What follows belongs to an exercise in optimizing a design on an open flow for small area and a short achievable clock period; a production flow would make more cautious choices. Where RTL was checked, it was by simulation tests only, not by an equivalence proof against the original. Some runs may be left out. An edit can pass the tests and still lose a function that they never use. The RTL of run 1 was laid out without a check of its function.

### flow/flow/run.sh
#!/bin/bash
set -euo pipefail
bash standard.sh SETUP_SLACK_MARGIN=6.5 finish > flow_make.log 2>&1
### flow/standard.sh
#!/bin/bash
# synth_recipe.tcl (not shown) runs the flow's synth.tcl, then flattens the netlist and writes it again
# the make line also repeats each setting of config.mk as NAME=value (left out here)
make -C /OpenROAD-flow-scripts/flow DESIGN_CONFIG=/design/flow/config.mk WORK_HOME=/design/flow/orfs CLKGATE_MAP_FILE= SYNTH_SCRIPT=/design/flow/synth_recipe.tcl "${@:-finish}"
### flow/config.mk
export PLATFORM = sky130hd
export DESIGN_NAME = mul64_multi
export DESIGN_NICKNAME = mul64_multi
export VERILOG_FILES = /design/flow/design.v
export SDC_FILE = /design/flow/constraint.sdc
export NUM_CORES = 4
export LEC_CHECK = 0
export CAP_MARGIN = 20
export CORE_MARGIN = 2
export CORE_UTILIZATION = 55
export SLEW_MARGIN = 20
export SYNTH_HIERARCHICAL = 1
### flow/constraint.sdc
create_clock -name core_clock -period 12.0 [get_ports {clk}]
set_input_delay 2.4000 -clock core_clock [delete_from_list [all_inputs] [get_ports {clk}]]
set_output_delay 2.4000 -clock core_clock [all_outputs]
set_load 0.01 [all_outputs]
### flow/design.v
`timescale 1ns/100ps
module mul64_multi(input clk, input [63:0] A, B, output reg [127:0] Y, output done);
reg [63:0] A_r, B_r;
reg [4:0]  st;      
reg [1:0]  Htop;    
wire changed = (A_r != A) | (B_r != B);
always @(posedge clk) begin
	A_r <= A;
	B_r <= B;
	if (changed)
		st <= 5'b00001;
	else
		st <= {st[3:0], 1'b0};
end
assign done = st[4];
wire [16:0] xnx = ({17{st[0]}} & B_r[33:17]) | ({17{st[1]}} & B_r[49:33]) |
                  ({17{st[2]}} & {2'b00, B_r[63:49]});
wire [26:0] cn0;
ctlnext uc0(.b(B[17:0]), .x(xnx), .chg(changed), .c(cn0));
reg  [26:0] ctl0;    
wire [26:0] cn1;
ctlnext uc1(.b(B[17:0]), .x(xnx), .chg(changed), .c(cn1));
reg  [26:0] ctl1;    
always @(posedge clk) begin
	ctl0 <= cn0;
	ctl1 <= cn1;
end
wire [64:0] ax  = {1'b0, A_r};
wire [64:0] ax2 = {A_r, 1'b0};
wire [7:0] neg  = ctl0[23:16];
wire [7:0] nneg = ~neg;
wire c0neg = ctl0[26];
wire [64:0] pp0;
assign pp0[31:0] = (({32{ctl0[0]}} & ax[31:0]) | ({32{ctl0[8]}} & ax2[31:0])) ^ {32{ctl0[16]}};
assign pp0[64:32] = (({33{ctl1[0]}} & ax[64:32]) | ({33{ctl1[8]}} & ax2[64:32])) ^ {33{ctl1[16]}};
wire [64:0] pp1;
assign pp1[31:0] = (({32{ctl0[1]}} & ax[31:0]) | ({32{ctl0[9]}} & ax2[31:0])) ^ {32{ctl0[17]}};
assign pp1[64:32] = (({33{ctl1[1]}} & ax[64:32]) | ({33{ctl1[9]}} & ax2[64:32])) ^ {33{ctl1[17]}};
wire [64:0] pp2;
assign pp2[31:0] = (({32{ctl0[2]}} & ax[31:0]) | ({32{ctl0[10]}} & ax2[31:0])) ^ {32{ctl0[18]}};
assign pp2[64:32] = (({33{ctl1[2]}} & ax[64:32]) | ({33{ctl1[10]}} & ax2[64:32])) ^ {33{ctl1[18]}};
wire [64:0] pp3;
assign pp3[31:0] = (({32{ctl0[3]}} & ax[31:0]) | ({32{ctl0[11]}} & ax2[31:0])) ^ {32{ctl0[19]}};
assign pp3[64:32] = (({33{ctl1[3]}} & ax[64:32]) | ({33{ctl1[11]}} & ax2[64:32])) ^ {33{ctl1[19]}};
wire [64:0] pp4;
assign pp4[31:0] = (({32{ctl0[4]}} & ax[31:0]) | ({32{ctl0[12]}} & ax2[31:0])) ^ {32{ctl0[20]}};
assign pp4[64:32] = (({33{ctl1[4]}} & ax[64:32]) | ({33{ctl1[12]}} & ax2[64:32])) ^ {33{ctl1[20]}};
wire [64:0] pp5;
assign pp5[31:0] = (({32{ctl0[5]}} & ax[31:0]) | ({32{ctl0[13]}} & ax2[31:0])) ^ {32{ctl0[21]}};
assign pp5[64:32] = (({33{ctl1[5]}} & ax[64:32]) | ({33{ctl1[13]}} & ax2[64:32])) ^ {33{ctl1[21]}};
wire [64:0] pp6;
assign pp6[31:0] = (({32{ctl0[6]}} & ax[31:0]) | ({32{ctl0[14]}} & ax2[31:0])) ^ {32{ctl0[22]}};
assign pp6[64:32] = (({33{ctl1[6]}} & ax[64:32]) | ({33{ctl1[14]}} & ax2[64:32])) ^ {33{ctl1[22]}};
wire [64:0] pp7;
assign pp7[31:0] = (({32{ctl0[7]}} & ax[31:0]) | ({32{ctl0[15]}} & ax2[31:0])) ^ {32{ctl0[23]}};
assign pp7[64:32] = (({33{ctl1[7]}} & ax[64:32]) | ({33{ctl1[15]}} & ax2[64:32])) ^ {33{ctl1[23]}};
wire [64:0] p0;
assign p0[31:0] = (({32{ctl0[24]}} & ax[31:0]) | ({32{ctl0[25]}} & ax2[31:0])) ^ {32{ctl0[26]}};
assign p0[64:32] = (({33{ctl1[24]}} & ax[64:32]) | ({33{ctl1[25]}} & ax2[64:32])) ^ {33{ctl1[26]}};
wire lo_c1 = p0[0] & c0neg;
wire [1:0] lo = {p0[1] ^ lo_c1, p0[0] ^ c0neg};
wire lo_c2 = p0[1] & lo_c1;
wire [63:0] H  = {Htop, Y[127:66]};
wire [63:0] Hg = H & {64{~st[0]}};
wire [63:0] sl = {c0neg | Hg[63], p0[64:2] | Hg[62:0]};
wire nsl63 = ~sl[63];
wire s1, c2;
ha us1(.a(neg[7]), .b(pp0[14]), .s(s1), .co(c2));
wire s3, c4;
ha us3(.a(pp0[15]), .b(pp1[13]), .s(s3), .co(c4));
wire s5, c6;
ha us5(.a(pp0[16]), .b(pp1[14]), .s(s5), .co(c6));
wire s7, c8;
ha us7(.a(pp0[17]), .b(pp1[15]), .s(s7), .co(c8));
wire s9, c10;
ha us9(.a(pp0[18]), .b(pp1[16]), .s(s9), .co(c10));
wire s11, c12;
ha us11(.a(pp0[19]), .b(pp1[17]), .s(s11), .co(c12));
wire s13, c14;
ha us13(.a(pp0[20]), .b(pp1[18]), .s(s13), .co(c14));
wire s15, c16;
ha us15(.a(pp0[21]), .b(pp1[19]), .s(s15), .co(c16));
wire s17, c18;
ha us17(.a(pp0[22]), .b(pp1[20]), .s(s17), .co(c18));
wire s19, c20;
ha us19(.a(pp0[23]), .b(pp1[21]), .s(s19), .co(c20));
wire s21, c22;
ha us21(.a(pp0[24]), .b(pp1[22]), .s(s21), .co(c22));
wire s23, c24;
ha us23(.a(pp0[25]), .b(pp1[23]), .s(s23), .co(c24));
wire s25, c26;
ha us25(.a(pp0[26]), .b(pp1[24]), .s(s25), .co(c26));
wire s27, c28;
ha us27(.a(pp0[27]), .b(pp1[25]), .s(s27), .co(c28));
wire s29, c30;
ha us29(.a(pp0[28]), .b(pp1[26]), .s(s29), .co(c30));
wire s31, c32;
ha us31(.a(pp0[29]), .b(pp1[27]), .s(s31), .co(c32));
wire s33, c34;
ha us33(.a(pp0[30]), .b(pp1[28]), .s(s33), .co(c34));
wire s35, c36;
ha us35(.a(pp0[31]), .b(pp1[29]), .s(s35), .co(c36));
wire s37, c38;
ha us37(.a(pp0[32]), .b(pp1[30]), .s(s37), .co(c38));
wire s39, c40;
ha us39(.a(pp0[33]), .b(pp1[31]), .s(s39), .co(c40));
wire s41, c42;
ha us41(.a(pp0[34]), .b(pp1[32]), .s(s41), .co(c42));
wire s43, c44;
ha us43(.a(pp0[35]), .b(pp1[33]), .s(s43), .co(c44));
wire s45, c46;
ha us45(.a(pp0[36]), .b(pp1[34]), .s(s45), .co(c46));
wire s47, c48;
ha us47(.a(pp0[37]), .b(pp1[35]), .s(s47), .co(c48));
wire s49, c50;
ha us49(.a(pp0[38]), .b(pp1[36]), .s(s49), .co(c50));
wire s51, c52;
ha us51(.a(pp0[39]), .b(pp1[37]), .s(s51), .co(c52));
wire s53, c54;
ha us53(.a(pp0[40]), .b(pp1[38]), .s(s53), .co(c54));
wire s55, c56;
ha us55(.a(pp0[41]), .b(pp1[39]), .s(s55), .co(c56));
wire s57, c58;
ha us57(.a(pp0[42]), .b(pp1[40]), .s(s57), .co(c58));
wire s59, c60;
ha us59(.a(pp0[43]), .b(pp1[41]), .s(s59), .co(c60));
wire s61, c62;
ha us61(.a(pp0[44]), .b(pp1[42]), .s(s61), .co(c62));
wire s63, c64;
ha us63(.a(pp0[45]), .b(pp1[43]), .s(s63), .co(c64));
wire s65, c66;
ha us65(.a(pp0[46]), .b(pp1[44]), .s(s65), .co(c66));
wire s67, c68;
ha us67(.a(pp0[47]), .b(pp1[45]), .s(s67), .co(c68));
wire s69, c70;
ha us69(.a(pp0[48]), .b(pp1[46]), .s(s69), .co(c70));
wire s71, c72;
ha us71(.a(pp0[49]), .b(pp1[47]), .s(s71), .co(c72));
wire s73, c74;
ha us73(.a(pp0[50]), .b(pp1[48]), .s(s73), .co(c74));
wire s75, c76;
ha us75(.a(pp0[51]), .b(pp1[49]), .s(s75), .co(c76));
wire s77, c78;
ha us77(.a(pp0[52]), .b(pp1[50]), .s(s77), .co(c78));
wire s79, c80;
ha us79(.a(pp0[53]), .b(pp1[51]), .s(s79), .co(c80));
wire s81, c82;
ha us81(.a(pp0[54]), .b(pp1[52]), .s(s81), .co(c82));
wire s83, c84;
ha us83(.a(pp0[55]), .b(pp1[53]), .s(s83), .co(c84));
wire s85, c86;
ha us85(.a(pp0[56]), .b(pp1[54]), .s(s85), .co(c86));
wire s87, c88;
ha us87(.a(pp0[57]), .b(pp1[55]), .s(s87), .co(c88));
wire s89, c90;
ha us89(.a(pp0[58]), .b(pp1[56]), .s(s89), .co(c90));
wire s91, c92;
ha us91(.a(pp0[59]), .b(pp1[57]), .s(s91), .co(c92));
wire s93, c94;
ha us93(.a(pp0[60]), .b(pp1[58]), .s(s93), .co(c94));
wire s95, c96;
ha us95(.a(pp0[61]), .b(pp1[59]), .s(s95), .co(c96));
wire s97, c98;
ha us97(.a(pp0[62]), .b(pp1[60]), .s(s97), .co(c98));
wire s99, c100;
ha us99(.a(pp0[63]), .b(pp1[61]), .s(s99), .co(c100));
wire s101, c102;
ha us101(.a(pp0[64]), .b(pp1[62]), .s(s101), .co(c102));
wire s103, c104;
ha us103(.a(nneg[0]), .b(pp1[63]), .s(s103), .co(c104));
wire s105, c106;
ha us105(.a(neg[4]), .b(pp0[8]), .s(s105), .co(c106));
wire s107, c108;
ha us107(.a(pp0[9]), .b(pp1[7]), .s(s107), .co(c108));
wire s109, c110;
fa us109(.a(neg[5]), .b(pp0[10]), .c(pp1[8]), .s(s109), .co(c110));
wire s111, c112;
ha us111(.a(pp2[6]), .b(pp3[4]), .s(s111), .co(c112));
wire s113, c114;
fa us113(.a(pp0[11]), .b(pp1[9]), .c(pp2[7]), .s(s113), .co(c114));
wire s115, c116;
ha us115(.a(pp3[5]), .b(pp4[3]), .s(s115), .co(c116));
wire s117, c118;
fa us117(.a(neg[6]), .b(pp0[12]), .c(pp1[10]), .s(s117), .co(c118));
wire s119, c120;
fa us119(.a(pp2[8]), .b(pp3[6]), .c(pp4[4]), .s(s119), .co(c120));
wire s121, c122;
ha us121(.a(pp5[2]), .b(pp6[0]), .s(s121), .co(c122));
wire s123, c124;
fa us123(.a(pp0[13]), .b(pp1[11]), .c(pp2[9]), .s(s123), .co(c124));
wire s125, c126;
fa us125(.a(pp3[7]), .b(pp4[5]), .c(pp5[3]), .s(s125), .co(c126));
wire s127, c128;
ha us127(.a(pp6[1]), .b(sl[13]), .s(s127), .co(c128));
wire s129, c130;
fa us129(.a(pp1[12]), .b(pp2[10]), .c(pp3[8]), .s(s129), .co(c130));
wire s131, c132;
fa us131(.a(pp4[6]), .b(pp5[4]), .c(pp6[2]), .s(s131), .co(c132));
wire s133, c134;
fa us133(.a(pp7[0]), .b(sl[14]), .c(s1), .s(s133), .co(c134));
wire s135, c136;
fa us135(.a(pp2[11]), .b(pp3[9]), .c(pp4[7]), .s(s135), .co(c136));
wire s137, c138;
fa us137(.a(pp5[5]), .b(pp6[3]), .c(pp7[1]), .s(s137), .co(c138));
wire s139, c140;
fa us139(.a(sl[15]), .b(c2), .c(s3), .s(s139), .co(c140));
wire s141, c142;
fa us141(.a(pp2[12]), .b(pp3[10]), .c(pp4[8]), .s(s141), .co(c142));
wire s143, c144;
fa us143(.a(pp5[6]), .b(pp6[4]), .c(pp7[2]), .s(s143), .co(c144));
wire s145, c146;
fa us145(.a(sl[16]), .b(c4), .c(s5), .s(s145), .co(c146));
wire s147, c148;
fa us147(.a(pp2[13]), .b(pp3[11]), .c(pp4[9]), .s(s147), .co(c148));
wire s149, c150;
fa us149(.a(pp5[7]), .b(pp6[5]), .c(pp7[3]), .s(s149), .co(c150));
wire s151, c152;
fa us151(.a(sl[17]), .b(c6), .c(s7), .s(s151), .co(c152));
wire s153, c154;
fa us153(.a(pp2[14]), .b(pp3[12]), .c(pp4[10]), .s(s153), .co(c154));
wire s155, c156;
fa us155(.a(pp5[8]), .b(pp6[6]), .c(pp7[4]), .s(s155), .co(c156));
wire s157, c158;
fa us157(.a(sl[18]), .b(c8), .c(s9), .s(s157), .co(c158));
wire s159, c160;
fa us159(.a(pp2[15]), .b(pp3[13]), .c(pp4[11]), .s(s159), .co(c160));
wire s161, c162;
fa us161(.a(pp5[9]), .b(pp6[7]), .c(pp7[5]), .s(s161), .co(c162));
wire s163, c164;
fa us163(.a(sl[19]), .b(c10), .c(s11), .s(s163), .co(c164));
wire s165, c166;
fa us165(.a(pp2[16]), .b(pp3[14]), .c(pp4[12]), .s(s165), .co(c166));
wire s167, c168;
fa us167(.a(pp5[10]), .b(pp6[8]), .c(pp7[6]), .s(s167), .co(c168));
wire s169, c170;
fa us169(.a(sl[20]), .b(c12), .c(s13), .s(s169), .co(c170));
wire s171, c172;
fa us171(.a(pp2[17]), .b(pp3[15]), .c(pp4[13]), .s(s171), .co(c172));
wire s173, c174;
fa us173(.a(pp5[11]), .b(pp6[9]), .c(pp7[7]), .s(s173), .co(c174));
wire s175, c176;
fa us175(.a(sl[21]), .b(c14), .c(s15), .s(s175), .co(c176));
wire s177, c178;
fa us177(.a(pp2[18]), .b(pp3[16]), .c(pp4[14]), .s(s177), .co(c178));
wire s179, c180;
fa us179(.a(pp5[12]), .b(pp6[10]), .c(pp7[8]), .s(s179), .co(c180));
wire s181, c182;
fa us181(.a(sl[22]), .b(c16), .c(s17), .s(s181), .co(c182));
wire s183, c184;
fa us183(.a(pp2[19]), .b(pp3[17]), .c(pp4[15]), .s(s183), .co(c184));
wire s185, c186;
fa us185(.a(pp5[13]), .b(pp6[11]), .c(pp7[9]), .s(s185), .co(c186));
wire s187, c188;
fa us187(.a(sl[23]), .b(c18), .c(s19), .s(s187), .co(c188));
wire s189, c190;
fa us189(.a(pp2[20]), .b(pp3[18]), .c(pp4[16]), .s(s189), .co(c190));
wire s191, c192;
fa us191(.a(pp5[14]), .b(pp6[12]), .c(pp7[10]), .s(s191), .co(c192));
wire s193, c194;
fa us193(.a(sl[24]), .b(c20), .c(s21), .s(s193), .co(c194));
wire s195, c196;
fa us195(.a(pp2[21]), .b(pp3[19]), .c(pp4[17]), .s(s195), .co(c196));
wire s197, c198;
fa us197(.a(pp5[15]), .b(pp6[13]), .c(pp7[11]), .s(s197), .co(c198));
wire s199, c200;
fa us199(.a(sl[25]), .b(c22), .c(s23), .s(s199), .co(c200));
wire s201, c202;
fa us201(.a(pp2[22]), .b(pp3[20]), .c(pp4[18]), .s(s201), .co(c202));
wire s203, c204;
fa us203(.a(pp5[16]), .b(pp6[14]), .c(pp7[12]), .s(s203), .co(c204));
wire s205, c206;
fa us205(.a(sl[26]), .b(c24), .c(s25), .s(s205), .co(c206));
wire s207, c208;
fa us207(.a(pp2[23]), .b(pp3[21]), .c(pp4[19]), .s(s207), .co(c208));
wire s209, c210;
fa us209(.a(pp5[17]), .b(pp6[15]), .c(pp7[13]), .s(s209), .co(c210));
wire s211, c212;
fa us211(.a(sl[27]), .b(c26), .c(s27), .s(s211), .co(c212));
wire s213, c214;
fa us213(.a(pp2[24]), .b(pp3[22]), .c(pp4[20]), .s(s213), .co(c214));
wire s215, c216;
fa us215(.a(pp5[18]), .b(pp6[16]), .c(pp7[14]), .s(s215), .co(c216));
wire s217, c218;
fa us217(.a(sl[28]), .b(c28), .c(s29), .s(s217), .co(c218));
wire s219, c220;
fa us219(.a(pp2[25]), .b(pp3[23]), .c(pp4[21]), .s(s219), .co(c220));
wire s221, c222;
fa us221(.a(pp5[19]), .b(pp6[17]), .c(pp7[15]), .s(s221), .co(c222));
wire s223, c224;
fa us223(.a(sl[29]), .b(c30), .c(s31), .s(s223), .co(c224));
wire s225, c226;
fa us225(.a(pp2[26]), .b(pp3[24]), .c(pp4[22]), .s(s225), .co(c226));
wire s227, c228;
fa us227(.a(pp5[20]), .b(pp6[18]), .c(pp7[16]), .s(s227), .co(c228));
wire s229, c230;
fa us229(.a(sl[30]), .b(c32), .c(s33), .s(s229), .co(c230));
wire s231, c232;
fa us231(.a(pp2[27]), .b(pp3[25]), .c(pp4[23]), .s(s231), .co(c232));
wire s233, c234;
fa us233(.a(pp5[21]), .b(pp6[19]), .c(pp7[17]), .s(s233), .co(c234));
wire s235, c236;
fa us235(.a(sl[31]), .b(c34), .c(s35), .s(s235), .co(c236));
wire s237, c238;
fa us237(.a(pp2[28]), .b(pp3[26]), .c(pp4[24]), .s(s237), .co(c238));
wire s239, c240;
fa us239(.a(pp5[22]), .b(pp6[20]), .c(pp7[18]), .s(s239), .co(c240));
wire s241, c242;
fa us241(.a(sl[32]), .b(c36), .c(s37), .s(s241), .co(c242));
wire s243, c244;
fa us243(.a(pp2[29]), .b(pp3[27]), .c(pp4[25]), .s(s243), .co(c244));
wire s245, c246;
fa us245(.a(pp5[23]), .b(pp6[21]), .c(pp7[19]), .s(s245), .co(c246));
wire s247, c248;
fa us247(.a(sl[33]), .b(c38), .c(s39), .s(s247), .co(c248));
wire s249, c250;
fa us249(.a(pp2[30]), .b(pp3[28]), .c(pp4[26]), .s(s249), .co(c250));
wire s251, c252;
fa us251(.a(pp5[24]), .b(pp6[22]), .c(pp7[20]), .s(s251), .co(c252));
wire s253, c254;
fa us253(.a(sl[34]), .b(c40), .c(s41), .s(s253), .co(c254));
wire s255, c256;
fa us255(.a(pp2[31]), .b(pp3[29]), .c(pp4[27]), .s(s255), .co(c256));
wire s257, c258;
fa us257(.a(pp5[25]), .b(pp6[23]), .c(pp7[21]), .s(s257), .co(c258));
wire s259, c260;
fa us259(.a(sl[35]), .b(c42), .c(s43), .s(s259), .co(c260));
wire s261, c262;
fa us261(.a(pp2[32]), .b(pp3[30]), .c(pp4[28]), .s(s261), .co(c262));
wire s263, c264;
fa us263(.a(pp5[26]), .b(pp6[24]), .c(pp7[22]), .s(s263), .co(c264));
wire s265, c266;
fa us265(.a(sl[36]), .b(c44), .c(s45), .s(s265), .co(c266));
wire s267, c268;
fa us267(.a(pp2[33]), .b(pp3[31]), .c(pp4[29]), .s(s267), .co(c268));
wire s269, c270;
fa us269(.a(pp5[27]), .b(pp6[25]), .c(pp7[23]), .s(s269), .co(c270));
wire s271, c272;
fa us271(.a(sl[37]), .b(c46), .c(s47), .s(s271), .co(c272));
wire s273, c274;
fa us273(.a(pp2[34]), .b(pp3[32]), .c(pp4[30]), .s(s273), .co(c274));
wire s275, c276;
fa us275(.a(pp5[28]), .b(pp6[26]), .c(pp7[24]), .s(s275), .co(c276));
wire s277, c278;
fa us277(.a(sl[38]), .b(c48), .c(s49), .s(s277), .co(c278));
wire s279, c280;
fa us279(.a(pp2[35]), .b(pp3[33]), .c(pp4[31]), .s(s279), .co(c280));
wire s281, c282;
fa us281(.a(pp5[29]), .b(pp6[27]), .c(pp7[25]), .s(s281), .co(c282));
wire s283, c284;
fa us283(.a(sl[39]), .b(c50), .c(s51), .s(s283), .co(c284));
wire s285, c286;
fa us285(.a(pp2[36]), .b(pp3[34]), .c(pp4[32]), .s(s285), .co(c286));
wire s287, c288;
fa us287(.a(pp5[30]), .b(pp6[28]), .c(pp7[26]), .s(s287), .co(c288));
wire s289, c290;
fa us289(.a(sl[40]), .b(c52), .c(s53), .s(s289), .co(c290));
wire s291, c292;
fa us291(.a(pp2[37]), .b(pp3[35]), .c(pp4[33]), .s(s291), .co(c292));
wire s293, c294;
fa us293(.a(pp5[31]), .b(pp6[29]), .c(pp7[27]), .s(s293), .co(c294));
wire s295, c296;
fa us295(.a(sl[41]), .b(c54), .c(s55), .s(s295), .co(c296));
wire s297, c298;
fa us297(.a(pp2[38]), .b(pp3[36]), .c(pp4[34]), .s(s297), .co(c298));
wire s299, c300;
fa us299(.a(pp5[32]), .b(pp6[30]), .c(pp7[28]), .s(s299), .co(c300));
wire s301, c302;
fa us301(.a(sl[42]), .b(c56), .c(s57), .s(s301), .co(c302));
wire s303, c304;
fa us303(.a(pp2[39]), .b(pp3[37]), .c(pp4[35]), .s(s303), .co(c304));
wire s305, c306;
fa us305(.a(pp5[33]), .b(pp6[31]), .c(pp7[29]), .s(s305), .co(c306));
wire s307, c308;
fa us307(.a(sl[43]), .b(c58), .c(s59), .s(s307), .co(c308));
wire s309, c310;
fa us309(.a(pp2[40]), .b(pp3[38]), .c(pp4[36]), .s(s309), .co(c310));
wire s311, c312;
fa us311(.a(pp5[34]), .b(pp6[32]), .c(pp7[30]), .s(s311), .co(c312));
wire s313, c314;
fa us313(.a(sl[44]), .b(c60), .c(s61), .s(s313), .co(c314));
wire s315, c316;
fa us315(.a(pp2[41]), .b(pp3[39]), .c(pp4[37]), .s(s315), .co(c316));
wire s317, c318;
fa us317(.a(pp5[35]), .b(pp6[33]), .c(pp7[31]), .s(s317), .co(c318));
wire s319, c320;
fa us319(.a(sl[45]), .b(c62), .c(s63), .s(s319), .co(c320));
wire s321, c322;
fa us321(.a(pp2[42]), .b(pp3[40]), .c(pp4[38]), .s(s321), .co(c322));
wire s323, c324;
fa us323(.a(pp5[36]), .b(pp6[34]), .c(pp7[32]), .s(s323), .co(c324));
wire s325, c326;
fa us325(.a(sl[46]), .b(c64), .c(s65), .s(s325), .co(c326));
wire s327, c328;
fa us327(.a(pp2[43]), .b(pp3[41]), .c(pp4[39]), .s(s327), .co(c328));
wire s329, c330;
fa us329(.a(pp5[37]), .b(pp6[35]), .c(pp7[33]), .s(s329), .co(c330));
wire s331, c332;
fa us331(.a(sl[47]), .b(c66), .c(s67), .s(s331), .co(c332));
wire s333, c334;
fa us333(.a(pp2[44]), .b(pp3[42]), .c(pp4[40]), .s(s333), .co(c334));
wire s335, c336;
fa us335(.a(pp5[38]), .b(pp6[36]), .c(pp7[34]), .s(s335), .co(c336));
wire s337, c338;
fa us337(.a(sl[48]), .b(c68), .c(s69), .s(s337), .co(c338));
wire s339, c340;
fa us339(.a(pp2[45]), .b(pp3[43]), .c(pp4[41]), .s(s339), .co(c340));
wire s341, c342;
fa us341(.a(pp5[39]), .b(pp6[37]), .c(pp7[35]), .s(s341), .co(c342));
wire s343, c344;
fa us343(.a(sl[49]), .b(c70), .c(s71), .s(s343), .co(c344));
wire s345, c346;
fa us345(.a(pp2[46]), .b(pp3[44]), .c(pp4[42]), .s(s345), .co(c346));
wire s347, c348;
fa us347(.a(pp5[40]), .b(pp6[38]), .c(pp7[36]), .s(s347), .co(c348));
wire s349, c350;
fa us349(.a(sl[50]), .b(c72), .c(s73), .s(s349), .co(c350));
wire s351, c352;
fa us351(.a(pp2[47]), .b(pp3[45]), .c(pp4[43]), .s(s351), .co(c352));
wire s353, c354;
fa us353(.a(pp5[41]), .b(pp6[39]), .c(pp7[37]), .s(s353), .co(c354));
wire s355, c356;
fa us355(.a(sl[51]), .b(c74), .c(s75), .s(s355), .co(c356));
wire s357, c358;
fa us357(.a(pp2[48]), .b(pp3[46]), .c(pp4[44]), .s(s357), .co(c358));
wire s359, c360;
fa us359(.a(pp5[42]), .b(pp6[40]), .c(pp7[38]), .s(s359), .co(c360));
wire s361, c362;
fa us361(.a(sl[52]), .b(c76), .c(s77), .s(s361), .co(c362));
wire s363, c364;
fa us363(.a(pp2[49]), .b(pp3[47]), .c(pp4[45]), .s(s363), .co(c364));
wire s365, c366;
fa us365(.a(pp5[43]), .b(pp6[41]), .c(pp7[39]), .s(s365), .co(c366));
wire s367, c368;
fa us367(.a(sl[53]), .b(c78), .c(s79), .s(s367), .co(c368));
wire s369, c370;
fa us369(.a(pp2[50]), .b(pp3[48]), .c(pp4[46]), .s(s369), .co(c370));
wire s371, c372;
fa us371(.a(pp5[44]), .b(pp6[42]), .c(pp7[40]), .s(s371), .co(c372));
wire s373, c374;
fa us373(.a(sl[54]), .b(c80), .c(s81), .s(s373), .co(c374));
wire s375, c376;
fa us375(.a(pp2[51]), .b(pp3[49]), .c(pp4[47]), .s(s375), .co(c376));
wire s377, c378;
fa us377(.a(pp5[45]), .b(pp6[43]), .c(pp7[41]), .s(s377), .co(c378));
wire s379, c380;
fa us379(.a(sl[55]), .b(c82), .c(s83), .s(s379), .co(c380));
wire s381, c382;
fa us381(.a(pp2[52]), .b(pp3[50]), .c(pp4[48]), .s(s381), .co(c382));
wire s383, c384;
fa us383(.a(pp5[46]), .b(pp6[44]), .c(pp7[42]), .s(s383), .co(c384));
wire s385, c386;
fa us385(.a(sl[56]), .b(c84), .c(s85), .s(s385), .co(c386));
wire s387, c388;
fa us387(.a(pp2[53]), .b(pp3[51]), .c(pp4[49]), .s(s387), .co(c388));
wire s389, c390;
fa us389(.a(pp5[47]), .b(pp6[45]), .c(pp7[43]), .s(s389), .co(c390));
wire s391, c392;
fa us391(.a(sl[57]), .b(c86), .c(s87), .s(s391), .co(c392));
wire s393, c394;
fa us393(.a(pp2[54]), .b(pp3[52]), .c(pp4[50]), .s(s393), .co(c394));
wire s395, c396;
fa us395(.a(pp5[48]), .b(pp6[46]), .c(pp7[44]), .s(s395), .co(c396));
wire s397, c398;
fa us397(.a(sl[58]), .b(c88), .c(s89), .s(s397), .co(c398));
wire s399, c400;
fa us399(.a(pp2[55]), .b(pp3[53]), .c(pp4[51]), .s(s399), .co(c400));
wire s401, c402;
fa us401(.a(pp5[49]), .b(pp6[47]), .c(pp7[45]), .s(s401), .co(c402));
wire s403, c404;
fa us403(.a(sl[59]), .b(c90), .c(s91), .s(s403), .co(c404));
wire s405, c406;
fa us405(.a(pp2[56]), .b(pp3[54]), .c(pp4[52]), .s(s405), .co(c406));
wire s407, c408;
fa us407(.a(pp5[50]), .b(pp6[48]), .c(pp7[46]), .s(s407), .co(c408));
wire s409, c410;
fa us409(.a(sl[60]), .b(c92), .c(s93), .s(s409), .co(c410));
wire s411, c412;
fa us411(.a(pp2[57]), .b(pp3[55]), .c(pp4[53]), .s(s411), .co(c412));
wire s413, c414;
fa us413(.a(pp5[51]), .b(pp6[49]), .c(pp7[47]), .s(s413), .co(c414));
wire s415, c416;
fa us415(.a(sl[61]), .b(c94), .c(s95), .s(s415), .co(c416));
wire s417, c418;
fa us417(.a(pp2[58]), .b(pp3[56]), .c(pp4[54]), .s(s417), .co(c418));
wire s419, c420;
fa us419(.a(pp5[52]), .b(pp6[50]), .c(pp7[48]), .s(s419), .co(c420));
wire s421, c422;
fa us421(.a(sl[62]), .b(c96), .c(s97), .s(s421), .co(c422));
wire s423, c424;
fa us423(.a(pp2[59]), .b(pp3[57]), .c(pp4[55]), .s(s423), .co(c424));
wire s425, c426;
fa us425(.a(pp5[53]), .b(pp6[51]), .c(pp7[49]), .s(s425), .co(c426));
wire s427, c428;
fa us427(.a(sl[63]), .b(c98), .c(s99), .s(s427), .co(c428));
wire s429, c430;
fa us429(.a(pp2[60]), .b(pp3[58]), .c(pp4[56]), .s(s429), .co(c430));
wire s431, c432;
fa us431(.a(pp5[54]), .b(pp6[52]), .c(pp7[50]), .s(s431), .co(c432));
wire s433, c434;
fa us433(.a(sl[63]), .b(c100), .c(s101), .s(s433), .co(c434));
wire s435, c436;
fa us435(.a(pp2[61]), .b(pp3[59]), .c(pp4[57]), .s(s435), .co(c436));
wire s437, c438;
fa us437(.a(pp5[55]), .b(pp6[53]), .c(pp7[51]), .s(s437), .co(c438));
wire s439, c440;
fa us439(.a(nsl63), .b(c102), .c(s103), .s(s439), .co(c440));
wire s441, c442;
fa us441(.a(1'b1), .b(pp1[64]), .c(pp2[62]), .s(s441), .co(c442));
wire s443, c444;
fa us443(.a(pp3[60]), .b(pp4[58]), .c(pp5[56]), .s(s443), .co(c444));
wire s445, c446;
fa us445(.a(pp6[54]), .b(pp7[52]), .c(c104), .s(s445), .co(c446));
wire s447, c448;
fa us447(.a(nneg[1]), .b(pp2[63]), .c(pp3[61]), .s(s447), .co(c448));
wire s449, c450;
fa us449(.a(pp4[59]), .b(pp5[57]), .c(pp6[55]), .s(s449), .co(c450));
wire s451, c452;
fa us451(.a(1'b1), .b(pp2[64]), .c(pp3[62]), .s(s451), .co(c452));
wire s453, c454;
ha us453(.a(pp4[60]), .b(pp5[58]), .s(s453), .co(c454));
wire s455, c456;
fa us455(.a(nneg[2]), .b(pp3[63]), .c(pp4[61]), .s(s455), .co(c456));
wire s457, c458;
ha us457(.a(1'b1), .b(pp3[64]), .s(s457), .co(c458));
wire s459, c460;
ha us459(.a(neg[2]), .b(pp0[4]), .s(s459), .co(c460));
wire s461, c462;
ha us461(.a(pp0[5]), .b(pp1[3]), .s(s461), .co(c462));
wire s463, c464;
fa us463(.a(neg[3]), .b(pp0[6]), .c(pp1[4]), .s(s463), .co(c464));
wire s465, c466;
ha us465(.a(pp2[2]), .b(pp3[0]), .s(s465), .co(c466));
wire s467, c468;
fa us467(.a(pp0[7]), .b(pp1[5]), .c(pp2[3]), .s(s467), .co(c468));
wire s469, c470;
ha us469(.a(pp3[1]), .b(sl[7]), .s(s469), .co(c470));
wire s471, c472;
fa us471(.a(pp1[6]), .b(pp2[4]), .c(pp3[2]), .s(s471), .co(c472));
wire s473, c474;
fa us473(.a(pp4[0]), .b(sl[8]), .c(s105), .s(s473), .co(c474));
wire s475, c476;
fa us475(.a(pp2[5]), .b(pp3[3]), .c(pp4[1]), .s(s475), .co(c476));
wire s477, c478;
fa us477(.a(sl[9]), .b(c106), .c(s107), .s(s477), .co(c478));
wire s479, c480;
fa us479(.a(pp4[2]), .b(pp5[0]), .c(sl[10]), .s(s479), .co(c480));
wire s481, c482;
fa us481(.a(c108), .b(s111), .c(s109), .s(s481), .co(c482));
wire s483, c484;
fa us483(.a(pp5[1]), .b(sl[11]), .c(c112), .s(s483), .co(c484));
wire s485, c486;
fa us485(.a(s115), .b(c110), .c(s113), .s(s485), .co(c486));
wire s487, c488;
fa us487(.a(sl[12]), .b(c116), .c(s121), .s(s487), .co(c488));
wire s489, c490;
fa us489(.a(c114), .b(s117), .c(s119), .s(s489), .co(c490));
wire s491, c492;
fa us491(.a(c122), .b(s127), .c(c118), .s(s491), .co(c492));
wire s493, c494;
fa us493(.a(c120), .b(s123), .c(s125), .s(s493), .co(c494));
wire s495, c496;
fa us495(.a(c128), .b(c124), .c(c126), .s(s495), .co(c496));
wire s497, c498;
fa us497(.a(s129), .b(s131), .c(s133), .s(s497), .co(c498));
wire s499, c500;
fa us499(.a(c130), .b(c132), .c(s135), .s(s499), .co(c500));
wire s501, c502;
fa us501(.a(s137), .b(c134), .c(s139), .s(s501), .co(c502));
wire s503, c504;
fa us503(.a(c136), .b(c138), .c(s141), .s(s503), .co(c504));
wire s505, c506;
fa us505(.a(s143), .b(c140), .c(s145), .s(s505), .co(c506));
wire s507, c508;
fa us507(.a(c142), .b(c144), .c(s147), .s(s507), .co(c508));
wire s509, c510;
fa us509(.a(s149), .b(c146), .c(s151), .s(s509), .co(c510));
wire s511, c512;
fa us511(.a(c148), .b(c150), .c(s153), .s(s511), .co(c512));
wire s513, c514;
fa us513(.a(s155), .b(c152), .c(s157), .s(s513), .co(c514));
wire s515, c516;
fa us515(.a(c154), .b(c156), .c(s159), .s(s515), .co(c516));
wire s517, c518;
fa us517(.a(s161), .b(c158), .c(s163), .s(s517), .co(c518));
wire s519, c520;
fa us519(.a(c160), .b(c162), .c(s165), .s(s519), .co(c520));
wire s521, c522;
fa us521(.a(s167), .b(c164), .c(s169), .s(s521), .co(c522));
wire s523, c524;
fa us523(.a(c166), .b(c168), .c(s171), .s(s523), .co(c524));
wire s525, c526;
fa us525(.a(s173), .b(c170), .c(s175), .s(s525), .co(c526));
wire s527, c528;
fa us527(.a(c172), .b(c174), .c(s177), .s(s527), .co(c528));
wire s529, c530;
fa us529(.a(s179), .b(c176), .c(s181), .s(s529), .co(c530));
wire s531, c532;
fa us531(.a(c178), .b(c180), .c(s183), .s(s531), .co(c532));
wire s533, c534;
fa us533(.a(s185), .b(c182), .c(s187), .s(s533), .co(c534));
wire s535, c536;
fa us535(.a(c184), .b(c186), .c(s189), .s(s535), .co(c536));
wire s537, c538;
fa us537(.a(s191), .b(c188), .c(s193), .s(s537), .co(c538));
wire s539, c540;
fa us539(.a(c190), .b(c192), .c(s195), .s(s539), .co(c540));
wire s541, c542;
fa us541(.a(s197), .b(c194), .c(s199), .s(s541), .co(c542));
wire s543, c544;
fa us543(.a(c196), .b(c198), .c(s201), .s(s543), .co(c544));
wire s545, c546;
fa us545(.a(s203), .b(c200), .c(s205), .s(s545), .co(c546));
wire s547, c548;
fa us547(.a(c202), .b(c204), .c(s207), .s(s547), .co(c548));
wire s549, c550;
fa us549(.a(s209), .b(c206), .c(s211), .s(s549), .co(c550));
wire s551, c552;
fa us551(.a(c208), .b(c210), .c(s213), .s(s551), .co(c552));
wire s553, c554;
fa us553(.a(s215), .b(c212), .c(s217), .s(s553), .co(c554));
wire s555, c556;
fa us555(.a(c214), .b(c216), .c(s219), .s(s555), .co(c556));
wire s557, c558;
fa us557(.a(s221), .b(c218), .c(s223), .s(s557), .co(c558));
wire s559, c560;
fa us559(.a(c220), .b(c222), .c(s225), .s(s559), .co(c560));
wire s561, c562;
fa us561(.a(s227), .b(c224), .c(s229), .s(s561), .co(c562));
wire s563, c564;
fa us563(.a(c226), .b(c228), .c(s231), .s(s563), .co(c564));
wire s565, c566;
fa us565(.a(s233), .b(c230), .c(s235), .s(s565), .co(c566));
wire s567, c568;
fa us567(.a(c232), .b(c234), .c(s237), .s(s567), .co(c568));
wire s569, c570;
fa us569(.a(s239), .b(c236), .c(s241), .s(s569), .co(c570));
wire s571, c572;
fa us571(.a(c238), .b(c240), .c(s243), .s(s571), .co(c572));
wire s573, c574;
fa us573(.a(s245), .b(c242), .c(s247), .s(s573), .co(c574));
wire s575, c576;
fa us575(.a(c244), .b(c246), .c(s249), .s(s575), .co(c576));
wire s577, c578;
fa us577(.a(s251), .b(c248), .c(s253), .s(s577), .co(c578));
wire s579, c580;
fa us579(.a(c250), .b(c252), .c(s255), .s(s579), .co(c580));
wire s581, c582;
fa us581(.a(s257), .b(c254), .c(s259), .s(s581), .co(c582));
wire s583, c584;
fa us583(.a(c256), .b(c258), .c(s261), .s(s583), .co(c584));
wire s585, c586;
fa us585(.a(s263), .b(c260), .c(s265), .s(s585), .co(c586));
wire s587, c588;
fa us587(.a(c262), .b(c264), .c(s267), .s(s587), .co(c588));
wire s589, c590;
fa us589(.a(s269), .b(c266), .c(s271), .s(s589), .co(c590));
wire s591, c592;
fa us591(.a(c268), .b(c270), .c(s273), .s(s591), .co(c592));
wire s593, c594;
fa us593(.a(s275), .b(c272), .c(s277), .s(s593), .co(c594));
wire s595, c596;
fa us595(.a(c274), .b(c276), .c(s279), .s(s595), .co(c596));
wire s597, c598;
fa us597(.a(s281), .b(c278), .c(s283), .s(s597), .co(c598));
wire s599, c600;
fa us599(.a(c280), .b(c282), .c(s285), .s(s599), .co(c600));
wire s601, c602;
fa us601(.a(s287), .b(c284), .c(s289), .s(s601), .co(c602));
wire s603, c604;
fa us603(.a(c286), .b(c288), .c(s291), .s(s603), .co(c604));
wire s605, c606;
fa us605(.a(s293), .b(c290), .c(s295), .s(s605), .co(c606));
wire s607, c608;
fa us607(.a(c292), .b(c294), .c(s297), .s(s607), .co(c608));
wire s609, c610;
fa us609(.a(s299), .b(c296), .c(s301), .s(s609), .co(c610));
wire s611, c612;
fa us611(.a(c298), .b(c300), .c(s303), .s(s611), .co(c612));
wire s613, c614;
fa us613(.a(s305), .b(c302), .c(s307), .s(s613), .co(c614));
wire s615, c616;
fa us615(.a(c304), .b(c306), .c(s309), .s(s615), .co(c616));
wire s617, c618;
fa us617(.a(s311), .b(c308), .c(s313), .s(s617), .co(c618));
wire s619, c620;
fa us619(.a(c310), .b(c312), .c(s315), .s(s619), .co(c620));
wire s621, c622;
fa us621(.a(s317), .b(c314), .c(s319), .s(s621), .co(c622));
wire s623, c624;
fa us623(.a(c316), .b(c318), .c(s321), .s(s623), .co(c624));
wire s625, c626;
fa us625(.a(s323), .b(c320), .c(s325), .s(s625), .co(c626));
wire s627, c628;
fa us627(.a(c322), .b(c324), .c(s327), .s(s627), .co(c628));
wire s629, c630;
fa us629(.a(s329), .b(c326), .c(s331), .s(s629), .co(c630));
wire s631, c632;
fa us631(.a(c328), .b(c330), .c(s333), .s(s631), .co(c632));
wire s633, c634;
fa us633(.a(s335), .b(c332), .c(s337), .s(s633), .co(c634));
wire s635, c636;
fa us635(.a(c334), .b(c336), .c(s339), .s(s635), .co(c636));
wire s637, c638;
fa us637(.a(s341), .b(c338), .c(s343), .s(s637), .co(c638));
wire s639, c640;
fa us639(.a(c340), .b(c342), .c(s345), .s(s639), .co(c640));
wire s641, c642;
fa us641(.a(s347), .b(c344), .c(s349), .s(s641), .co(c642));
wire s643, c644;
fa us643(.a(c346), .b(c348), .c(s351), .s(s643), .co(c644));
wire s645, c646;
fa us645(.a(s353), .b(c350), .c(s355), .s(s645), .co(c646));
wire s647, c648;
fa us647(.a(c352), .b(c354), .c(s357), .s(s647), .co(c648));
wire s649, c650;
fa us649(.a(s359), .b(c356), .c(s361), .s(s649), .co(c650));
wire s651, c652;
fa us651(.a(c358), .b(c360), .c(s363), .s(s651), .co(c652));
wire s653, c654;
fa us653(.a(s365), .b(c362), .c(s367), .s(s653), .co(c654));
wire s655, c656;
fa us655(.a(c364), .b(c366), .c(s369), .s(s655), .co(c656));
wire s657, c658;
fa us657(.a(s371), .b(c368), .c(s373), .s(s657), .co(c658));
wire s659, c660;
fa us659(.a(c370), .b(c372), .c(s375), .s(s659), .co(c660));
wire s661, c662;
fa us661(.a(s377), .b(c374), .c(s379), .s(s661), .co(c662));
wire s663, c664;
fa us663(.a(c376), .b(c378), .c(s381), .s(s663), .co(c664));
wire s665, c666;
fa us665(.a(s383), .b(c380), .c(s385), .s(s665), .co(c666));
wire s667, c668;
fa us667(.a(c382), .b(c384), .c(s387), .s(s667), .co(c668));
wire s669, c670;
fa us669(.a(s389), .b(c386), .c(s391), .s(s669), .co(c670));
wire s671, c672;
fa us671(.a(c388), .b(c390), .c(s393), .s(s671), .co(c672));
wire s673, c674;
fa us673(.a(s395), .b(c392), .c(s397), .s(s673), .co(c674));
wire s675, c676;
fa us675(.a(c394), .b(c396), .c(s399), .s(s675), .co(c676));
wire s677, c678;
fa us677(.a(s401), .b(c398), .c(s403), .s(s677), .co(c678));
wire s679, c680;
fa us679(.a(c400), .b(c402), .c(s405), .s(s679), .co(c680));
wire s681, c682;
fa us681(.a(s407), .b(c404), .c(s409), .s(s681), .co(c682));
wire s683, c684;
fa us683(.a(c406), .b(c408), .c(s411), .s(s683), .co(c684));
wire s685, c686;
fa us685(.a(s413), .b(c410), .c(s415), .s(s685), .co(c686));
wire s687, c688;
fa us687(.a(c412), .b(c414), .c(s417), .s(s687), .co(c688));
wire s689, c690;
fa us689(.a(s419), .b(c416), .c(s421), .s(s689), .co(c690));
wire s691, c692;
fa us691(.a(c418), .b(c420), .c(s423), .s(s691), .co(c692));
wire s693, c694;
fa us693(.a(s425), .b(c422), .c(s427), .s(s693), .co(c694));
wire s695, c696;
fa us695(.a(c424), .b(c426), .c(s429), .s(s695), .co(c696));
wire s697, c698;
fa us697(.a(s431), .b(c428), .c(s433), .s(s697), .co(c698));
wire s699, c700;
fa us699(.a(c430), .b(c432), .c(s435), .s(s699), .co(c700));
wire s701, c702;
fa us701(.a(s437), .b(c434), .c(s439), .s(s701), .co(c702));
wire s703, c704;
fa us703(.a(c436), .b(c438), .c(s441), .s(s703), .co(c704));
wire s705, c706;
fa us705(.a(s443), .b(c440), .c(s445), .s(s705), .co(c706));
wire s707, c708;
fa us707(.a(pp7[53]), .b(c442), .c(c444), .s(s707), .co(c708));
wire s709, c710;
fa us709(.a(s447), .b(s449), .c(c446), .s(s709), .co(c710));
wire s711, c712;
fa us711(.a(pp6[56]), .b(pp7[54]), .c(s453), .s(s711), .co(c712));
wire s713, c714;
fa us713(.a(c448), .b(c450), .c(s451), .s(s713), .co(c714));
wire s715, c716;
fa us715(.a(pp5[59]), .b(pp6[57]), .c(pp7[55]), .s(s715), .co(c716));
wire s717, c718;
fa us717(.a(c454), .b(c452), .c(s455), .s(s717), .co(c718));
wire s719, c720;
fa us719(.a(pp4[62]), .b(pp5[60]), .c(pp6[58]), .s(s719), .co(c720));
wire s721, c722;
fa us721(.a(pp7[56]), .b(s457), .c(c456), .s(s721), .co(c722));
wire s723, c724;
fa us723(.a(nneg[3]), .b(pp4[63]), .c(pp5[61]), .s(s723), .co(c724));
wire s725, c726;
fa us725(.a(pp6[59]), .b(pp7[57]), .c(c458), .s(s725), .co(c726));
wire s727, c728;
fa us727(.a(1'b1), .b(pp4[64]), .c(pp5[62]), .s(s727), .co(c728));
wire s729, c730;
ha us729(.a(pp6[60]), .b(pp7[58]), .s(s729), .co(c730));
wire s731, c732;
fa us731(.a(nneg[4]), .b(pp5[63]), .c(pp6[61]), .s(s731), .co(c732));
wire s733, c734;
ha us733(.a(1'b1), .b(pp5[64]), .s(s733), .co(c734));
wire s735, c736;
ha us735(.a(neg[1]), .b(pp0[2]), .s(s735), .co(c736));
wire s737, c738;
ha us737(.a(pp0[3]), .b(pp1[1]), .s(s737), .co(c738));
wire s739, c740;
fa us739(.a(pp1[2]), .b(pp2[0]), .c(sl[4]), .s(s739), .co(c740));
wire s741, c742;
fa us741(.a(pp2[1]), .b(sl[5]), .c(c460), .s(s741), .co(c742));
wire s743, c744;
fa us743(.a(sl[6]), .b(c462), .c(s465), .s(s743), .co(c744));
wire s745, c746;
fa us745(.a(c466), .b(s469), .c(c464), .s(s745), .co(c746));
wire s747, c748;
fa us747(.a(c470), .b(c468), .c(s471), .s(s747), .co(c748));
wire s749, c750;
fa us749(.a(c472), .b(s475), .c(c474), .s(s749), .co(c750));
wire s751, c752;
fa us751(.a(c476), .b(s479), .c(c478), .s(s751), .co(c752));
wire s753, c754;
fa us753(.a(c480), .b(s483), .c(c482), .s(s753), .co(c754));
wire s755, c756;
fa us755(.a(c484), .b(s487), .c(c486), .s(s755), .co(c756));
wire s757, c758;
fa us757(.a(c488), .b(s491), .c(c490), .s(s757), .co(c758));
wire s759, c760;
fa us759(.a(c492), .b(s495), .c(c494), .s(s759), .co(c760));
wire s761, c762;
fa us761(.a(c496), .b(s499), .c(c498), .s(s761), .co(c762));
wire s763, c764;
fa us763(.a(c500), .b(s503), .c(c502), .s(s763), .co(c764));
wire s765, c766;
fa us765(.a(c504), .b(s507), .c(c506), .s(s765), .co(c766));
wire s767, c768;
fa us767(.a(c508), .b(s511), .c(c510), .s(s767), .co(c768));
wire s769, c770;
fa us769(.a(c512), .b(s515), .c(c514), .s(s769), .co(c770));
wire s771, c772;
fa us771(.a(c516), .b(s519), .c(c518), .s(s771), .co(c772));
wire s773, c774;
fa us773(.a(c520), .b(s523), .c(c522), .s(s773), .co(c774));
wire s775, c776;
fa us775(.a(c524), .b(s527), .c(c526), .s(s775), .co(c776));
wire s777, c778;
fa us777(.a(c528), .b(s531), .c(c530), .s(s777), .co(c778));
wire s779, c780;
fa us779(.a(c532), .b(s535), .c(c534), .s(s779), .co(c780));
wire s781, c782;
fa us781(.a(c536), .b(s539), .c(c538), .s(s781), .co(c782));
wire s783, c784;
fa us783(.a(c540), .b(s543), .c(c542), .s(s783), .co(c784));
wire s785, c786;
fa us785(.a(c544), .b(s547), .c(c546), .s(s785), .co(c786));
wire s787, c788;
fa us787(.a(c548), .b(s551), .c(c550), .s(s787), .co(c788));
wire s789, c790;
fa us789(.a(c552), .b(s555), .c(c554), .s(s789), .co(c790));
wire s791, c792;
fa us791(.a(c556), .b(s559), .c(c558), .s(s791), .co(c792));
wire s793, c794;
fa us793(.a(c560), .b(s563), .c(c562), .s(s793), .co(c794));
wire s795, c796;
fa us795(.a(c564), .b(s567), .c(c566), .s(s795), .co(c796));
wire s797, c798;
fa us797(.a(c568), .b(s571), .c(c570), .s(s797), .co(c798));
wire s799, c800;
fa us799(.a(c572), .b(s575), .c(c574), .s(s799), .co(c800));
wire s801, c802;
fa us801(.a(c576), .b(s579), .c(c578), .s(s801), .co(c802));
wire s803, c804;
fa us803(.a(c580), .b(s583), .c(c582), .s(s803), .co(c804));
wire s805, c806;
fa us805(.a(c584), .b(s587), .c(c586), .s(s805), .co(c806));
wire s807, c808;
fa us807(.a(c588), .b(s591), .c(c590), .s(s807), .co(c808));
wire s809, c810;
fa us809(.a(c592), .b(s595), .c(c594), .s(s809), .co(c810));
wire s811, c812;
fa us811(.a(c596), .b(s599), .c(c598), .s(s811), .co(c812));
wire s813, c814;
fa us813(.a(c600), .b(s603), .c(c602), .s(s813), .co(c814));
wire s815, c816;
fa us815(.a(c604), .b(s607), .c(c606), .s(s815), .co(c816));
wire s817, c818;
fa us817(.a(c608), .b(s611), .c(c610), .s(s817), .co(c818));
wire s819, c820;
fa us819(.a(c612), .b(s615), .c(c614), .s(s819), .co(c820));
wire s821, c822;
fa us821(.a(c616), .b(s619), .c(c618), .s(s821), .co(c822));
wire s823, c824;
fa us823(.a(c620), .b(s623), .c(c622), .s(s823), .co(c824));
wire s825, c826;
fa us825(.a(c624), .b(s627), .c(c626), .s(s825), .co(c826));
wire s827, c828;
fa us827(.a(c628), .b(s631), .c(c630), .s(s827), .co(c828));
wire s829, c830;
fa us829(.a(c632), .b(s635), .c(c634), .s(s829), .co(c830));
wire s831, c832;
fa us831(.a(c636), .b(s639), .c(c638), .s(s831), .co(c832));
wire s833, c834;
fa us833(.a(c640), .b(s643), .c(c642), .s(s833), .co(c834));
wire s835, c836;
fa us835(.a(c644), .b(s647), .c(c646), .s(s835), .co(c836));
wire s837, c838;
fa us837(.a(c648), .b(s651), .c(c650), .s(s837), .co(c838));
wire s839, c840;
fa us839(.a(c652), .b(s655), .c(c654), .s(s839), .co(c840));
wire s841, c842;
fa us841(.a(c656), .b(s659), .c(c658), .s(s841), .co(c842));
wire s843, c844;
fa us843(.a(c660), .b(s663), .c(c662), .s(s843), .co(c844));
wire s845, c846;
fa us845(.a(c664), .b(s667), .c(c666), .s(s845), .co(c846));
wire s847, c848;
fa us847(.a(c668), .b(s671), .c(c670), .s(s847), .co(c848));
wire s849, c850;
fa us849(.a(c672), .b(s675), .c(c674), .s(s849), .co(c850));
wire s851, c852;
fa us851(.a(c676), .b(s679), .c(c678), .s(s851), .co(c852));
wire s853, c854;
fa us853(.a(c680), .b(s683), .c(c682), .s(s853), .co(c854));
wire s855, c856;
fa us855(.a(c684), .b(s687), .c(c686), .s(s855), .co(c856));
wire s857, c858;
fa us857(.a(c688), .b(s691), .c(c690), .s(s857), .co(c858));
wire s859, c860;
fa us859(.a(c692), .b(s695), .c(c694), .s(s859), .co(c860));
wire s861, c862;
fa us861(.a(c696), .b(s699), .c(c698), .s(s861), .co(c862));
wire s863, c864;
fa us863(.a(c700), .b(s703), .c(c702), .s(s863), .co(c864));
wire s865, c866;
fa us865(.a(s707), .b(c704), .c(c706), .s(s865), .co(c866));
wire s867, c868;
fa us867(.a(s711), .b(c708), .c(s713), .s(s867), .co(c868));
wire s869, c870;
fa us869(.a(s715), .b(c712), .c(c714), .s(s869), .co(c870));
wire s871, c872;
fa us871(.a(c716), .b(s719), .c(s721), .s(s871), .co(c872));
wire s873, c874;
fa us873(.a(c720), .b(s723), .c(s725), .s(s873), .co(c874));
wire s875, c876;
fa us875(.a(s729), .b(c724), .c(s727), .s(s875), .co(c876));
wire s877, c878;
fa us877(.a(pp7[59]), .b(c730), .c(c728), .s(s877), .co(c878));
wire s879, c880;
fa us879(.a(pp6[62]), .b(pp7[60]), .c(s733), .s(s879), .co(c880));
wire s881, c882;
fa us881(.a(nneg[5]), .b(pp6[63]), .c(pp7[61]), .s(s881), .co(c882));
wire s883, c884;
ha us883(.a(1'b1), .b(pp6[64]), .s(s883), .co(c884));
wire s885, c886;
ha us885(.a(neg[0]), .b(pp0[0]), .s(s885), .co(c886));
wire s887, c888;
ha us887(.a(pp0[1]), .b(sl[1]), .s(s887), .co(c888));
wire s889, c890;
fa us889(.a(pp1[0]), .b(sl[2]), .c(s735), .s(s889), .co(c890));
wire s891, c892;
fa us891(.a(sl[3]), .b(c736), .c(s737), .s(s891), .co(c892));
wire s893, c894;
fa us893(.a(c738), .b(s459), .c(s739), .s(s893), .co(c894));
wire s895, c896;
fa us895(.a(s461), .b(c740), .c(s741), .s(s895), .co(c896));
wire s897, c898;
fa us897(.a(s463), .b(c742), .c(s743), .s(s897), .co(c898));
wire s899, c900;
fa us899(.a(s467), .b(c744), .c(s745), .s(s899), .co(c900));
wire s901, c902;
fa us901(.a(s473), .b(c746), .c(s747), .s(s901), .co(c902));
wire s903, c904;
fa us903(.a(s477), .b(c748), .c(s749), .s(s903), .co(c904));
wire s905, c906;
fa us905(.a(s481), .b(c750), .c(s751), .s(s905), .co(c906));
wire s907, c908;
fa us907(.a(s485), .b(c752), .c(s753), .s(s907), .co(c908));
wire s909, c910;
fa us909(.a(s489), .b(c754), .c(s755), .s(s909), .co(c910));
wire s911, c912;
fa us911(.a(s493), .b(c756), .c(s757), .s(s911), .co(c912));
wire s913, c914;
fa us913(.a(s497), .b(c758), .c(s759), .s(s913), .co(c914));
wire s915, c916;
fa us915(.a(s501), .b(c760), .c(s761), .s(s915), .co(c916));
wire s917, c918;
fa us917(.a(s505), .b(c762), .c(s763), .s(s917), .co(c918));
wire s919, c920;
fa us919(.a(s509), .b(c764), .c(s765), .s(s919), .co(c920));
wire s921, c922;
fa us921(.a(s513), .b(c766), .c(s767), .s(s921), .co(c922));
wire s923, c924;
fa us923(.a(s517), .b(c768), .c(s769), .s(s923), .co(c924));
wire s925, c926;
fa us925(.a(s521), .b(c770), .c(s771), .s(s925), .co(c926));
wire s927, c928;
fa us927(.a(s525), .b(c772), .c(s773), .s(s927), .co(c928));
wire s929, c930;
fa us929(.a(s529), .b(c774), .c(s775), .s(s929), .co(c930));
wire s931, c932;
fa us931(.a(s533), .b(c776), .c(s777), .s(s931), .co(c932));
wire s933, c934;
fa us933(.a(s537), .b(c778), .c(s779), .s(s933), .co(c934));
wire s935, c936;
fa us935(.a(s541), .b(c780), .c(s781), .s(s935), .co(c936));
wire s937, c938;
fa us937(.a(s545), .b(c782), .c(s783), .s(s937), .co(c938));
wire s939, c940;
fa us939(.a(s549), .b(c784), .c(s785), .s(s939), .co(c940));
wire s941, c942;
fa us941(.a(s553), .b(c786), .c(s787), .s(s941), .co(c942));
wire s943, c944;
fa us943(.a(s557), .b(c788), .c(s789), .s(s943), .co(c944));
wire s945, c946;
fa us945(.a(s561), .b(c790), .c(s791), .s(s945), .co(c946));
wire s947, c948;
fa us947(.a(s565), .b(c792), .c(s793), .s(s947), .co(c948));
wire s949, c950;
fa us949(.a(s569), .b(c794), .c(s795), .s(s949), .co(c950));
wire s951, c952;
fa us951(.a(s573), .b(c796), .c(s797), .s(s951), .co(c952));
wire s953, c954;
fa us953(.a(s577), .b(c798), .c(s799), .s(s953), .co(c954));
wire s955, c956;
fa us955(.a(s581), .b(c800), .c(s801), .s(s955), .co(c956));
wire s957, c958;
fa us957(.a(s585), .b(c802), .c(s803), .s(s957), .co(c958));
wire s959, c960;
fa us959(.a(s589), .b(c804), .c(s805), .s(s959), .co(c960));
wire s961, c962;
fa us961(.a(s593), .b(c806), .c(s807), .s(s961), .co(c962));
wire s963, c964;
fa us963(.a(s597), .b(c808), .c(s809), .s(s963), .co(c964));
wire s965, c966;
fa us965(.a(s601), .b(c810), .c(s811), .s(s965), .co(c966));
wire s967, c968;
fa us967(.a(s605), .b(c812), .c(s813), .s(s967), .co(c968));
wire s969, c970;
fa us969(.a(s609), .b(c814), .c(s815), .s(s969), .co(c970));
wire s971, c972;
fa us971(.a(s613), .b(c816), .c(s817), .s(s971), .co(c972));
wire s973, c974;
fa us973(.a(s617), .b(c818), .c(s819), .s(s973), .co(c974));
wire s975, c976;
fa us975(.a(s621), .b(c820), .c(s821), .s(s975), .co(c976));
wire s977, c978;
fa us977(.a(s625), .b(c822), .c(s823), .s(s977), .co(c978));
wire s979, c980;
fa us979(.a(s629), .b(c824), .c(s825), .s(s979), .co(c980));
wire s981, c982;
fa us981(.a(s633), .b(c826), .c(s827), .s(s981), .co(c982));
wire s983, c984;
fa us983(.a(s637), .b(c828), .c(s829), .s(s983), .co(c984));
wire s985, c986;
fa us985(.a(s641), .b(c830), .c(s831), .s(s985), .co(c986));
wire s987, c988;
fa us987(.a(s645), .b(c832), .c(s833), .s(s987), .co(c988));
wire s989, c990;
fa us989(.a(s649), .b(c834), .c(s835), .s(s989), .co(c990));
wire s991, c992;
fa us991(.a(s653), .b(c836), .c(s837), .s(s991), .co(c992));
wire s993, c994;
fa us993(.a(s657), .b(c838), .c(s839), .s(s993), .co(c994));
wire s995, c996;
fa us995(.a(s661), .b(c840), .c(s841), .s(s995), .co(c996));
wire s997, c998;
fa us997(.a(s665), .b(c842), .c(s843), .s(s997), .co(c998));
wire s999, c1000;
fa us999(.a(s669), .b(c844), .c(s845), .s(s999), .co(c1000));
wire s1001, c1002;
fa us1001(.a(s673), .b(c846), .c(s847), .s(s1001), .co(c1002));
wire s1003, c1004;
fa us1003(.a(s677), .b(c848), .c(s849), .s(s1003), .co(c1004));
wire s1005, c1006;
fa us1005(.a(s681), .b(c850), .c(s851), .s(s1005), .co(c1006));
wire s1007, c1008;
fa us1007(.a(s685), .b(c852), .c(s853), .s(s1007), .co(c1008));
wire s1009, c1010;
fa us1009(.a(s689), .b(c854), .c(s855), .s(s1009), .co(c1010));
wire s1011, c1012;
fa us1011(.a(s693), .b(c856), .c(s857), .s(s1011), .co(c1012));
wire s1013, c1014;
fa us1013(.a(s697), .b(c858), .c(s859), .s(s1013), .co(c1014));
wire s1015, c1016;
fa us1015(.a(s701), .b(c860), .c(s861), .s(s1015), .co(c1016));
wire s1017, c1018;
fa us1017(.a(s705), .b(c862), .c(s863), .s(s1017), .co(c1018));
wire s1019, c1020;
fa us1019(.a(s709), .b(c864), .c(s865), .s(s1019), .co(c1020));
wire s1021, c1022;
fa us1021(.a(c710), .b(s867), .c(c866), .s(s1021), .co(c1022));
wire s1023, c1024;
fa us1023(.a(s717), .b(c868), .c(s869), .s(s1023), .co(c1024));
wire s1025, c1026;
fa us1025(.a(c718), .b(c870), .c(s871), .s(s1025), .co(c1026));
wire s1027, c1028;
fa us1027(.a(c722), .b(s873), .c(c872), .s(s1027), .co(c1028));
wire s1029, c1030;
fa us1029(.a(c726), .b(s875), .c(c874), .s(s1029), .co(c1030));
wire s1031, c1032;
fa us1031(.a(s731), .b(s877), .c(c876), .s(s1031), .co(c1032));
wire s1033, c1034;
fa us1033(.a(c732), .b(s879), .c(c878), .s(s1033), .co(c1034));
wire s1035, c1036;
fa us1035(.a(c734), .b(s881), .c(c880), .s(s1035), .co(c1036));
wire s1037, c1038;
fa us1037(.a(pp7[62]), .b(s883), .c(c882), .s(s1037), .co(c1038));
wire s1039, c1040;
fa us1039(.a(nneg[6]), .b(pp7[63]), .c(c884), .s(s1039), .co(c1040));
wire s1041, c1042;
ha us1041(.a(1'b1), .b(pp7[64]), .s(s1041), .co(c1042));
wire [79:0] r0 = {c1042, c1040, c1038, c1036, c1034, c1032, c1030, c1028, c1026, c1024, c1022, c1020, c1018, c1016, c1014, c1012, c1010, c1008, c1006, c1004, c1002, c1000, c998, c996, c994, c992, c990, c988, c986, c984, c982, c980, c978, c976, c974, c972, c970, c968, c966, c964, c962, c960, c958, c956, c954, c952, c950, c948, c946, c944, c942, c940, c938, c936, c934, c932, c930, c928, c926, c924, c922, c920, c918, c916, c914, c912, c910, c908, c906, c904, c902, c900, c898, c896, c894, c892, c890, c888, c886, s885};
wire [79:0] r1 = {nneg[7], s1041, s1039, s1037, s1035, s1033, s1031, s1029, s1027, s1025, s1023, s1021, s1019, s1017, s1015, s1013, s1011, s1009, s1007, s1005, s1003, s1001, s999, s997, s995, s993, s991, s989, s987, s985, s983, s981, s979, s977, s975, s973, s971, s969, s967, s965, s963, s961, s959, s957, s955, s953, s951, s949, s947, s945, s943, s941, s939, s937, s935, s933, s931, s929, s927, s925, s923, s921, s919, s917, s915, s913, s911, s909, s907, s905, s903, s901, s899, s897, s895, s893, s891, s889, s887, sl[0]};
wire q1, q2, q3; pgc uq1(.a(r0[0]), .b(r1[0]), .gn(q1), .pn(q2)); xr2 uq3(.a(r0[0]), .b(r1[0]), .x(q3));
wire q4, q5, q6; pgc uq4(.a(r0[1]), .b(r1[1]), .gn(q4), .pn(q5)); xr2 uq6(.a(r0[1]), .b(r1[1]), .x(q6));
wire q7, q8, q9; pgc uq7(.a(r0[2]), .b(r1[2]), .gn(q7), .pn(q8)); xr2 uq9(.a(r0[2]), .b(r1[2]), .x(q9));
wire q10, q11, q12; pgc uq10(.a(r0[3]), .b(r1[3]), .gn(q10), .pn(q11)); xr2 uq12(.a(r0[3]), .b(r1[3]), .x(q12));
wire q13, q14, q15; pgc uq13(.a(r0[4]), .b(r1[4]), .gn(q13), .pn(q14)); xr2 uq15(.a(r0[4]), .b(r1[4]), .x(q15));
wire q16, q17, q18; pgc uq16(.a(r0[5]), .b(r1[5]), .gn(q16), .pn(q17)); xr2 uq18(.a(r0[5]), .b(r1[5]), .x(q18));
wire q19, q20, q21; pgc uq19(.a(r0[6]), .b(r1[6]), .gn(q19), .pn(q20)); xr2 uq21(.a(r0[6]), .b(r1[6]), .x(q21));
wire q22, q23, q24; pgc uq22(.a(r0[7]), .b(r1[7]), .gn(q22), .pn(q23)); xr2 uq24(.a(r0[7]), .b(r1[7]), .x(q24));
wire q25, q26, q27; pgc uq25(.a(r0[8]), .b(r1[8]), .gn(q25), .pn(q26)); xr2 uq27(.a(r0[8]), .b(r1[8]), .x(q27));
wire q28, q29, q30; pgc uq28(.a(r0[9]), .b(r1[9]), .gn(q28), .pn(q29)); xr2 uq30(.a(r0[9]), .b(r1[9]), .x(q30));
wire q31, q32, q33; pgc uq31(.a(r0[10]), .b(r1[10]), .gn(q31), .pn(q32)); xr2 uq33(.a(r0[10]), .b(r1[10]), .x(q33));
wire q34, q35, q36; pgc uq34(.a(r0[11]), .b(r1[11]), .gn(q34), .pn(q35)); xr2 uq36(.a(r0[11]), .b(r1[11]), .x(q36));
wire q37, q38, q39; pgc uq37(.a(r0[12]), .b(r1[12]), .gn(q37), .pn(q38)); xr2 uq39(.a(r0[12]), .b(r1[12]), .x(q39));
wire q40, q41, q42; pgc uq40(.a(r0[13]), .b(r1[13]), .gn(q40), .pn(q41)); xr2 uq42(.a(r0[13]), .b(r1[13]), .x(q42));
wire q43, q44, q45; pgc uq43(.a(r0[14]), .b(r1[14]), .gn(q43), .pn(q44)); xr2 uq45(.a(r0[14]), .b(r1[14]), .x(q45));
wire q46, q47, q48; pgc uq46(.a(r0[15]), .b(r1[15]), .gn(q46), .pn(q47)); xr2 uq48(.a(r0[15]), .b(r1[15]), .x(q48));
wire q49, q50, q51; pgc uq49(.a(r0[16]), .b(r1[16]), .gn(q49), .pn(q50)); xr2 uq51(.a(r0[16]), .b(r1[16]), .x(q51));
wire q52, q53, q54; pgc uq52(.a(r0[17]), .b(r1[17]), .gn(q52), .pn(q53)); xr2 uq54(.a(r0[17]), .b(r1[17]), .x(q54));
wire q55, q56, q57; pgc uq55(.a(r0[18]), .b(r1[18]), .gn(q55), .pn(q56)); xr2 uq57(.a(r0[18]), .b(r1[18]), .x(q57));
wire q58, q59, q60; pgc uq58(.a(r0[19]), .b(r1[19]), .gn(q58), .pn(q59)); xr2 uq60(.a(r0[19]), .b(r1[19]), .x(q60));
wire q61, q62, q63; pgc uq61(.a(r0[20]), .b(r1[20]), .gn(q61), .pn(q62)); xr2 uq63(.a(r0[20]), .b(r1[20]), .x(q63));
wire q64, q65, q66; pgc uq64(.a(r0[21]), .b(r1[21]), .gn(q64), .pn(q65)); xr2 uq66(.a(r0[21]), .b(r1[21]), .x(q66));
wire q67, q68, q69; pgc uq67(.a(r0[22]), .b(r1[22]), .gn(q67), .pn(q68)); xr2 uq69(.a(r0[22]), .b(r1[22]), .x(q69));
wire q70, q71, q72; pgc uq70(.a(r0[23]), .b(r1[23]), .gn(q70), .pn(q71)); xr2 uq72(.a(r0[23]), .b(r1[23]), .x(q72));
wire q73, q74, q75; pgc uq73(.a(r0[24]), .b(r1[24]), .gn(q73), .pn(q74)); xr2 uq75(.a(r0[24]), .b(r1[24]), .x(q75));
wire q76, q77, q78; pgc uq76(.a(r0[25]), .b(r1[25]), .gn(q76), .pn(q77)); xr2 uq78(.a(r0[25]), .b(r1[25]), .x(q78));
wire q79, q80, q81; pgc uq79(.a(r0[26]), .b(r1[26]), .gn(q79), .pn(q80)); xr2 uq81(.a(r0[26]), .b(r1[26]), .x(q81));
wire q82, q83, q84; pgc uq82(.a(r0[27]), .b(r1[27]), .gn(q82), .pn(q83)); xr2 uq84(.a(r0[27]), .b(r1[27]), .x(q84));
wire q85, q86, q87; pgc uq85(.a(r0[28]), .b(r1[28]), .gn(q85), .pn(q86)); xr2 uq87(.a(r0[28]), .b(r1[28]), .x(q87));
wire q88, q89, q90; pgc uq88(.a(r0[29]), .b(r1[29]), .gn(q88), .pn(q89)); xr2 uq90(.a(r0[29]), .b(r1[29]), .x(q90));
wire q91, q92, q93; pgc uq91(.a(r0[30]), .b(r1[30]), .gn(q91), .pn(q92)); xr2 uq93(.a(r0[30]), .b(r1[30]), .x(q93));
wire q94, q95, q96; pgc uq94(.a(r0[31]), .b(r1[31]), .gn(q94), .pn(q95)); xr2 uq96(.a(r0[31]), .b(r1[31]), .x(q96));
wire q97, q98, q99; pgc uq97(.a(r0[32]), .b(r1[32]), .gn(q97), .pn(q98)); xr2 uq99(.a(r0[32]), .b(r1[32]), .x(q99));
wire q100, q101, q102; pgc uq100(.a(r0[33]), .b(r1[33]), .gn(q100), .pn(q101)); xr2 uq102(.a(r0[33]), .b(r1[33]), .x(q102));
wire q103, q104, q105; pgc uq103(.a(r0[34]), .b(r1[34]), .gn(q103), .pn(q104)); xr2 uq105(.a(r0[34]), .b(r1[34]), .x(q105));
wire q106, q107, q108; pgc uq106(.a(r0[35]), .b(r1[35]), .gn(q106), .pn(q107)); xr2 uq108(.a(r0[35]), .b(r1[35]), .x(q108));
wire q109, q110, q111; pgc uq109(.a(r0[36]), .b(r1[36]), .gn(q109), .pn(q110)); xr2 uq111(.a(r0[36]), .b(r1[36]), .x(q111));
wire q112, q113, q114; pgc uq112(.a(r0[37]), .b(r1[37]), .gn(q112), .pn(q113)); xr2 uq114(.a(r0[37]), .b(r1[37]), .x(q114));
wire q115, q116, q117; pgc uq115(.a(r0[38]), .b(r1[38]), .gn(q115), .pn(q116)); xr2 uq117(.a(r0[38]), .b(r1[38]), .x(q117));
wire q118, q119, q120; pgc uq118(.a(r0[39]), .b(r1[39]), .gn(q118), .pn(q119)); xr2 uq120(.a(r0[39]), .b(r1[39]), .x(q120));
wire q121, q122, q123; pgc uq121(.a(r0[40]), .b(r1[40]), .gn(q121), .pn(q122)); xr2 uq123(.a(r0[40]), .b(r1[40]), .x(q123));
wire q124, q125, q126; pgc uq124(.a(r0[41]), .b(r1[41]), .gn(q124), .pn(q125)); xr2 uq126(.a(r0[41]), .b(r1[41]), .x(q126));
wire q127, q128, q129; pgc uq127(.a(r0[42]), .b(r1[42]), .gn(q127), .pn(q128)); xr2 uq129(.a(r0[42]), .b(r1[42]), .x(q129));
wire q130, q131, q132; pgc uq130(.a(r0[43]), .b(r1[43]), .gn(q130), .pn(q131)); xr2 uq132(.a(r0[43]), .b(r1[43]), .x(q132));
wire q133, q134, q135; pgc uq133(.a(r0[44]), .b(r1[44]), .gn(q133), .pn(q134)); xr2 uq135(.a(r0[44]), .b(r1[44]), .x(q135));
wire q136, q137, q138; pgc uq136(.a(r0[45]), .b(r1[45]), .gn(q136), .pn(q137)); xr2 uq138(.a(r0[45]), .b(r1[45]), .x(q138));
wire q139, q140, q141; pgc uq139(.a(r0[46]), .b(r1[46]), .gn(q139), .pn(q140)); xr2 uq141(.a(r0[46]), .b(r1[46]), .x(q141));
wire q142, q143, q144; pgc uq142(.a(r0[47]), .b(r1[47]), .gn(q142), .pn(q143)); xr2 uq144(.a(r0[47]), .b(r1[47]), .x(q144));
wire q145, q146, q147; pgc uq145(.a(r0[48]), .b(r1[48]), .gn(q145), .pn(q146)); xr2 uq147(.a(r0[48]), .b(r1[48]), .x(q147));
wire q148, q149, q150; pgc uq148(.a(r0[49]), .b(r1[49]), .gn(q148), .pn(q149)); xr2 uq150(.a(r0[49]), .b(r1[49]), .x(q150));
wire q151, q152, q153; pgc uq151(.a(r0[50]), .b(r1[50]), .gn(q151), .pn(q152)); xr2 uq153(.a(r0[50]), .b(r1[50]), .x(q153));
wire q154, q155, q156; pgc uq154(.a(r0[51]), .b(r1[51]), .gn(q154), .pn(q155)); xr2 uq156(.a(r0[51]), .b(r1[51]), .x(q156));
wire q157, q158, q159; pgc uq157(.a(r0[52]), .b(r1[52]), .gn(q157), .pn(q158)); xr2 uq159(.a(r0[52]), .b(r1[52]), .x(q159));
wire q160, q161, q162; pgc uq160(.a(r0[53]), .b(r1[53]), .gn(q160), .pn(q161)); xr2 uq162(.a(r0[53]), .b(r1[53]), .x(q162));
wire q163, q164, q165; pgc uq163(.a(r0[54]), .b(r1[54]), .gn(q163), .pn(q164)); xr2 uq165(.a(r0[54]), .b(r1[54]), .x(q165));
wire q166, q167, q168; pgc uq166(.a(r0[55]), .b(r1[55]), .gn(q166), .pn(q167)); xr2 uq168(.a(r0[55]), .b(r1[55]), .x(q168));
wire q169, q170, q171; pgc uq169(.a(r0[56]), .b(r1[56]), .gn(q169), .pn(q170)); xr2 uq171(.a(r0[56]), .b(r1[56]), .x(q171));
wire q172, q173, q174; pgc uq172(.a(r0[57]), .b(r1[57]), .gn(q172), .pn(q173)); xr2 uq174(.a(r0[57]), .b(r1[57]), .x(q174));
wire q175, q176, q177; pgc uq175(.a(r0[58]), .b(r1[58]), .gn(q175), .pn(q176)); xr2 uq177(.a(r0[58]), .b(r1[58]), .x(q177));
wire q178, q179, q180; pgc uq178(.a(r0[59]), .b(r1[59]), .gn(q178), .pn(q179)); xr2 uq180(.a(r0[59]), .b(r1[59]), .x(q180));
wire q181, q182, q183; pgc uq181(.a(r0[60]), .b(r1[60]), .gn(q181), .pn(q182)); xr2 uq183(.a(r0[60]), .b(r1[60]), .x(q183));
wire q184, q185, q186; pgc uq184(.a(r0[61]), .b(r1[61]), .gn(q184), .pn(q185)); xr2 uq186(.a(r0[61]), .b(r1[61]), .x(q186));
wire q187, q188, q189; pgc uq187(.a(r0[62]), .b(r1[62]), .gn(q187), .pn(q188)); xr2 uq189(.a(r0[62]), .b(r1[62]), .x(q189));
wire q190, q191, q192; pgc uq190(.a(r0[63]), .b(r1[63]), .gn(q190), .pn(q191)); xr2 uq192(.a(r0[63]), .b(r1[63]), .x(q192));
wire q193, q194, q195; pgc uq193(.a(r0[64]), .b(r1[64]), .gn(q193), .pn(q194)); xr2 uq195(.a(r0[64]), .b(r1[64]), .x(q195));
wire q196, q197, q198; pgc uq196(.a(r0[65]), .b(r1[65]), .gn(q196), .pn(q197)); xr2 uq198(.a(r0[65]), .b(r1[65]), .x(q198));
wire q199, q200, q201; pgc uq199(.a(r0[66]), .b(r1[66]), .gn(q199), .pn(q200)); xr2 uq201(.a(r0[66]), .b(r1[66]), .x(q201));
wire q202, q203, q204; pgc uq202(.a(r0[67]), .b(r1[67]), .gn(q202), .pn(q203)); xr2 uq204(.a(r0[67]), .b(r1[67]), .x(q204));
wire q205, q206, q207; pgc uq205(.a(r0[68]), .b(r1[68]), .gn(q205), .pn(q206)); xr2 uq207(.a(r0[68]), .b(r1[68]), .x(q207));
wire q208, q209, q210; pgc uq208(.a(r0[69]), .b(r1[69]), .gn(q208), .pn(q209)); xr2 uq210(.a(r0[69]), .b(r1[69]), .x(q210));
wire q211, q212, q213; pgc uq211(.a(r0[70]), .b(r1[70]), .gn(q211), .pn(q212)); xr2 uq213(.a(r0[70]), .b(r1[70]), .x(q213));
wire q214, q215, q216; pgc uq214(.a(r0[71]), .b(r1[71]), .gn(q214), .pn(q215)); xr2 uq216(.a(r0[71]), .b(r1[71]), .x(q216));
wire q217, q218, q219; pgc uq217(.a(r0[72]), .b(r1[72]), .gn(q217), .pn(q218)); xr2 uq219(.a(r0[72]), .b(r1[72]), .x(q219));
wire q220, q221, q222; pgc uq220(.a(r0[73]), .b(r1[73]), .gn(q220), .pn(q221)); xr2 uq222(.a(r0[73]), .b(r1[73]), .x(q222));
wire q223, q224, q225; pgc uq223(.a(r0[74]), .b(r1[74]), .gn(q223), .pn(q224)); xr2 uq225(.a(r0[74]), .b(r1[74]), .x(q225));
wire q226, q227, q228; pgc uq226(.a(r0[75]), .b(r1[75]), .gn(q226), .pn(q227)); xr2 uq228(.a(r0[75]), .b(r1[75]), .x(q228));
wire q229, q230, q231; pgc uq229(.a(r0[76]), .b(r1[76]), .gn(q229), .pn(q230)); xr2 uq231(.a(r0[76]), .b(r1[76]), .x(q231));
wire q232, q233, q234; pgc uq232(.a(r0[77]), .b(r1[77]), .gn(q232), .pn(q233)); xr2 uq234(.a(r0[77]), .b(r1[77]), .x(q234));
wire q235, q236, q237; pgc uq235(.a(r0[78]), .b(r1[78]), .gn(q235), .pn(q236)); xr2 uq237(.a(r0[78]), .b(r1[78]), .x(q237));
wire q238, q239, q240; pgc uq238(.a(r0[79]), .b(r1[79]), .gn(q238), .pn(q239)); xr2 uq240(.a(r0[79]), .b(r1[79]), .x(q240));
wire q241 = ~lo_c2;
wire q242; opng uq242(.gn1(q1), .pn1(q2), .gn0(q241), .g(q242));
wire q243, q244; opn uq243(.gn1(q7), .pn1(q8), .gn0(q4), .pn0(q5), .g(q243), .p(q244));
wire q245, q246; opn uq245(.gn1(q13), .pn1(q14), .gn0(q10), .pn0(q11), .g(q245), .p(q246));
wire q247, q248; opn uq247(.gn1(q19), .pn1(q20), .gn0(q16), .pn0(q17), .g(q247), .p(q248));
wire q249, q250; opn uq249(.gn1(q25), .pn1(q26), .gn0(q22), .pn0(q23), .g(q249), .p(q250));
wire q251, q252; opn uq251(.gn1(q31), .pn1(q32), .gn0(q28), .pn0(q29), .g(q251), .p(q252));
wire q253, q254; opn uq253(.gn1(q37), .pn1(q38), .gn0(q34), .pn0(q35), .g(q253), .p(q254));
wire q255, q256; opn uq255(.gn1(q43), .pn1(q44), .gn0(q40), .pn0(q41), .g(q255), .p(q256));
wire q257, q258; opn uq257(.gn1(q49), .pn1(q50), .gn0(q46), .pn0(q47), .g(q257), .p(q258));
wire q259, q260; opn uq259(.gn1(q55), .pn1(q56), .gn0(q52), .pn0(q53), .g(q259), .p(q260));
wire q261, q262; opn uq261(.gn1(q61), .pn1(q62), .gn0(q58), .pn0(q59), .g(q261), .p(q262));
wire q263, q264; opn uq263(.gn1(q67), .pn1(q68), .gn0(q64), .pn0(q65), .g(q263), .p(q264));
wire q265, q266; opn uq265(.gn1(q73), .pn1(q74), .gn0(q70), .pn0(q71), .g(q265), .p(q266));
wire q267, q268; opn uq267(.gn1(q79), .pn1(q80), .gn0(q76), .pn0(q77), .g(q267), .p(q268));
wire q269, q270; opn uq269(.gn1(q85), .pn1(q86), .gn0(q82), .pn0(q83), .g(q269), .p(q270));
wire q271, q272; opn uq271(.gn1(q91), .pn1(q92), .gn0(q88), .pn0(q89), .g(q271), .p(q272));
wire q273, q274; opn uq273(.gn1(q97), .pn1(q98), .gn0(q94), .pn0(q95), .g(q273), .p(q274));
wire q275, q276; opn uq275(.gn1(q103), .pn1(q104), .gn0(q100), .pn0(q101), .g(q275), .p(q276));
wire q277, q278; opn uq277(.gn1(q109), .pn1(q110), .gn0(q106), .pn0(q107), .g(q277), .p(q278));
wire q279, q280; opn uq279(.gn1(q115), .pn1(q116), .gn0(q112), .pn0(q113), .g(q279), .p(q280));
wire q281, q282; opn uq281(.gn1(q121), .pn1(q122), .gn0(q118), .pn0(q119), .g(q281), .p(q282));
wire q283, q284; opn uq283(.gn1(q127), .pn1(q128), .gn0(q124), .pn0(q125), .g(q283), .p(q284));
wire q285, q286; opn uq285(.gn1(q133), .pn1(q134), .gn0(q130), .pn0(q131), .g(q285), .p(q286));
wire q287, q288; opn uq287(.gn1(q139), .pn1(q140), .gn0(q136), .pn0(q137), .g(q287), .p(q288));
wire q289, q290; opn uq289(.gn1(q145), .pn1(q146), .gn0(q142), .pn0(q143), .g(q289), .p(q290));
wire q291, q292; opn uq291(.gn1(q151), .pn1(q152), .gn0(q148), .pn0(q149), .g(q291), .p(q292));
wire q293, q294; opn uq293(.gn1(q157), .pn1(q158), .gn0(q154), .pn0(q155), .g(q293), .p(q294));
wire q295, q296; opn uq295(.gn1(q163), .pn1(q164), .gn0(q160), .pn0(q161), .g(q295), .p(q296));
wire q297, q298; opn uq297(.gn1(q169), .pn1(q170), .gn0(q166), .pn0(q167), .g(q297), .p(q298));
wire q299, q300; opn uq299(.gn1(q175), .pn1(q176), .gn0(q172), .pn0(q173), .g(q299), .p(q300));
wire q301, q302; opn uq301(.gn1(q181), .pn1(q182), .gn0(q178), .pn0(q179), .g(q301), .p(q302));
wire q303, q304; opn uq303(.gn1(q187), .pn1(q188), .gn0(q184), .pn0(q185), .g(q303), .p(q304));
wire q305, q306; opn uq305(.gn1(q193), .pn1(q194), .gn0(q190), .pn0(q191), .g(q305), .p(q306));
wire q307, q308; opn uq307(.gn1(q199), .pn1(q200), .gn0(q196), .pn0(q197), .g(q307), .p(q308));
wire q309, q310; opn uq309(.gn1(q205), .pn1(q206), .gn0(q202), .pn0(q203), .g(q309), .p(q310));
wire q311, q312; opn uq311(.gn1(q211), .pn1(q212), .gn0(q208), .pn0(q209), .g(q311), .p(q312));
wire q313, q314; opn uq313(.gn1(q217), .pn1(q218), .gn0(q214), .pn0(q215), .g(q313), .p(q314));
wire q315, q316; opn uq315(.gn1(q223), .pn1(q224), .gn0(q220), .pn0(q221), .g(q315), .p(q316));
wire q317, q318; opn uq317(.gn1(q229), .pn1(q230), .gn0(q226), .pn0(q227), .g(q317), .p(q318));
wire q319, q320; opn uq319(.gn1(q235), .pn1(q236), .gn0(q232), .pn0(q233), .g(q319), .p(q320));
wire q321, q322; opi uq321(.g1(q319), .p1(q320), .g0(q317), .p0(q318), .gn(q321), .pn(q322));
wire q323, q324; opi uq323(.g1(q317), .p1(q318), .g0(q315), .p0(q316), .gn(q323), .pn(q324));
wire q325, q326; opi uq325(.g1(q315), .p1(q316), .g0(q313), .p0(q314), .gn(q325), .pn(q326));
wire q327, q328; opi uq327(.g1(q313), .p1(q314), .g0(q311), .p0(q312), .gn(q327), .pn(q328));
wire q329, q330; opi uq329(.g1(q311), .p1(q312), .g0(q309), .p0(q310), .gn(q329), .pn(q330));
wire q331, q332; opi uq331(.g1(q309), .p1(q310), .g0(q307), .p0(q308), .gn(q331), .pn(q332));
wire q333, q334; opi uq333(.g1(q307), .p1(q308), .g0(q305), .p0(q306), .gn(q333), .pn(q334));
wire q335, q336; opi uq335(.g1(q305), .p1(q306), .g0(q303), .p0(q304), .gn(q335), .pn(q336));
wire q337, q338; opi uq337(.g1(q303), .p1(q304), .g0(q301), .p0(q302), .gn(q337), .pn(q338));
wire q339, q340; opi uq339(.g1(q301), .p1(q302), .g0(q299), .p0(q300), .gn(q339), .pn(q340));
wire q341, q342; opi uq341(.g1(q299), .p1(q300), .g0(q297), .p0(q298), .gn(q341), .pn(q342));
wire q343, q344; opi uq343(.g1(q297), .p1(q298), .g0(q295), .p0(q296), .gn(q343), .pn(q344));
wire q345, q346; opi uq345(.g1(q295), .p1(q296), .g0(q293), .p0(q294), .gn(q345), .pn(q346));
wire q347, q348; opi uq347(.g1(q293), .p1(q294), .g0(q291), .p0(q292), .gn(q347), .pn(q348));
wire q349, q350; opi uq349(.g1(q291), .p1(q292), .g0(q289), .p0(q290), .gn(q349), .pn(q350));
wire q351, q352; opi uq351(.g1(q289), .p1(q290), .g0(q287), .p0(q288), .gn(q351), .pn(q352));
wire q353, q354; opi uq353(.g1(q287), .p1(q288), .g0(q285), .p0(q286), .gn(q353), .pn(q354));
wire q355, q356; opi uq355(.g1(q285), .p1(q286), .g0(q283), .p0(q284), .gn(q355), .pn(q356));
wire q357, q358; opi uq357(.g1(q283), .p1(q284), .g0(q281), .p0(q282), .gn(q357), .pn(q358));
wire q359, q360; opi uq359(.g1(q281), .p1(q282), .g0(q279), .p0(q280), .gn(q359), .pn(q360));
wire q361, q362; opi uq361(.g1(q279), .p1(q280), .g0(q277), .p0(q278), .gn(q361), .pn(q362));
wire q363, q364; opi uq363(.g1(q277), .p1(q278), .g0(q275), .p0(q276), .gn(q363), .pn(q364));
wire q365, q366; opi uq365(.g1(q275), .p1(q276), .g0(q273), .p0(q274), .gn(q365), .pn(q366));
wire q367, q368; opi uq367(.g1(q273), .p1(q274), .g0(q271), .p0(q272), .gn(q367), .pn(q368));
wire q369, q370; opi uq369(.g1(q271), .p1(q272), .g0(q269), .p0(q270), .gn(q369), .pn(q370));
wire q371, q372; opi uq371(.g1(q269), .p1(q270), .g0(q267), .p0(q268), .gn(q371), .pn(q372));
wire q373, q374; opi uq373(.g1(q267), .p1(q268), .g0(q265), .p0(q266), .gn(q373), .pn(q374));
wire q375, q376; opi uq375(.g1(q265), .p1(q266), .g0(q263), .p0(q264), .gn(q375), .pn(q376));
wire q377, q378; opi uq377(.g1(q263), .p1(q264), .g0(q261), .p0(q262), .gn(q377), .pn(q378));
wire q379, q380; opi uq379(.g1(q261), .p1(q262), .g0(q259), .p0(q260), .gn(q379), .pn(q380));
wire q381, q382; opi uq381(.g1(q259), .p1(q260), .g0(q257), .p0(q258), .gn(q381), .pn(q382));
wire q383, q384; opi uq383(.g1(q257), .p1(q258), .g0(q255), .p0(q256), .gn(q383), .pn(q384));
wire q385, q386; opi uq385(.g1(q255), .p1(q256), .g0(q253), .p0(q254), .gn(q385), .pn(q386));
wire q387, q388; opi uq387(.g1(q253), .p1(q254), .g0(q251), .p0(q252), .gn(q387), .pn(q388));
wire q389, q390; opi uq389(.g1(q251), .p1(q252), .g0(q249), .p0(q250), .gn(q389), .pn(q390));
wire q391, q392; opi uq391(.g1(q249), .p1(q250), .g0(q247), .p0(q248), .gn(q391), .pn(q392));
wire q393, q394; opi uq393(.g1(q247), .p1(q248), .g0(q245), .p0(q246), .gn(q393), .pn(q394));
wire q395, q396; opi uq395(.g1(q245), .p1(q246), .g0(q243), .p0(q244), .gn(q395), .pn(q396));
wire q397; opig uq397(.g1(q243), .p1(q244), .g0(q242), .gn(q397));
wire q398, q399; opn uq398(.gn1(q321), .pn1(q322), .gn0(q325), .pn0(q326), .g(q398), .p(q399));
wire q400, q401; opn uq400(.gn1(q323), .pn1(q324), .gn0(q327), .pn0(q328), .g(q400), .p(q401));
wire q402, q403; opn uq402(.gn1(q325), .pn1(q326), .gn0(q329), .pn0(q330), .g(q402), .p(q403));
wire q404, q405; opn uq404(.gn1(q327), .pn1(q328), .gn0(q331), .pn0(q332), .g(q404), .p(q405));
wire q406, q407; opn uq406(.gn1(q329), .pn1(q330), .gn0(q333), .pn0(q334), .g(q406), .p(q407));
wire q408, q409; opn uq408(.gn1(q331), .pn1(q332), .gn0(q335), .pn0(q336), .g(q408), .p(q409));
wire q410, q411; opn uq410(.gn1(q333), .pn1(q334), .gn0(q337), .pn0(q338), .g(q410), .p(q411));
wire q412, q413; opn uq412(.gn1(q335), .pn1(q336), .gn0(q339), .pn0(q340), .g(q412), .p(q413));
wire q414, q415; opn uq414(.gn1(q337), .pn1(q338), .gn0(q341), .pn0(q342), .g(q414), .p(q415));
wire q416, q417; opn uq416(.gn1(q339), .pn1(q340), .gn0(q343), .pn0(q344), .g(q416), .p(q417));
wire q418, q419; opn uq418(.gn1(q341), .pn1(q342), .gn0(q345), .pn0(q346), .g(q418), .p(q419));
wire q420, q421; opn uq420(.gn1(q343), .pn1(q344), .gn0(q347), .pn0(q348), .g(q420), .p(q421));
wire q422, q423; opn uq422(.gn1(q345), .pn1(q346), .gn0(q349), .pn0(q350), .g(q422), .p(q423));
wire q424, q425; opn uq424(.gn1(q347), .pn1(q348), .gn0(q351), .pn0(q352), .g(q424), .p(q425));
wire q426, q427; opn uq426(.gn1(q349), .pn1(q350), .gn0(q353), .pn0(q354), .g(q426), .p(q427));
wire q428, q429; opn uq428(.gn1(q351), .pn1(q352), .gn0(q355), .pn0(q356), .g(q428), .p(q429));
wire q430, q431; opn uq430(.gn1(q353), .pn1(q354), .gn0(q357), .pn0(q358), .g(q430), .p(q431));
wire q432, q433; opn uq432(.gn1(q355), .pn1(q356), .gn0(q359), .pn0(q360), .g(q432), .p(q433));
wire q434, q435; opn uq434(.gn1(q357), .pn1(q358), .gn0(q361), .pn0(q362), .g(q434), .p(q435));
wire q436, q437; opn uq436(.gn1(q359), .pn1(q360), .gn0(q363), .pn0(q364), .g(q436), .p(q437));
wire q438, q439; opn uq438(.gn1(q361), .pn1(q362), .gn0(q365), .pn0(q366), .g(q438), .p(q439));
wire q440, q441; opn uq440(.gn1(q363), .pn1(q364), .gn0(q367), .pn0(q368), .g(q440), .p(q441));
wire q442, q443; opn uq442(.gn1(q365), .pn1(q366), .gn0(q369), .pn0(q370), .g(q442), .p(q443));
wire q444, q445; opn uq444(.gn1(q367), .pn1(q368), .gn0(q371), .pn0(q372), .g(q444), .p(q445));
wire q446, q447; opn uq446(.gn1(q369), .pn1(q370), .gn0(q373), .pn0(q374), .g(q446), .p(q447));
wire q448, q449; opn uq448(.gn1(q371), .pn1(q372), .gn0(q375), .pn0(q376), .g(q448), .p(q449));
wire q450, q451; opn uq450(.gn1(q373), .pn1(q374), .gn0(q377), .pn0(q378), .g(q450), .p(q451));
wire q452, q453; opn uq452(.gn1(q375), .pn1(q376), .gn0(q379), .pn0(q380), .g(q452), .p(q453));
wire q454, q455; opn uq454(.gn1(q377), .pn1(q378), .gn0(q381), .pn0(q382), .g(q454), .p(q455));
wire q456, q457; opn uq456(.gn1(q379), .pn1(q380), .gn0(q383), .pn0(q384), .g(q456), .p(q457));
wire q458, q459; opn uq458(.gn1(q381), .pn1(q382), .gn0(q385), .pn0(q386), .g(q458), .p(q459));
wire q460, q461; opn uq460(.gn1(q383), .pn1(q384), .gn0(q387), .pn0(q388), .g(q460), .p(q461));
wire q462, q463; opn uq462(.gn1(q385), .pn1(q386), .gn0(q389), .pn0(q390), .g(q462), .p(q463));
wire q464, q465; opn uq464(.gn1(q387), .pn1(q388), .gn0(q391), .pn0(q392), .g(q464), .p(q465));
wire q466, q467; opn uq466(.gn1(q389), .pn1(q390), .gn0(q393), .pn0(q394), .g(q466), .p(q467));
wire q468, q469; opn uq468(.gn1(q391), .pn1(q392), .gn0(q395), .pn0(q396), .g(q468), .p(q469));
wire q470; opng uq470(.gn1(q393), .pn1(q394), .gn0(q397), .g(q470));
wire q471 = ~q242;
wire q472; opng uq472(.gn1(q395), .pn1(q396), .gn0(q471), .g(q472));
wire q473, q474; opi uq473(.g1(q398), .p1(q399), .g0(q406), .p0(q407), .gn(q473), .pn(q474));
wire q475, q476; opi uq475(.g1(q400), .p1(q401), .g0(q408), .p0(q409), .gn(q475), .pn(q476));
wire q477, q478; opi uq477(.g1(q402), .p1(q403), .g0(q410), .p0(q411), .gn(q477), .pn(q478));
wire q479, q480; opi uq479(.g1(q404), .p1(q405), .g0(q412), .p0(q413), .gn(q479), .pn(q480));
wire q481, q482; opi uq481(.g1(q406), .p1(q407), .g0(q414), .p0(q415), .gn(q481), .pn(q482));
wire q483, q484; opi uq483(.g1(q408), .p1(q409), .g0(q416), .p0(q417), .gn(q483), .pn(q484));
wire q485, q486; opi uq485(.g1(q410), .p1(q411), .g0(q418), .p0(q419), .gn(q485), .pn(q486));
wire q487, q488; opi uq487(.g1(q412), .p1(q413), .g0(q420), .p0(q421), .gn(q487), .pn(q488));
wire q489, q490; opi uq489(.g1(q414), .p1(q415), .g0(q422), .p0(q423), .gn(q489), .pn(q490));
wire q491, q492; opi uq491(.g1(q416), .p1(q417), .g0(q424), .p0(q425), .gn(q491), .pn(q492));
wire q493, q494; opi uq493(.g1(q418), .p1(q419), .g0(q426), .p0(q427), .gn(q493), .pn(q494));
wire q495, q496; opi uq495(.g1(q420), .p1(q421), .g0(q428), .p0(q429), .gn(q495), .pn(q496));
wire q497, q498; opi uq497(.g1(q422), .p1(q423), .g0(q430), .p0(q431), .gn(q497), .pn(q498));
wire q499, q500; opi uq499(.g1(q424), .p1(q425), .g0(q432), .p0(q433), .gn(q499), .pn(q500));
wire q501, q502; opi uq501(.g1(q426), .p1(q427), .g0(q434), .p0(q435), .gn(q501), .pn(q502));
wire q503, q504; opi uq503(.g1(q428), .p1(q429), .g0(q436), .p0(q437), .gn(q503), .pn(q504));
wire q505, q506; opi uq505(.g1(q430), .p1(q431), .g0(q438), .p0(q439), .gn(q505), .pn(q506));
wire q507, q508; opi uq507(.g1(q432), .p1(q433), .g0(q440), .p0(q441), .gn(q507), .pn(q508));
wire q509, q510; opi uq509(.g1(q434), .p1(q435), .g0(q442), .p0(q443), .gn(q509), .pn(q510));
wire q511, q512; opi uq511(.g1(q436), .p1(q437), .g0(q444), .p0(q445), .gn(q511), .pn(q512));
wire q513, q514; opi uq513(.g1(q438), .p1(q439), .g0(q446), .p0(q447), .gn(q513), .pn(q514));
wire q515, q516; opi uq515(.g1(q440), .p1(q441), .g0(q448), .p0(q449), .gn(q515), .pn(q516));
wire q517, q518; opi uq517(.g1(q442), .p1(q443), .g0(q450), .p0(q451), .gn(q517), .pn(q518));
wire q519, q520; opi uq519(.g1(q444), .p1(q445), .g0(q452), .p0(q453), .gn(q519), .pn(q520));
wire q521, q522; opi uq521(.g1(q446), .p1(q447), .g0(q454), .p0(q455), .gn(q521), .pn(q522));
wire q523, q524; opi uq523(.g1(q448), .p1(q449), .g0(q456), .p0(q457), .gn(q523), .pn(q524));
wire q525, q526; opi uq525(.g1(q450), .p1(q451), .g0(q458), .p0(q459), .gn(q525), .pn(q526));
wire q527, q528; opi uq527(.g1(q452), .p1(q453), .g0(q460), .p0(q461), .gn(q527), .pn(q528));
wire q529, q530; opi uq529(.g1(q454), .p1(q455), .g0(q462), .p0(q463), .gn(q529), .pn(q530));
wire q531, q532; opi uq531(.g1(q456), .p1(q457), .g0(q464), .p0(q465), .gn(q531), .pn(q532));
wire q533, q534; opi uq533(.g1(q458), .p1(q459), .g0(q466), .p0(q467), .gn(q533), .pn(q534));
wire q535, q536; opi uq535(.g1(q460), .p1(q461), .g0(q468), .p0(q469), .gn(q535), .pn(q536));
wire q537; opig uq537(.g1(q462), .p1(q463), .g0(q470), .gn(q537));
wire q538; opig uq538(.g1(q464), .p1(q465), .g0(q472), .gn(q538));
wire q539 = ~q397;
wire q540; opig uq540(.g1(q466), .p1(q467), .g0(q539), .gn(q540));
wire q541; opig uq541(.g1(q468), .p1(q469), .g0(q242), .gn(q541));
wire q542, q543; opn uq542(.gn1(q473), .pn1(q474), .gn0(q489), .pn0(q490), .g(q542), .p(q543));
wire q544, q545; opn uq544(.gn1(q475), .pn1(q476), .gn0(q491), .pn0(q492), .g(q544), .p(q545));
wire q546, q547; opn uq546(.gn1(q477), .pn1(q478), .gn0(q493), .pn0(q494), .g(q546), .p(q547));
wire q548, q549; opn uq548(.gn1(q479), .pn1(q480), .gn0(q495), .pn0(q496), .g(q548), .p(q549));
wire q550, q551; opn uq550(.gn1(q481), .pn1(q482), .gn0(q497), .pn0(q498), .g(q550), .p(q551));
wire q552, q553; opn uq552(.gn1(q483), .pn1(q484), .gn0(q499), .pn0(q500), .g(q552), .p(q553));
wire q554, q555; opn uq554(.gn1(q485), .pn1(q486), .gn0(q501), .pn0(q502), .g(q554), .p(q555));
wire q556, q557; opn uq556(.gn1(q487), .pn1(q488), .gn0(q503), .pn0(q504), .g(q556), .p(q557));
wire q558, q559; opn uq558(.gn1(q489), .pn1(q490), .gn0(q505), .pn0(q506), .g(q558), .p(q559));
wire q560, q561; opn uq560(.gn1(q491), .pn1(q492), .gn0(q507), .pn0(q508), .g(q560), .p(q561));
wire q562, q563; opn uq562(.gn1(q493), .pn1(q494), .gn0(q509), .pn0(q510), .g(q562), .p(q563));
wire q564, q565; opn uq564(.gn1(q495), .pn1(q496), .gn0(q511), .pn0(q512), .g(q564), .p(q565));
wire q566, q567; opn uq566(.gn1(q497), .pn1(q498), .gn0(q513), .pn0(q514), .g(q566), .p(q567));
wire q568, q569; opn uq568(.gn1(q499), .pn1(q500), .gn0(q515), .pn0(q516), .g(q568), .p(q569));
wire q570, q571; opn uq570(.gn1(q501), .pn1(q502), .gn0(q517), .pn0(q518), .g(q570), .p(q571));
wire q572, q573; opn uq572(.gn1(q503), .pn1(q504), .gn0(q519), .pn0(q520), .g(q572), .p(q573));
wire q574, q575; opn uq574(.gn1(q505), .pn1(q506), .gn0(q521), .pn0(q522), .g(q574), .p(q575));
wire q576, q577; opn uq576(.gn1(q507), .pn1(q508), .gn0(q523), .pn0(q524), .g(q576), .p(q577));
wire q578, q579; opn uq578(.gn1(q509), .pn1(q510), .gn0(q525), .pn0(q526), .g(q578), .p(q579));
wire q580, q581; opn uq580(.gn1(q511), .pn1(q512), .gn0(q527), .pn0(q528), .g(q580), .p(q581));
wire q582, q583; opn uq582(.gn1(q513), .pn1(q514), .gn0(q529), .pn0(q530), .g(q582), .p(q583));
wire q584, q585; opn uq584(.gn1(q515), .pn1(q516), .gn0(q531), .pn0(q532), .g(q584), .p(q585));
wire q586, q587; opn uq586(.gn1(q517), .pn1(q518), .gn0(q533), .pn0(q534), .g(q586), .p(q587));
wire q588, q589; opn uq588(.gn1(q519), .pn1(q520), .gn0(q535), .pn0(q536), .g(q588), .p(q589));
wire q590; opng uq590(.gn1(q521), .pn1(q522), .gn0(q537), .g(q590));
wire q591; opng uq591(.gn1(q523), .pn1(q524), .gn0(q538), .g(q591));
wire q592; opng uq592(.gn1(q525), .pn1(q526), .gn0(q540), .g(q592));
wire q593; opng uq593(.gn1(q527), .pn1(q528), .gn0(q541), .g(q593));
wire q594 = ~q470;
wire q595; opng uq595(.gn1(q529), .pn1(q530), .gn0(q594), .g(q595));
wire q596 = ~q472;
wire q597; opng uq597(.gn1(q531), .pn1(q532), .gn0(q596), .g(q597));
wire q598; opng uq598(.gn1(q533), .pn1(q534), .gn0(q397), .g(q598));
wire q599; opng uq599(.gn1(q535), .pn1(q536), .gn0(q471), .g(q599));
wire q600, q601; opi uq600(.g1(q542), .p1(q543), .g0(q574), .p0(q575), .gn(q600), .pn(q601));
wire q602, q603; opi uq602(.g1(q544), .p1(q545), .g0(q576), .p0(q577), .gn(q602), .pn(q603));
wire q604, q605; opi uq604(.g1(q546), .p1(q547), .g0(q578), .p0(q579), .gn(q604), .pn(q605));
wire q606, q607; opi uq606(.g1(q548), .p1(q549), .g0(q580), .p0(q581), .gn(q606), .pn(q607));
wire q608, q609; opi uq608(.g1(q550), .p1(q551), .g0(q582), .p0(q583), .gn(q608), .pn(q609));
wire q610, q611; opi uq610(.g1(q552), .p1(q553), .g0(q584), .p0(q585), .gn(q610), .pn(q611));
wire q612, q613; opi uq612(.g1(q554), .p1(q555), .g0(q586), .p0(q587), .gn(q612), .pn(q613));
wire q614, q615; opi uq614(.g1(q556), .p1(q557), .g0(q588), .p0(q589), .gn(q614), .pn(q615));
wire q616; opig uq616(.g1(q558), .p1(q559), .g0(q590), .gn(q616));
wire q617; opig uq617(.g1(q560), .p1(q561), .g0(q591), .gn(q617));
wire q618; opig uq618(.g1(q562), .p1(q563), .g0(q592), .gn(q618));
wire q619; opig uq619(.g1(q564), .p1(q565), .g0(q593), .gn(q619));
wire q620; opig uq620(.g1(q566), .p1(q567), .g0(q595), .gn(q620));
wire q621; opig uq621(.g1(q568), .p1(q569), .g0(q597), .gn(q621));
wire q622; opig uq622(.g1(q570), .p1(q571), .g0(q598), .gn(q622));
wire q623; opig uq623(.g1(q572), .p1(q573), .g0(q599), .gn(q623));
wire q624 = ~q537;
wire q625; opig uq625(.g1(q574), .p1(q575), .g0(q624), .gn(q625));
wire q626 = ~q538;
wire q627; opig uq627(.g1(q576), .p1(q577), .g0(q626), .gn(q627));
wire q628 = ~q540;
wire q629; opig uq629(.g1(q578), .p1(q579), .g0(q628), .gn(q629));
wire q630 = ~q541;
wire q631; opig uq631(.g1(q580), .p1(q581), .g0(q630), .gn(q631));
wire q632; opig uq632(.g1(q582), .p1(q583), .g0(q470), .gn(q632));
wire q633; opig uq633(.g1(q584), .p1(q585), .g0(q472), .gn(q633));
wire q634; opig uq634(.g1(q586), .p1(q587), .g0(q539), .gn(q634));
wire q635; opig uq635(.g1(q588), .p1(q589), .g0(q242), .gn(q635));
wire q636; opng uq636(.gn1(q600), .pn1(q601), .gn0(q537), .g(q636));
wire q637; opng uq637(.gn1(q602), .pn1(q603), .gn0(q538), .g(q637));
wire q638; opng uq638(.gn1(q604), .pn1(q605), .gn0(q540), .g(q638));
wire q639; opng uq639(.gn1(q606), .pn1(q607), .gn0(q541), .g(q639));
wire q640; opng uq640(.gn1(q608), .pn1(q609), .gn0(q594), .g(q640));
wire q641; opng uq641(.gn1(q610), .pn1(q611), .gn0(q596), .g(q641));
wire q642; opng uq642(.gn1(q612), .pn1(q613), .gn0(q397), .g(q642));
wire q643; opng uq643(.gn1(q614), .pn1(q615), .gn0(q471), .g(q643));
wire q644; opng uq644(.gn1(q4), .pn1(q5), .gn0(q471), .g(q644));
wire q645; opng uq645(.gn1(q10), .pn1(q11), .gn0(q397), .g(q645));
wire q646; opng uq646(.gn1(q16), .pn1(q17), .gn0(q596), .g(q646));
wire q647; opng uq647(.gn1(q22), .pn1(q23), .gn0(q594), .g(q647));
wire q648; opng uq648(.gn1(q28), .pn1(q29), .gn0(q541), .g(q648));
wire q649; opng uq649(.gn1(q34), .pn1(q35), .gn0(q540), .g(q649));
wire q650; opng uq650(.gn1(q40), .pn1(q41), .gn0(q538), .g(q650));
wire q651; opng uq651(.gn1(q46), .pn1(q47), .gn0(q537), .g(q651));
wire q652 = ~q599;
wire q653; opng uq653(.gn1(q52), .pn1(q53), .gn0(q652), .g(q653));
wire q654 = ~q598;
wire q655; opng uq655(.gn1(q58), .pn1(q59), .gn0(q654), .g(q655));
wire q656 = ~q597;
wire q657; opng uq657(.gn1(q64), .pn1(q65), .gn0(q656), .g(q657));
wire q658 = ~q595;
wire q659; opng uq659(.gn1(q70), .pn1(q71), .gn0(q658), .g(q659));
wire q660 = ~q593;
wire q661; opng uq661(.gn1(q76), .pn1(q77), .gn0(q660), .g(q661));
wire q662 = ~q592;
wire q663; opng uq663(.gn1(q82), .pn1(q83), .gn0(q662), .g(q663));
wire q664 = ~q591;
wire q665; opng uq665(.gn1(q88), .pn1(q89), .gn0(q664), .g(q665));
wire q666 = ~q590;
wire q667; opng uq667(.gn1(q94), .pn1(q95), .gn0(q666), .g(q667));
wire q668; opng uq668(.gn1(q100), .pn1(q101), .gn0(q635), .g(q668));
wire q669; opng uq669(.gn1(q106), .pn1(q107), .gn0(q634), .g(q669));
wire q670; opng uq670(.gn1(q112), .pn1(q113), .gn0(q633), .g(q670));
wire q671; opng uq671(.gn1(q118), .pn1(q119), .gn0(q632), .g(q671));
wire q672; opng uq672(.gn1(q124), .pn1(q125), .gn0(q631), .g(q672));
wire q673; opng uq673(.gn1(q130), .pn1(q131), .gn0(q629), .g(q673));
wire q674; opng uq674(.gn1(q136), .pn1(q137), .gn0(q627), .g(q674));
wire q675; opng uq675(.gn1(q142), .pn1(q143), .gn0(q625), .g(q675));
wire q676; opng uq676(.gn1(q148), .pn1(q149), .gn0(q623), .g(q676));
wire q677; opng uq677(.gn1(q154), .pn1(q155), .gn0(q622), .g(q677));
wire q678; opng uq678(.gn1(q160), .pn1(q161), .gn0(q621), .g(q678));
wire q679; opng uq679(.gn1(q166), .pn1(q167), .gn0(q620), .g(q679));
wire q680; opng uq680(.gn1(q172), .pn1(q173), .gn0(q619), .g(q680));
wire q681; opng uq681(.gn1(q178), .pn1(q179), .gn0(q618), .g(q681));
wire q682; opng uq682(.gn1(q184), .pn1(q185), .gn0(q617), .g(q682));
wire q683; opng uq683(.gn1(q190), .pn1(q191), .gn0(q616), .g(q683));
wire q684 = ~q643;
wire q685; opng uq685(.gn1(q196), .pn1(q197), .gn0(q684), .g(q685));
wire q686 = ~q642;
wire q687; opng uq687(.gn1(q202), .pn1(q203), .gn0(q686), .g(q687));
wire q688 = ~q641;
wire q689; opng uq689(.gn1(q208), .pn1(q209), .gn0(q688), .g(q689));
wire q690 = ~q640;
wire q691; opng uq691(.gn1(q214), .pn1(q215), .gn0(q690), .g(q691));
wire q692 = ~q639;
wire q693; opng uq693(.gn1(q220), .pn1(q221), .gn0(q692), .g(q693));
wire q694 = ~q638;
wire q695; opng uq695(.gn1(q226), .pn1(q227), .gn0(q694), .g(q695));
wire q696 = ~q637;
wire q697; opng uq697(.gn1(q232), .pn1(q233), .gn0(q696), .g(q697));
wire q698 = ~q636;
wire q699; opng uq699(.gn1(q238), .pn1(q239), .gn0(q698), .g(q699));
wire [79:0] T = {(q240 ^ q636), (q237 ^ q697), (q234 ^ q637), (q231 ^ q695), (q228 ^ q638), (q225 ^ q693), (q222 ^ q639), (q219 ^ q691), (q216 ^ q640), (q213 ^ q689), (q210 ^ q641), (q207 ^ q687), (q204 ^ q642), (q201 ^ q685), (q198 ^ q643), (q195 ^ q683), ~(q192 ^ q616), (q189 ^ q682), ~(q186 ^ q617), (q183 ^ q681), ~(q180 ^ q618), (q177 ^ q680), ~(q174 ^ q619), (q171 ^ q679), ~(q168 ^ q620), (q165 ^ q678), ~(q162 ^ q621), (q159 ^ q677), ~(q156 ^ q622), (q153 ^ q676), ~(q150 ^ q623), (q147 ^ q675), ~(q144 ^ q625), (q141 ^ q674), ~(q138 ^ q627), (q135 ^ q673), ~(q132 ^ q629), (q129 ^ q672), ~(q126 ^ q631), (q123 ^ q671), ~(q120 ^ q632), (q117 ^ q670), ~(q114 ^ q633), (q111 ^ q669), ~(q108 ^ q634), (q105 ^ q668), ~(q102 ^ q635), (q99 ^ q667), (q96 ^ q590), (q93 ^ q665), (q90 ^ q591), (q87 ^ q663), (q84 ^ q592), (q81 ^ q661), (q78 ^ q593), (q75 ^ q659), (q72 ^ q595), (q69 ^ q657), (q66 ^ q597), (q63 ^ q655), (q60 ^ q598), (q57 ^ q653), (q54 ^ q599), (q51 ^ q651), ~(q48 ^ q537), (q45 ^ q650), ~(q42 ^ q538), (q39 ^ q649), ~(q36 ^ q540), (q33 ^ q648), ~(q30 ^ q541), (q27 ^ q647), (q24 ^ q470), (q21 ^ q646), (q18 ^ q472), (q15 ^ q645), ~(q12 ^ q397), (q9 ^ q644), (q6 ^ q242), (q3 ^ lo_c2)};
always @(posedge clk) begin
	if (|st[3:0]) begin
		Y[127:66] <= T[77:16];
		Htop      <= T[79:78];
		Y[65:50]  <= T[15:0];
		Y[49:2]   <= Y[65:18];
	end
	if (st[0])
		Y[1:0] <= lo;
end
endmodule
module fa(input a, b, c, output s, co);
assign s  = a ^ b ^ c;
assign co = (a & b) | (a & c) | (b & c);
endmodule
module ha(input a, b, output s, co);
assign s  = a ^ b;
assign co = a & b;
endmodule
module bdig(input [2:0] t, output [2:0] d);
assign d[0] = t[1] ^ t[0];
assign d[1] = (t[2] & ~t[1] & ~t[0]) | (~t[2] & t[1] & t[0]);
assign d[2] = t[2] & ~(t[1] & t[0]);
endmodule
module ctlnext(input [17:0] b, input [16:0] x, input chg, output [26:0] c);
wire [2:0] dn [0:7];
wire [2:0] dx [0:7];
wire [2:0] d0;
genvar k;
generate for (k = 0; k < 8; k = k + 1) begin : g
	bdig un(.t(b[2*k+3 -: 3]), .d(dn[k]));
	bdig ux(.t(x[2*k+2 -: 3]), .d(dx[k]));
	assign c[k]    = chg ? dn[k][0] : dx[k][0];
	assign c[8+k]  = chg ? dn[k][1] : dx[k][1];
	assign c[16+k] = chg ? dn[k][2] : dx[k][2];
end endgenerate
bdig u0(.t({b[1:0], 1'b0}), .d(d0));
assign c[26:24] = chg ? d0 : 3'b000;
endmodule
module pgc(input a, b, output gn, pn);
assign gn = ~(a & b);
assign pn = ~(a | b);
endmodule
module xr2(input a, b, output x);
assign x = a ^ b;
endmodule
module opi(input g1, p1, g0, p0, output gn, pn);
assign gn = ~(g1 | (p1 & g0));
assign pn = ~(p1 & p0);
endmodule
module opig(input g1, p1, g0, output gn);
assign gn = ~(g1 | (p1 & g0));
endmodule
module opn(input gn1, pn1, gn0, pn0, output g, p);
assign g = ~(gn1 & (pn1 | gn0));
assign p = ~(pn1 | pn0);
endmodule
module opng(input gn1, pn1, gn0, output g);
assign g = ~(gn1 & (pn1 | gn0));
endmodule
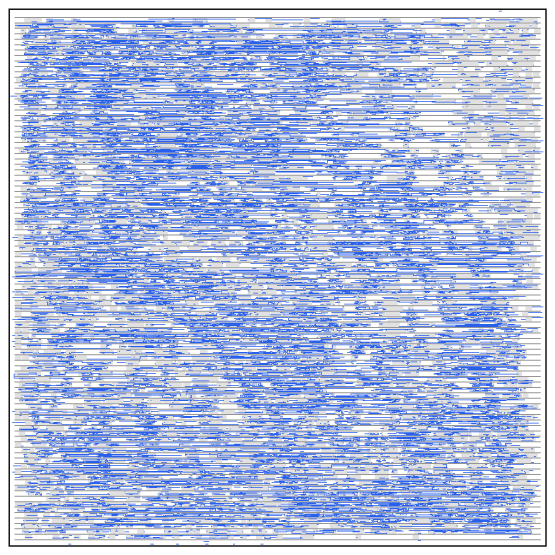
Figure 1: run 1, metal 1.
Scale: 2 px per um. Supply wires on this layer in grey. Cells faint in the background.
nets with wire on the layer	3979
share of all routed wire	38%
WL final: 137000 um
via count: 30400
met1 global-route usage: 0.488

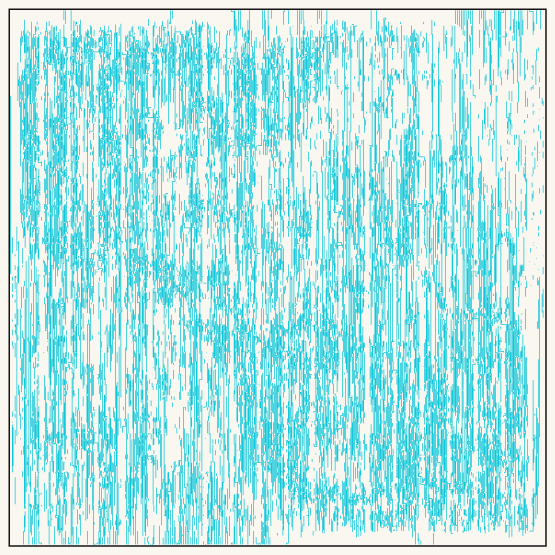
Figure 2: run 1, metal 2.
Scale: 2 px per um.
share of all routed wire	46%
nets with wire on the layer	3821
wire length on this layer	62.7 mm
main direction	vertical
longest straight run	152 um

==> impl_metrics.json, run 1 <==
{
  "status": "timing/DRC/antenna clean",
  "cts_tree": "yes",
  "skew_ns": 0.0294,
  "cp_slowest_cell": "clkdlybuf4s50_1",
  "nMultiInputCombCells": 2938,
  "gp_congestion": 1.02,
  "reg2reg_depth": 16,
  "critPathMaxStageDelay_ns": 0.78,
  "ctsResizeCount": 91,
  "multi_input_area_um2": 28500,
  "synthArstFlopShare": 0,
  "syn_avg_cell_area_um2": 10.3,
  "holdPathStages": 0,
  "yosys.area_share.xor_xnor": 0.201,
  "rrSetupSlack_ns": 6.61,
  "n_sequential_cell": 317,
  "path_depth": 8,
  "n_antenna_cell": 1,
  "nWellTaps": 931,
  "cap_viol_max_count": 0,
  "yosysSeqAreaShare": 0.200,
  "ant_nets": 0,
  "clock_tree_area_fraction": 0.0299,
  "num-nonclk-buffers": 317,
  "seq_share": 0.187,
  "post_cts_buffers": 0,
  "worstSetupEndpoint": "ctl0[16]$_DFF_P_",
  "stdcell_area_um2": 42300,
  "multi_input_area_share": 0.674,
  "wl_per_cell_um": 29.6,
  "synthMuxAreaShare": 0.0175,
  "hpwl_um": 100000,
  "period_share": 0.453,
  "hp-start": "Y[24]$_DFFE_PP_",
  "yosys.area_share.simple": 0.0581,
  "relSlewSlack": 0.292,
  "cp-end-kind": "flop",
  "numCtsBuffers": 38,
  "synth-adder-area-share": 0.271,
  "worst_setup_path_start_kind": "input pin",
  "r2r-start": "ctl0[3]$_DFF_P_",
  "first_pass_iters": 6,
  "hold_buffers": 0,
  "drc": 0,
  "mostFrequentLayoutCells": "xnor2_1 (726), a22oi_1 (567), fa_1 (449)",
  "nets": 4350,
  "crit_chain": "clkdlybuf4s50_1 > xnor2_1 > nand4_1 > nor4_1 > nand4_1 > or2_2 > buf_4 > mux2_4",
  "regToRegEndpoint": "Y[114]$_DFFE_PP_"
}
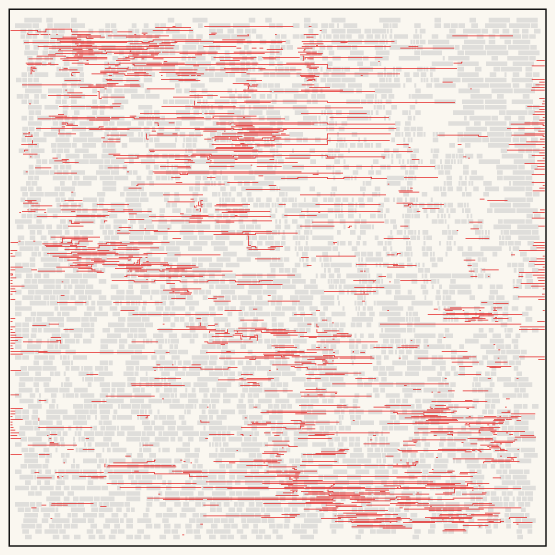
Figure 3: run 1, met3 routing.
Scale: 2 px per um. Cells faint in the background.
main direction	horizontal
share of all routed wire	10%
longest straight run	114 um
wire length on this layer	13700 um
nets with wire on the layer	592

## run 1: Yosys cell counts, drive strengths merged (6+ instances only)
master / count / share of area
nor2: 178 / 0.017
dfxtp: 187 / 0.098
nor2b: 34 / 0.0056
xor2: 139 / 0.032
edfxtp: 130 / 0.10
nand2: 208 / 0.020
fa: 449 / 0.24
nor4: 8 / 0.0015
a22oi: 567 / 0.11
clkbuf: 158 / 0.016
buf: 240 / 0.039
mux2: 48 / 0.017
a222oi: 15 / 0.0039
o22ai: 34 / 0.011
nand2b: 34 / 0.0056
inv: 52 / 0.0051
xnor2: 733 / 0.17
o21ai: 157 / 0.030
and2: 6 / 0.00098
a21oi: 100 / 0.023
ha: 108 / 0.035
nand4: 35 / 0.0057
a21o: 63 / 0.012
## run 1: flip-flops by register name, indices dropped and copies added (netlist names)
name and cells:
ctl0 27, A_r 64, Htop 2, Y 128, st 5, ctl1 27, B_r 64
## run 1: metal layers
metal | share of wire | GRT usage | vias up
met1 | 0.38 | 0.488 | 15300
li1 | - | - | 12600
met4 | 0.061 | 0.204 | 0
met5 | 0 | 0 | -
met2 | 0.46 | 0.604 | 2007
met3 | 0.10 | 0.0803 | 410
--- run 2 (diff from run 1) ---
--- a/flow/design.v
+++ b/flow/design.v
@@ -2,7 +2,7 @@
 module mul64_multi(input clk, input [63:0] A, B, output reg [127:0] Y, output done);
 reg [63:0] A_r, B_r;
 reg [4:0]  st;      
-reg [1:0]  Htop;    
+reg        Htop;    
 wire changed = (A_r != A) | (B_r != B);
 always @(posedge clk) begin
 	A_r <= A;
@@ -13,56 +13,38 @@
 		st <= {st[3:0], 1'b0};
 end
 assign done = st[4];
-wire [16:0] xnx = ({17{st[0]}} & B_r[33:17]) | ({17{st[1]}} & B_r[49:33]) |
-                  ({17{st[2]}} & {2'b00, B_r[63:49]});
-wire [26:0] cn0;
-ctlnext uc0(.b(B[17:0]), .x(xnx), .chg(changed), .c(cn0));
-reg  [26:0] ctl0;    
-wire [26:0] cn1;
-ctlnext uc1(.b(B[17:0]), .x(xnx), .chg(changed), .c(cn1));
-reg  [26:0] ctl1;    
+wire [16:0] xnx = ({17{st[0]}} & B_r[32:16]) | ({17{st[1]}} & B_r[48:32]) |
+                  ({17{st[2]}} & {1'b0, B_r[63:48]});
+wire [24:0] cn0;
+ctlnext uc0(.b(B[16:0]), .x(xnx), .chg(changed), .c(cn0));
+reg  [24:0] ctl0;    
 always @(posedge clk) begin
 	ctl0 <= cn0;
-	ctl1 <= cn1;
 end
 wire [64:0] ax  = {1'b0, A_r};
 wire [64:0] ax2 = {A_r, 1'b0};
 wire [7:0] neg  = ctl0[23:16];
 wire [7:0] nneg = ~neg;
-wire c0neg = ctl0[26];
+wire b0 = ctl0[24];
 wire [64:0] pp0;
-assign pp0[31:0] = (({32{ctl0[0]}} & ax[31:0]) | ({32{ctl0[8]}} & ax2[31:0])) ^ {32{ctl0[16]}};
-assign pp0[64:32] = (({33{ctl1[0]}} & ax[64:32]) | ({33{ctl1[8]}} & ax2[64:32])) ^ {33{ctl1[16]}};
+assign pp0[64:0] = (({65{ctl0[0]}} & ax[64:0]) | ({65{ctl0[8]}} & ax2[64:0])) ^ {65{ctl0[16]}};
 wire [64:0] pp1;
-assign pp1[31:0] = (({32{ctl0[1]}} & ax[31:0]) | ({32{ctl0[9]}} & ax2[31:0])) ^ {32{ctl0[17]}};
-assign pp1[64:32] = (({33{ctl1[1]}} & ax[64:32]) | ({33{ctl1[9]}} & ax2[64:32])) ^ {33{ctl1[17]}};
+assign pp1[64:0] = (({65{ctl0[1]}} & ax[64:0]) | ({65{ctl0[9]}} & ax2[64:0])) ^ {65{ctl0[17]}};
 wire [64:0] pp2;
-assign pp2[31:0] = (({32{ctl0[2]}} & ax[31:0]) | ({32{ctl0[10]}} & ax2[31:0])) ^ {32{ctl0[18]}};
-assign pp2[64:32] = (({33{ctl1[2]}} & ax[64:32]) | ({33{ctl1[10]}} & ax2[64:32])) ^ {33{ctl1[18]}};
+assign pp2[64:0] = (({65{ctl0[2]}} & ax[64:0]) | ({65{ctl0[10]}} & ax2[64:0])) ^ {65{ctl0[18]}};
 wire [64:0] pp3;
-assign pp3[31:0] = (({32{ctl0[3]}} & ax[31:0]) | ({32{ctl0[11]}} & ax2[31:0])) ^ {32{ctl0[19]}};
-assign pp3[64:32] = (({33{ctl1[3]}} & ax[64:32]) | ({33{ctl1[11]}} & ax2[64:32])) ^ {33{ctl1[19]}};
+assign pp3[64:0] = (({65{ctl0[3]}} & ax[64:0]) | ({65{ctl0[11]}} & ax2[64:0])) ^ {65{ctl0[19]}};
 wire [64:0] pp4;
-assign pp4[31:0] = (({32{ctl0[4]}} & ax[31:0]) | ({32{ctl0[12]}} & ax2[31:0])) ^ {32{ctl0[20]}};
-assign pp4[64:32] = (({33{ctl1[4]}} & ax[64:32]) | ({33{ctl1[12]}} & ax2[64:32])) ^ {33{ctl1[20]}};
+assign pp4[64:0] = (({65{ctl0[4]}} & ax[64:0]) | ({65{ctl0[12]}} & ax2[64:0])) ^ {65{ctl0[20]}};
 wire [64:0] pp5;
-assign pp5[31:0] = (({32{ctl0[5]}} & ax[31:0]) | ({32{ctl0[13]}} & ax2[31:0])) ^ {32{ctl0[21]}};
-assign pp5[64:32] = (({33{ctl1[5]}} & ax[64:32]) | ({33{ctl1[13]}} & ax2[64:32])) ^ {33{ctl1[21]}};
+assign pp5[64:0] = (({65{ctl0[5]}} & ax[64:0]) | ({65{ctl0[13]}} & ax2[64:0])) ^ {65{ctl0[21]}};
 wire [64:0] pp6;
-assign pp6[31:0] = (({32{ctl0[6]}} & ax[31:0]) | ({32{ctl0[14]}} & ax2[31:0])) ^ {32{ctl0[22]}};
-assign pp6[64:32] = (({33{ctl1[6]}} & ax[64:32]) | ({33{ctl1[14]}} & ax2[64:32])) ^ {33{ctl1[22]}};
+assign pp6[64:0] = (({65{ctl0[6]}} & ax[64:0]) | ({65{ctl0[14]}} & ax2[64:0])) ^ {65{ctl0[22]}};
 wire [64:0] pp7;
-assign pp7[31:0] = (({32{ctl0[7]}} & ax[31:0]) | ({32{ctl0[15]}} & ax2[31:0])) ^ {32{ctl0[23]}};
-assign pp7[64:32] = (({33{ctl1[7]}} & ax[64:32]) | ({33{ctl1[15]}} & ax2[64:32])) ^ {33{ctl1[23]}};
-wire [64:0] p0;
-assign p0[31:0] = (({32{ctl0[24]}} & ax[31:0]) | ({32{ctl0[25]}} & ax2[31:0])) ^ {32{ctl0[26]}};
-assign p0[64:32] = (({33{ctl1[24]}} & ax[64:32]) | ({33{ctl1[25]}} & ax2[64:32])) ^ {33{ctl1[26]}};
-wire lo_c1 = p0[0] & c0neg;
-wire [1:0] lo = {p0[1] ^ lo_c1, p0[0] ^ c0neg};
-wire lo_c2 = p0[1] & lo_c1;
-wire [63:0] H  = {Htop, Y[127:66]};
+assign pp7[64:0] = (({65{ctl0[7]}} & ax[64:0]) | ({65{ctl0[15]}} & ax2[64:0])) ^ {65{ctl0[23]}};
+wire [63:0] H  = {Htop, Y[127:65]};
 wire [63:0] Hg = H & {64{~st[0]}};
-wire [63:0] sl = {c0neg | Hg[63], p0[64:2] | Hg[62:0]};
+wire [63:0] sl = {Hg[63], (A_r[63:1] & {63{b0}}) | Hg[62:0]};
 wire nsl63 = ~sl[63];
 wire s1, c2;
 ha us1(.a(neg[7]), .b(pp0[14]), .s(s1), .co(c2));
@@ -949,165 +931,161 @@
 wire s883, c884;
 ha us883(.a(1'b1), .b(pp6[64]), .s(s883), .co(c884));
 wire s885, c886;
-ha us885(.a(neg[0]), .b(pp0[0]), .s(s885), .co(c886));
+ha us885(.a(pp1[0]), .b(sl[2]), .s(s885), .co(c886));
 wire s887, c888;
-ha us887(.a(pp0[1]), .b(sl[1]), .s(s887), .co(c888));
+fa us887(.a(sl[3]), .b(c736), .c(s737), .s(s887), .co(c888));
 wire s889, c890;
-fa us889(.a(pp1[0]), .b(sl[2]), .c(s735), .s(s889), .co(c890));
+fa us889(.a(c738), .b(s459), .c(s739), .s(s889), .co(c890));
 wire s891, c892;
-fa us891(.a(sl[3]), .b(c736), .c(s737), .s(s891), .co(c892));
+fa us891(.a(s461), .b(c740), .c(s741), .s(s891), .co(c892));
 wire s893, c894;
-fa us893(.a(c738), .b(s459), .c(s739), .s(s893), .co(c894));
+fa us893(.a(s463), .b(c742), .c(s743), .s(s893), .co(c894));
 wire s895, c896;
-fa us895(.a(s461), .b(c740), .c(s741), .s(s895), .co(c896));
+fa us895(.a(s467), .b(c744), .c(s745), .s(s895), .co(c896));
 wire s897, c898;
-fa us897(.a(s463), .b(c742), .c(s743), .s(s897), .co(c898));
+fa us897(.a(s473), .b(c746), .c(s747), .s(s897), .co(c898));
 wire s899, c900;
-fa us899(.a(s467), .b(c744), .c(s745), .s(s899), .co(c900));
+fa us899(.a(s477), .b(c748), .c(s749), .s(s899), .co(c900));
 wire s901, c902;
-fa us901(.a(s473), .b(c746), .c(s747), .s(s901), .co(c902));
+fa us901(.a(s481), .b(c750), .c(s751), .s(s901), .co(c902));
 wire s903, c904;
-fa us903(.a(s477), .b(c748), .c(s749), .s(s903), .co(c904));
+fa us903(.a(s485), .b(c752), .c(s753), .s(s903), .co(c904));
 wire s905, c906;
-fa us905(.a(s481), .b(c750), .c(s751), .s(s905), .co(c906));
+fa us905(.a(s489), .b(c754), .c(s755), .s(s905), .co(c906));
 wire s907, c908;
-fa us907(.a(s485), .b(c752), .c(s753), .s(s907), .co(c908));
+fa us907(.a(s493), .b(c756), .c(s757), .s(s907), .co(c908));
 wire s909, c910;
-fa us909(.a(s489), .b(c754), .c(s755), .s(s909), .co(c910));
+fa us909(.a(s497), .b(c758), .c(s759), .s(s909), .co(c910));
 wire s911, c912;
-fa us911(.a(s493), .b(c756), .c(s757), .s(s911), .co(c912));
+fa us911(.a(s501), .b(c760), .c(s761), .s(s911), .co(c912));
 wire s913, c914;
-fa us913(.a(s497), .b(c758), .c(s759), .s(s913), .co(c914));
+fa us913(.a(s505), .b(c762), .c(s763), .s(s913), .co(c914));
 wire s915, c916;
-fa us915(.a(s501), .b(c760), .c(s761), .s(s915), .co(c916));
+fa us915(.a(s509), .b(c764), .c(s765), .s(s915), .co(c916));
 wire s917, c918;
-fa us917(.a(s505), .b(c762), .c(s763), .s(s917), .co(c918));
+fa us917(.a(s513), .b(c766), .c(s767), .s(s917), .co(c918));
 wire s919, c920;
-fa us919(.a(s509), .b(c764), .c(s765), .s(s919), .co(c920));
+fa us919(.a(s517), .b(c768), .c(s769), .s(s919), .co(c920));
 wire s921, c922;
-fa us921(.a(s513), .b(c766), .c(s767), .s(s921), .co(c922));
+fa us921(.a(s521), .b(c770), .c(s771), .s(s921), .co(c922));
 wire s923, c924;
-fa us923(.a(s517), .b(c768), .c(s769), .s(s923), .co(c924));
+fa us923(.a(s525), .b(c772), .c(s773), .s(s923), .co(c924));
 wire s925, c926;
-fa us925(.a(s521), .b(c770), .c(s771), .s(s925), .co(c926));
+fa us925(.a(s529), .b(c774), .c(s775), .s(s925), .co(c926));
 wire s927, c928;
-fa us927(.a(s525), .b(c772), .c(s773), .s(s927), .co(c928));
+fa us927(.a(s533), .b(c776), .c(s777), .s(s927), .co(c928));
 wire s929, c930;
-fa us929(.a(s529), .b(c774), .c(s775), .s(s929), .co(c930));
+fa us929(.a(s537), .b(c778), .c(s779), .s(s929), .co(c930));
 wire s931, c932;
-fa us931(.a(s533), .b(c776), .c(s777), .s(s931), .co(c932));
+fa us931(.a(s541), .b(c780), .c(s781), .s(s931), .co(c932));
 wire s933, c934;
-fa us933(.a(s537), .b(c778), .c(s779), .s(s933), .co(c934));
+fa us933(.a(s545), .b(c782), .c(s783), .s(s933), .co(c934));
 wire s935, c936;
-fa us935(.a(s541), .b(c780), .c(s781), .s(s935), .co(c936));
+fa us935(.a(s549), .b(c784), .c(s785), .s(s935), .co(c936));
 wire s937, c938;
-fa us937(.a(s545), .b(c782), .c(s783), .s(s937), .co(c938));
+fa us937(.a(s553), .b(c786), .c(s787), .s(s937), .co(c938));
 wire s939, c940;
-fa us939(.a(s549), .b(c784), .c(s785), .s(s939), .co(c940));
+fa us939(.a(s557), .b(c788), .c(s789), .s(s939), .co(c940));
 wire s941, c942;
-fa us941(.a(s553), .b(c786), .c(s787), .s(s941), .co(c942));
+fa us941(.a(s561), .b(c790), .c(s791), .s(s941), .co(c942));
 wire s943, c944;
-fa us943(.a(s557), .b(c788), .c(s789), .s(s943), .co(c944));
+fa us943(.a(s565), .b(c792), .c(s793), .s(s943), .co(c944));
 wire s945, c946;
-fa us945(.a(s561), .b(c790), .c(s791), .s(s945), .co(c946));
+fa us945(.a(s569), .b(c794), .c(s795), .s(s945), .co(c946));
 wire s947, c948;
-fa us947(.a(s565), .b(c792), .c(s793), .s(s947), .co(c948));
+fa us947(.a(s573), .b(c796), .c(s797), .s(s947), .co(c948));
 wire s949, c950;
-fa us949(.a(s569), .b(c794), .c(s795), .s(s949), .co(c950));
+fa us949(.a(s577), .b(c798), .c(s799), .s(s949), .co(c950));
 wire s951, c952;
-fa us951(.a(s573), .b(c796), .c(s797), .s(s951), .co(c952));
+fa us951(.a(s581), .b(c800), .c(s801), .s(s951), .co(c952));
 wire s953, c954;
-fa us953(.a(s577), .b(c798), .c(s799), .s(s953), .co(c954));
+fa us953(.a(s585), .b(c802), .c(s803), .s(s953), .co(c954));
 wire s955, c956;
-fa us955(.a(s581), .b(c800), .c(s801), .s(s955), .co(c956));
+fa us955(.a(s589), .b(c804), .c(s805), .s(s955), .co(c956));
 wire s957, c958;
-fa us957(.a(s585), .b(c802), .c(s803), .s(s957), .co(c958));
+fa us957(.a(s593), .b(c806), .c(s807), .s(s957), .co(c958));
 wire s959, c960;
-fa us959(.a(s589), .b(c804), .c(s805), .s(s959), .co(c960));
+fa us959(.a(s597), .b(c808), .c(s809), .s(s959), .co(c960));
 wire s961, c962;
-fa us961(.a(s593), .b(c806), .c(s807), .s(s961), .co(c962));
+fa us961(.a(s601), .b(c810), .c(s811), .s(s961), .co(c962));
 wire s963, c964;
-fa us963(.a(s597), .b(c808), .c(s809), .s(s963), .co(c964));
+fa us963(.a(s605), .b(c812), .c(s813), .s(s963), .co(c964));
 wire s965, c966;
-fa us965(.a(s601), .b(c810), .c(s811), .s(s965), .co(c966));
+fa us965(.a(s609), .b(c814), .c(s815), .s(s965), .co(c966));
 wire s967, c968;
-fa us967(.a(s605), .b(c812), .c(s813), .s(s967), .co(c968));
+fa us967(.a(s613), .b(c816), .c(s817), .s(s967), .co(c968));
 wire s969, c970;
-fa us969(.a(s609), .b(c814), .c(s815), .s(s969), .co(c970));
+fa us969(.a(s617), .b(c818), .c(s819), .s(s969), .co(c970));
 wire s971, c972;
-fa us971(.a(s613), .b(c816), .c(s817), .s(s971), .co(c972));
+fa us971(.a(s621), .b(c820), .c(s821), .s(s971), .co(c972));
 wire s973, c974;
-fa us973(.a(s617), .b(c818), .c(s819), .s(s973), .co(c974));
+fa us973(.a(s625), .b(c822), .c(s823), .s(s973), .co(c974));
 wire s975, c976;
-fa us975(.a(s621), .b(c820), .c(s821), .s(s975), .co(c976));
+fa us975(.a(s629), .b(c824), .c(s825), .s(s975), .co(c976));
 wire s977, c978;
-fa us977(.a(s625), .b(c822), .c(s823), .s(s977), .co(c978));
+fa us977(.a(s633), .b(c826), .c(s827), .s(s977), .co(c978));
 wire s979, c980;
-fa us979(.a(s629), .b(c824), .c(s825), .s(s979), .co(c980));
+fa us979(.a(s637), .b(c828), .c(s829), .s(s979), .co(c980));
 wire s981, c982;
-fa us981(.a(s633), .b(c826), .c(s827), .s(s981), .co(c982));
+fa us981(.a(s641), .b(c830), .c(s831), .s(s981), .co(c982));
 wire s983, c984;
-fa us983(.a(s637), .b(c828), .c(s829), .s(s983), .co(c984));
+fa us983(.a(s645), .b(c832), .c(s833), .s(s983), .co(c984));
 wire s985, c986;
-fa us985(.a(s641), .b(c830), .c(s831), .s(s985), .co(c986));
+fa us985(.a(s649), .b(c834), .c(s835), .s(s985), .co(c986));
 wire s987, c988;
-fa us987(.a(s645), .b(c832), .c(s833), .s(s987), .co(c988));
+fa us987(.a(s653), .b(c836), .c(s837), .s(s987), .co(c988));
 wire s989, c990;
-fa us989(.a(s649), .b(c834), .c(s835), .s(s989), .co(c990));
+fa us989(.a(s657), .b(c838), .c(s839), .s(s989), .co(c990));
 wire s991, c992;
-fa us991(.a(s653), .b(c836), .c(s837), .s(s991), .co(c992));
+fa us991(.a(s661), .b(c840), .c(s841), .s(s991), .co(c992));
 wire s993, c994;
-fa us993(.a(s657), .b(c838), .c(s839), .s(s993), .co(c994));
+fa us993(.a(s665), .b(c842), .c(s843), .s(s993), .co(c994));
 wire s995, c996;
-fa us995(.a(s661), .b(c840), .c(s841), .s(s995), .co(c996));
+fa us995(.a(s669), .b(c844), .c(s845), .s(s995), .co(c996));
 wire s997, c998;
-fa us997(.a(s665), .b(c842), .c(s843), .s(s997), .co(c998));
+fa us997(.a(s673), .b(c846), .c(s847), .s(s997), .co(c998));
 wire s999, c1000;
-fa us999(.a(s669), .b(c844), .c(s845), .s(s999), .co(c1000));
+fa us999(.a(s677), .b(c848), .c(s849), .s(s999), .co(c1000));
 wire s1001, c1002;
-fa us1001(.a(s673), .b(c846), .c(s847), .s(s1001), .co(c1002));
+fa us1001(.a(s681), .b(c850), .c(s851), .s(s1001), .co(c1002));
 wire s1003, c1004;
-fa us1003(.a(s677), .b(c848), .c(s849), .s(s1003), .co(c1004));
+fa us1003(.a(s685), .b(c852), .c(s853), .s(s1003), .co(c1004));
 wire s1005, c1006;
-fa us1005(.a(s681), .b(c850), .c(s851), .s(s1005), .co(c1006));
+fa us1005(.a(s689), .b(c854), .c(s855), .s(s1005), .co(c1006));
 wire s1007, c1008;
-fa us1007(.a(s685), .b(c852), .c(s853), .s(s1007), .co(c1008));
+fa us1007(.a(s693), .b(c856), .c(s857), .s(s1007), .co(c1008));
 wire s1009, c1010;
-fa us1009(.a(s689), .b(c854), .c(s855), .s(s1009), .co(c1010));
+fa us1009(.a(s697), .b(c858), .c(s859), .s(s1009), .co(c1010));
 wire s1011, c1012;
-fa us1011(.a(s693), .b(c856), .c(s857), .s(s1011), .co(c1012));
+fa us1011(.a(s701), .b(c860), .c(s861), .s(s1011), .co(c1012));
 wire s1013, c1014;
-fa us1013(.a(s697), .b(c858), .c(s859), .s(s1013), .co(c1014));
+fa us1013(.a(s705), .b(c862), .c(s863), .s(s1013), .co(c1014));
 wire s1015, c1016;
-fa us1015(.a(s701), .b(c860), .c(s861), .s(s1015), .co(c1016));
+fa us1015(.a(s709), .b(c864), .c(s865), .s(s1015), .co(c1016));
 wire s1017, c1018;
-fa us1017(.a(s705), .b(c862), .c(s863), .s(s1017), .co(c1018));
+fa us1017(.a(c710), .b(s867), .c(c866), .s(s1017), .co(c1018));
 wire s1019, c1020;
-fa us1019(.a(s709), .b(c864), .c(s865), .s(s1019), .co(c1020));
+fa us1019(.a(s717), .b(c868), .c(s869), .s(s1019), .co(c1020));
 wire s1021, c1022;
-fa us1021(.a(c710), .b(s867), .c(c866), .s(s1021), .co(c1022));
+fa us1021(.a(c718), .b(c870), .c(s871), .s(s1021), .co(c1022));
 wire s1023, c1024;
-fa us1023(.a(s717), .b(c868), .c(s869), .s(s1023), .co(c1024));
+fa us1023(.a(c722), .b(s873), .c(c872), .s(s1023), .co(c1024));
 wire s1025, c1026;
-fa us1025(.a(c718), .b(c870), .c(s871), .s(s1025), .co(c1026));
+fa us1025(.a(c726), .b(s875), .c(c874), .s(s1025), .co(c1026));
 wire s1027, c1028;
-fa us1027(.a(c722), .b(s873), .c(c872), .s(s1027), .co(c1028));
+fa us1027(.a(s731), .b(s877), .c(c876), .s(s1027), .co(c1028));
 wire s1029, c1030;
-fa us1029(.a(c726), .b(s875), .c(c874), .s(s1029), .co(c1030));
+fa us1029(.a(c732), .b(s879), .c(c878), .s(s1029), .co(c1030));
 wire s1031, c1032;
-fa us1031(.a(s731), .b(s877), .c(c876), .s(s1031), .co(c1032));
+fa us1031(.a(c734), .b(s881), .c(c880), .s(s1031), .co(c1032));
 wire s1033, c1034;
-fa us1033(.a(c732), .b(s879), .c(c878), .s(s1033), .co(c1034));
+fa us1033(.a(pp7[62]), .b(s883), .c(c882), .s(s1033), .co(c1034));
 wire s1035, c1036;
-fa us1035(.a(c734), .b(s881), .c(c880), .s(s1035), .co(c1036));
+fa us1035(.a(nneg[6]), .b(pp7[63]), .c(c884), .s(s1035), .co(c1036));
 wire s1037, c1038;
-fa us1037(.a(pp7[62]), .b(s883), .c(c882), .s(s1037), .co(c1038));
-wire s1039, c1040;
-fa us1039(.a(nneg[6]), .b(pp7[63]), .c(c884), .s(s1039), .co(c1040));
-wire s1041, c1042;
-ha us1041(.a(1'b1), .b(pp7[64]), .s(s1041), .co(c1042));
-wire [79:0] r0 = {c1042, c1040, c1038, c1036, c1034, c1032, c1030, c1028, c1026, c1024, c1022, c1020, c1018, c1016, c1014, c1012, c1010, c1008, c1006, c1004, c1002, c1000, c998, c996, c994, c992, c990, c988, c986, c984, c982, c980, c978, c976, c974, c972, c970, c968, c966, c964, c962, c960, c958, c956, c954, c952, c950, c948, c946, c944, c942, c940, c938, c936, c934, c932, c930, c928, c926, c924, c922, c920, c918, c916, c914, c912, c910, c908, c906, c904, c902, c900, c898, c896, c894, c892, c890, c888, c886, s885};
-wire [79:0] r1 = {nneg[7], s1041, s1039, s1037, s1035, s1033, s1031, s1029, s1027, s1025, s1023, s1021, s1019, s1017, s1015, s1013, s1011, s1009, s1007, s1005, s1003, s1001, s999, s997, s995, s993, s991, s989, s987, s985, s983, s981, s979, s977, s975, s973, s971, s969, s967, s965, s963, s961, s959, s957, s955, s953, s951, s949, s947, s945, s943, s941, s939, s937, s935, s933, s931, s929, s927, s925, s923, s921, s919, s917, s915, s913, s911, s909, s907, s905, s903, s901, s899, s897, s895, s893, s891, s889, s887, sl[0]};
+ha us1037(.a(1'b1), .b(pp7[64]), .s(s1037), .co(c1038));
+wire [79:0] r0 = {c1038, c1036, c1034, c1032, c1030, c1028, c1026, c1024, c1022, c1020, c1018, c1016, c1014, c1012, c1010, c1008, c1006, c1004, c1002, c1000, c998, c996, c994, c992, c990, c988, c986, c984, c982, c980, c978, c976, c974, c972, c970, c968, c966, c964, c962, c960, c958, c956, c954, c952, c950, c948, c946, c944, c942, c940, c938, c936, c934, c932, c930, c928, c926, c924, c922, c920, c918, c916, c914, c912, c910, c908, c906, c904, c902, c900, c898, c896, c894, c892, c890, c888, c886, s885, pp0[1], pp0[0]};
+wire [79:0] r1 = {nneg[7], s1037, s1035, s1033, s1031, s1029, s1027, s1025, s1023, s1021, s1019, s1017, s1015, s1013, s1011, s1009, s1007, s1005, s1003, s1001, s999, s997, s995, s993, s991, s989, s987, s985, s983, s981, s979, s977, s975, s973, s971, s969, s967, s965, s963, s961, s959, s957, s955, s953, s951, s949, s947, s945, s943, s941, s939, s937, s935, s933, s931, s929, s927, s925, s923, s921, s919, s917, s915, s913, s911, s909, s907, s905, s903, s901, s899, s897, s895, s893, s891, s889, s887, s735, sl[1], sl[0]};
 wire q1, q2, q3; pgc uq1(.a(r0[0]), .b(r1[0]), .gn(q1), .pn(q2)); xr2 uq3(.a(r0[0]), .b(r1[0]), .x(q3));
 wire q4, q5, q6; pgc uq4(.a(r0[1]), .b(r1[1]), .gn(q4), .pn(q5)); xr2 uq6(.a(r0[1]), .b(r1[1]), .x(q6));
 wire q7, q8, q9; pgc uq7(.a(r0[2]), .b(r1[2]), .gn(q7), .pn(q8)); xr2 uq9(.a(r0[2]), .b(r1[2]), .x(q9));
@@ -1188,7 +1166,7 @@
 wire q232, q233, q234; pgc uq232(.a(r0[77]), .b(r1[77]), .gn(q232), .pn(q233)); xr2 uq234(.a(r0[77]), .b(r1[77]), .x(q234));
 wire q235, q236, q237; pgc uq235(.a(r0[78]), .b(r1[78]), .gn(q235), .pn(q236)); xr2 uq237(.a(r0[78]), .b(r1[78]), .x(q237));
 wire q238, q239, q240; pgc uq238(.a(r0[79]), .b(r1[79]), .gn(q238), .pn(q239)); xr2 uq240(.a(r0[79]), .b(r1[79]), .x(q240));
-wire q241 = ~lo_c2;
+wire q241 = ~neg[0];
 wire q242; opng uq242(.gn1(q1), .pn1(q2), .gn0(q241), .g(q242));
 wire q243, q244; opn uq243(.gn1(q7), .pn1(q8), .gn0(q4), .pn0(q5), .g(q243), .p(q244));
 wire q245, q246; opn uq245(.gn1(q13), .pn1(q14), .gn0(q10), .pn0(q11), .g(q245), .p(q246));
@@ -1470,16 +1448,16 @@
 wire q697; opng uq697(.gn1(q232), .pn1(q233), .gn0(q696), .g(q697));
 wire q698 = ~q636;
 wire q699; opng uq699(.gn1(q238), .pn1(q239), .gn0(q698), .g(q699));
-wire [79:0] T = {(q240 ^ q636), (q237 ^ q697), (q234 ^ q637), (q231 ^ q695), (q228 ^ q638), (q225 ^ q693), (q222 ^ q639), (q219 ^ q691), (q216 ^ q640), (q213 ^ q689), (q210 ^ q641), (q207 ^ q687), (q204 ^ q642), (q201 ^ q685), (q198 ^ q643), (q195 ^ q683), ~(q192 ^ q616), (q189 ^ q682), ~(q186 ^ q617), (q183 ^ q681), ~(q180 ^ q618), (q177 ^ q680), ~(q174 ^ q619), (q171 ^ q679), ~(q168 ^ q620), (q165 ^ q678), ~(q162 ^ q621), (q159 ^ q677), ~(q156 ^ q622), (q153 ^ q676), ~(q150 ^ q623), (q147 ^ q675), ~(q144 ^ q625), (q141 ^ q674), ~(q138 ^ q627), (q135 ^ q673), ~(q132 ^ q629), (q129 ^ q672), ~(q126 ^ q631), (q123 ^ q671), ~(q120 ^ q632), (q117 ^ q670), ~(q114 ^ q633), (q111 ^ q669), ~(q108 ^ q634), (q105 ^ q668), ~(q102 ^ q635), (q99 ^ q667), (q96 ^ q590), (q93 ^ q665), (q90 ^ q591), (q87 ^ q663), (q84 ^ q592), (q81 ^ q661), (q78 ^ q593), (q75 ^ q659), (q72 ^ q595), (q69 ^ q657), (q66 ^ q597), (q63 ^ q655), (q60 ^ q598), (q57 ^ q653), (q54 ^ q599), (q51 ^ q651), ~(q48 ^ q537), (q45 ^ q650), ~(q42 ^ q538), (q39 ^ q649), ~(q36 ^ q540), (q33 ^ q648), ~(q30 ^ q541), (q27 ^ q647), (q24 ^ q470), (q21 ^ q646), (q18 ^ q472), (q15 ^ q645), ~(q12 ^ q397), (q9 ^ q644), (q6 ^ q242), (q3 ^ lo_c2)};
+wire [79:0] T = {(q240 ^ q636), (q237 ^ q697), (q234 ^ q637), (q231 ^ q695), (q228 ^ q638), (q225 ^ q693), (q222 ^ q639), (q219 ^ q691), (q216 ^ q640), (q213 ^ q689), (q210 ^ q641), (q207 ^ q687), (q204 ^ q642), (q201 ^ q685), (q198 ^ q643), (q195 ^ q683), ~(q192 ^ q616), (q189 ^ q682), ~(q186 ^ q617), (q183 ^ q681), ~(q180 ^ q618), (q177 ^ q680), ~(q174 ^ q619), (q171 ^ q679), ~(q168 ^ q620), (q165 ^ q678), ~(q162 ^ q621), (q159 ^ q677), ~(q156 ^ q622), (q153 ^ q676), ~(q150 ^ q623), (q147 ^ q675), ~(q144 ^ q625), (q141 ^ q674), ~(q138 ^ q627), (q135 ^ q673), ~(q132 ^ q629), (q129 ^ q672), ~(q126 ^ q631), (q123 ^ q671), ~(q120 ^ q632), (q117 ^ q670), ~(q114 ^ q633), (q111 ^ q669), ~(q108 ^ q634), (q105 ^ q668), ~(q102 ^ q635), (q99 ^ q667), (q96 ^ q590), (q93 ^ q665), (q90 ^ q591), (q87 ^ q663), (q84 ^ q592), (q81 ^ q661), (q78 ^ q593), (q75 ^ q659), (q72 ^ q595), (q69 ^ q657), (q66 ^ q597), (q63 ^ q655), (q60 ^ q598), (q57 ^ q653), (q54 ^ q599), (q51 ^ q651), ~(q48 ^ q537), (q45 ^ q650), ~(q42 ^ q538), (q39 ^ q649), ~(q36 ^ q540), (q33 ^ q648), ~(q30 ^ q541), (q27 ^ q647), (q24 ^ q470), (q21 ^ q646), (q18 ^ q472), (q15 ^ q645), ~(q12 ^ q397), (q9 ^ q644), (q6 ^ q242), (q3 ^ neg[0])};
 always @(posedge clk) begin
 	if (|st[3:0]) begin
-		Y[127:66] <= T[77:16];
-		Htop      <= T[79:78];
-		Y[65:50]  <= T[15:0];
-		Y[49:2]   <= Y[65:18];
+		Y[127:65] <= T[78:16];
+		Htop      <= T[79];
+		Y[64:49]  <= T[15:0];
+		Y[48:1]   <= Y[64:17];
 	end
 	if (st[0])
-		Y[1:0] <= lo;
+		Y[0] <= A_r[0] & b0;
 end
 endmodule
 module fa(input a, b, c, output s, co);
@@ -1495,20 +1473,19 @@
 assign d[1] = (t[2] & ~t[1] & ~t[0]) | (~t[2] & t[1] & t[0]);
 assign d[2] = t[2] & ~(t[1] & t[0]);
 endmodule
-module ctlnext(input [17:0] b, input [16:0] x, input chg, output [26:0] c);
-wire [2:0] dn [0:7];
+module ctlnext(input [16:0] b, input [16:0] x, input chg, output [24:0] c);
+wire [16:0] yb = {b[16:1], 1'b0};
+wire [2:0] db [0:7];
 wire [2:0] dx [0:7];
-wire [2:0] d0;
 genvar k;
 generate for (k = 0; k < 8; k = k + 1) begin : g
-	bdig un(.t(b[2*k+3 -: 3]), .d(dn[k]));
+	bdig ub(.t(yb[2*k+2 -: 3]), .d(db[k]));
 	bdig ux(.t(x[2*k+2 -: 3]), .d(dx[k]));
-	assign c[k]    = chg ? dn[k][0] : dx[k][0];
-	assign c[8+k]  = chg ? dn[k][1] : dx[k][1];
-	assign c[16+k] = chg ? dn[k][2] : dx[k][2];
+	assign c[k]    = chg ? db[k][0] : dx[k][0];
+	assign c[8+k]  = chg ? db[k][1] : dx[k][1];
+	assign c[16+k] = chg ? db[k][2] : dx[k][2];
 end endgenerate
-bdig u0(.t({b[1:0], 1'b0}), .d(d0));
-assign c[26:24] = chg ? d0 : 3'b000;
+assign c[24] = chg & b[0];
 endmodule
 module pgc(input a, b, output gn, pn);
 assign gn = ~(a & b);
==> flow/flow/run.sh (replaced) <==
#!/bin/bash
set -euo pipefail
bash standard.sh SETUP_SLACK_MARGIN=6.0 finish > flow_make.log 2>&1
--- a/flow/config.mk
+++ b/flow/config.mk
@@ -7,6 +7,6 @@
 export LEC_CHECK = 0
 export CAP_MARGIN = 20
 export CORE_MARGIN = 2
-export CORE_UTILIZATION = 55
+export CORE_UTILIZATION = 60
 export SLEW_MARGIN = 20
 export SYNTH_HIERARCHICAL = 1
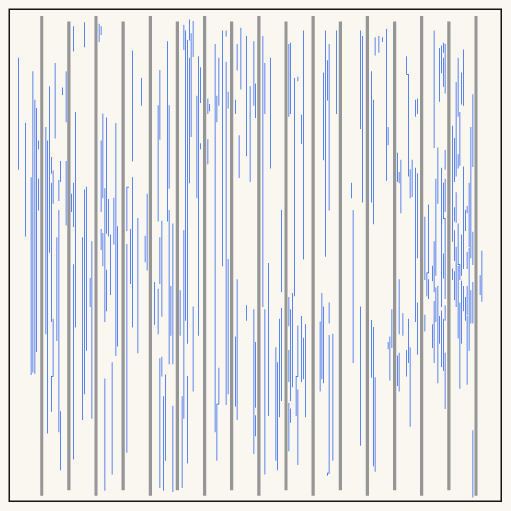
Figure 4: run 2, the metal 4 layer.
Scale: 2 px per um. Supply wires on this layer in grey.
main direction	vertical
nets with wire on the layer	188
longest straight run	194 um

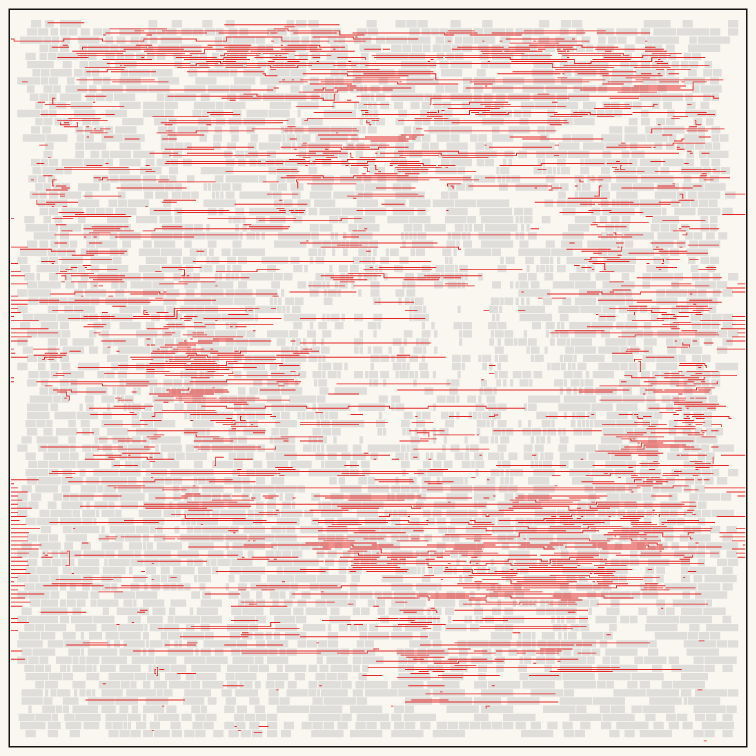
Figure 5: run 2, met3 routing.
Scale: 3 px per um. Cells faint in the background.
wire length on this layer	18500 um
main direction	horizontal
share of all routed wire	14%
nets with wire on the layer	638
longest straight run	194 um
via count: 29000
WL final: 135000 um
met3 Usage GRT: 0.112

==> run 2 against run 1 <==
  * Clock-buffer cell count is 7 higher
  * Synthesized cell count is 9.6% lower
  * Non-clock buffer count is 4 lower
  * Wire length is 1.6% lower
  * Flip-flop and latch count is 30 lower
  * Critical path depth is 10 higher
  * Register-to-register slack worse by 0.53 ns
  * Via count is 4.4% lower
  * Maximum frequency is 8.2% lower
  * Critical path type is now reg -> reg
  * Highest routed layer is now met5
  * Global-route usage is 4.1 points higher
==> impl_metrics.json, run 2 <==
{
  "top_register": "Y",
  "yosysSeqAreaShare": 0.201,
  "syn_avg_cell_area_um2": 10.5,
  "synth.area.top_cells": "fa_1 (26%), xnor2_1 (17%), edfxtp_1 (11%)",
  "numCtsBuffers": 36,
  "seq_share": 0.183,
  "cap_viol_max_count": 0,
  "cp-end-kind": "flop",
  "busiest_layer": "met2",
  "yosys.area_share.simple": 0.0543,
  "num-nonclk-buffers": 313,
  "yosys.area_share.xor_xnor": 0.204,
  "highest-signal-layer": "met5",
  "regToRegEndpoint": "Y[127]$_DFFE_PP_",
  "use_met1": 0.535,
  "period_share": 0.493,
  "hp-start": "Y[42]$_DFFE_PP_",
  "wl_met3_um": 18500,
  "clock_tree_area_fraction": 0.0313,
  "status": "timing/DRC/antenna clean",
  "reg_top3": "Y: 128 flops, A_r: 64 flops, B_r: 64 flops",
  "nMultiInputCombCells": 2683,
  "first_pass_iters": 7,
  "hpwl_um": 88700,
  "nets": 4037,
  "gp_congestion": 0.993,
  "largest_register_ffs": 128,
  "r2r-start": "A_r[33]$_DFF_P_",
  "worst_setup_path_start_kind": "flop",
  "nWellTaps": 765
}
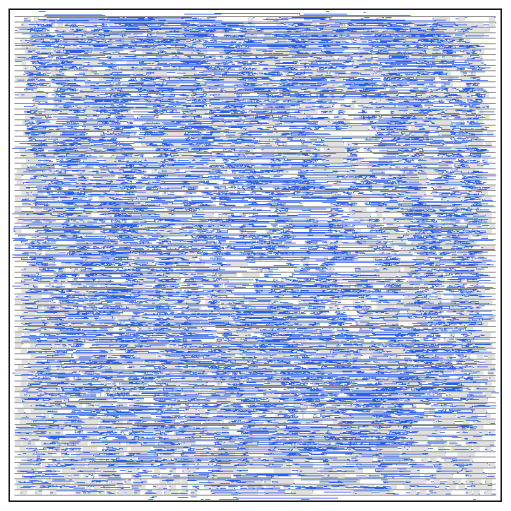
Figure 6: run 2, metal 1.
Scale: 2 px per um. Supply wires on this layer in grey. Cells faint in the background.
share of all routed wire	35%
wire length on this layer	47.1 mm
nets with wire on the layer	3682
longest straight run	98.4 um
main direction	horizontal

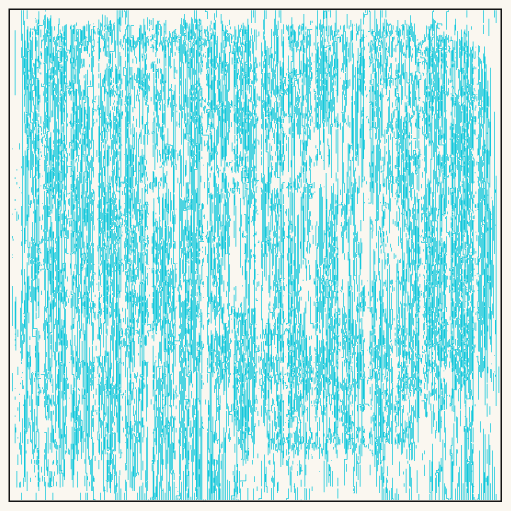
Figure 7: run 2, metal 2.
Scale: 2 px per um.
wire length on this layer	58.8 mm
nets with wire on the layer	3596
longest straight run	135 um
met2 usage: 0.647

[run 2: changes by cell type in the layout (fill, tap and decap cells not counted), moves of 38 or more]
cell / before / now
dfxtp_4: 60 / 22
nor2_2: 41 / 0
a22oi_1: 567 / 504
nor2_1: 137 / 178
xnor2_1: 726 / 663
a21o_1: 63 / 0
a22o_1: 2 / 64
[run 2: per-stage QoR]
stage                     instance area [um^2]  setup WS, ns
final                                    39200          6.08
after global routing                     39200          5.99
after CTS                                38600          6.00
after detailed placement                 37300          5.73
after global placement                   37300          5.81
after floorplan                          35000          6.06
[run 2: worst max-delay path by stage]
stage	to	slack [ns]	depth (start not counted)
finish	Y[127]$_DFFE_PP_	6.08	18
CTS	Y[125]$_DFFE_PP_	6.00	18
global placement	Y[125]$_DFFE_PP_	5.81	18
detailed placement	Y[125]$_DFFE_PP_	5.73	18
global route	Y[115]$_DFFE_PP_	5.99	18
floorplan	Htop$_DFFE_PP_	6.06	4
[run 2: timing repair]
item	4_1_cts	5_1_grt
setup endpoints to repair	15	18
setup buffers	3	21
hold endpoints to repair	0	0
gates resized for setup	13	76
hold buffers	0	0
--- run 3 (diff from run 2) ---
==> flow/flow/run.sh (replaced) <==
#!/bin/bash
set -euo pipefail
bash standard.sh SETUP_SLACK_MARGIN=6.5 finish > flow_make.log 2>&1
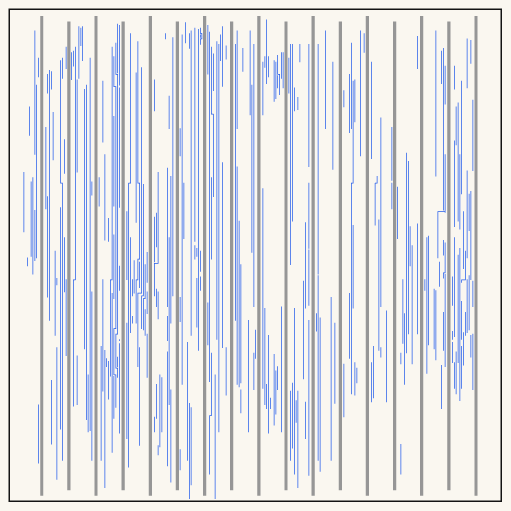
Figure 8: run 3, the metal 4 layer.
Scale: 2 px per um. Supply wires on this layer in grey.
nets with wire on the layer	184
wire length on this layer	12100 um

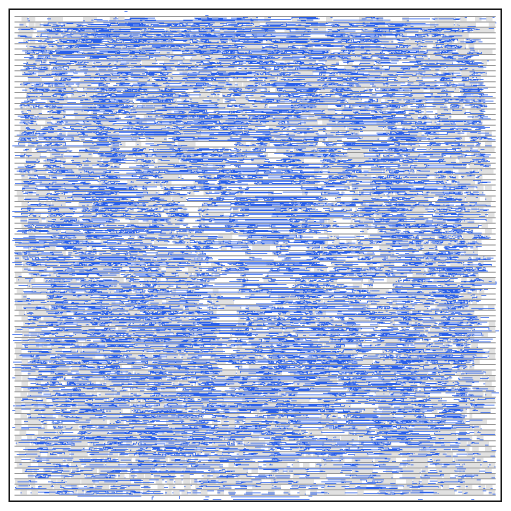
Figure 9: run 3, metal 1.
Scale: 2 px per um. Supply wires on this layer in grey. Cells faint in the background.
main direction	horizontal
longest straight run	107 um
share of all routed wire	34%
nets with wire on the layer	3742
via count: 29500
WL final: 140000 um
met1 global-route usage: 0.568

==> run 3 against run 2 <==
  * Design area rose by 2.4%
  * Wire length increased by 3.9%
  * Register-to-register slack improved by 0.38 ns
  * First-iteration DRC count up 18%
  * Sequential share of layout area shrank 0.32 points
  * Via count is 1.5% higher
  * Global-route usage up 4.2 points
  * Flip-flop and latch count is the same
==> impl_metrics.json, run 3 <==
{
  "nets": 4076,
  "cp_slowest_cell": "fa_1",
  "drc": 0,
  "yosysSeqAreaShare": 0.201,
  "rrSetupSlack_ns": 6.46,
  "worst_setup_path_start_kind": "flop",
  "path_depth": 19,
  "yosysMostFrequentCell": "xnor2_1",
  "largest_register_ffs": 128,
  "cp-end-kind": "flop",
  "ant_nets": 0,
  "synth-adder-area-share": 0.288,
  "yosys.area_share.xor_xnor": 0.204,
  "grt_use_met3": 0.146,
  "synthArstFlopShare": 0,
  "hold_buffers": 0,
  "busiest_layer": "met2",
  "skew_ns": 0.0171,
  "mostFrequentLayoutCells": "xnor2_1 (663), a22oi_1 (504), fa_1 (448)",
  "synth_top_cell_by_area": "fa_1",
  "worstSetupEndpoint": "Y[121]$_DFFE_PP_",
  "globalRouteMet2Util": 0.687,
  "first_pass_iters": 8,
  "status": "timing/DRC/antenna clean",
  "syn_avg_cell_area_um2": 10.5,
  "yosys-top-cells-count": "xnor2_1 (663), a22oi_1 (504), fa_1 (448)",
  "synth.area.top_cells": "fa_1 (26%), xnor2_1 (17%), edfxtp_1 (11%)",
  "netlist.area_leader.share": 0.257,
  "period_share": 0.462,
  "cap_viol_max_count": 0,
  "relSlewSlack": 0.248,
  "crit_chain": "buf_12 > a22oi_1 > xnor2_1 > ha_1 > fa_1 > fa_1 > fa_1 > fa_1 > nor2_1 > nor2_2 > nand2_1 > nor2_1 > nand2_1 > nor2_2 > nand2_1 > o21ai_1 > inv_1 > o21ai_1 > xor2_1",
  "top_register": "Y",
  "post_cts_buffers": 52,
  "r2r-start": "ctl0[1]$_DFF_P_",
  "reg2reg_depth": 19
}
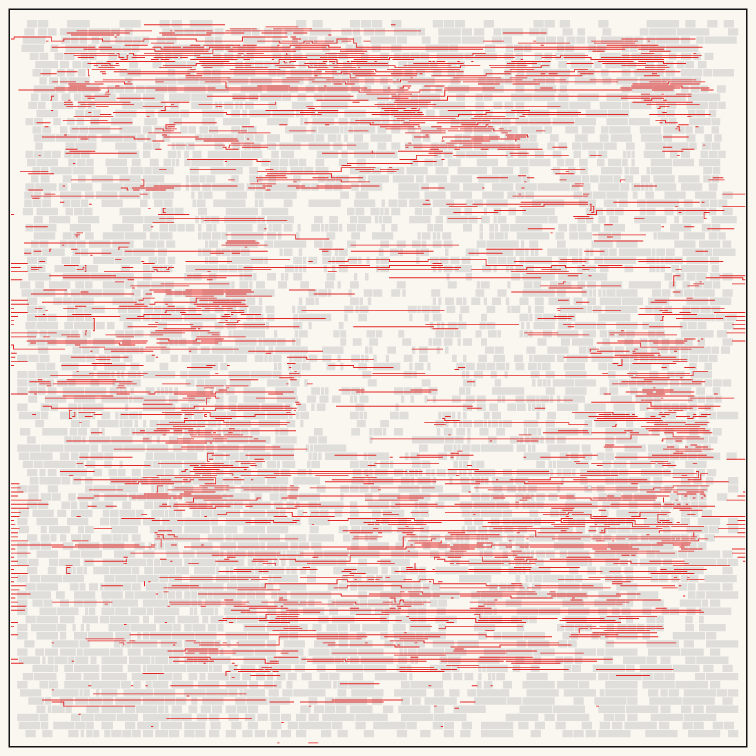
Figure 10: run 3, met3 routing.
Scale: 3 px per um. Cells faint in the background.
wire length on this layer	19000 um
longest straight run	159 um
nets with wire on the layer	689
share of all routed wire	14%

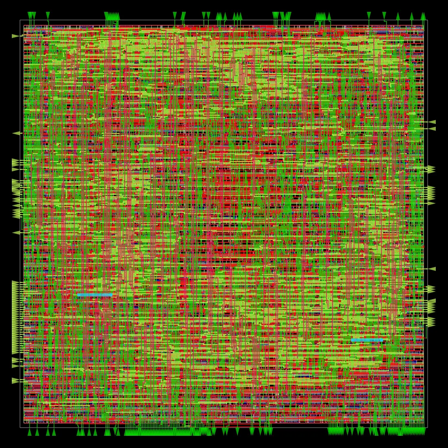
Figure 11: run 3, signal routing as the flow saved it.
WL met3: 19000 um
GR Util All Layers: 0.463
Avg WL per Cell: 33.2 um
DR top layer: met5

## run 3: worst min path at each step
stage	from	endpoint	slack (ns)	cells after the start
floorplan	st[3]$_SDFF_PP0_	st[4]$_SDFF_PP0_	0.42	2
global placement	Y[49]$_DFFE_PP_	Y[33]$_DFFE_PP_	0.43	0
detailed placement	Y[49]$_DFFE_PP_	Y[33]$_DFFE_PP_	0.43	0
CTS	Y[49]$_DFFE_PP_	Y[33]$_DFFE_PP_	0.45	0
global route	Y[49]$_DFFE_PP_	Y[33]$_DFFE_PP_	0.45	0
finish	Y[49]$_DFFE_PP_	Y[33]$_DFFE_PP_	0.45	0
## run 3: metrics by stage
step                      setup WS, ns  std cells  area [um^2]   util
after detailed placement          5.82       4074        37300  0.647
after global placement            5.81       4074        37300  0.647
after floorplan                   6.19       3349        35000      -
final                             6.46       4213        40200  0.698
after CTS                         6.48       4196        39900  0.692
after global routing              6.40       4209        40200  0.697
## run 3: final cells by class
type	instances	area (um^2)
multi-input cells	2683	26300
fillers	4257	17400
flip-flops and latches	287	7230
repair buffers	350	4100
clock buffers	51	1150
well taps	765	957
clock inverters	19	219
inverters	52	203
diodes	6	15.0
--- run 4 (diff from run 3) ---
==> flow/flow/run.sh (replaced) <==
#!/bin/bash
set -euo pipefail
bash standard.sh SETUP_SLACK_MARGIN=7.0 finish > flow_make.log 2>&1
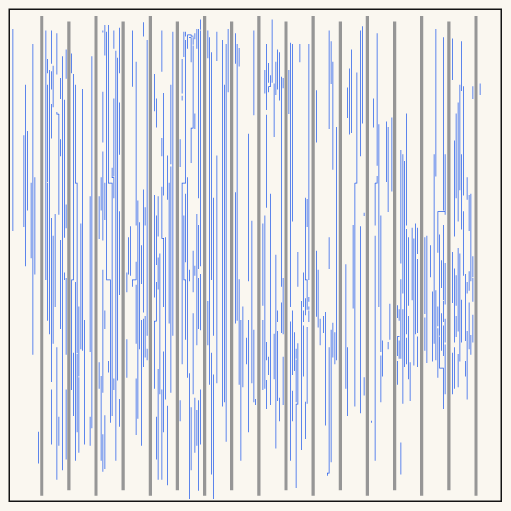
Figure 12: run 4, the metal 4 layer.
Scale: 2 px per um. Supply wires on this layer in grey.
longest straight run	207 um
main direction	vertical

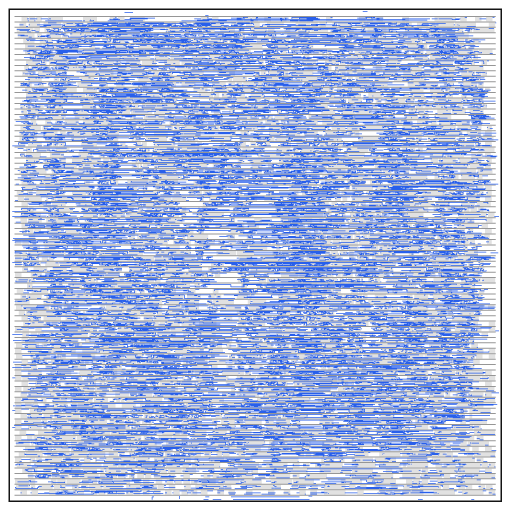
Figure 13: run 4, metal 1.
Scale: 2 px per um. Supply wires on this layer in grey. Cells faint in the background.
longest straight run	161 um
share of all routed wire	33%
main direction	horizontal

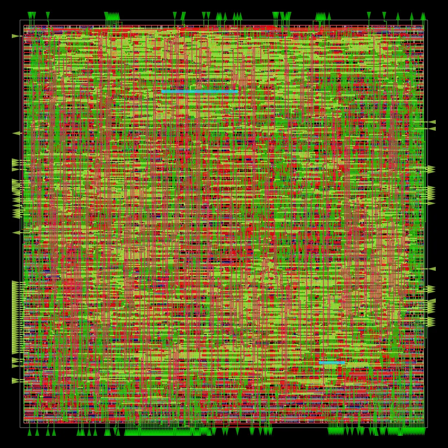
Figure 14: run 4, signal routing as the flow saved it.
GR Util All Layers: 0.476
length of routed met2 wiring: 63900 um
WL met3: 21300 um
WL final: 151000 um

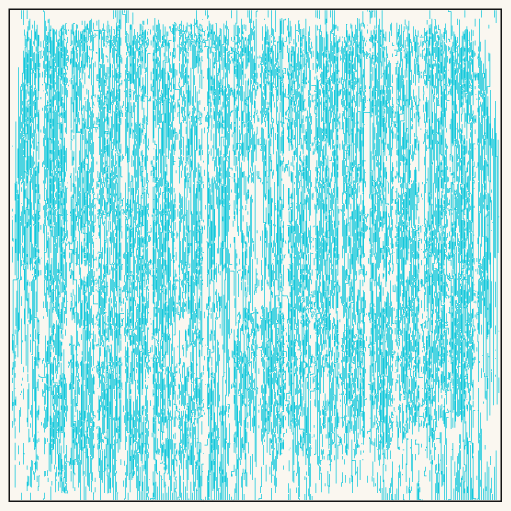
Figure 15: run 4, metal 2.
Scale: 2 px per um.
share of all routed wire	42%
longest straight run	133 um
met2 usage: 0.704
via count: 30600

==> run 4 against run 3 <==
  * First-iteration DRC count up 12%
  * Via count up 3.9%
  * Maximum frequency up 5.8%
  * Design area up 6.6%
  * Worst setup slack better by 0.30 ns
  * Synthesized cell count unchanged
  * Critical path depth up 1
  * Die area unchanged
  * Global-route usage up 1.3 points
  * Still clean
  * Critical endpoint is now Y[127]$_DFFE_PP_
  * Cell count up 2.1%
  * Highest routed layer unchanged
==> impl_metrics.json, run 4 <==
{
  "relSlewSlack": 0.249,
  "synthMuxAreaShare": 0.00978,
  "drc": 0,
  "mostFrequentLayoutCells": "xnor2_1 (650), a22oi_1 (489), fa_1 (410)",
  "cp-end-kind": "flop",
  "first_pass_iters": 7,
  "synth_top_cell_by_area": "fa_1",
  "top_register": "Y",
  "status": "timing/DRC/antenna clean",
  "nWellTaps": 765,
  "ant_nets": 0,
  "multi_input_area_share": 0.649,
  "hpwl_um": 90000,
  "placedInstanceArea_um2": 37300,
  "wl_per_cell_um": 35.0,
  "grt_use_met3": 0.146,
  "busiest_layer": "met2",
  "skew_ns": 0.0263,
  "use_met1": 0.584,
  "seq_area_um2": 7280,
  "stdcell_area_um2": 42800,
  "post_cts_buffers": 66,
  "holdPathStages": 0,
  "ctsResizeCount": 286,
  "synthArstFlopShare": 0,
  "syn_avg_cell_area_um2": 10.5,
  "netlist.area_leader.share": 0.257,
  "num-fill-cells": 3919,
  "yosysSeqAreaShare": 0.201,
  "nMultiInputCombCells": 2683,
  "gp_congestion": 1.00,
  "synth-adder-area-share": 0.288,
  "yosys.area_share.xor_xnor": 0.204,
  "numCtsBuffers": 38,
  "period_share": 0.437
}
[run 4: cell counts after synthesis]
Identical to the previous run, type by type.
[run 4: metal layers]
layer / up-vias / wire (um) / share of wire
met4: 4 / 15000 / 0.099
met3: 768 / 21300 / 0.14
met1: 15100 / 50400 / 0.33
li1: 11900 / - / -
met5: - / 57 / 0.00038
met2: 2795 / 63900 / 0.42
[run 4: stage by stage]
step	utilization	worst slack (ns)	hold slack, ns
floorplan	-	6.19	0.424
detailed placement	0.647	5.82	0.434
finish	0.744	6.76	0.446
global placement	0.647	5.81	0.427
global route	0.744	6.70	0.451
CTS	0.709	6.88	0.447
[run 4: worst paths after layout]
check / from / end
setup / recovery: ctl0[0]$_DFF_P_ / Y[127]$_DFFE_PP_
hold / removal: Y[49]$_DFFE_PP_ / Y[33]$_DFFE_PP_
hold reg to reg: Y[49]$_DFFE_PP_ / Y[33]$_DFFE_PP_
setup reg to reg: ctl0[0]$_DFF_P_ / Y[127]$_DFFE_PP_
--- run 5 (diff from run 4) ---
==> flow/flow/run.sh (replaced) <==
#!/bin/bash
set -euo pipefail
bash standard.sh SETUP_SLACK_MARGIN=6.5 finish > flow_make.log 2>&1
--- a/flow/config.mk
+++ b/flow/config.mk
@@ -7,6 +7,7 @@
 export LEC_CHECK = 0
 export CAP_MARGIN = 20
 export CORE_MARGIN = 2
-export CORE_UTILIZATION = 60
+export CORE_UTILIZATION = 70
+export CTS_BUF_LIST = sky130_fd_sc_hd__clkbuf_4 sky130_fd_sc_hd__clkbuf_8
 export SLEW_MARGIN = 20
 export SYNTH_HIERARCHICAL = 1
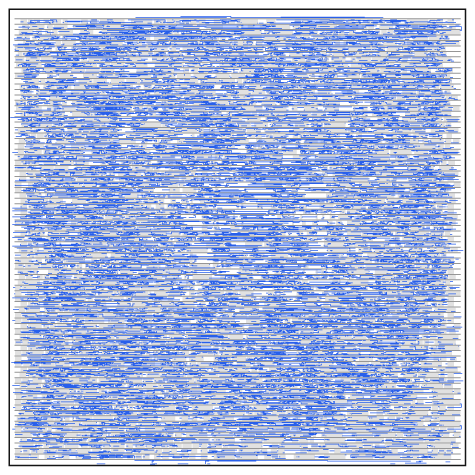
Figure 16: run 5, metal 1.
Scale: 2 px per um. Supply wires on this layer in grey. Cells faint in the background.
wire length on this layer	43.6 mm
longest straight run	118 um
main direction	horizontal
nets with wire on the layer	3767

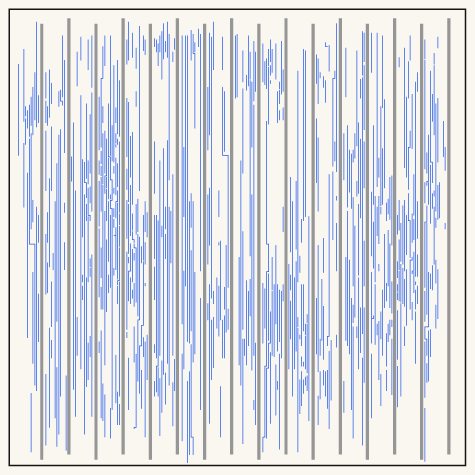
Figure 17: run 5, the metal 4 layer.
Scale: 2 px per um. Supply wires on this layer in grey.
longest straight run	153 um
main direction	vertical
share of all routed wire	11%
nets with wire on the layer	343
wire length on this layer	15500 um

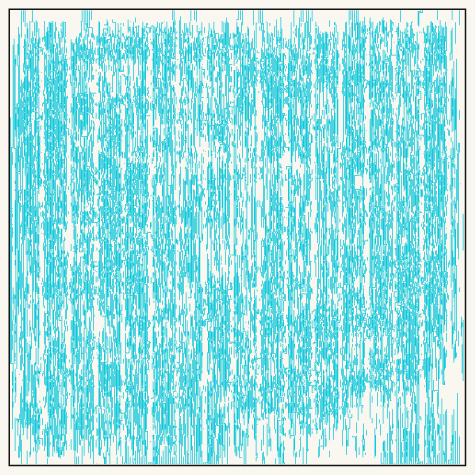
Figure 18: run 5, metal 2.
Scale: 2 px per um.
share of all routed wire	41%
wire length on this layer	58.1 mm
main direction	vertical

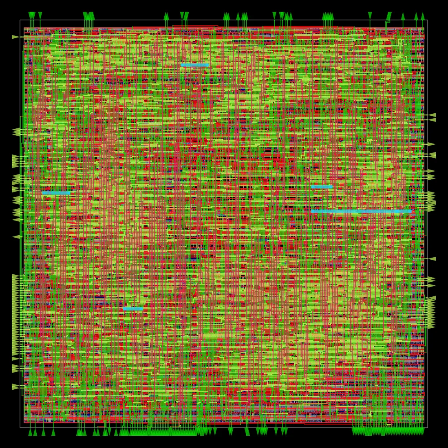
Figure 19: run 5, signal routing as the flow saved it.
wire length on met1: 43600 um
WL met3: 24000 um
via count: 31400
Avg WL per Cell: 34.0 um

==> run 5 against run 4 <==
  * Synthesized area did not move
  * Highest routed layer unchanged
  * Design area decreased by 6.7%
  * Largest cell class unchanged
  * Die area decreased by 14%
  * Utilization grew 6.9 points
==> impl_metrics.json, run 5 <==
{
  "status": "timing/DRC/antenna clean",
  "cp_slowest_cell": "fa_1",
  "grtUsageTotal": 0.530,
  "num-fill-cells": 2964,
  "skew_ns": 0.101,
  "placedInstanceArea_um2": 37100,
  "nets": 4107,
  "fin_cells": 4158,
  "nMultiInputCombCells": 2683,
  "yosys.area_share.xor_xnor": 0.204,
  "multi_input_area_share": 0.660,
  "reg_top3": "Y: 128 flops, A_r: 64 flops, B_r: 64 flops",
  "syn_avg_cell_area_um2": 10.5,
  "clock_buffers": 82,
  "highest-signal-layer": "met5",
  "numCtsBuffers": 53,
  "largest_register_ffs": 128,
  "synth_top_cell_by_area": "fa_1",
  "inv_count": 52,
  "use_met1": 0.619,
  "n_antenna_cell": 6,
  "multi_input_area_um2": 26400,
  "synth-adder-area-share": 0.288,
  "synthMuxAreaShare": 0.00978,
  "yosysMostFrequentCell": "xnor2_1",
  "seq_area_um2": 7230,
  "n_sequential_cell": 287,
  "setup_slack_ns": 6.52,
  "finalCoreUtilization": 0.813,
  "worst_setup_path_start_kind": "flop",
  "synthArstFlopShare": 0,
  "grt_use_met3": 0.236,
  "synth.area.top_cells": "fa_1 (26%), xnor2_1 (17%), edfxtp_1 (11%)"
}
[run 5: cell counts after synthesis]
Identical to the previous run, type by type.
[run 5: final timing paths]
kind | from | endpoint | slack [ns] | depth (start not counted)
worst max-delay path | ctl0[0]$_DFF_P_ | Y[127]$_DFFE_PP_ | 6.52 | 19
worst min-delay path | Y[45]$_DFFE_PP_ | Y[29]$_DFFE_PP_ | 0.45 | 0
worst max register to register | ctl0[0]$_DFF_P_ | Y[127]$_DFFE_PP_ | 6.52 | 19
worst min register to register | Y[45]$_DFFE_PP_ | Y[29]$_DFFE_PP_ | 0.45 | 0
[run 5: worst max-delay path: cells and delay by family, from the launching register on]
| family | cells | cell delay (ns) |
|---|---|---|
| adder cells (fa/ha/maj) | 5 | 2.22 |
| AND/OR/NAND/NOR | 7 | 1.26 |
| AO/OA/AOI/OAI | 3 | 0.58 |
| flip-flops | 1 | 0.44 |
| XOR/XNOR | 2 | 0.37 |
| buffers and inverters | 2 | 0.35 |
[run 5: what timing repair did]
item,CTS,global route
gates cloned,0,5
resized for setup,117,81
setup endpoints to repair,63,43
hold buffers,0,0
pin swaps,0,1
buffers inserted,45,28
Figure 20. Placed standard cells (run 5).
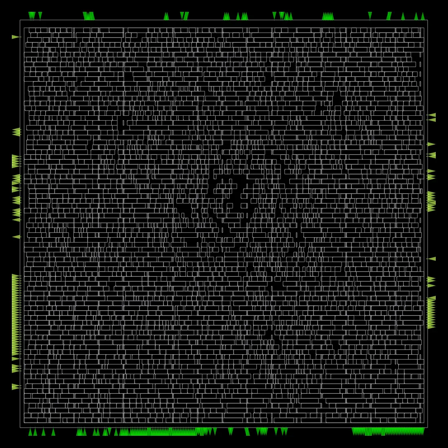

--- run 6 (diff from run 5) ---
==> flow/flow/run.sh (replaced) <==
#!/bin/bash
set -euo pipefail
K=(SETUP_SLACK_MARGIN=6.8 "BUFFER_PORTS_ARGS=-buffer_cell sky130_fd_sc_hd__buf_1")
bash standard.sh "${K[@]}" synth > flow_synth.log 2>&1
N=orfs/results/sky130hd/mul64_multi/base/1_2_yosys.v
sed -i -E 's/sky130_fd_sc_hd__(a21oi|o21ai|o22ai|a22oi|mux2|xnor2|xor2|nor4|nand4|and2b|and2)_[2-8] /sky130_fd_sc_hd__\1_1 /g' $N
bash standard.sh "${K[@]}" finish > flow_make.log 2>&1
--- a/flow/config.mk
+++ b/flow/config.mk
@@ -8,6 +8,5 @@
 export CAP_MARGIN = 20
 export CORE_MARGIN = 2
 export CORE_UTILIZATION = 70
-export CTS_BUF_LIST = sky130_fd_sc_hd__clkbuf_4 sky130_fd_sc_hd__clkbuf_8
 export SLEW_MARGIN = 20
 export SYNTH_HIERARCHICAL = 1
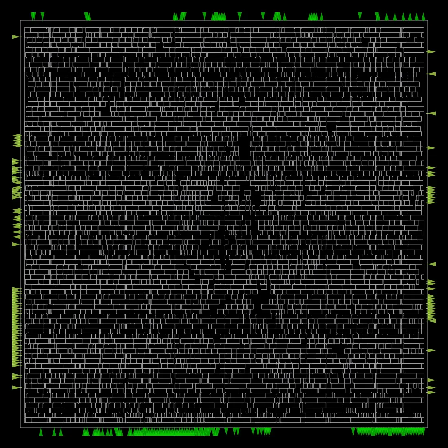
Figure 21: run 6, placed standard cells.
core area: 47800 um^2
Finished Core Util: 0.805
sequential cells: 287

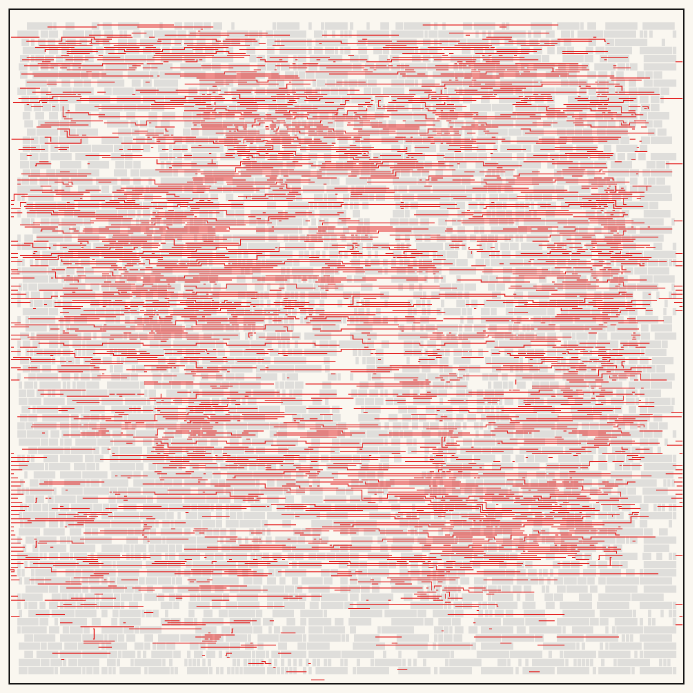
Figure 22: run 6, met3 routing.
Scale: 3 px per um. Cells faint in the background.
share of all routed wire	18%
wire length on this layer	25.9 mm
via count: 31500
WL final: 143000 um

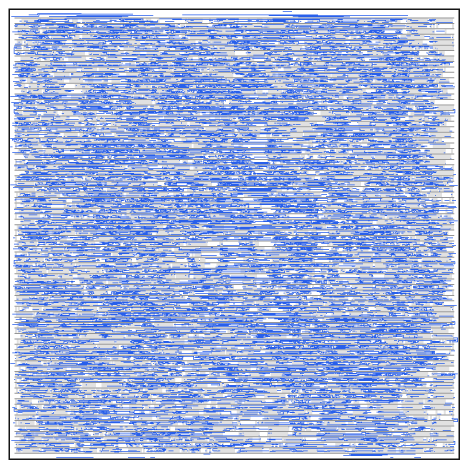
Figure 23: run 6, metal 1.
Scale: 2 px per um. Supply wires on this layer in grey. Cells faint in the background.
nets with wire on the layer	3795
longest straight run	69.5 um
wire length on this layer	44.1 mm
share of all routed wire	31%
main direction	horizontal
met1 global-route usage: 0.626

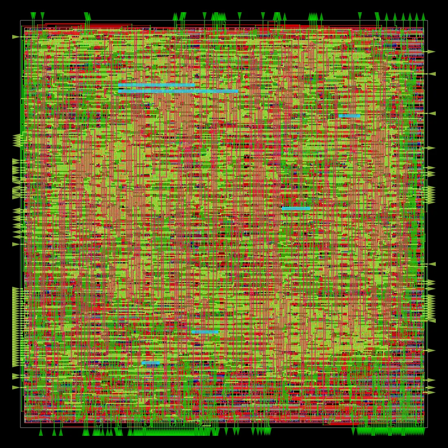
Figure 24: run 6, signal routing as the flow saved it.
length of routed met2 wiring: 57000 um
wire length on met1: 44100 um

==> run 6 against run 5 <==
  * Still clean on timing, DRC and antenna
  * Register-to-register slack gained 0.097 ns
  * Cell count shrank 1.6%
  * Sequential share of layout area grew 0.78 points
  * Critical path type unchanged
  * Largest cell class unchanged
==> impl_metrics.json, run 6 <==
{
  "min_to": "Y[18]$_DFFE_PP_",
  "reg2reg_depth": 18,
  "grtUsageTotal": 0.527,
  "mostFrequentLayoutCells": "xnor2_1 (666), a22oi_1 (500), fa_1 (432)",
  "holdPathStages": 0,
  "hold_buffers": 0,
  "post_cts_buffers": 43,
  "hp-start": "Y[34]$_DFFE_PP_",
  "stdcell_area_um2": 38500,
  "period_share": 0.449,
  "startpoint": "A_r[45]$_DFF_P_",
  "rrSetupSlack_ns": 6.61,
  "largest_register_ffs": 128,
  "worst_setup_path_start_kind": "flop",
  "nets": 4104,
  "globalRouteMet2Util": 0.762,
  "ant_nets": 0,
  "top_register": "Y",
  "relSlewSlack": 0.258,
  "worstSetupEndpoint": "Y[121]$_DFFE_PP_",
  "placedInstanceArea_um2": 34500,
  "r2r-start": "A_r[45]$_DFF_P_",
  "setup_viol": 0,
  "cp-end-kind": "flop",
  "wl_per_cell_um": 35.0,
  "drc": 0,
  "status": "timing/DRC/antenna clean",
  "place_inst": 3933,
  "gp_congestion": 1.03,
  "reg_top3": "Y: 128 flops, A_r: 64 flops, B_r: 64 flops",
  "dp_worst_setup_slack_ns": 5.77,
  "numCtsBuffers": 35,
  "ctsResizeCount": 173,
  "hpwl_um": 85900,
  "cp.arrival_ns": 5.74,
  "grt_use_met3": 0.229,
  "skew_ns": 0.0405,
  "cap_viol_max_count": 0,
  "num-fill-cells": 2990,
  "wl_met3_um": 25900,
  "initial_core_util": 0.710,
  "fin_cells": 4090,
  "syn_avg_cell_area_um2": 10.2,
  "grt_remaining_overflow": 0
}
[run 6: area by class of cell]
cell class / count / area [um^2] / area share
inverters: 52 / 198 / 0.00514
multi-input cells: 2683 / 26200 / 0.680
flip-flops and latches: 287 / 7270 / 0.189
diodes: 8 / 20.0 / 0.000520
well taps: 615 / 769 / 0.0200
clock inverters: 21 / 216 / 0.00562
repair buffers: 381 / 2910 / 0.0756
clock buffers: 43 / 946 / 0.0246
[run 6: critical path, cell delays in order, from the launching register on]
cell and delay [ns]:
dfxtp_2 0.65, a22oi_1 0.22, xnor2_1 0.27, ha_1 0.30
fa_2 0.40, fa_1 0.43, fa_1 0.49, fa_1 0.59
nor2_1 0.10, nor2_2 0.28, nand2_2 0.18, nor2_2 0.18
nand2_1 0.16, nor2_2 0.16, nand2_1 0.11, o21ai_4 0.21
inv_1 0.08, o21ai_1 0.22, xor2_1 0.10
--- run 7 (diff from run 6) ---
--- a/flow/design.v
+++ b/flow/design.v
@@ -1392,63 +1392,85 @@
 wire q641; opng uq641(.gn1(q610), .pn1(q611), .gn0(q596), .g(q641));
 wire q642; opng uq642(.gn1(q612), .pn1(q613), .gn0(q397), .g(q642));
 wire q643; opng uq643(.gn1(q614), .pn1(q615), .gn0(q471), .g(q643));
-wire q644; opng uq644(.gn1(q4), .pn1(q5), .gn0(q471), .g(q644));
-wire q645; opng uq645(.gn1(q10), .pn1(q11), .gn0(q397), .g(q645));
-wire q646; opng uq646(.gn1(q16), .pn1(q17), .gn0(q596), .g(q646));
-wire q647; opng uq647(.gn1(q22), .pn1(q23), .gn0(q594), .g(q647));
-wire q648; opng uq648(.gn1(q28), .pn1(q29), .gn0(q541), .g(q648));
-wire q649; opng uq649(.gn1(q34), .pn1(q35), .gn0(q540), .g(q649));
-wire q650; opng uq650(.gn1(q40), .pn1(q41), .gn0(q538), .g(q650));
-wire q651; opng uq651(.gn1(q46), .pn1(q47), .gn0(q537), .g(q651));
-wire q652 = ~q599;
-wire q653; opng uq653(.gn1(q52), .pn1(q53), .gn0(q652), .g(q653));
-wire q654 = ~q598;
-wire q655; opng uq655(.gn1(q58), .pn1(q59), .gn0(q654), .g(q655));
-wire q656 = ~q597;
-wire q657; opng uq657(.gn1(q64), .pn1(q65), .gn0(q656), .g(q657));
-wire q658 = ~q595;
-wire q659; opng uq659(.gn1(q70), .pn1(q71), .gn0(q658), .g(q659));
-wire q660 = ~q593;
-wire q661; opng uq661(.gn1(q76), .pn1(q77), .gn0(q660), .g(q661));
-wire q662 = ~q592;
-wire q663; opng uq663(.gn1(q82), .pn1(q83), .gn0(q662), .g(q663));
-wire q664 = ~q591;
-wire q665; opng uq665(.gn1(q88), .pn1(q89), .gn0(q664), .g(q665));
-wire q666 = ~q590;
-wire q667; opng uq667(.gn1(q94), .pn1(q95), .gn0(q666), .g(q667));
-wire q668; opng uq668(.gn1(q100), .pn1(q101), .gn0(q635), .g(q668));
-wire q669; opng uq669(.gn1(q106), .pn1(q107), .gn0(q634), .g(q669));
-wire q670; opng uq670(.gn1(q112), .pn1(q113), .gn0(q633), .g(q670));
-wire q671; opng uq671(.gn1(q118), .pn1(q119), .gn0(q632), .g(q671));
-wire q672; opng uq672(.gn1(q124), .pn1(q125), .gn0(q631), .g(q672));
-wire q673; opng uq673(.gn1(q130), .pn1(q131), .gn0(q629), .g(q673));
-wire q674; opng uq674(.gn1(q136), .pn1(q137), .gn0(q627), .g(q674));
-wire q675; opng uq675(.gn1(q142), .pn1(q143), .gn0(q625), .g(q675));
-wire q676; opng uq676(.gn1(q148), .pn1(q149), .gn0(q623), .g(q676));
-wire q677; opng uq677(.gn1(q154), .pn1(q155), .gn0(q622), .g(q677));
-wire q678; opng uq678(.gn1(q160), .pn1(q161), .gn0(q621), .g(q678));
-wire q679; opng uq679(.gn1(q166), .pn1(q167), .gn0(q620), .g(q679));
-wire q680; opng uq680(.gn1(q172), .pn1(q173), .gn0(q619), .g(q680));
-wire q681; opng uq681(.gn1(q178), .pn1(q179), .gn0(q618), .g(q681));
-wire q682; opng uq682(.gn1(q184), .pn1(q185), .gn0(q617), .g(q682));
-wire q683; opng uq683(.gn1(q190), .pn1(q191), .gn0(q616), .g(q683));
-wire q684 = ~q643;
-wire q685; opng uq685(.gn1(q196), .pn1(q197), .gn0(q684), .g(q685));
-wire q686 = ~q642;
-wire q687; opng uq687(.gn1(q202), .pn1(q203), .gn0(q686), .g(q687));
-wire q688 = ~q641;
-wire q689; opng uq689(.gn1(q208), .pn1(q209), .gn0(q688), .g(q689));
-wire q690 = ~q640;
-wire q691; opng uq691(.gn1(q214), .pn1(q215), .gn0(q690), .g(q691));
-wire q692 = ~q639;
-wire q693; opng uq693(.gn1(q220), .pn1(q221), .gn0(q692), .g(q693));
-wire q694 = ~q638;
-wire q695; opng uq695(.gn1(q226), .pn1(q227), .gn0(q694), .g(q695));
-wire q696 = ~q637;
-wire q697; opng uq697(.gn1(q232), .pn1(q233), .gn0(q696), .g(q697));
-wire q698 = ~q636;
-wire q699; opng uq699(.gn1(q238), .pn1(q239), .gn0(q698), .g(q699));
-wire [79:0] T = {(q240 ^ q636), (q237 ^ q697), (q234 ^ q637), (q231 ^ q695), (q228 ^ q638), (q225 ^ q693), (q222 ^ q639), (q219 ^ q691), (q216 ^ q640), (q213 ^ q689), (q210 ^ q641), (q207 ^ q687), (q204 ^ q642), (q201 ^ q685), (q198 ^ q643), (q195 ^ q683), ~(q192 ^ q616), (q189 ^ q682), ~(q186 ^ q617), (q183 ^ q681), ~(q180 ^ q618), (q177 ^ q680), ~(q174 ^ q619), (q171 ^ q679), ~(q168 ^ q620), (q165 ^ q678), ~(q162 ^ q621), (q159 ^ q677), ~(q156 ^ q622), (q153 ^ q676), ~(q150 ^ q623), (q147 ^ q675), ~(q144 ^ q625), (q141 ^ q674), ~(q138 ^ q627), (q135 ^ q673), ~(q132 ^ q629), (q129 ^ q672), ~(q126 ^ q631), (q123 ^ q671), ~(q120 ^ q632), (q117 ^ q670), ~(q114 ^ q633), (q111 ^ q669), ~(q108 ^ q634), (q105 ^ q668), ~(q102 ^ q635), (q99 ^ q667), (q96 ^ q590), (q93 ^ q665), (q90 ^ q591), (q87 ^ q663), (q84 ^ q592), (q81 ^ q661), (q78 ^ q593), (q75 ^ q659), (q72 ^ q595), (q69 ^ q657), (q66 ^ q597), (q63 ^ q655), (q60 ^ q598), (q57 ^ q653), (q54 ^ q599), (q51 ^ q651), ~(q48 ^ q537), (q45 ^ q650), ~(q42 ^ q538), (q39 ^ q649), ~(q36 ^ q540), (q33 ^ q648), ~(q30 ^ q541), (q27 ^ q647), (q24 ^ q470), (q21 ^ q646), (q18 ^ q472), (q15 ^ q645), ~(q12 ^ q397), (q9 ^ q644), (q6 ^ q242), (q3 ^ neg[0])};
+wire q644 = ~q4;
+wire q645 = ~q5;
+wire q646; opig uq646(.g1(q644), .p1(q645), .g0(q242), .gn(q646));
+wire q647; opng uq647(.gn1(q10), .pn1(q11), .gn0(q397), .g(q647));
+wire q648 = ~q16;
+wire q649 = ~q17;
+wire q650; opig uq650(.g1(q648), .p1(q649), .g0(q472), .gn(q650));
+wire q651 = ~q22;
+wire q652 = ~q23;
+wire q653; opig uq653(.g1(q651), .p1(q652), .g0(q470), .gn(q653));
+wire q654; opng uq654(.gn1(q28), .pn1(q29), .gn0(q541), .g(q654));
+wire q655; opng uq655(.gn1(q34), .pn1(q35), .gn0(q540), .g(q655));
+wire q656; opng uq656(.gn1(q40), .pn1(q41), .gn0(q538), .g(q656));
+wire q657; opng uq657(.gn1(q46), .pn1(q47), .gn0(q537), .g(q657));
+wire q658 = ~q52;
+wire q659 = ~q53;
+wire q660; opig uq660(.g1(q658), .p1(q659), .g0(q599), .gn(q660));
+wire q661 = ~q58;
+wire q662 = ~q59;
+wire q663; opig uq663(.g1(q661), .p1(q662), .g0(q598), .gn(q663));
+wire q664 = ~q64;
+wire q665 = ~q65;
+wire q666; opig uq666(.g1(q664), .p1(q665), .g0(q597), .gn(q666));
+wire q667 = ~q70;
+wire q668 = ~q71;
+wire q669; opig uq669(.g1(q667), .p1(q668), .g0(q595), .gn(q669));
+wire q670 = ~q76;
+wire q671 = ~q77;
+wire q672; opig uq672(.g1(q670), .p1(q671), .g0(q593), .gn(q672));
+wire q673 = ~q82;
+wire q674 = ~q83;
+wire q675; opig uq675(.g1(q673), .p1(q674), .g0(q592), .gn(q675));
+wire q676 = ~q88;
+wire q677 = ~q89;
+wire q678; opig uq678(.g1(q676), .p1(q677), .g0(q591), .gn(q678));
+wire q679 = ~q94;
+wire q680 = ~q95;
+wire q681; opig uq681(.g1(q679), .p1(q680), .g0(q590), .gn(q681));
+wire q682; opng uq682(.gn1(q100), .pn1(q101), .gn0(q635), .g(q682));
+wire q683; opng uq683(.gn1(q106), .pn1(q107), .gn0(q634), .g(q683));
+wire q684; opng uq684(.gn1(q112), .pn1(q113), .gn0(q633), .g(q684));
+wire q685; opng uq685(.gn1(q118), .pn1(q119), .gn0(q632), .g(q685));
+wire q686; opng uq686(.gn1(q124), .pn1(q125), .gn0(q631), .g(q686));
+wire q687; opng uq687(.gn1(q130), .pn1(q131), .gn0(q629), .g(q687));
+wire q688; opng uq688(.gn1(q136), .pn1(q137), .gn0(q627), .g(q688));
+wire q689; opng uq689(.gn1(q142), .pn1(q143), .gn0(q625), .g(q689));
+wire q690; opng uq690(.gn1(q148), .pn1(q149), .gn0(q623), .g(q690));
+wire q691; opng uq691(.gn1(q154), .pn1(q155), .gn0(q622), .g(q691));
+wire q692; opng uq692(.gn1(q160), .pn1(q161), .gn0(q621), .g(q692));
+wire q693; opng uq693(.gn1(q166), .pn1(q167), .gn0(q620), .g(q693));
+wire q694; opng uq694(.gn1(q172), .pn1(q173), .gn0(q619), .g(q694));
+wire q695; opng uq695(.gn1(q178), .pn1(q179), .gn0(q618), .g(q695));
+wire q696; opng uq696(.gn1(q184), .pn1(q185), .gn0(q617), .g(q696));
+wire q697; opng uq697(.gn1(q190), .pn1(q191), .gn0(q616), .g(q697));
+wire q698 = ~q196;
+wire q699 = ~q197;
+wire q700; opig uq700(.g1(q698), .p1(q699), .g0(q643), .gn(q700));
+wire q701 = ~q202;
+wire q702 = ~q203;
+wire q703; opig uq703(.g1(q701), .p1(q702), .g0(q642), .gn(q703));
+wire q704 = ~q208;
+wire q705 = ~q209;
+wire q706; opig uq706(.g1(q704), .p1(q705), .g0(q641), .gn(q706));
+wire q707 = ~q214;
+wire q708 = ~q215;
+wire q709; opig uq709(.g1(q707), .p1(q708), .g0(q640), .gn(q709));
+wire q710 = ~q220;
+wire q711 = ~q221;
+wire q712; opig uq712(.g1(q710), .p1(q711), .g0(q639), .gn(q712));
+wire q713 = ~q226;
+wire q714 = ~q227;
+wire q715; opig uq715(.g1(q713), .p1(q714), .g0(q638), .gn(q715));
+wire q716 = ~q232;
+wire q717 = ~q233;
+wire q718; opig uq718(.g1(q716), .p1(q717), .g0(q637), .gn(q718));
+wire q719 = ~q238;
+wire q720 = ~q239;
+wire q721; opig uq721(.g1(q719), .p1(q720), .g0(q636), .gn(q721));
+wire [79:0] T = {(q240 ^ q636), ~(q237 ^ q718), (q234 ^ q637), ~(q231 ^ q715), (q228 ^ q638), ~(q225 ^ q712), (q222 ^ q639), ~(q219 ^ q709), (q216 ^ q640), ~(q213 ^ q706), (q210 ^ q641), ~(q207 ^ q703), (q204 ^ q642), ~(q201 ^ q700), (q198 ^ q643), (q195 ^ q697), ~(q192 ^ q616), (q189 ^ q696), ~(q186 ^ q617), (q183 ^ q695), ~(q180 ^ q618), (q177 ^ q694), ~(q174 ^ q619), (q171 ^ q693), ~(q168 ^ q620), (q165 ^ q692), ~(q162 ^ q621), (q159 ^ q691), ~(q156 ^ q622), (q153 ^ q690), ~(q150 ^ q623), (q147 ^ q689), ~(q144 ^ q625), (q141 ^ q688), ~(q138 ^ q627), (q135 ^ q687), ~(q132 ^ q629), (q129 ^ q686), ~(q126 ^ q631), (q123 ^ q685), ~(q120 ^ q632), (q117 ^ q684), ~(q114 ^ q633), (q111 ^ q683), ~(q108 ^ q634), (q105 ^ q682), ~(q102 ^ q635), ~(q99 ^ q681), (q96 ^ q590), ~(q93 ^ q678), (q90 ^ q591), ~(q87 ^ q675), (q84 ^ q592), ~(q81 ^ q672), (q78 ^ q593), ~(q75 ^ q669), (q72 ^ q595), ~(q69 ^ q666), (q66 ^ q597), ~(q63 ^ q663), (q60 ^ q598), ~(q57 ^ q660), (q54 ^ q599), (q51 ^ q657), ~(q48 ^ q537), (q45 ^ q656), ~(q42 ^ q538), (q39 ^ q655), ~(q36 ^ q540), (q33 ^ q654), ~(q30 ^ q541), ~(q27 ^ q653), (q24 ^ q470), ~(q21 ^ q650), (q18 ^ q472), (q15 ^ q647), ~(q12 ^ q397), ~(q9 ^ q646), (q6 ^ q242), (q3 ^ neg[0])};
 always @(posedge clk) begin
 	if (|st[3:0]) begin
 		Y[127:65] <= T[78:16];
==> run 7 against run 6 <==
  * Synthesized area up 0.23%
  * Clock-buffer cell count up 9
  * Register-to-register slack better by 0.02 ns
  * Die area up 0.22%
  * Clock skew up 0.013 ns
  * Utilization up 0.59 points
  * Still clean on timing, DRC and antenna
  * Via count down 1.1%
==> impl_metrics.json, run 7 <==
{
  "cp_slowest_cell": "fa_1",
  "first_pass_iters": 10,
  "numCtsBuffers": 36,
  "coreArea_um2": 47800,
  "busiest_layer": "met2",
  "gp_congestion": 1.03,
  "cp-end-kind": "flop",
  "skew_ns": 0.0534,
  "fin_cells": 4092,
  "drc": 0,
  "critPathTopFamily": "adder cells",
  "hpwl_um": 85300,
  "grt_remaining_overflow": 0,
  "hold_buffers": 0,
  "cap_viol_max_count": 0,
  "place_inst": 3949,
  "critPathMaxStageDelay_ns": 0.57,
  "crit_buf_inv": 1,
  "hp-start": "Y[43]$_DFFE_PP_",
  "crit_chain": "clkbuf_16 > a22oi_1 > xnor2_1 > ha_1 > fa_1 > fa_1 > fa_1 > fa_1 > nor2_2 > nor2_2 > nand2_2 > nor2_2 > nand2_1 > nor2_2 > nand2_1 > o21ai_4 > a21oi_1 > xnor2_1",
  "min_to": "Y[27]$_DFFE_PP_",
  "period_share": 0.447,
  "setup_slack_ns": 6.64,
  "holdWs_ns": 0.445,
  "regToRegEndpoint": "Y[123]$_DFFE_PP_",
  "worst_setup_path_start_kind": "flop",
  "initial_core_util": 0.712,
  "largest_register_ffs": 128,
  "setup_viol": 0,
  "startpoint": "ctl0[1]$_DFF_P_",
  "syn_avg_cell_area_um2": 10.1,
  "cp.arrival_ns": 5.71,
  "dp_worst_setup_slack_ns": 5.80,
  "reg2reg_depth": 18,
  "cts_tree": "yes",
  "r2r-start": "ctl0[1]$_DFF_P_",
  "status": "timing/DRC/antenna clean",
  "rrSetupSlack_ns": 6.64
}
run 7: layout make-up:
cell class / count / area [um^2]
multi-input cells: 2683 / 26600
fillers: 2856 / 9070
flip-flops and latches: 287 / 7210
repair buffers: 359 / 2610
clock buffers: 52 / 1020
well taps: 615 / 769
inverters: 73 / 282
clock inverters: 14 / 251
diodes: 9 / 22.5
run 7: what timing repair did:
action | in CTS | in global routing
gates cloned | 6 | 7
pin swaps | 4 | 43
endpoints found under the setup margin | 70 | 80
buffers inserted | 23 | 32
resized for setup | 238 | 284
run 7: through the flow:
stage / utilization / area, um^2
global route: 0.810 / 38800
CTS: 0.777 / 37200
finish: 0.810 / 38800
floorplan: - / 34100
detailed placement: 0.723 / 34600
global placement: 0.723 / 34600
run 7: layer usage:
metal / share of wire / vias up
met2: 0.42 / 3372
met3: 0.17 / 1078
met1: 0.32 / 15000
met4: 0.096 / 4
li1: - / 11800
met5: 0.0011 / -
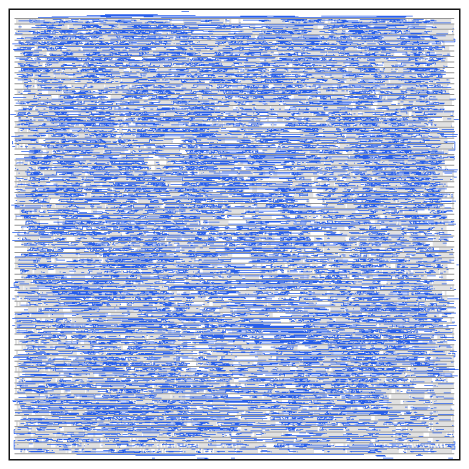
Figure 25: run 7, metal 1.
Scale: 2 px per um. Supply wires on this layer in grey. Cells faint in the background.
main direction	horizontal
nets with wire on the layer	3771
wire length on this layer	44.2 mm
share of all routed wire	32%

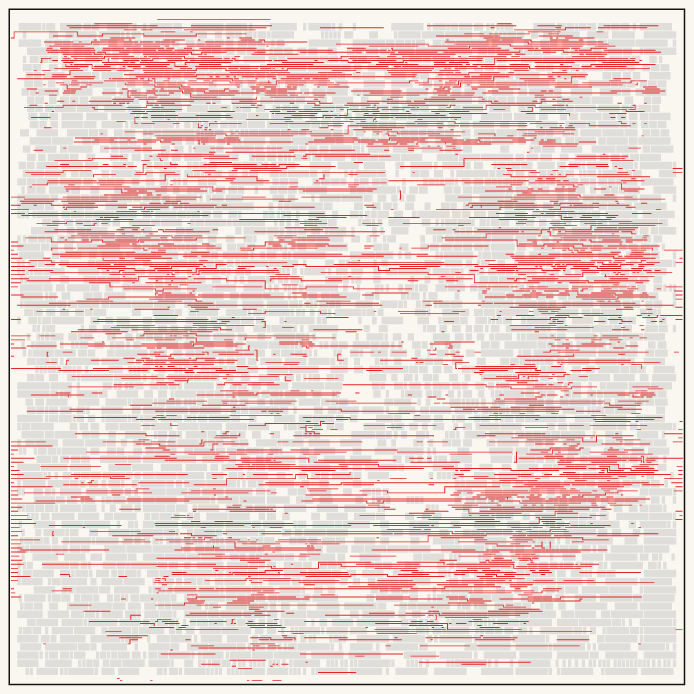
Figure 26: run 7, met3 routing.
Scale: 3 px per um. Cells faint in the background.
nets with wire on the layer	864
wire length on this layer	23.0 mm
longest straight run	118 um
main direction	horizontal
share of all routed wire	17%
met3 Usage GRT: 0.232
via count: 31200
WL final: 138000 um

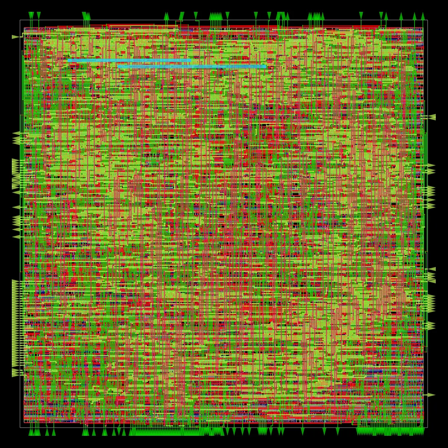
Figure 27: run 7, signal routing as the flow saved it.
GR Util All Layers: 0.526
WL met3: 23000 um
length of routed met2 wiring: 57100 um
Avg WL per Cell: 33.6 um
wire length on met1: 44200 um

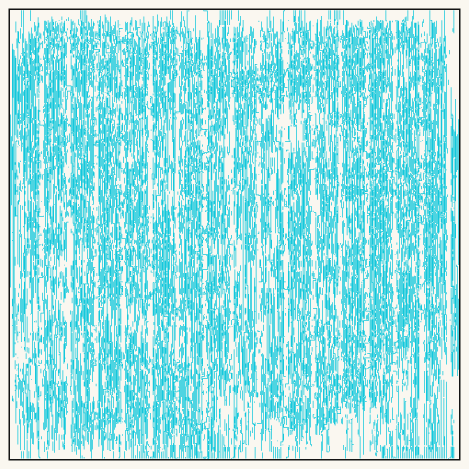
Figure 28: run 7, metal 2.
Scale: 2 px per um.
main direction	vertical
longest straight run	153 um
nets with wire on the layer	3736

--- run 8 (diff from run 7) ---
==> flow/flow/run.sh (replaced) <==
#!/bin/bash
set -euo pipefail
K=(SETUP_SLACK_MARGIN=7.0 "BUFFER_PORTS_ARGS=-buffer_cell sky130_fd_sc_hd__buf_1")
bash standard.sh "${K[@]}" synth > flow_synth.log 2>&1
N=orfs/results/sky130hd/mul64_multi/base/1_2_yosys.v
sed -i -E 's/sky130_fd_sc_hd__(a21oi|o21ai|o22ai|a22oi|mux2|xnor2|xor2|nor4|nand4|and2b|and2)_[2-8] /sky130_fd_sc_hd__\1_1 /g' $N
bash standard.sh "${K[@]}" finish > flow_make.log 2>&1
--- a/flow/config.mk
+++ b/flow/config.mk
@@ -7,6 +7,6 @@
 export LEC_CHECK = 0
 export CAP_MARGIN = 20
 export CORE_MARGIN = 2
-export CORE_UTILIZATION = 70
+export CORE_UTILIZATION = 65
 export SLEW_MARGIN = 20
 export SYNTH_HIERARCHICAL = 1
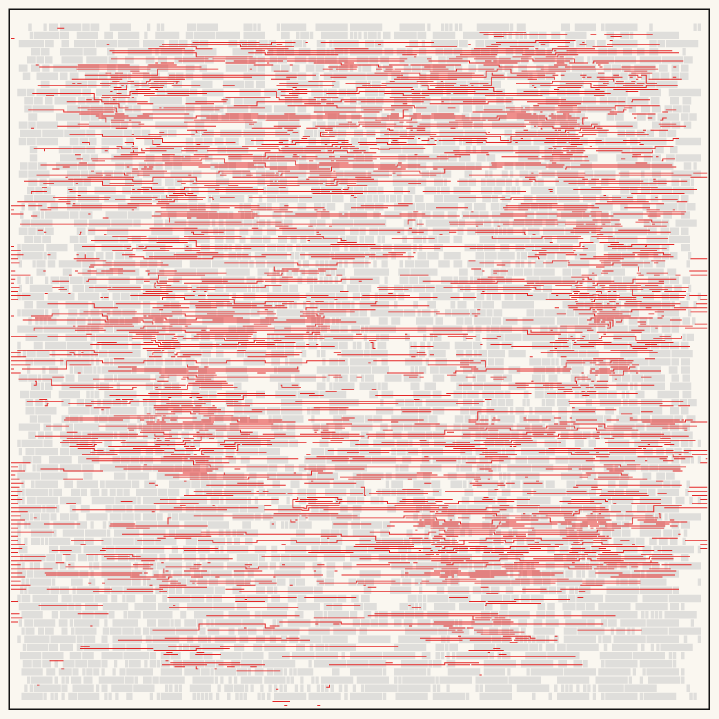
Figure 29: run 8, met3 routing.
Scale: 3 px per um. Cells faint in the background.
main direction	horizontal
longest straight run	170 um
wire length on this layer	24.2 mm
via count: 31200
met3 Usage GRT: 0.220
WL final: 147000 um

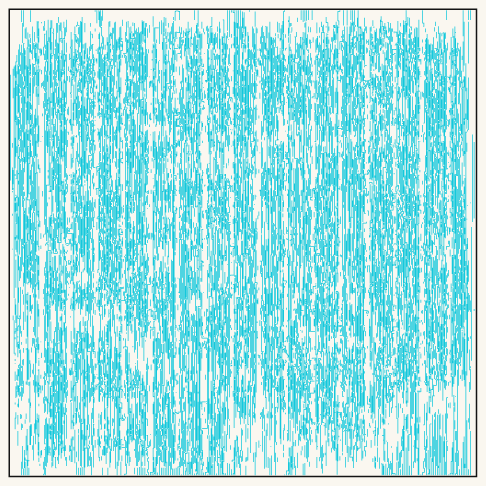
Figure 30: run 8, metal 2.
Scale: 2 px per um.
share of all routed wire	41%
longest straight run	139 um
wire length on this layer	59.8 mm
main direction	vertical
met2 usage: 0.748

==> run 8 against run 7 <==
  * Still clean
  * Hold slack worse by 0.0011 ns
  * Design area up 3.0%
  * Sequential share of layout area down 0.43 points
  * Worst setup slack better by 0.086 ns
  * Critical path type unchanged
  * Critical endpoint unchanged
  * Largest cell class unchanged
==> impl_metrics.json, run 8 <==
{
  "worstSetupEndpoint": "Y[123]$_DFFE_PP_",
  "min_to": "Y[36]$_DFFE_PP_",
  "post_cts_buffers": 54,
  "initial_core_util": 0.661,
  "grt_remaining_overflow": 0,
  "regToRegEndpoint": "Y[123]$_DFFE_PP_",
  "skew_ns": 0.0360,
  "status": "timing/DRC/antenna clean",
  "wl_per_cell_um": 35.0,
  "worst_setup_path_start_kind": "flop",
  "place_inst": 4016,
  "mostFrequentLayoutCells": "xnor2_1 (675), a22oi_1 (475), fa_1 (407)",
  "largest_register_ffs": 128,
  "busiest_layer": "met2",
  "placedInstanceArea_um2": 34700,
  "relSlewSlack": 0.0731,
  "numCtsBuffers": 36,
  "wl_met3_um": 24200,
  "stdcell_area_um2": 39900,
  "hold_buffers": 0,
  "nets": 4136,
  "reg2reg_depth": 19,
  "holdWs_ns": 0.444,
  "wl_met2_um": 59800
}
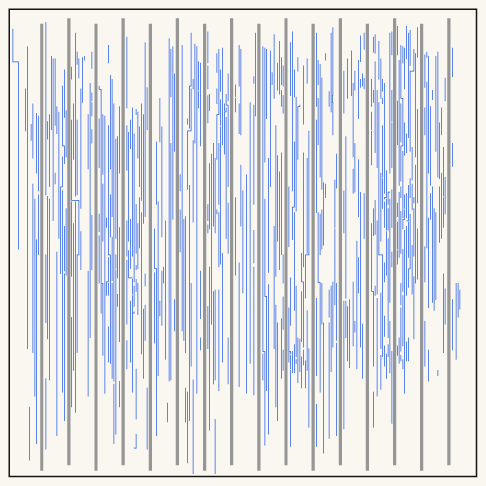
Figure 31: run 8, the metal 4 layer.
Scale: 2 px per um. Supply wires on this layer in grey.
longest straight run	173 um
nets with wire on the layer	288
wire length on this layer	15800 um

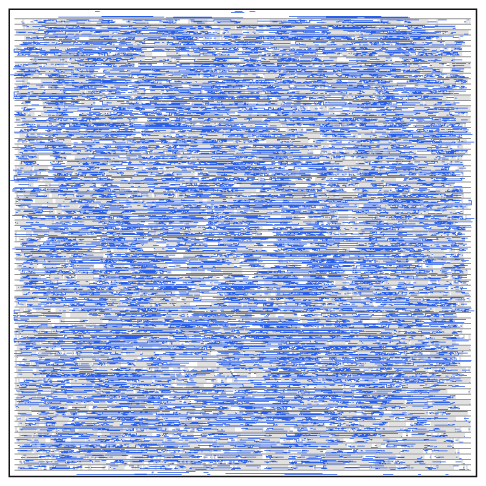
Figure 32: run 8, metal 1.
Scale: 2 px per um. Supply wires on this layer in grey. Cells faint in the background.
longest straight run	113 um
share of all routed wire	32%
main direction	horizontal
met1 global-route usage: 0.620

==> run 8: changes by cell type in the layout (fill, tap and decap cells not counted), sizes merged <==
cell / previous run / this run
clkinv: 8 / 10
diode: 9 / 6
bufinv: 4 / 0
bufbuf: 0 / 2
inv: 74 / 75
clkinvlp: 1 / 0
buf: 352 / 384
==> run 8: final cells by class <==
class	count	area (um^2)	share of cell area
antenna	6	15.0	0.000376
timing repair buffer	391	3040	0.0761
clock inverter	12	130	0.00326
tap	680	851	0.0213
clock buffer	54	1040	0.0260
sequential	287	7250	0.182
inverter	73	282	0.00705
multi-input combinational	2683	27300	0.684
==> run 8: critical path: stages, from the launching register on <==
cell	delay, ns
dfxtp_4	0.35
buf_12	0.15
clkbuf_16	0.20
a22oi_2	0.22
xnor2_1	0.15
ha_1	0.28
fa_1	0.49
fa_1	0.39
fa_1	0.46
fa_2	0.62
nor2_1	0.11
nor2_2	0.29
nand2_2	0.16
nor2_4	0.20
nand2_2	0.15
nor2_4	0.17
nand2_1	0.11
o21ai_4	0.26
a21oi_2	0.10
xnor2_1	0.14
--- run 9 (diff from run 8) ---
==> flow/flow/run.sh (replaced) <==
#!/bin/bash
set -euo pipefail
K=(SETUP_SLACK_MARGIN=6.4 "BUFFER_PORTS_ARGS=-buffer_cell sky130_fd_sc_hd__buf_1")
bash standard.sh "${K[@]}" synth > flow_synth.log 2>&1
N=orfs/results/sky130hd/mul64_multi/base/1_2_yosys.v
sed -i -E 's/sky130_fd_sc_hd__(a21oi|o21ai|o22ai|a22oi|mux2|xnor2|xor2|nor4|nand4|and2b|and2)_[2-8] /sky130_fd_sc_hd__\1_1 /g' $N
bash standard.sh "${K[@]}" finish > flow_make.log 2>&1
==> run 9 against run 8 <==
  * Still clean on timing, DRC and antenna
  * Wire length fell by 9.1%
  * Global-route usage fell by 4.3 points
  * Maximum frequency shrank 6.4%
==> impl_metrics.json, run 9 <==
{
  "hold_buffers": 0,
  "root_buffer": "clkbuf_16",
  "cts_tree": "yes",
  "rrSetupSlack_ns": 6.36,
  "cp_slowest_cell": "fa_1",
  "crit_top_cell": "fa_1",
  "holdPathStages": 0,
  "path_depth": 16,
  "wl_per_cell_um": 32.2,
  "gp_congestion": 1.04,
  "startpoint": "ctl0[6]$_DFF_P_",
  "top_register": "Y",
  "critPathTopFamily": "adder cells",
  "place_inst": 4016,
  "grt_remaining_overflow": 0,
  "setup_slack_ns": 6.36,
  "cap_viol_max_count": 0,
  "crit_buf_inv": 1,
  "mostFrequentLayoutCells": "xnor2_1 (686), a22oi_1 (504), fa_1 (448)",
  "worst_setup_path_start_kind": "flop",
  "first_pass_iters": 8,
  "cp-end-kind": "flop",
  "worstSetupEndpoint": "Y[113]$_DFFE_PP_",
  "largest_register_ffs": 128,
  "period_share": 0.470,
  "nets": 4090,
  "hp-start": "Y[52]$_DFFE_PP_",
  "numCtsBuffers": 36,
  "syn_avg_cell_area_um2": 10.1,
  "reg2reg_depth": 16,
  "relSlewSlack": 0.197,
  "cp.arrival_ns": 5.99,
  "dp_worst_setup_slack_ns": 5.71,
  "skew_ns": 0.0360,
  "crit_chain": "buf_8 > a22oi_1 > xnor2_1 > fa_1 > fa_1 > fa_1 > fa_1 > nor2_1 > nor2_1 > nand2_1 > nor2_2 > nand2_1 > o21ai_4 > a21oi_1 > o21ai_1 > xor2_1",
  "r2r-start": "ctl0[6]$_DFF_P_",
  "reg_top3": "Y: 128 flops, A_r: 64 flops, B_r: 64 flops",
  "grtUsageTotal": 0.483,
  "initial_core_util": 0.661,
  "ant_nets": 0,
  "drc": 0,
  "min_to": "Y[36]$_DFFE_PP_",
  "status": "timing/DRC/antenna clean",
  "hpwl_um": 88000,
  "critPathMaxStageDelay_ns": 0.59,
  "holdWs_ns": 0.444
}
[run 9: metrics by stage]
step | cell area, um^2
global placement | 34700
detailed placement | 34700
finish | 37000
global route | 37000
CTS | 36300
floorplan | 34100
[run 9: layer usage]
metal  up-vias  share of wire  GRT usage
met2      2833           0.43      0.714
met1     14500           0.34      0.594
met4         4          0.087      0.335
li1      11700              -          -
met5         -        0.00021          0
met3       737           0.15      0.168
[run 9: area by class of cell]
cell class                 instances  area (um^2)  share of cell area
multi-input combinational       2683        25400               0.686
sequential                       287         7190               0.194
clock inverter                    12          130             0.00352
clock buffer                      54         1040              0.0281
tap                              680          851              0.0230
timing repair buffer             345         2090              0.0565
antenna                            2         5.00            0.000135
inverter                          73          288             0.00778
[run 9: repair_timing]
| action | in CTS | in global routing |
|---|---|---|
| setup buffers | 9 | 43 |
| endpoints found under the hold margin | 0 | 0 |
| pin swaps | 0 | 2 |
| gates resized for setup | 85 | 91 |
| endpoints found under the setup margin | 58 | 43 |
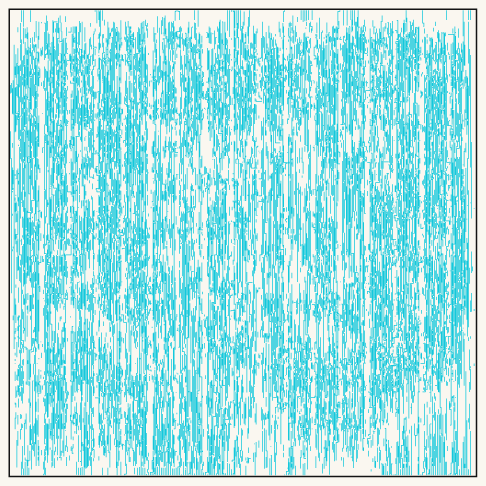
Figure 33: run 9, metal 2.
Scale: 2 px per um.
share of all routed wire	43%
wire length on this layer	56.8 mm
nets with wire on the layer	3686

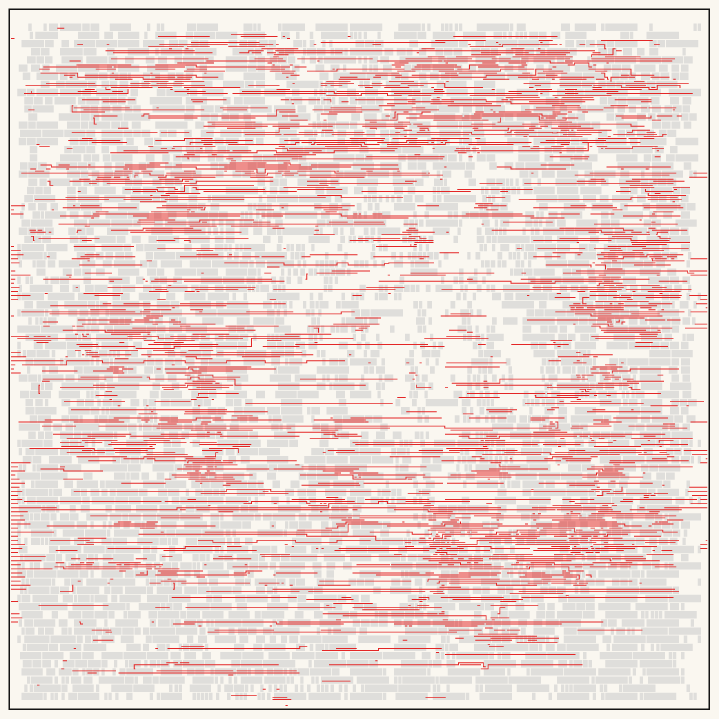
Figure 34: run 9, met3 routing.
Scale: 3 px per um. Cells faint in the background.
main direction	horizontal
longest straight run	134 um
share of all routed wire	15%
wire length on this layer	20.2 mm
nets with wire on the layer	763

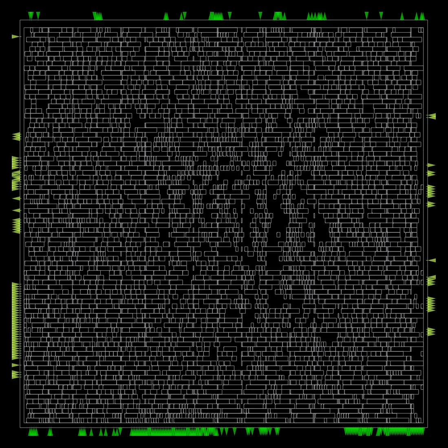
Figure 35: run 9, placed standard cells.
core area: 51500 um^2
fillers: 3887
Finished Core Util: 0.718
# Taps: 680

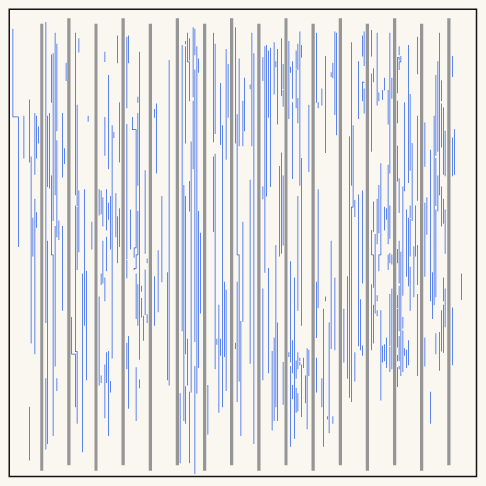
Figure 36: run 9, the metal 4 layer.
Scale: 2 px per um. Supply wires on this layer in grey.
share of all routed wire	8.7%
wire length on this layer	11500 um
main direction	vertical
WL final: 133000 um
via count: 29800

Figure 37. Metal 1 (run 9).
Scale: 2 px per um. Supply wires on this layer in grey. Cells faint in the background.
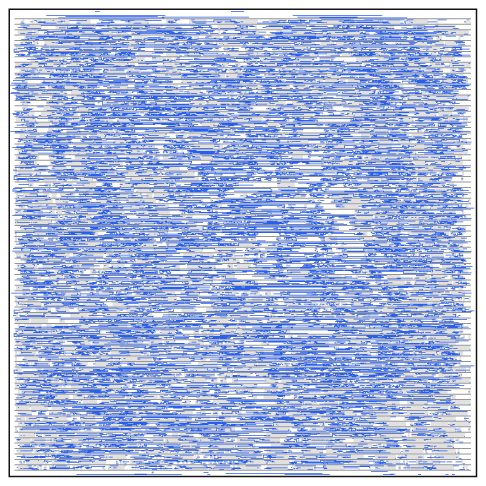

--- run 10 (diff from run 9) ---
==> flow/flow/run.sh (replaced) <==
#!/bin/bash
set -euo pipefail
K=(SETUP_SLACK_MARGIN=6.0 "BUFFER_PORTS_ARGS=-buffer_cell sky130_fd_sc_hd__buf_1")
bash standard.sh "${K[@]}" synth > flow_synth.log 2>&1
N=orfs/results/sky130hd/mul64_multi/base/1_2_yosys.v
sed -i -E 's/sky130_fd_sc_hd__(a21oi|o21ai|o22ai|a22oi|mux2|xnor2|xor2|nor4|nand4|and2b|and2)_[2-8] /sky130_fd_sc_hd__\1_1 /g' $N
bash standard.sh "${K[@]}" finish > flow_make.log 2>&1
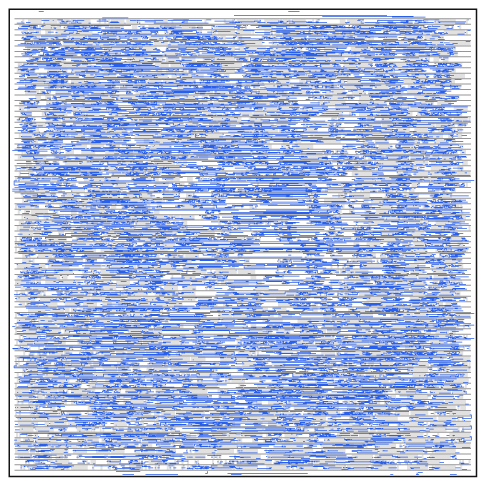
Figure 38: run 10, metal 1.
Scale: 2 px per um. Supply wires on this layer in grey. Cells faint in the background.
wire length on this layer	44.4 mm
main direction	horizontal
WL final: 128000 um
met1 global-route usage: 0.586

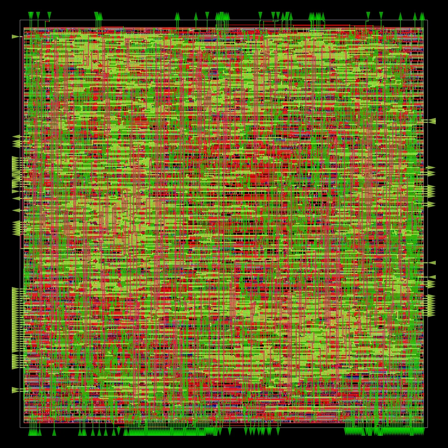
Figure 39: run 10, signal routing as the flow saved it.
via count: 29100
Avg WL per Cell: 31.4 um

==> run 10 against run 9 <==
  * Design area shrank 2.1%
  * Die area unchanged
  * Wire length down 3.6%
  * Worst setup slack got worse by 0.35 ns
  * Hold slack better by 0.0029 ns
  * Sequential share of layout area grew 0.26 points
==> impl_metrics.json, run 10 <==
{
  "status": "timing/DRC/antenna clean",
  "gp_congestion": 1.02,
  "cp.arrival_ns": 6.32,
  "drc": 0,
  "inv_count": 73,
  "worst_setup_path_start_kind": "flop",
  "grt_remaining_overflow": 0,
  "startpoint": "ctl0[13]$_DFF_P_",
  "mostFrequentLayoutCells": "xnor2_1 (687), a22oi_1 (504), fa_1 (448)",
  "r2r-start": "ctl0[13]$_DFF_P_",
  "first_pass_iters": 9,
  "nWellTaps": 680,
  "numCtsBuffers": 35,
  "period_share": 0.499,
  "reg_top3": "Y: 128 flops, A_r: 64 flops, B_r: 64 flops",
  "cp-end-kind": "flop",
  "multi_input_area_um2": 25300,
  "globalRouteMet2Util": 0.691,
  "reg2reg_depth": 17,
  "post_cts_buffers": 1,
  "nets": 4043,
  "num-nonclk-buffers": 299,
  "cp_slowest_cell": "dfxtp_4",
  "fmax_mhz": 167,
  "wl_met2_um": 55200,
  "clock_buffers": 43,
  "busiest_layer": "met2",
  "crit_chain": "buf_6 > a22oi_1 > xnor2_1 > fa_1 > fa_1 > fa_1 > fa_1 > nor2_1 > nor2_1 > nand2_1 > nor2_1 > nand2_1 > nor2_1 > nand2_1 > o21ai_2 > a21oi_1 > xnor2_1",
  "grtUsageTotal": 0.471,
  "n_sequential_cell": 287,
  "top_register": "Y",
  "grt_pass1_vias": 29900,
  "largest_register_ffs": 128,
  "coreArea_um2": 51500,
  "setup_viol": 0,
  "cap_viol_max_count": 0,
  "crit_buf_inv": 1,
  "n_antenna_cell": 0,
  "critPathMaxStageDelay_ns": 0.73,
  "hp-start": "Y[47]$_DFFE_PP_",
  "yosys_warnings": 8,
  "critPathTopFamily": "adder cells",
  "wl_met1_um": 44400,
  "hold_buffers": 0,
  "place_inst": 4019,
  "root_buffer": "clkbuf_16",
  "cts_tree": "yes",
  "highest-signal-layer": "met4",
  "min_to": "Y[31]$_DFFE_PP_",
  "rrSetupSlack_ns": 6.01,
  "holdPathStages": 0,
  "worst_pin_slew_ns": 1.17,
  "skew_ns": 0.0462,
  "relSlewSlack": 0.211,
  "clock_tree_area_fraction": 0.0344,
  "fin_cells": 4086
}
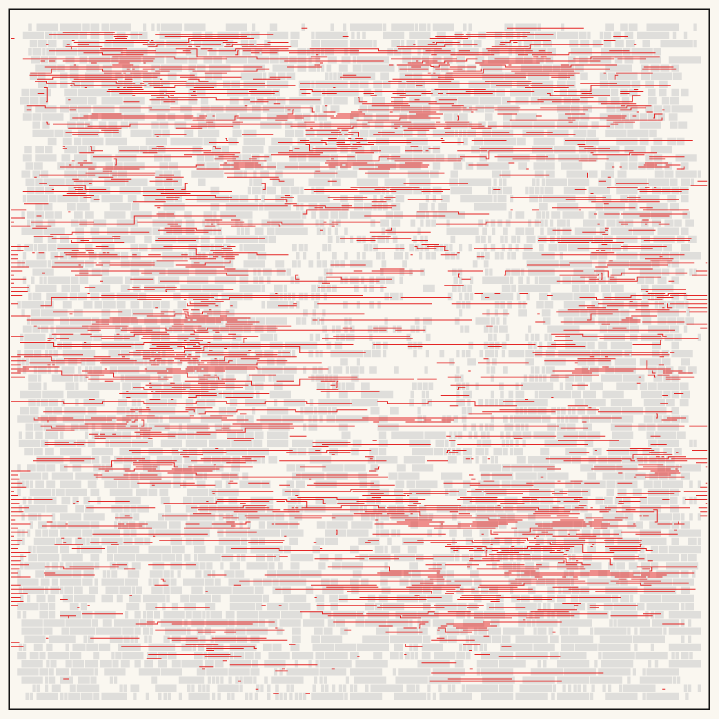
Figure 40: run 10, met3 routing.
Scale: 3 px per um. Cells faint in the background.
longest straight run	123 um
nets with wire on the layer	727
wire length on this layer	18700 um
main direction	horizontal
share of all routed wire	15%
met3 Usage GRT: 0.152

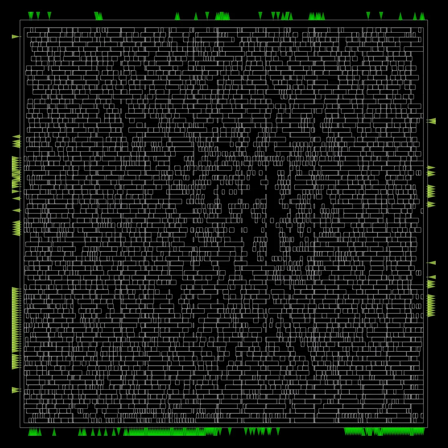
Figure 41: run 10, placed standard cells.
Seq area share: 0.197
num rows: 83
Finished Core Util: 0.703
fillers: 3946

run 10: worst max path at each step:
| stage | to | cells past startpoint |
|---|---|---|
| after floorplan | Htop$_DFFE_PP_ | 4 |
| after global placement | Y[113]$_DFFE_PP_ | 16 |
| after detailed placement | Y[113]$_DFFE_PP_ | 16 |
| after CTS | Y[107]$_DFFE_PP_ | 15 |
| after global routing | Y[121]$_DFFE_PP_ | 18 |
| final | Y[121]$_DFFE_PP_ | 17 |
run 10: stage by stage:
step	hold slack, ns	util	setup WS, ns	cell area (um^2)
finish	0.447	0.703	6.01	36200
CTS	0.445	0.700	6.00	36000
floorplan	0.424	-	6.07	34100
global route	0.457	0.703	5.88	36200
detailed placement	0.432	0.673	5.72	34700
global placement	0.428	0.673	5.72	34700
Figure 42. Metal 2 (run 10).
Scale: 2 px per um.
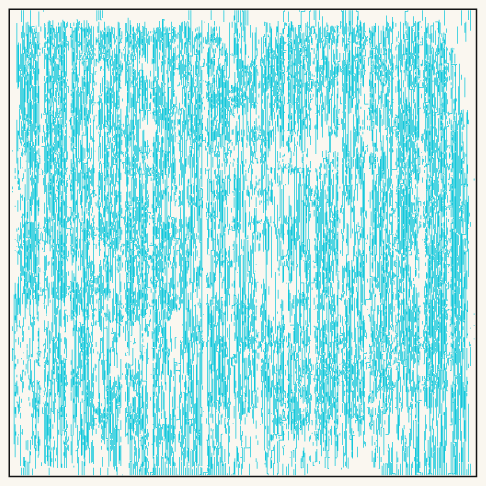

--- run 11 (diff from run 10) ---
==> flow/flow/run.sh (replaced) <==
#!/bin/bash
set -euo pipefail
K=(SETUP_SLACK_MARGIN=5.6 "BUFFER_PORTS_ARGS=-buffer_cell sky130_fd_sc_hd__buf_1")
bash standard.sh "${K[@]}" synth > flow_synth.log 2>&1
N=orfs/results/sky130hd/mul64_multi/base/1_2_yosys.v
sed -i -E 's/sky130_fd_sc_hd__(a21oi|o21ai|o22ai|a22oi|mux2|xnor2|xor2|nor4|nand4|and2b|and2)_[2-8] /sky130_fd_sc_hd__\1_1 /g' $N
bash standard.sh "${K[@]}" finish > flow_make.log 2>&1
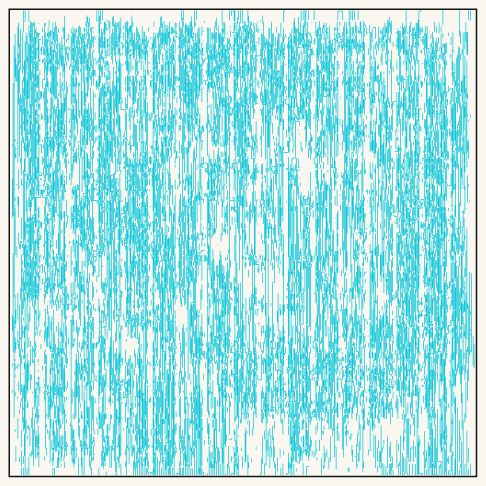
Figure 43: run 11, metal 2.
Scale: 2 px per um.
nets with wire on the layer	3616
share of all routed wire	44%
wire length on this layer	55.6 mm

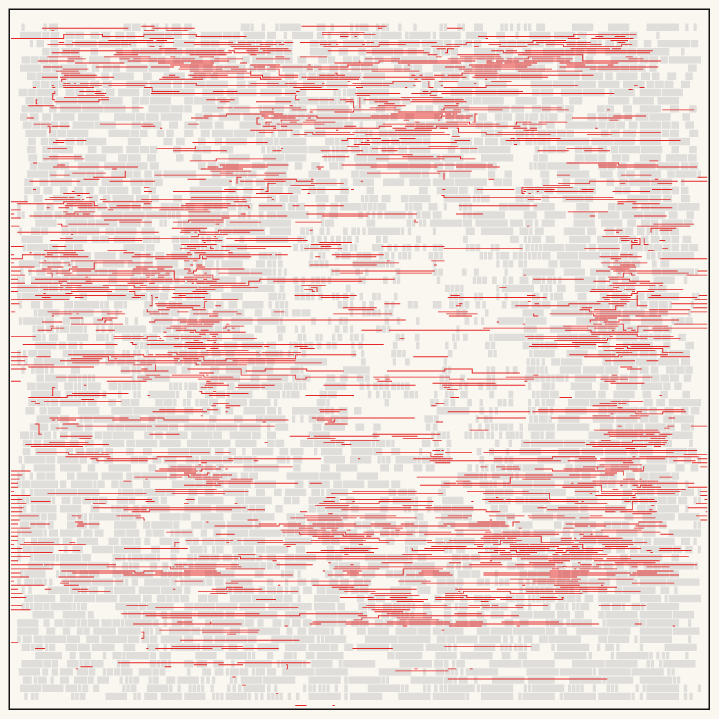
Figure 44: run 11, met3 routing.
Scale: 3 px per um. Cells faint in the background.
main direction	horizontal
wire length on this layer	17400 um
nets with wire on the layer	676
longest straight run	143 um

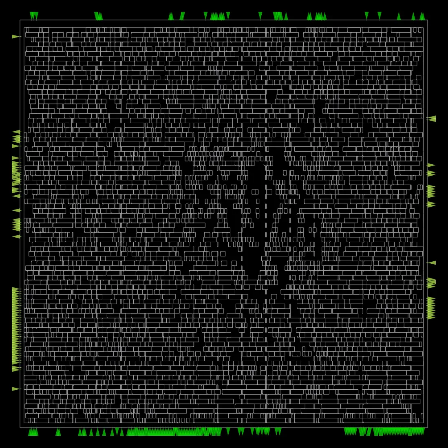
Figure 45: run 11, placed standard cells.
Seq area share: 0.198
Finished Core Util: 0.698

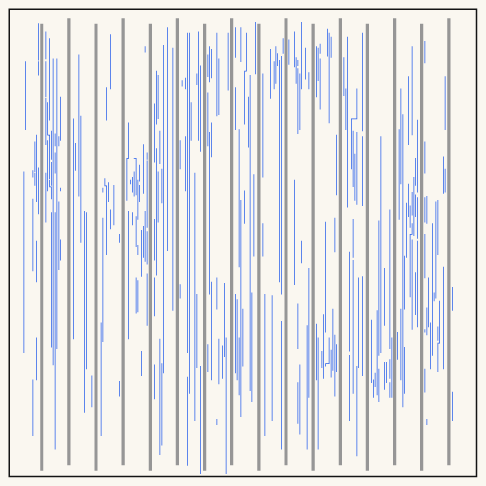
Figure 46: run 11, the metal 4 layer.
Scale: 2 px per um. Supply wires on this layer in grey.
longest straight run	180 um
share of all routed wire	7.0%
nets with wire on the layer	187
main direction	vertical
wire length on this layer	8790 um

==> run 11 against run 10 <==
  * Still clean on timing, DRC and antenna
  * Flip-flop and latch count unchanged
  * Via count shrank 0.28%
  * Synthesized area did not move
  * Clock skew rose by 0.0025 ns
  * Register-to-register slack got worse by 0.38 ns
  * Global-route usage fell by 0.39 points
  * Sequential share of layout area about the same
  * Non-clock buffer count up 5
  * Maximum frequency fell by 6.0%
==> impl_metrics.json, run 11 <==
{
  "period_share": 0.531,
  "top_register": "Y",
  "cp-end-kind": "flop",
  "relSlewSlack": 0.235,
  "crit_chain": "buf_4 > a22o_1 > fa_1 > fa_1 > fa_1 > fa_1 > nor2_1 > o21ai_1 > a21oi_1 > o21ai_1 > a21oi_1 > o21ai_1 > a21oi_1 > o21ai_1 > xor2_1",
  "fin_cells": 4092,
  "globalRouteMet2Util": 0.703,
  "gp_congestion": 1.04,
  "wl_per_cell_um": 30.8,
  "place_inst": 4027,
  "status": "timing/DRC/antenna clean",
  "reg_top3": "Y: 128 flops, A_r: 64 flops, B_r: 64 flops",
  "worst_setup_path_start_kind": "flop",
  "post_cts_buffers": 0,
  "syn_avg_cell_area_um2": 10.1,
  "wl_um": 126000,
  "numCtsBuffers": 35,
  "crit_buf_inv": 1,
  "wl_met2_um": 55600,
  "ant_nets": 0,
  "dp_worst_setup_slack_ns": 5.76,
  "first_pass_iters": 9,
  "initial_core_util": 0.661,
  "fp-row-count": 83,
  "busiest_layer": "met2",
  "mostFrequentLayoutCells": "xnor2_1 (687), a22oi_1 (504), fa_1 (448)",
  "highest-signal-layer": "met5",
  "critPathMaxStageDelay_ns": 0.84,
  "cp_slowest_cell": "dfxtp_2",
  "wl_met1_um": 44200,
  "worst_pin_slew_ns": 1.14,
  "via_count": 29000,
  "coreArea_um2": 51500,
  "holdWs_ns": 0.447,
  "hpwl_um": 88600,
  "grt_use_met3": 0.146,
  "wl_met3_um": 17400,
  "cap_viol_max_count": 0,
  "skew_ns": 0.0487,
  "grt_remaining_overflow": 0,
  "grt_pass1_vias": 29600,
  "stdcell_area_um2": 35900,
  "fmax_mhz": 157,
  "root_buffer": "clkbuf_16",
  "cp.arrival_ns": 6.71,
  "critPathTopFamily": "compound AO/OA/AOI/OAI gates",
  "drc": 0,
  "setup_viol": 0,
  "num-fill-cells": 3949
}
[run 11: what timing repair did]
| item | in CTS | in global routing |
|---|---|---|
| hold endpoints to repair | 0 | 0 |
| hold buffers | 0 | 0 |
| gates resized for setup | 0 | 10 |
| endpoints found under the setup margin | 0 | 12 |
[run 11: layout make-up]
type	count	area, um^2	area share
multi-input combinational	2683	25200	0.702
sequential	287	7100	0.198
timing repair buffer	304	1340	0.0373
clock buffer	44	941	0.0262
tap	680	851	0.0237
inverter	73	274	0.00763
clock inverter	20	211	0.00588
antenna	1	2.50	0.0000696
[run 11: worst paths after layout]
path / from / endpoint / slack [ns] / cells after the start
worst max register to register: ctl0[24]$_DFF_P_ / Y[105]$_DFFE_PP_ / 5.63 / 15
worst max-delay path: ctl0[24]$_DFF_P_ / Y[105]$_DFFE_PP_ / 5.63 / 15
worst min-delay path: Y[35]$_DFFE_PP_ / Y[19]$_DFFE_PP_ / 0.45 / 0
worst min register to register: Y[35]$_DFFE_PP_ / Y[19]$_DFFE_PP_ / 0.45 / 0
--- run 12 (diff from run 11) ---
==> flow/flow/run.sh (replaced) <==
#!/bin/bash
set -euo pipefail
K=(SETUP_SLACK_MARGIN=6.6 "BUFFER_PORTS_ARGS=-buffer_cell sky130_fd_sc_hd__buf_1")
bash standard.sh "${K[@]}" synth > flow_synth.log 2>&1
N=orfs/results/sky130hd/mul64_multi/base/1_2_yosys.v
sed -i -E 's/sky130_fd_sc_hd__(a21oi|o21ai|o22ai|a22oi|mux2|xnor2|xor2|nor4|nand4|and2b|and2)_[2-8] /sky130_fd_sc_hd__\1_1 /g' $N
bash standard.sh "${K[@]}" finish > flow_make.log 2>&1
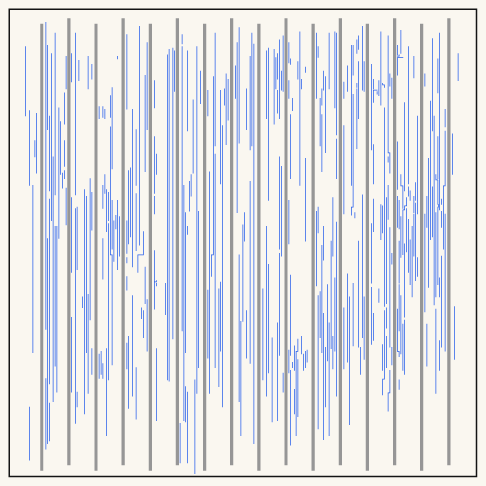
Figure 47: run 12, the metal 4 layer.
Scale: 2 px per um. Supply wires on this layer in grey.
share of all routed wire	8.3%
wire length on this layer	11300 um
main direction	vertical
longest straight run	200 um

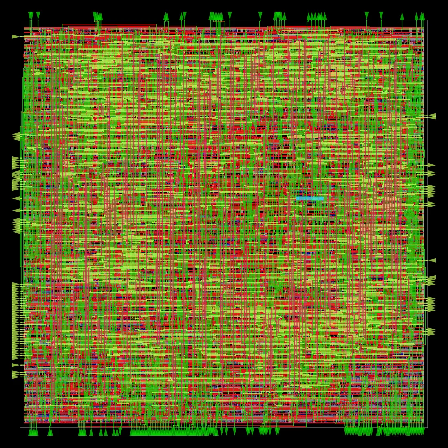
Figure 48: run 12, signal routing as the flow saved it.
WL met3: 20800 um
Avg WL per Cell: 32.9 um

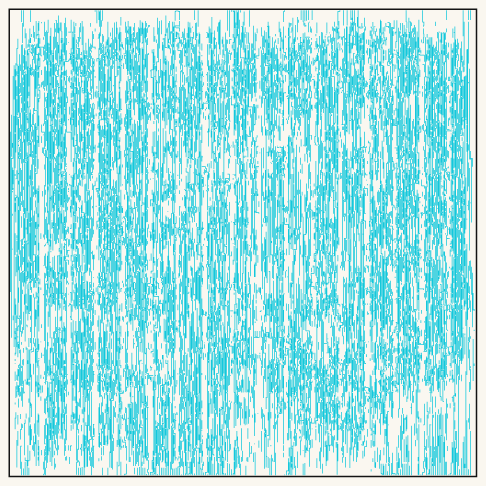
Figure 49: run 12, metal 2.
Scale: 2 px per um.
main direction	vertical
wire length on this layer	58.2 mm
share of all routed wire	43%
longest straight run	115 um
nets with wire on the layer	3707
WL final: 136000 um
via count: 29900

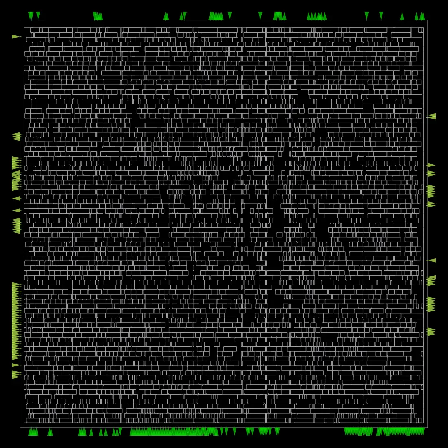
Figure 50: run 12, placed standard cells.
Finished Core Util: 0.728
fillers: 3811
Non-Filler Instances: 4142
Seq area share: 0.192

==> run 12 against run 11 <==
  * Worst setup slack better by 0.95 ns
  * Clock skew is 0.014 ns lower
  * Clock-buffer cell count is 10 higher
  * Non-clock buffer count is 47 higher
  * Critical path depth stayed put
  * Via count is 3.1% higher
==> impl_metrics.json, run 12 <==
{
  "initial_core_util": 0.661,
  "gp_congestion": 1.04,
  "cp.arrival_ns": 5.78,
  "mostFrequentLayoutCells": "xnor2_1 (684), a22oi_1 (504), fa_1 (446)",
  "critPathMaxStageDelay_ns": 0.65,
  "busiest_layer": "met2",
  "coreArea_um2": 51500,
  "setup_viol": 0,
  "nets": 4096,
  "worst_pin_slew_ns": 1.37,
  "yosys_warnings": 8,
  "holdPathStages": 0,
  "drc": 0,
  "reg_top3": "Y: 128 flops, A_r: 64 flops, B_r: 64 flops",
  "placedInstanceArea_um2": 34700,
  "cp_slowest_cell": "dfxtp_4",
  "worst_setup_path_start_kind": "flop",
  "reg2reg_depth": 15,
  "hold_buffers": 0,
  "skew_ns": 0.0345,
  "holdWs_ns": 0.444,
  "first_pass_iters": 8,
  "grt_remaining_overflow": 0,
  "dp_worst_setup_slack_ns": 5.71,
  "highest-signal-layer": "met5",
  "critPathTopFamily": "adder cells",
  "crit_chain": "buf_6 > a22o_1 > fa_1 > fa_1 > fa_1 > fa_1 > nor2_2 > o21ai_1 > a21oi_2 > o21ai_1 > a21oi_2 > o21ai_4 > a21oi_2 > o21ai_1 > xor2_1",
  "globalRouteMet2Util": 0.726,
  "hpwl_um": 88000,
  "use_met1": 0.600,
  "path_depth": 15,
  "fp-row-count": 83,
  "status": "timing/DRC/antenna clean",
  "top_register": "Y"
}
-- run 12: final timing paths --
kind / start / end / slack (ns)
min reg2reg: Y[52]$_DFFE_PP_ / Y[36]$_DFFE_PP_ / 0.44
max: ctl0[24]$_DFF_P_ / Y[113]$_DFFE_PP_ / 6.57
min: Y[52]$_DFFE_PP_ / Y[36]$_DFFE_PP_ / 0.44
max reg2reg: ctl0[24]$_DFF_P_ / Y[113]$_DFFE_PP_ / 6.57
-- run 12: cell type report --
type                            count  area, um^2  share of cell area
Multi-Input combinational cell   2683       25700               0.684
Sequential cell                   287        7200               0.192
Timing Repair Buffer              351        2330              0.0621
Clock buffer                       54        1040              0.0277
Tap cell                          680         851              0.0227
Inverter                           73         282             0.00751
Clock inverter                     12         130             0.00347
Antenna cell                        2        5.00            0.000133
-- run 12: what timing repair did --
action                     in CTS  in global routing
setup endpoints to repair      66                 49
gates cloned                    0                  4
pin swaps                       1                  8
gates resized for setup       145                107
buffers inserted               31                 23
--- run 13 (diff from run 12) ---
==> flow/flow/run.sh (replaced) <==
#!/bin/bash
set -euo pipefail
K=(SETUP_SLACK_MARGIN=6.2 "BUFFER_PORTS_ARGS=-buffer_cell sky130_fd_sc_hd__buf_1")
bash standard.sh "${K[@]}" synth > flow_synth.log 2>&1
N=orfs/results/sky130hd/mul64_multi/base/1_2_yosys.v
sed -i -E 's/sky130_fd_sc_hd__(a21oi|o21ai|o22ai|a22oi|mux2|xnor2|xor2|nor4|nand4|and2b|and2)_[2-8] /sky130_fd_sc_hd__\1_1 /g' $N
bash standard.sh "${K[@]}" finish > flow_make.log 2>&1
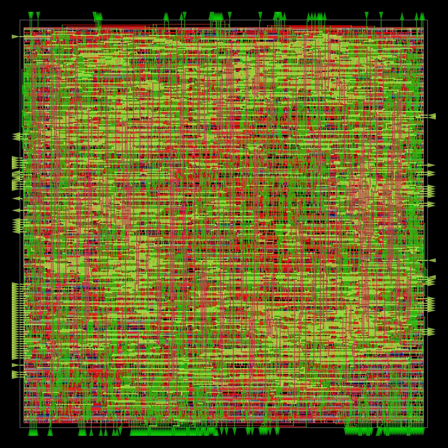
Figure 51: run 13, signal routing as the flow saved it.
WL final: 132000 um
length of routed met2 wiring: 56800 um
WL met3: 19700 um
Avg WL per Cell: 32.2 um

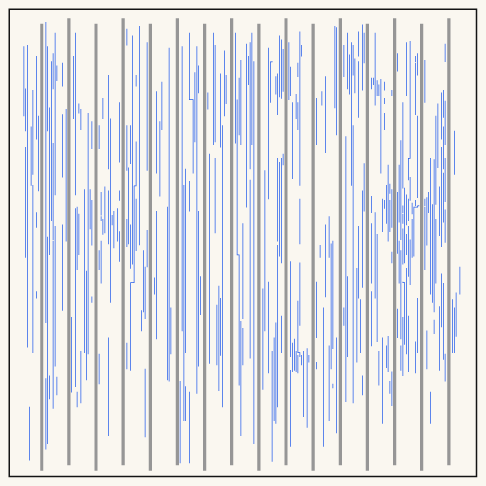
Figure 52: run 13, the metal 4 layer.
Scale: 2 px per um. Supply wires on this layer in grey.
share of all routed wire	8.2%
main direction	vertical
via count: 29400

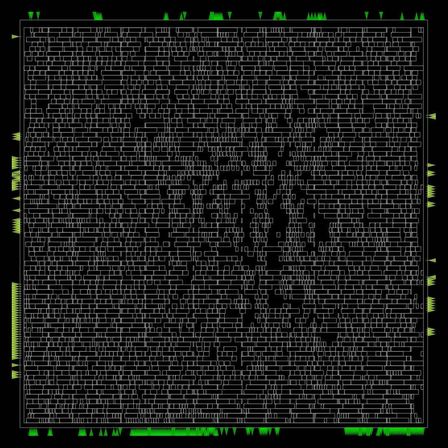
Figure 53: run 13, placed standard cells.
Seq area share: 0.196
Non-Filler Instances: 4117
fillers: 3914
Finished Core Util: 0.712

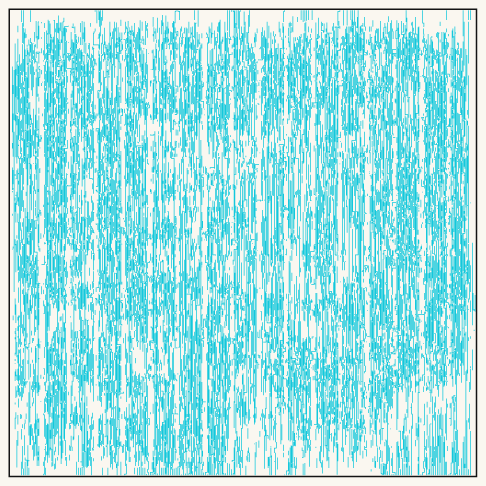
Figure 54: run 13, metal 2.
Scale: 2 px per um.
main direction	vertical
share of all routed wire	43%

==> run 13 against run 12 <==
  * Flip-flop and latch count did not move
  * Via count down 1.6%
  * First-iteration DRC count is 5.4% lower
  * Critical endpoint unchanged
  * Utilization decreased by 1.6 points
  * Cell count fell by 0.60%
  * Register-to-register slack got worse by 0.34 ns
  * Critical path depth unchanged
  * Still clean
  * Clock-buffer cell count unchanged
  * Critical path type unchanged
  * Non-clock buffer count down 25
  * Highest routed layer is now met4
==> impl_metrics.json, run 13 <==
{
  "drc": 0,
  "holdPathStages": 0,
  "syn_avg_cell_area_um2": 10.1,
  "reg_top3": "Y: 128 flops, A_r: 64 flops, B_r: 64 flops",
  "initial_core_util": 0.661,
  "fp-row-count": 83,
  "worstSetupEndpoint": "Y[113]$_DFFE_PP_",
  "holdWs_ns": 0.445,
  "cap_viol_max_count": 0,
  "fmax_mhz": 173,
  "critPathMaxStageDelay_ns": 0.80,
  "regToRegEndpoint": "Y[113]$_DFFE_PP_",
  "stdcell_area_um2": 36700,
  "yosys_warnings": 8,
  "hp-start": "Y[52]$_DFFE_PP_",
  "top_register": "Y",
  "nets": 4071,
  "grt_pass1_vias": 30100,
  "crit_type": "reg -> reg",
  "rrSetupSlack_ns": 6.23,
  "relSlewSlack": 0.240,
  "setup_viol": 0,
  "root_buffer": "clkbuf_16",
  "hold_buffers": 0,
  "min_to": "Y[36]$_DFFE_PP_",
  "ant_nets": 0,
  "status": "timing/DRC/antenna clean",
  "coreArea_um2": 51500,
  "skew_ns": 0.0309,
  "mostFrequentLayoutCells": "xnor2_1 (686), a22oi_1 (504), fa_1 (448)",
  "numCtsBuffers": 36,
  "cts_tree": "yes",
  "drt_iter0_drc": 4306,
  "cp_slowest_cell": "dfxtp_2",
  "r2r-start": "A_r[10]$_DFF_P_",
  "place_inst": 4016,
  "reg2reg_depth": 15,
  "placedInstanceArea_um2": 34700,
  "seq_area_um2": 7170,
  "largest_register_ffs": 128,
  "crit_chain": "a22oi_1 > xnor2_1 > fa_1 > fa_1 > fa_1 > fa_1 > nor2_1 > nor2_1 > nand2_1 > nor2_1 > a21oi_2 > o21ai_2 > a21oi_1 > o21ai_1 > xor2_1",
  "setup_slack_ns": 6.23,
  "worst_setup_path_start_kind": "flop",
  "multi_input_area_um2": 25300,
  "startpoint": "A_r[10]$_DFF_P_",
  "highest-signal-layer": "met4",
  "worst_pin_slew_ns": 1.14
}
## run 13: final cells by class
class / count / share of cell area
Sequential cell: 287 / 0.196
Timing Repair Buffer: 326 / 0.0515
Antenna cell: 2 / 0.000137
Inverter: 73 / 0.00785
Clock buffer: 54 / 0.0284
Tap cell: 680 / 0.0232
Multi-Input combinational cell: 2683 / 0.690
Clock inverter: 12 / 0.00355
## run 13: what timing repair did
action,4_1_cts,5_1_grt
gates cloned,0,0
endpoints found under the setup margin,43,38
gates resized for setup,45,98
buffers inserted,5,28
## run 13: critical path, delay by kind of cell, from the launching register on
family | cells | cell delay [ns]
adder cells (fa/ha/maj) | 4 | 1.99
AO/OA/AOI/OAI | 5 | 1.21
flip-flops | 1 | 0.80
AND/OR/NAND/NOR | 4 | 0.76
XOR/XNOR | 2 | 0.75
## run 13: layer usage
metal  vias to the layer above  track usage
met1                     14400        0.594
met5                         -            0
li1                      11700            -
met3                       666        0.160
met2                      2669        0.709
met4                         0        0.320

port drivers added, routing unchanged:
Ports are ideal in the flow. The routed layouts listed here were re-timed in OpenROAD.
Step 1, drivers: a clkbuf_16 drives clk and a buf_2 each remaining input, both assumed.
Step 2, shift: input delay + t, output delay - t, t = (earliest + latest rising clock arrival at the registers) / 2. This alone moves slack from input paths to output paths.
a / b / c = no drivers / after step 1 / after step 2; a / b = the first two.
run	t (ns)	slack for setup (ns)	clock arrival spread, ns
run 1	0.655	6.566 / 6.607 / 5.955	0.029 / 0.029
run 2	0.647	6.079 / 6.079 / 5.731	0.057 / 0.057
run 3	0.659	6.458 / 6.458 / 5.895	0.019 / 0.019
run 4	0.663	6.760 / 6.760 / 6.248	0.030 / 0.029
run 5	0.772	6.516 / 6.516 / 5.915	0.101 / 0.101
run 6	0.663	6.613 / 6.613 / 6.230	0.041 / 0.041
run 7	0.647	6.637 / 6.637 / 6.204	0.053 / 0.053
run 8	0.653	6.723 / 6.723 / 6.508	0.036 / 0.036
run 9	0.645	6.363 / 6.363 / 5.846	0.036 / 0.036
run 10	0.628	6.009 / 6.009 / 6.009	0.047 / 0.046
run 11	0.637	5.626 / 5.626 / 5.626	0.049 / 0.049
run 12	0.642	6.573 / 6.573 / 6.063	0.034 / 0.034
run 13	0.641	6.232 / 6.232 / 5.987	0.031 / 0.031
After both steps every run listed still meets setup and hold. For run 1, which loses most, drivers alone change the setup slack by +0.041 ns; drivers and shift together by -0.611 ns.
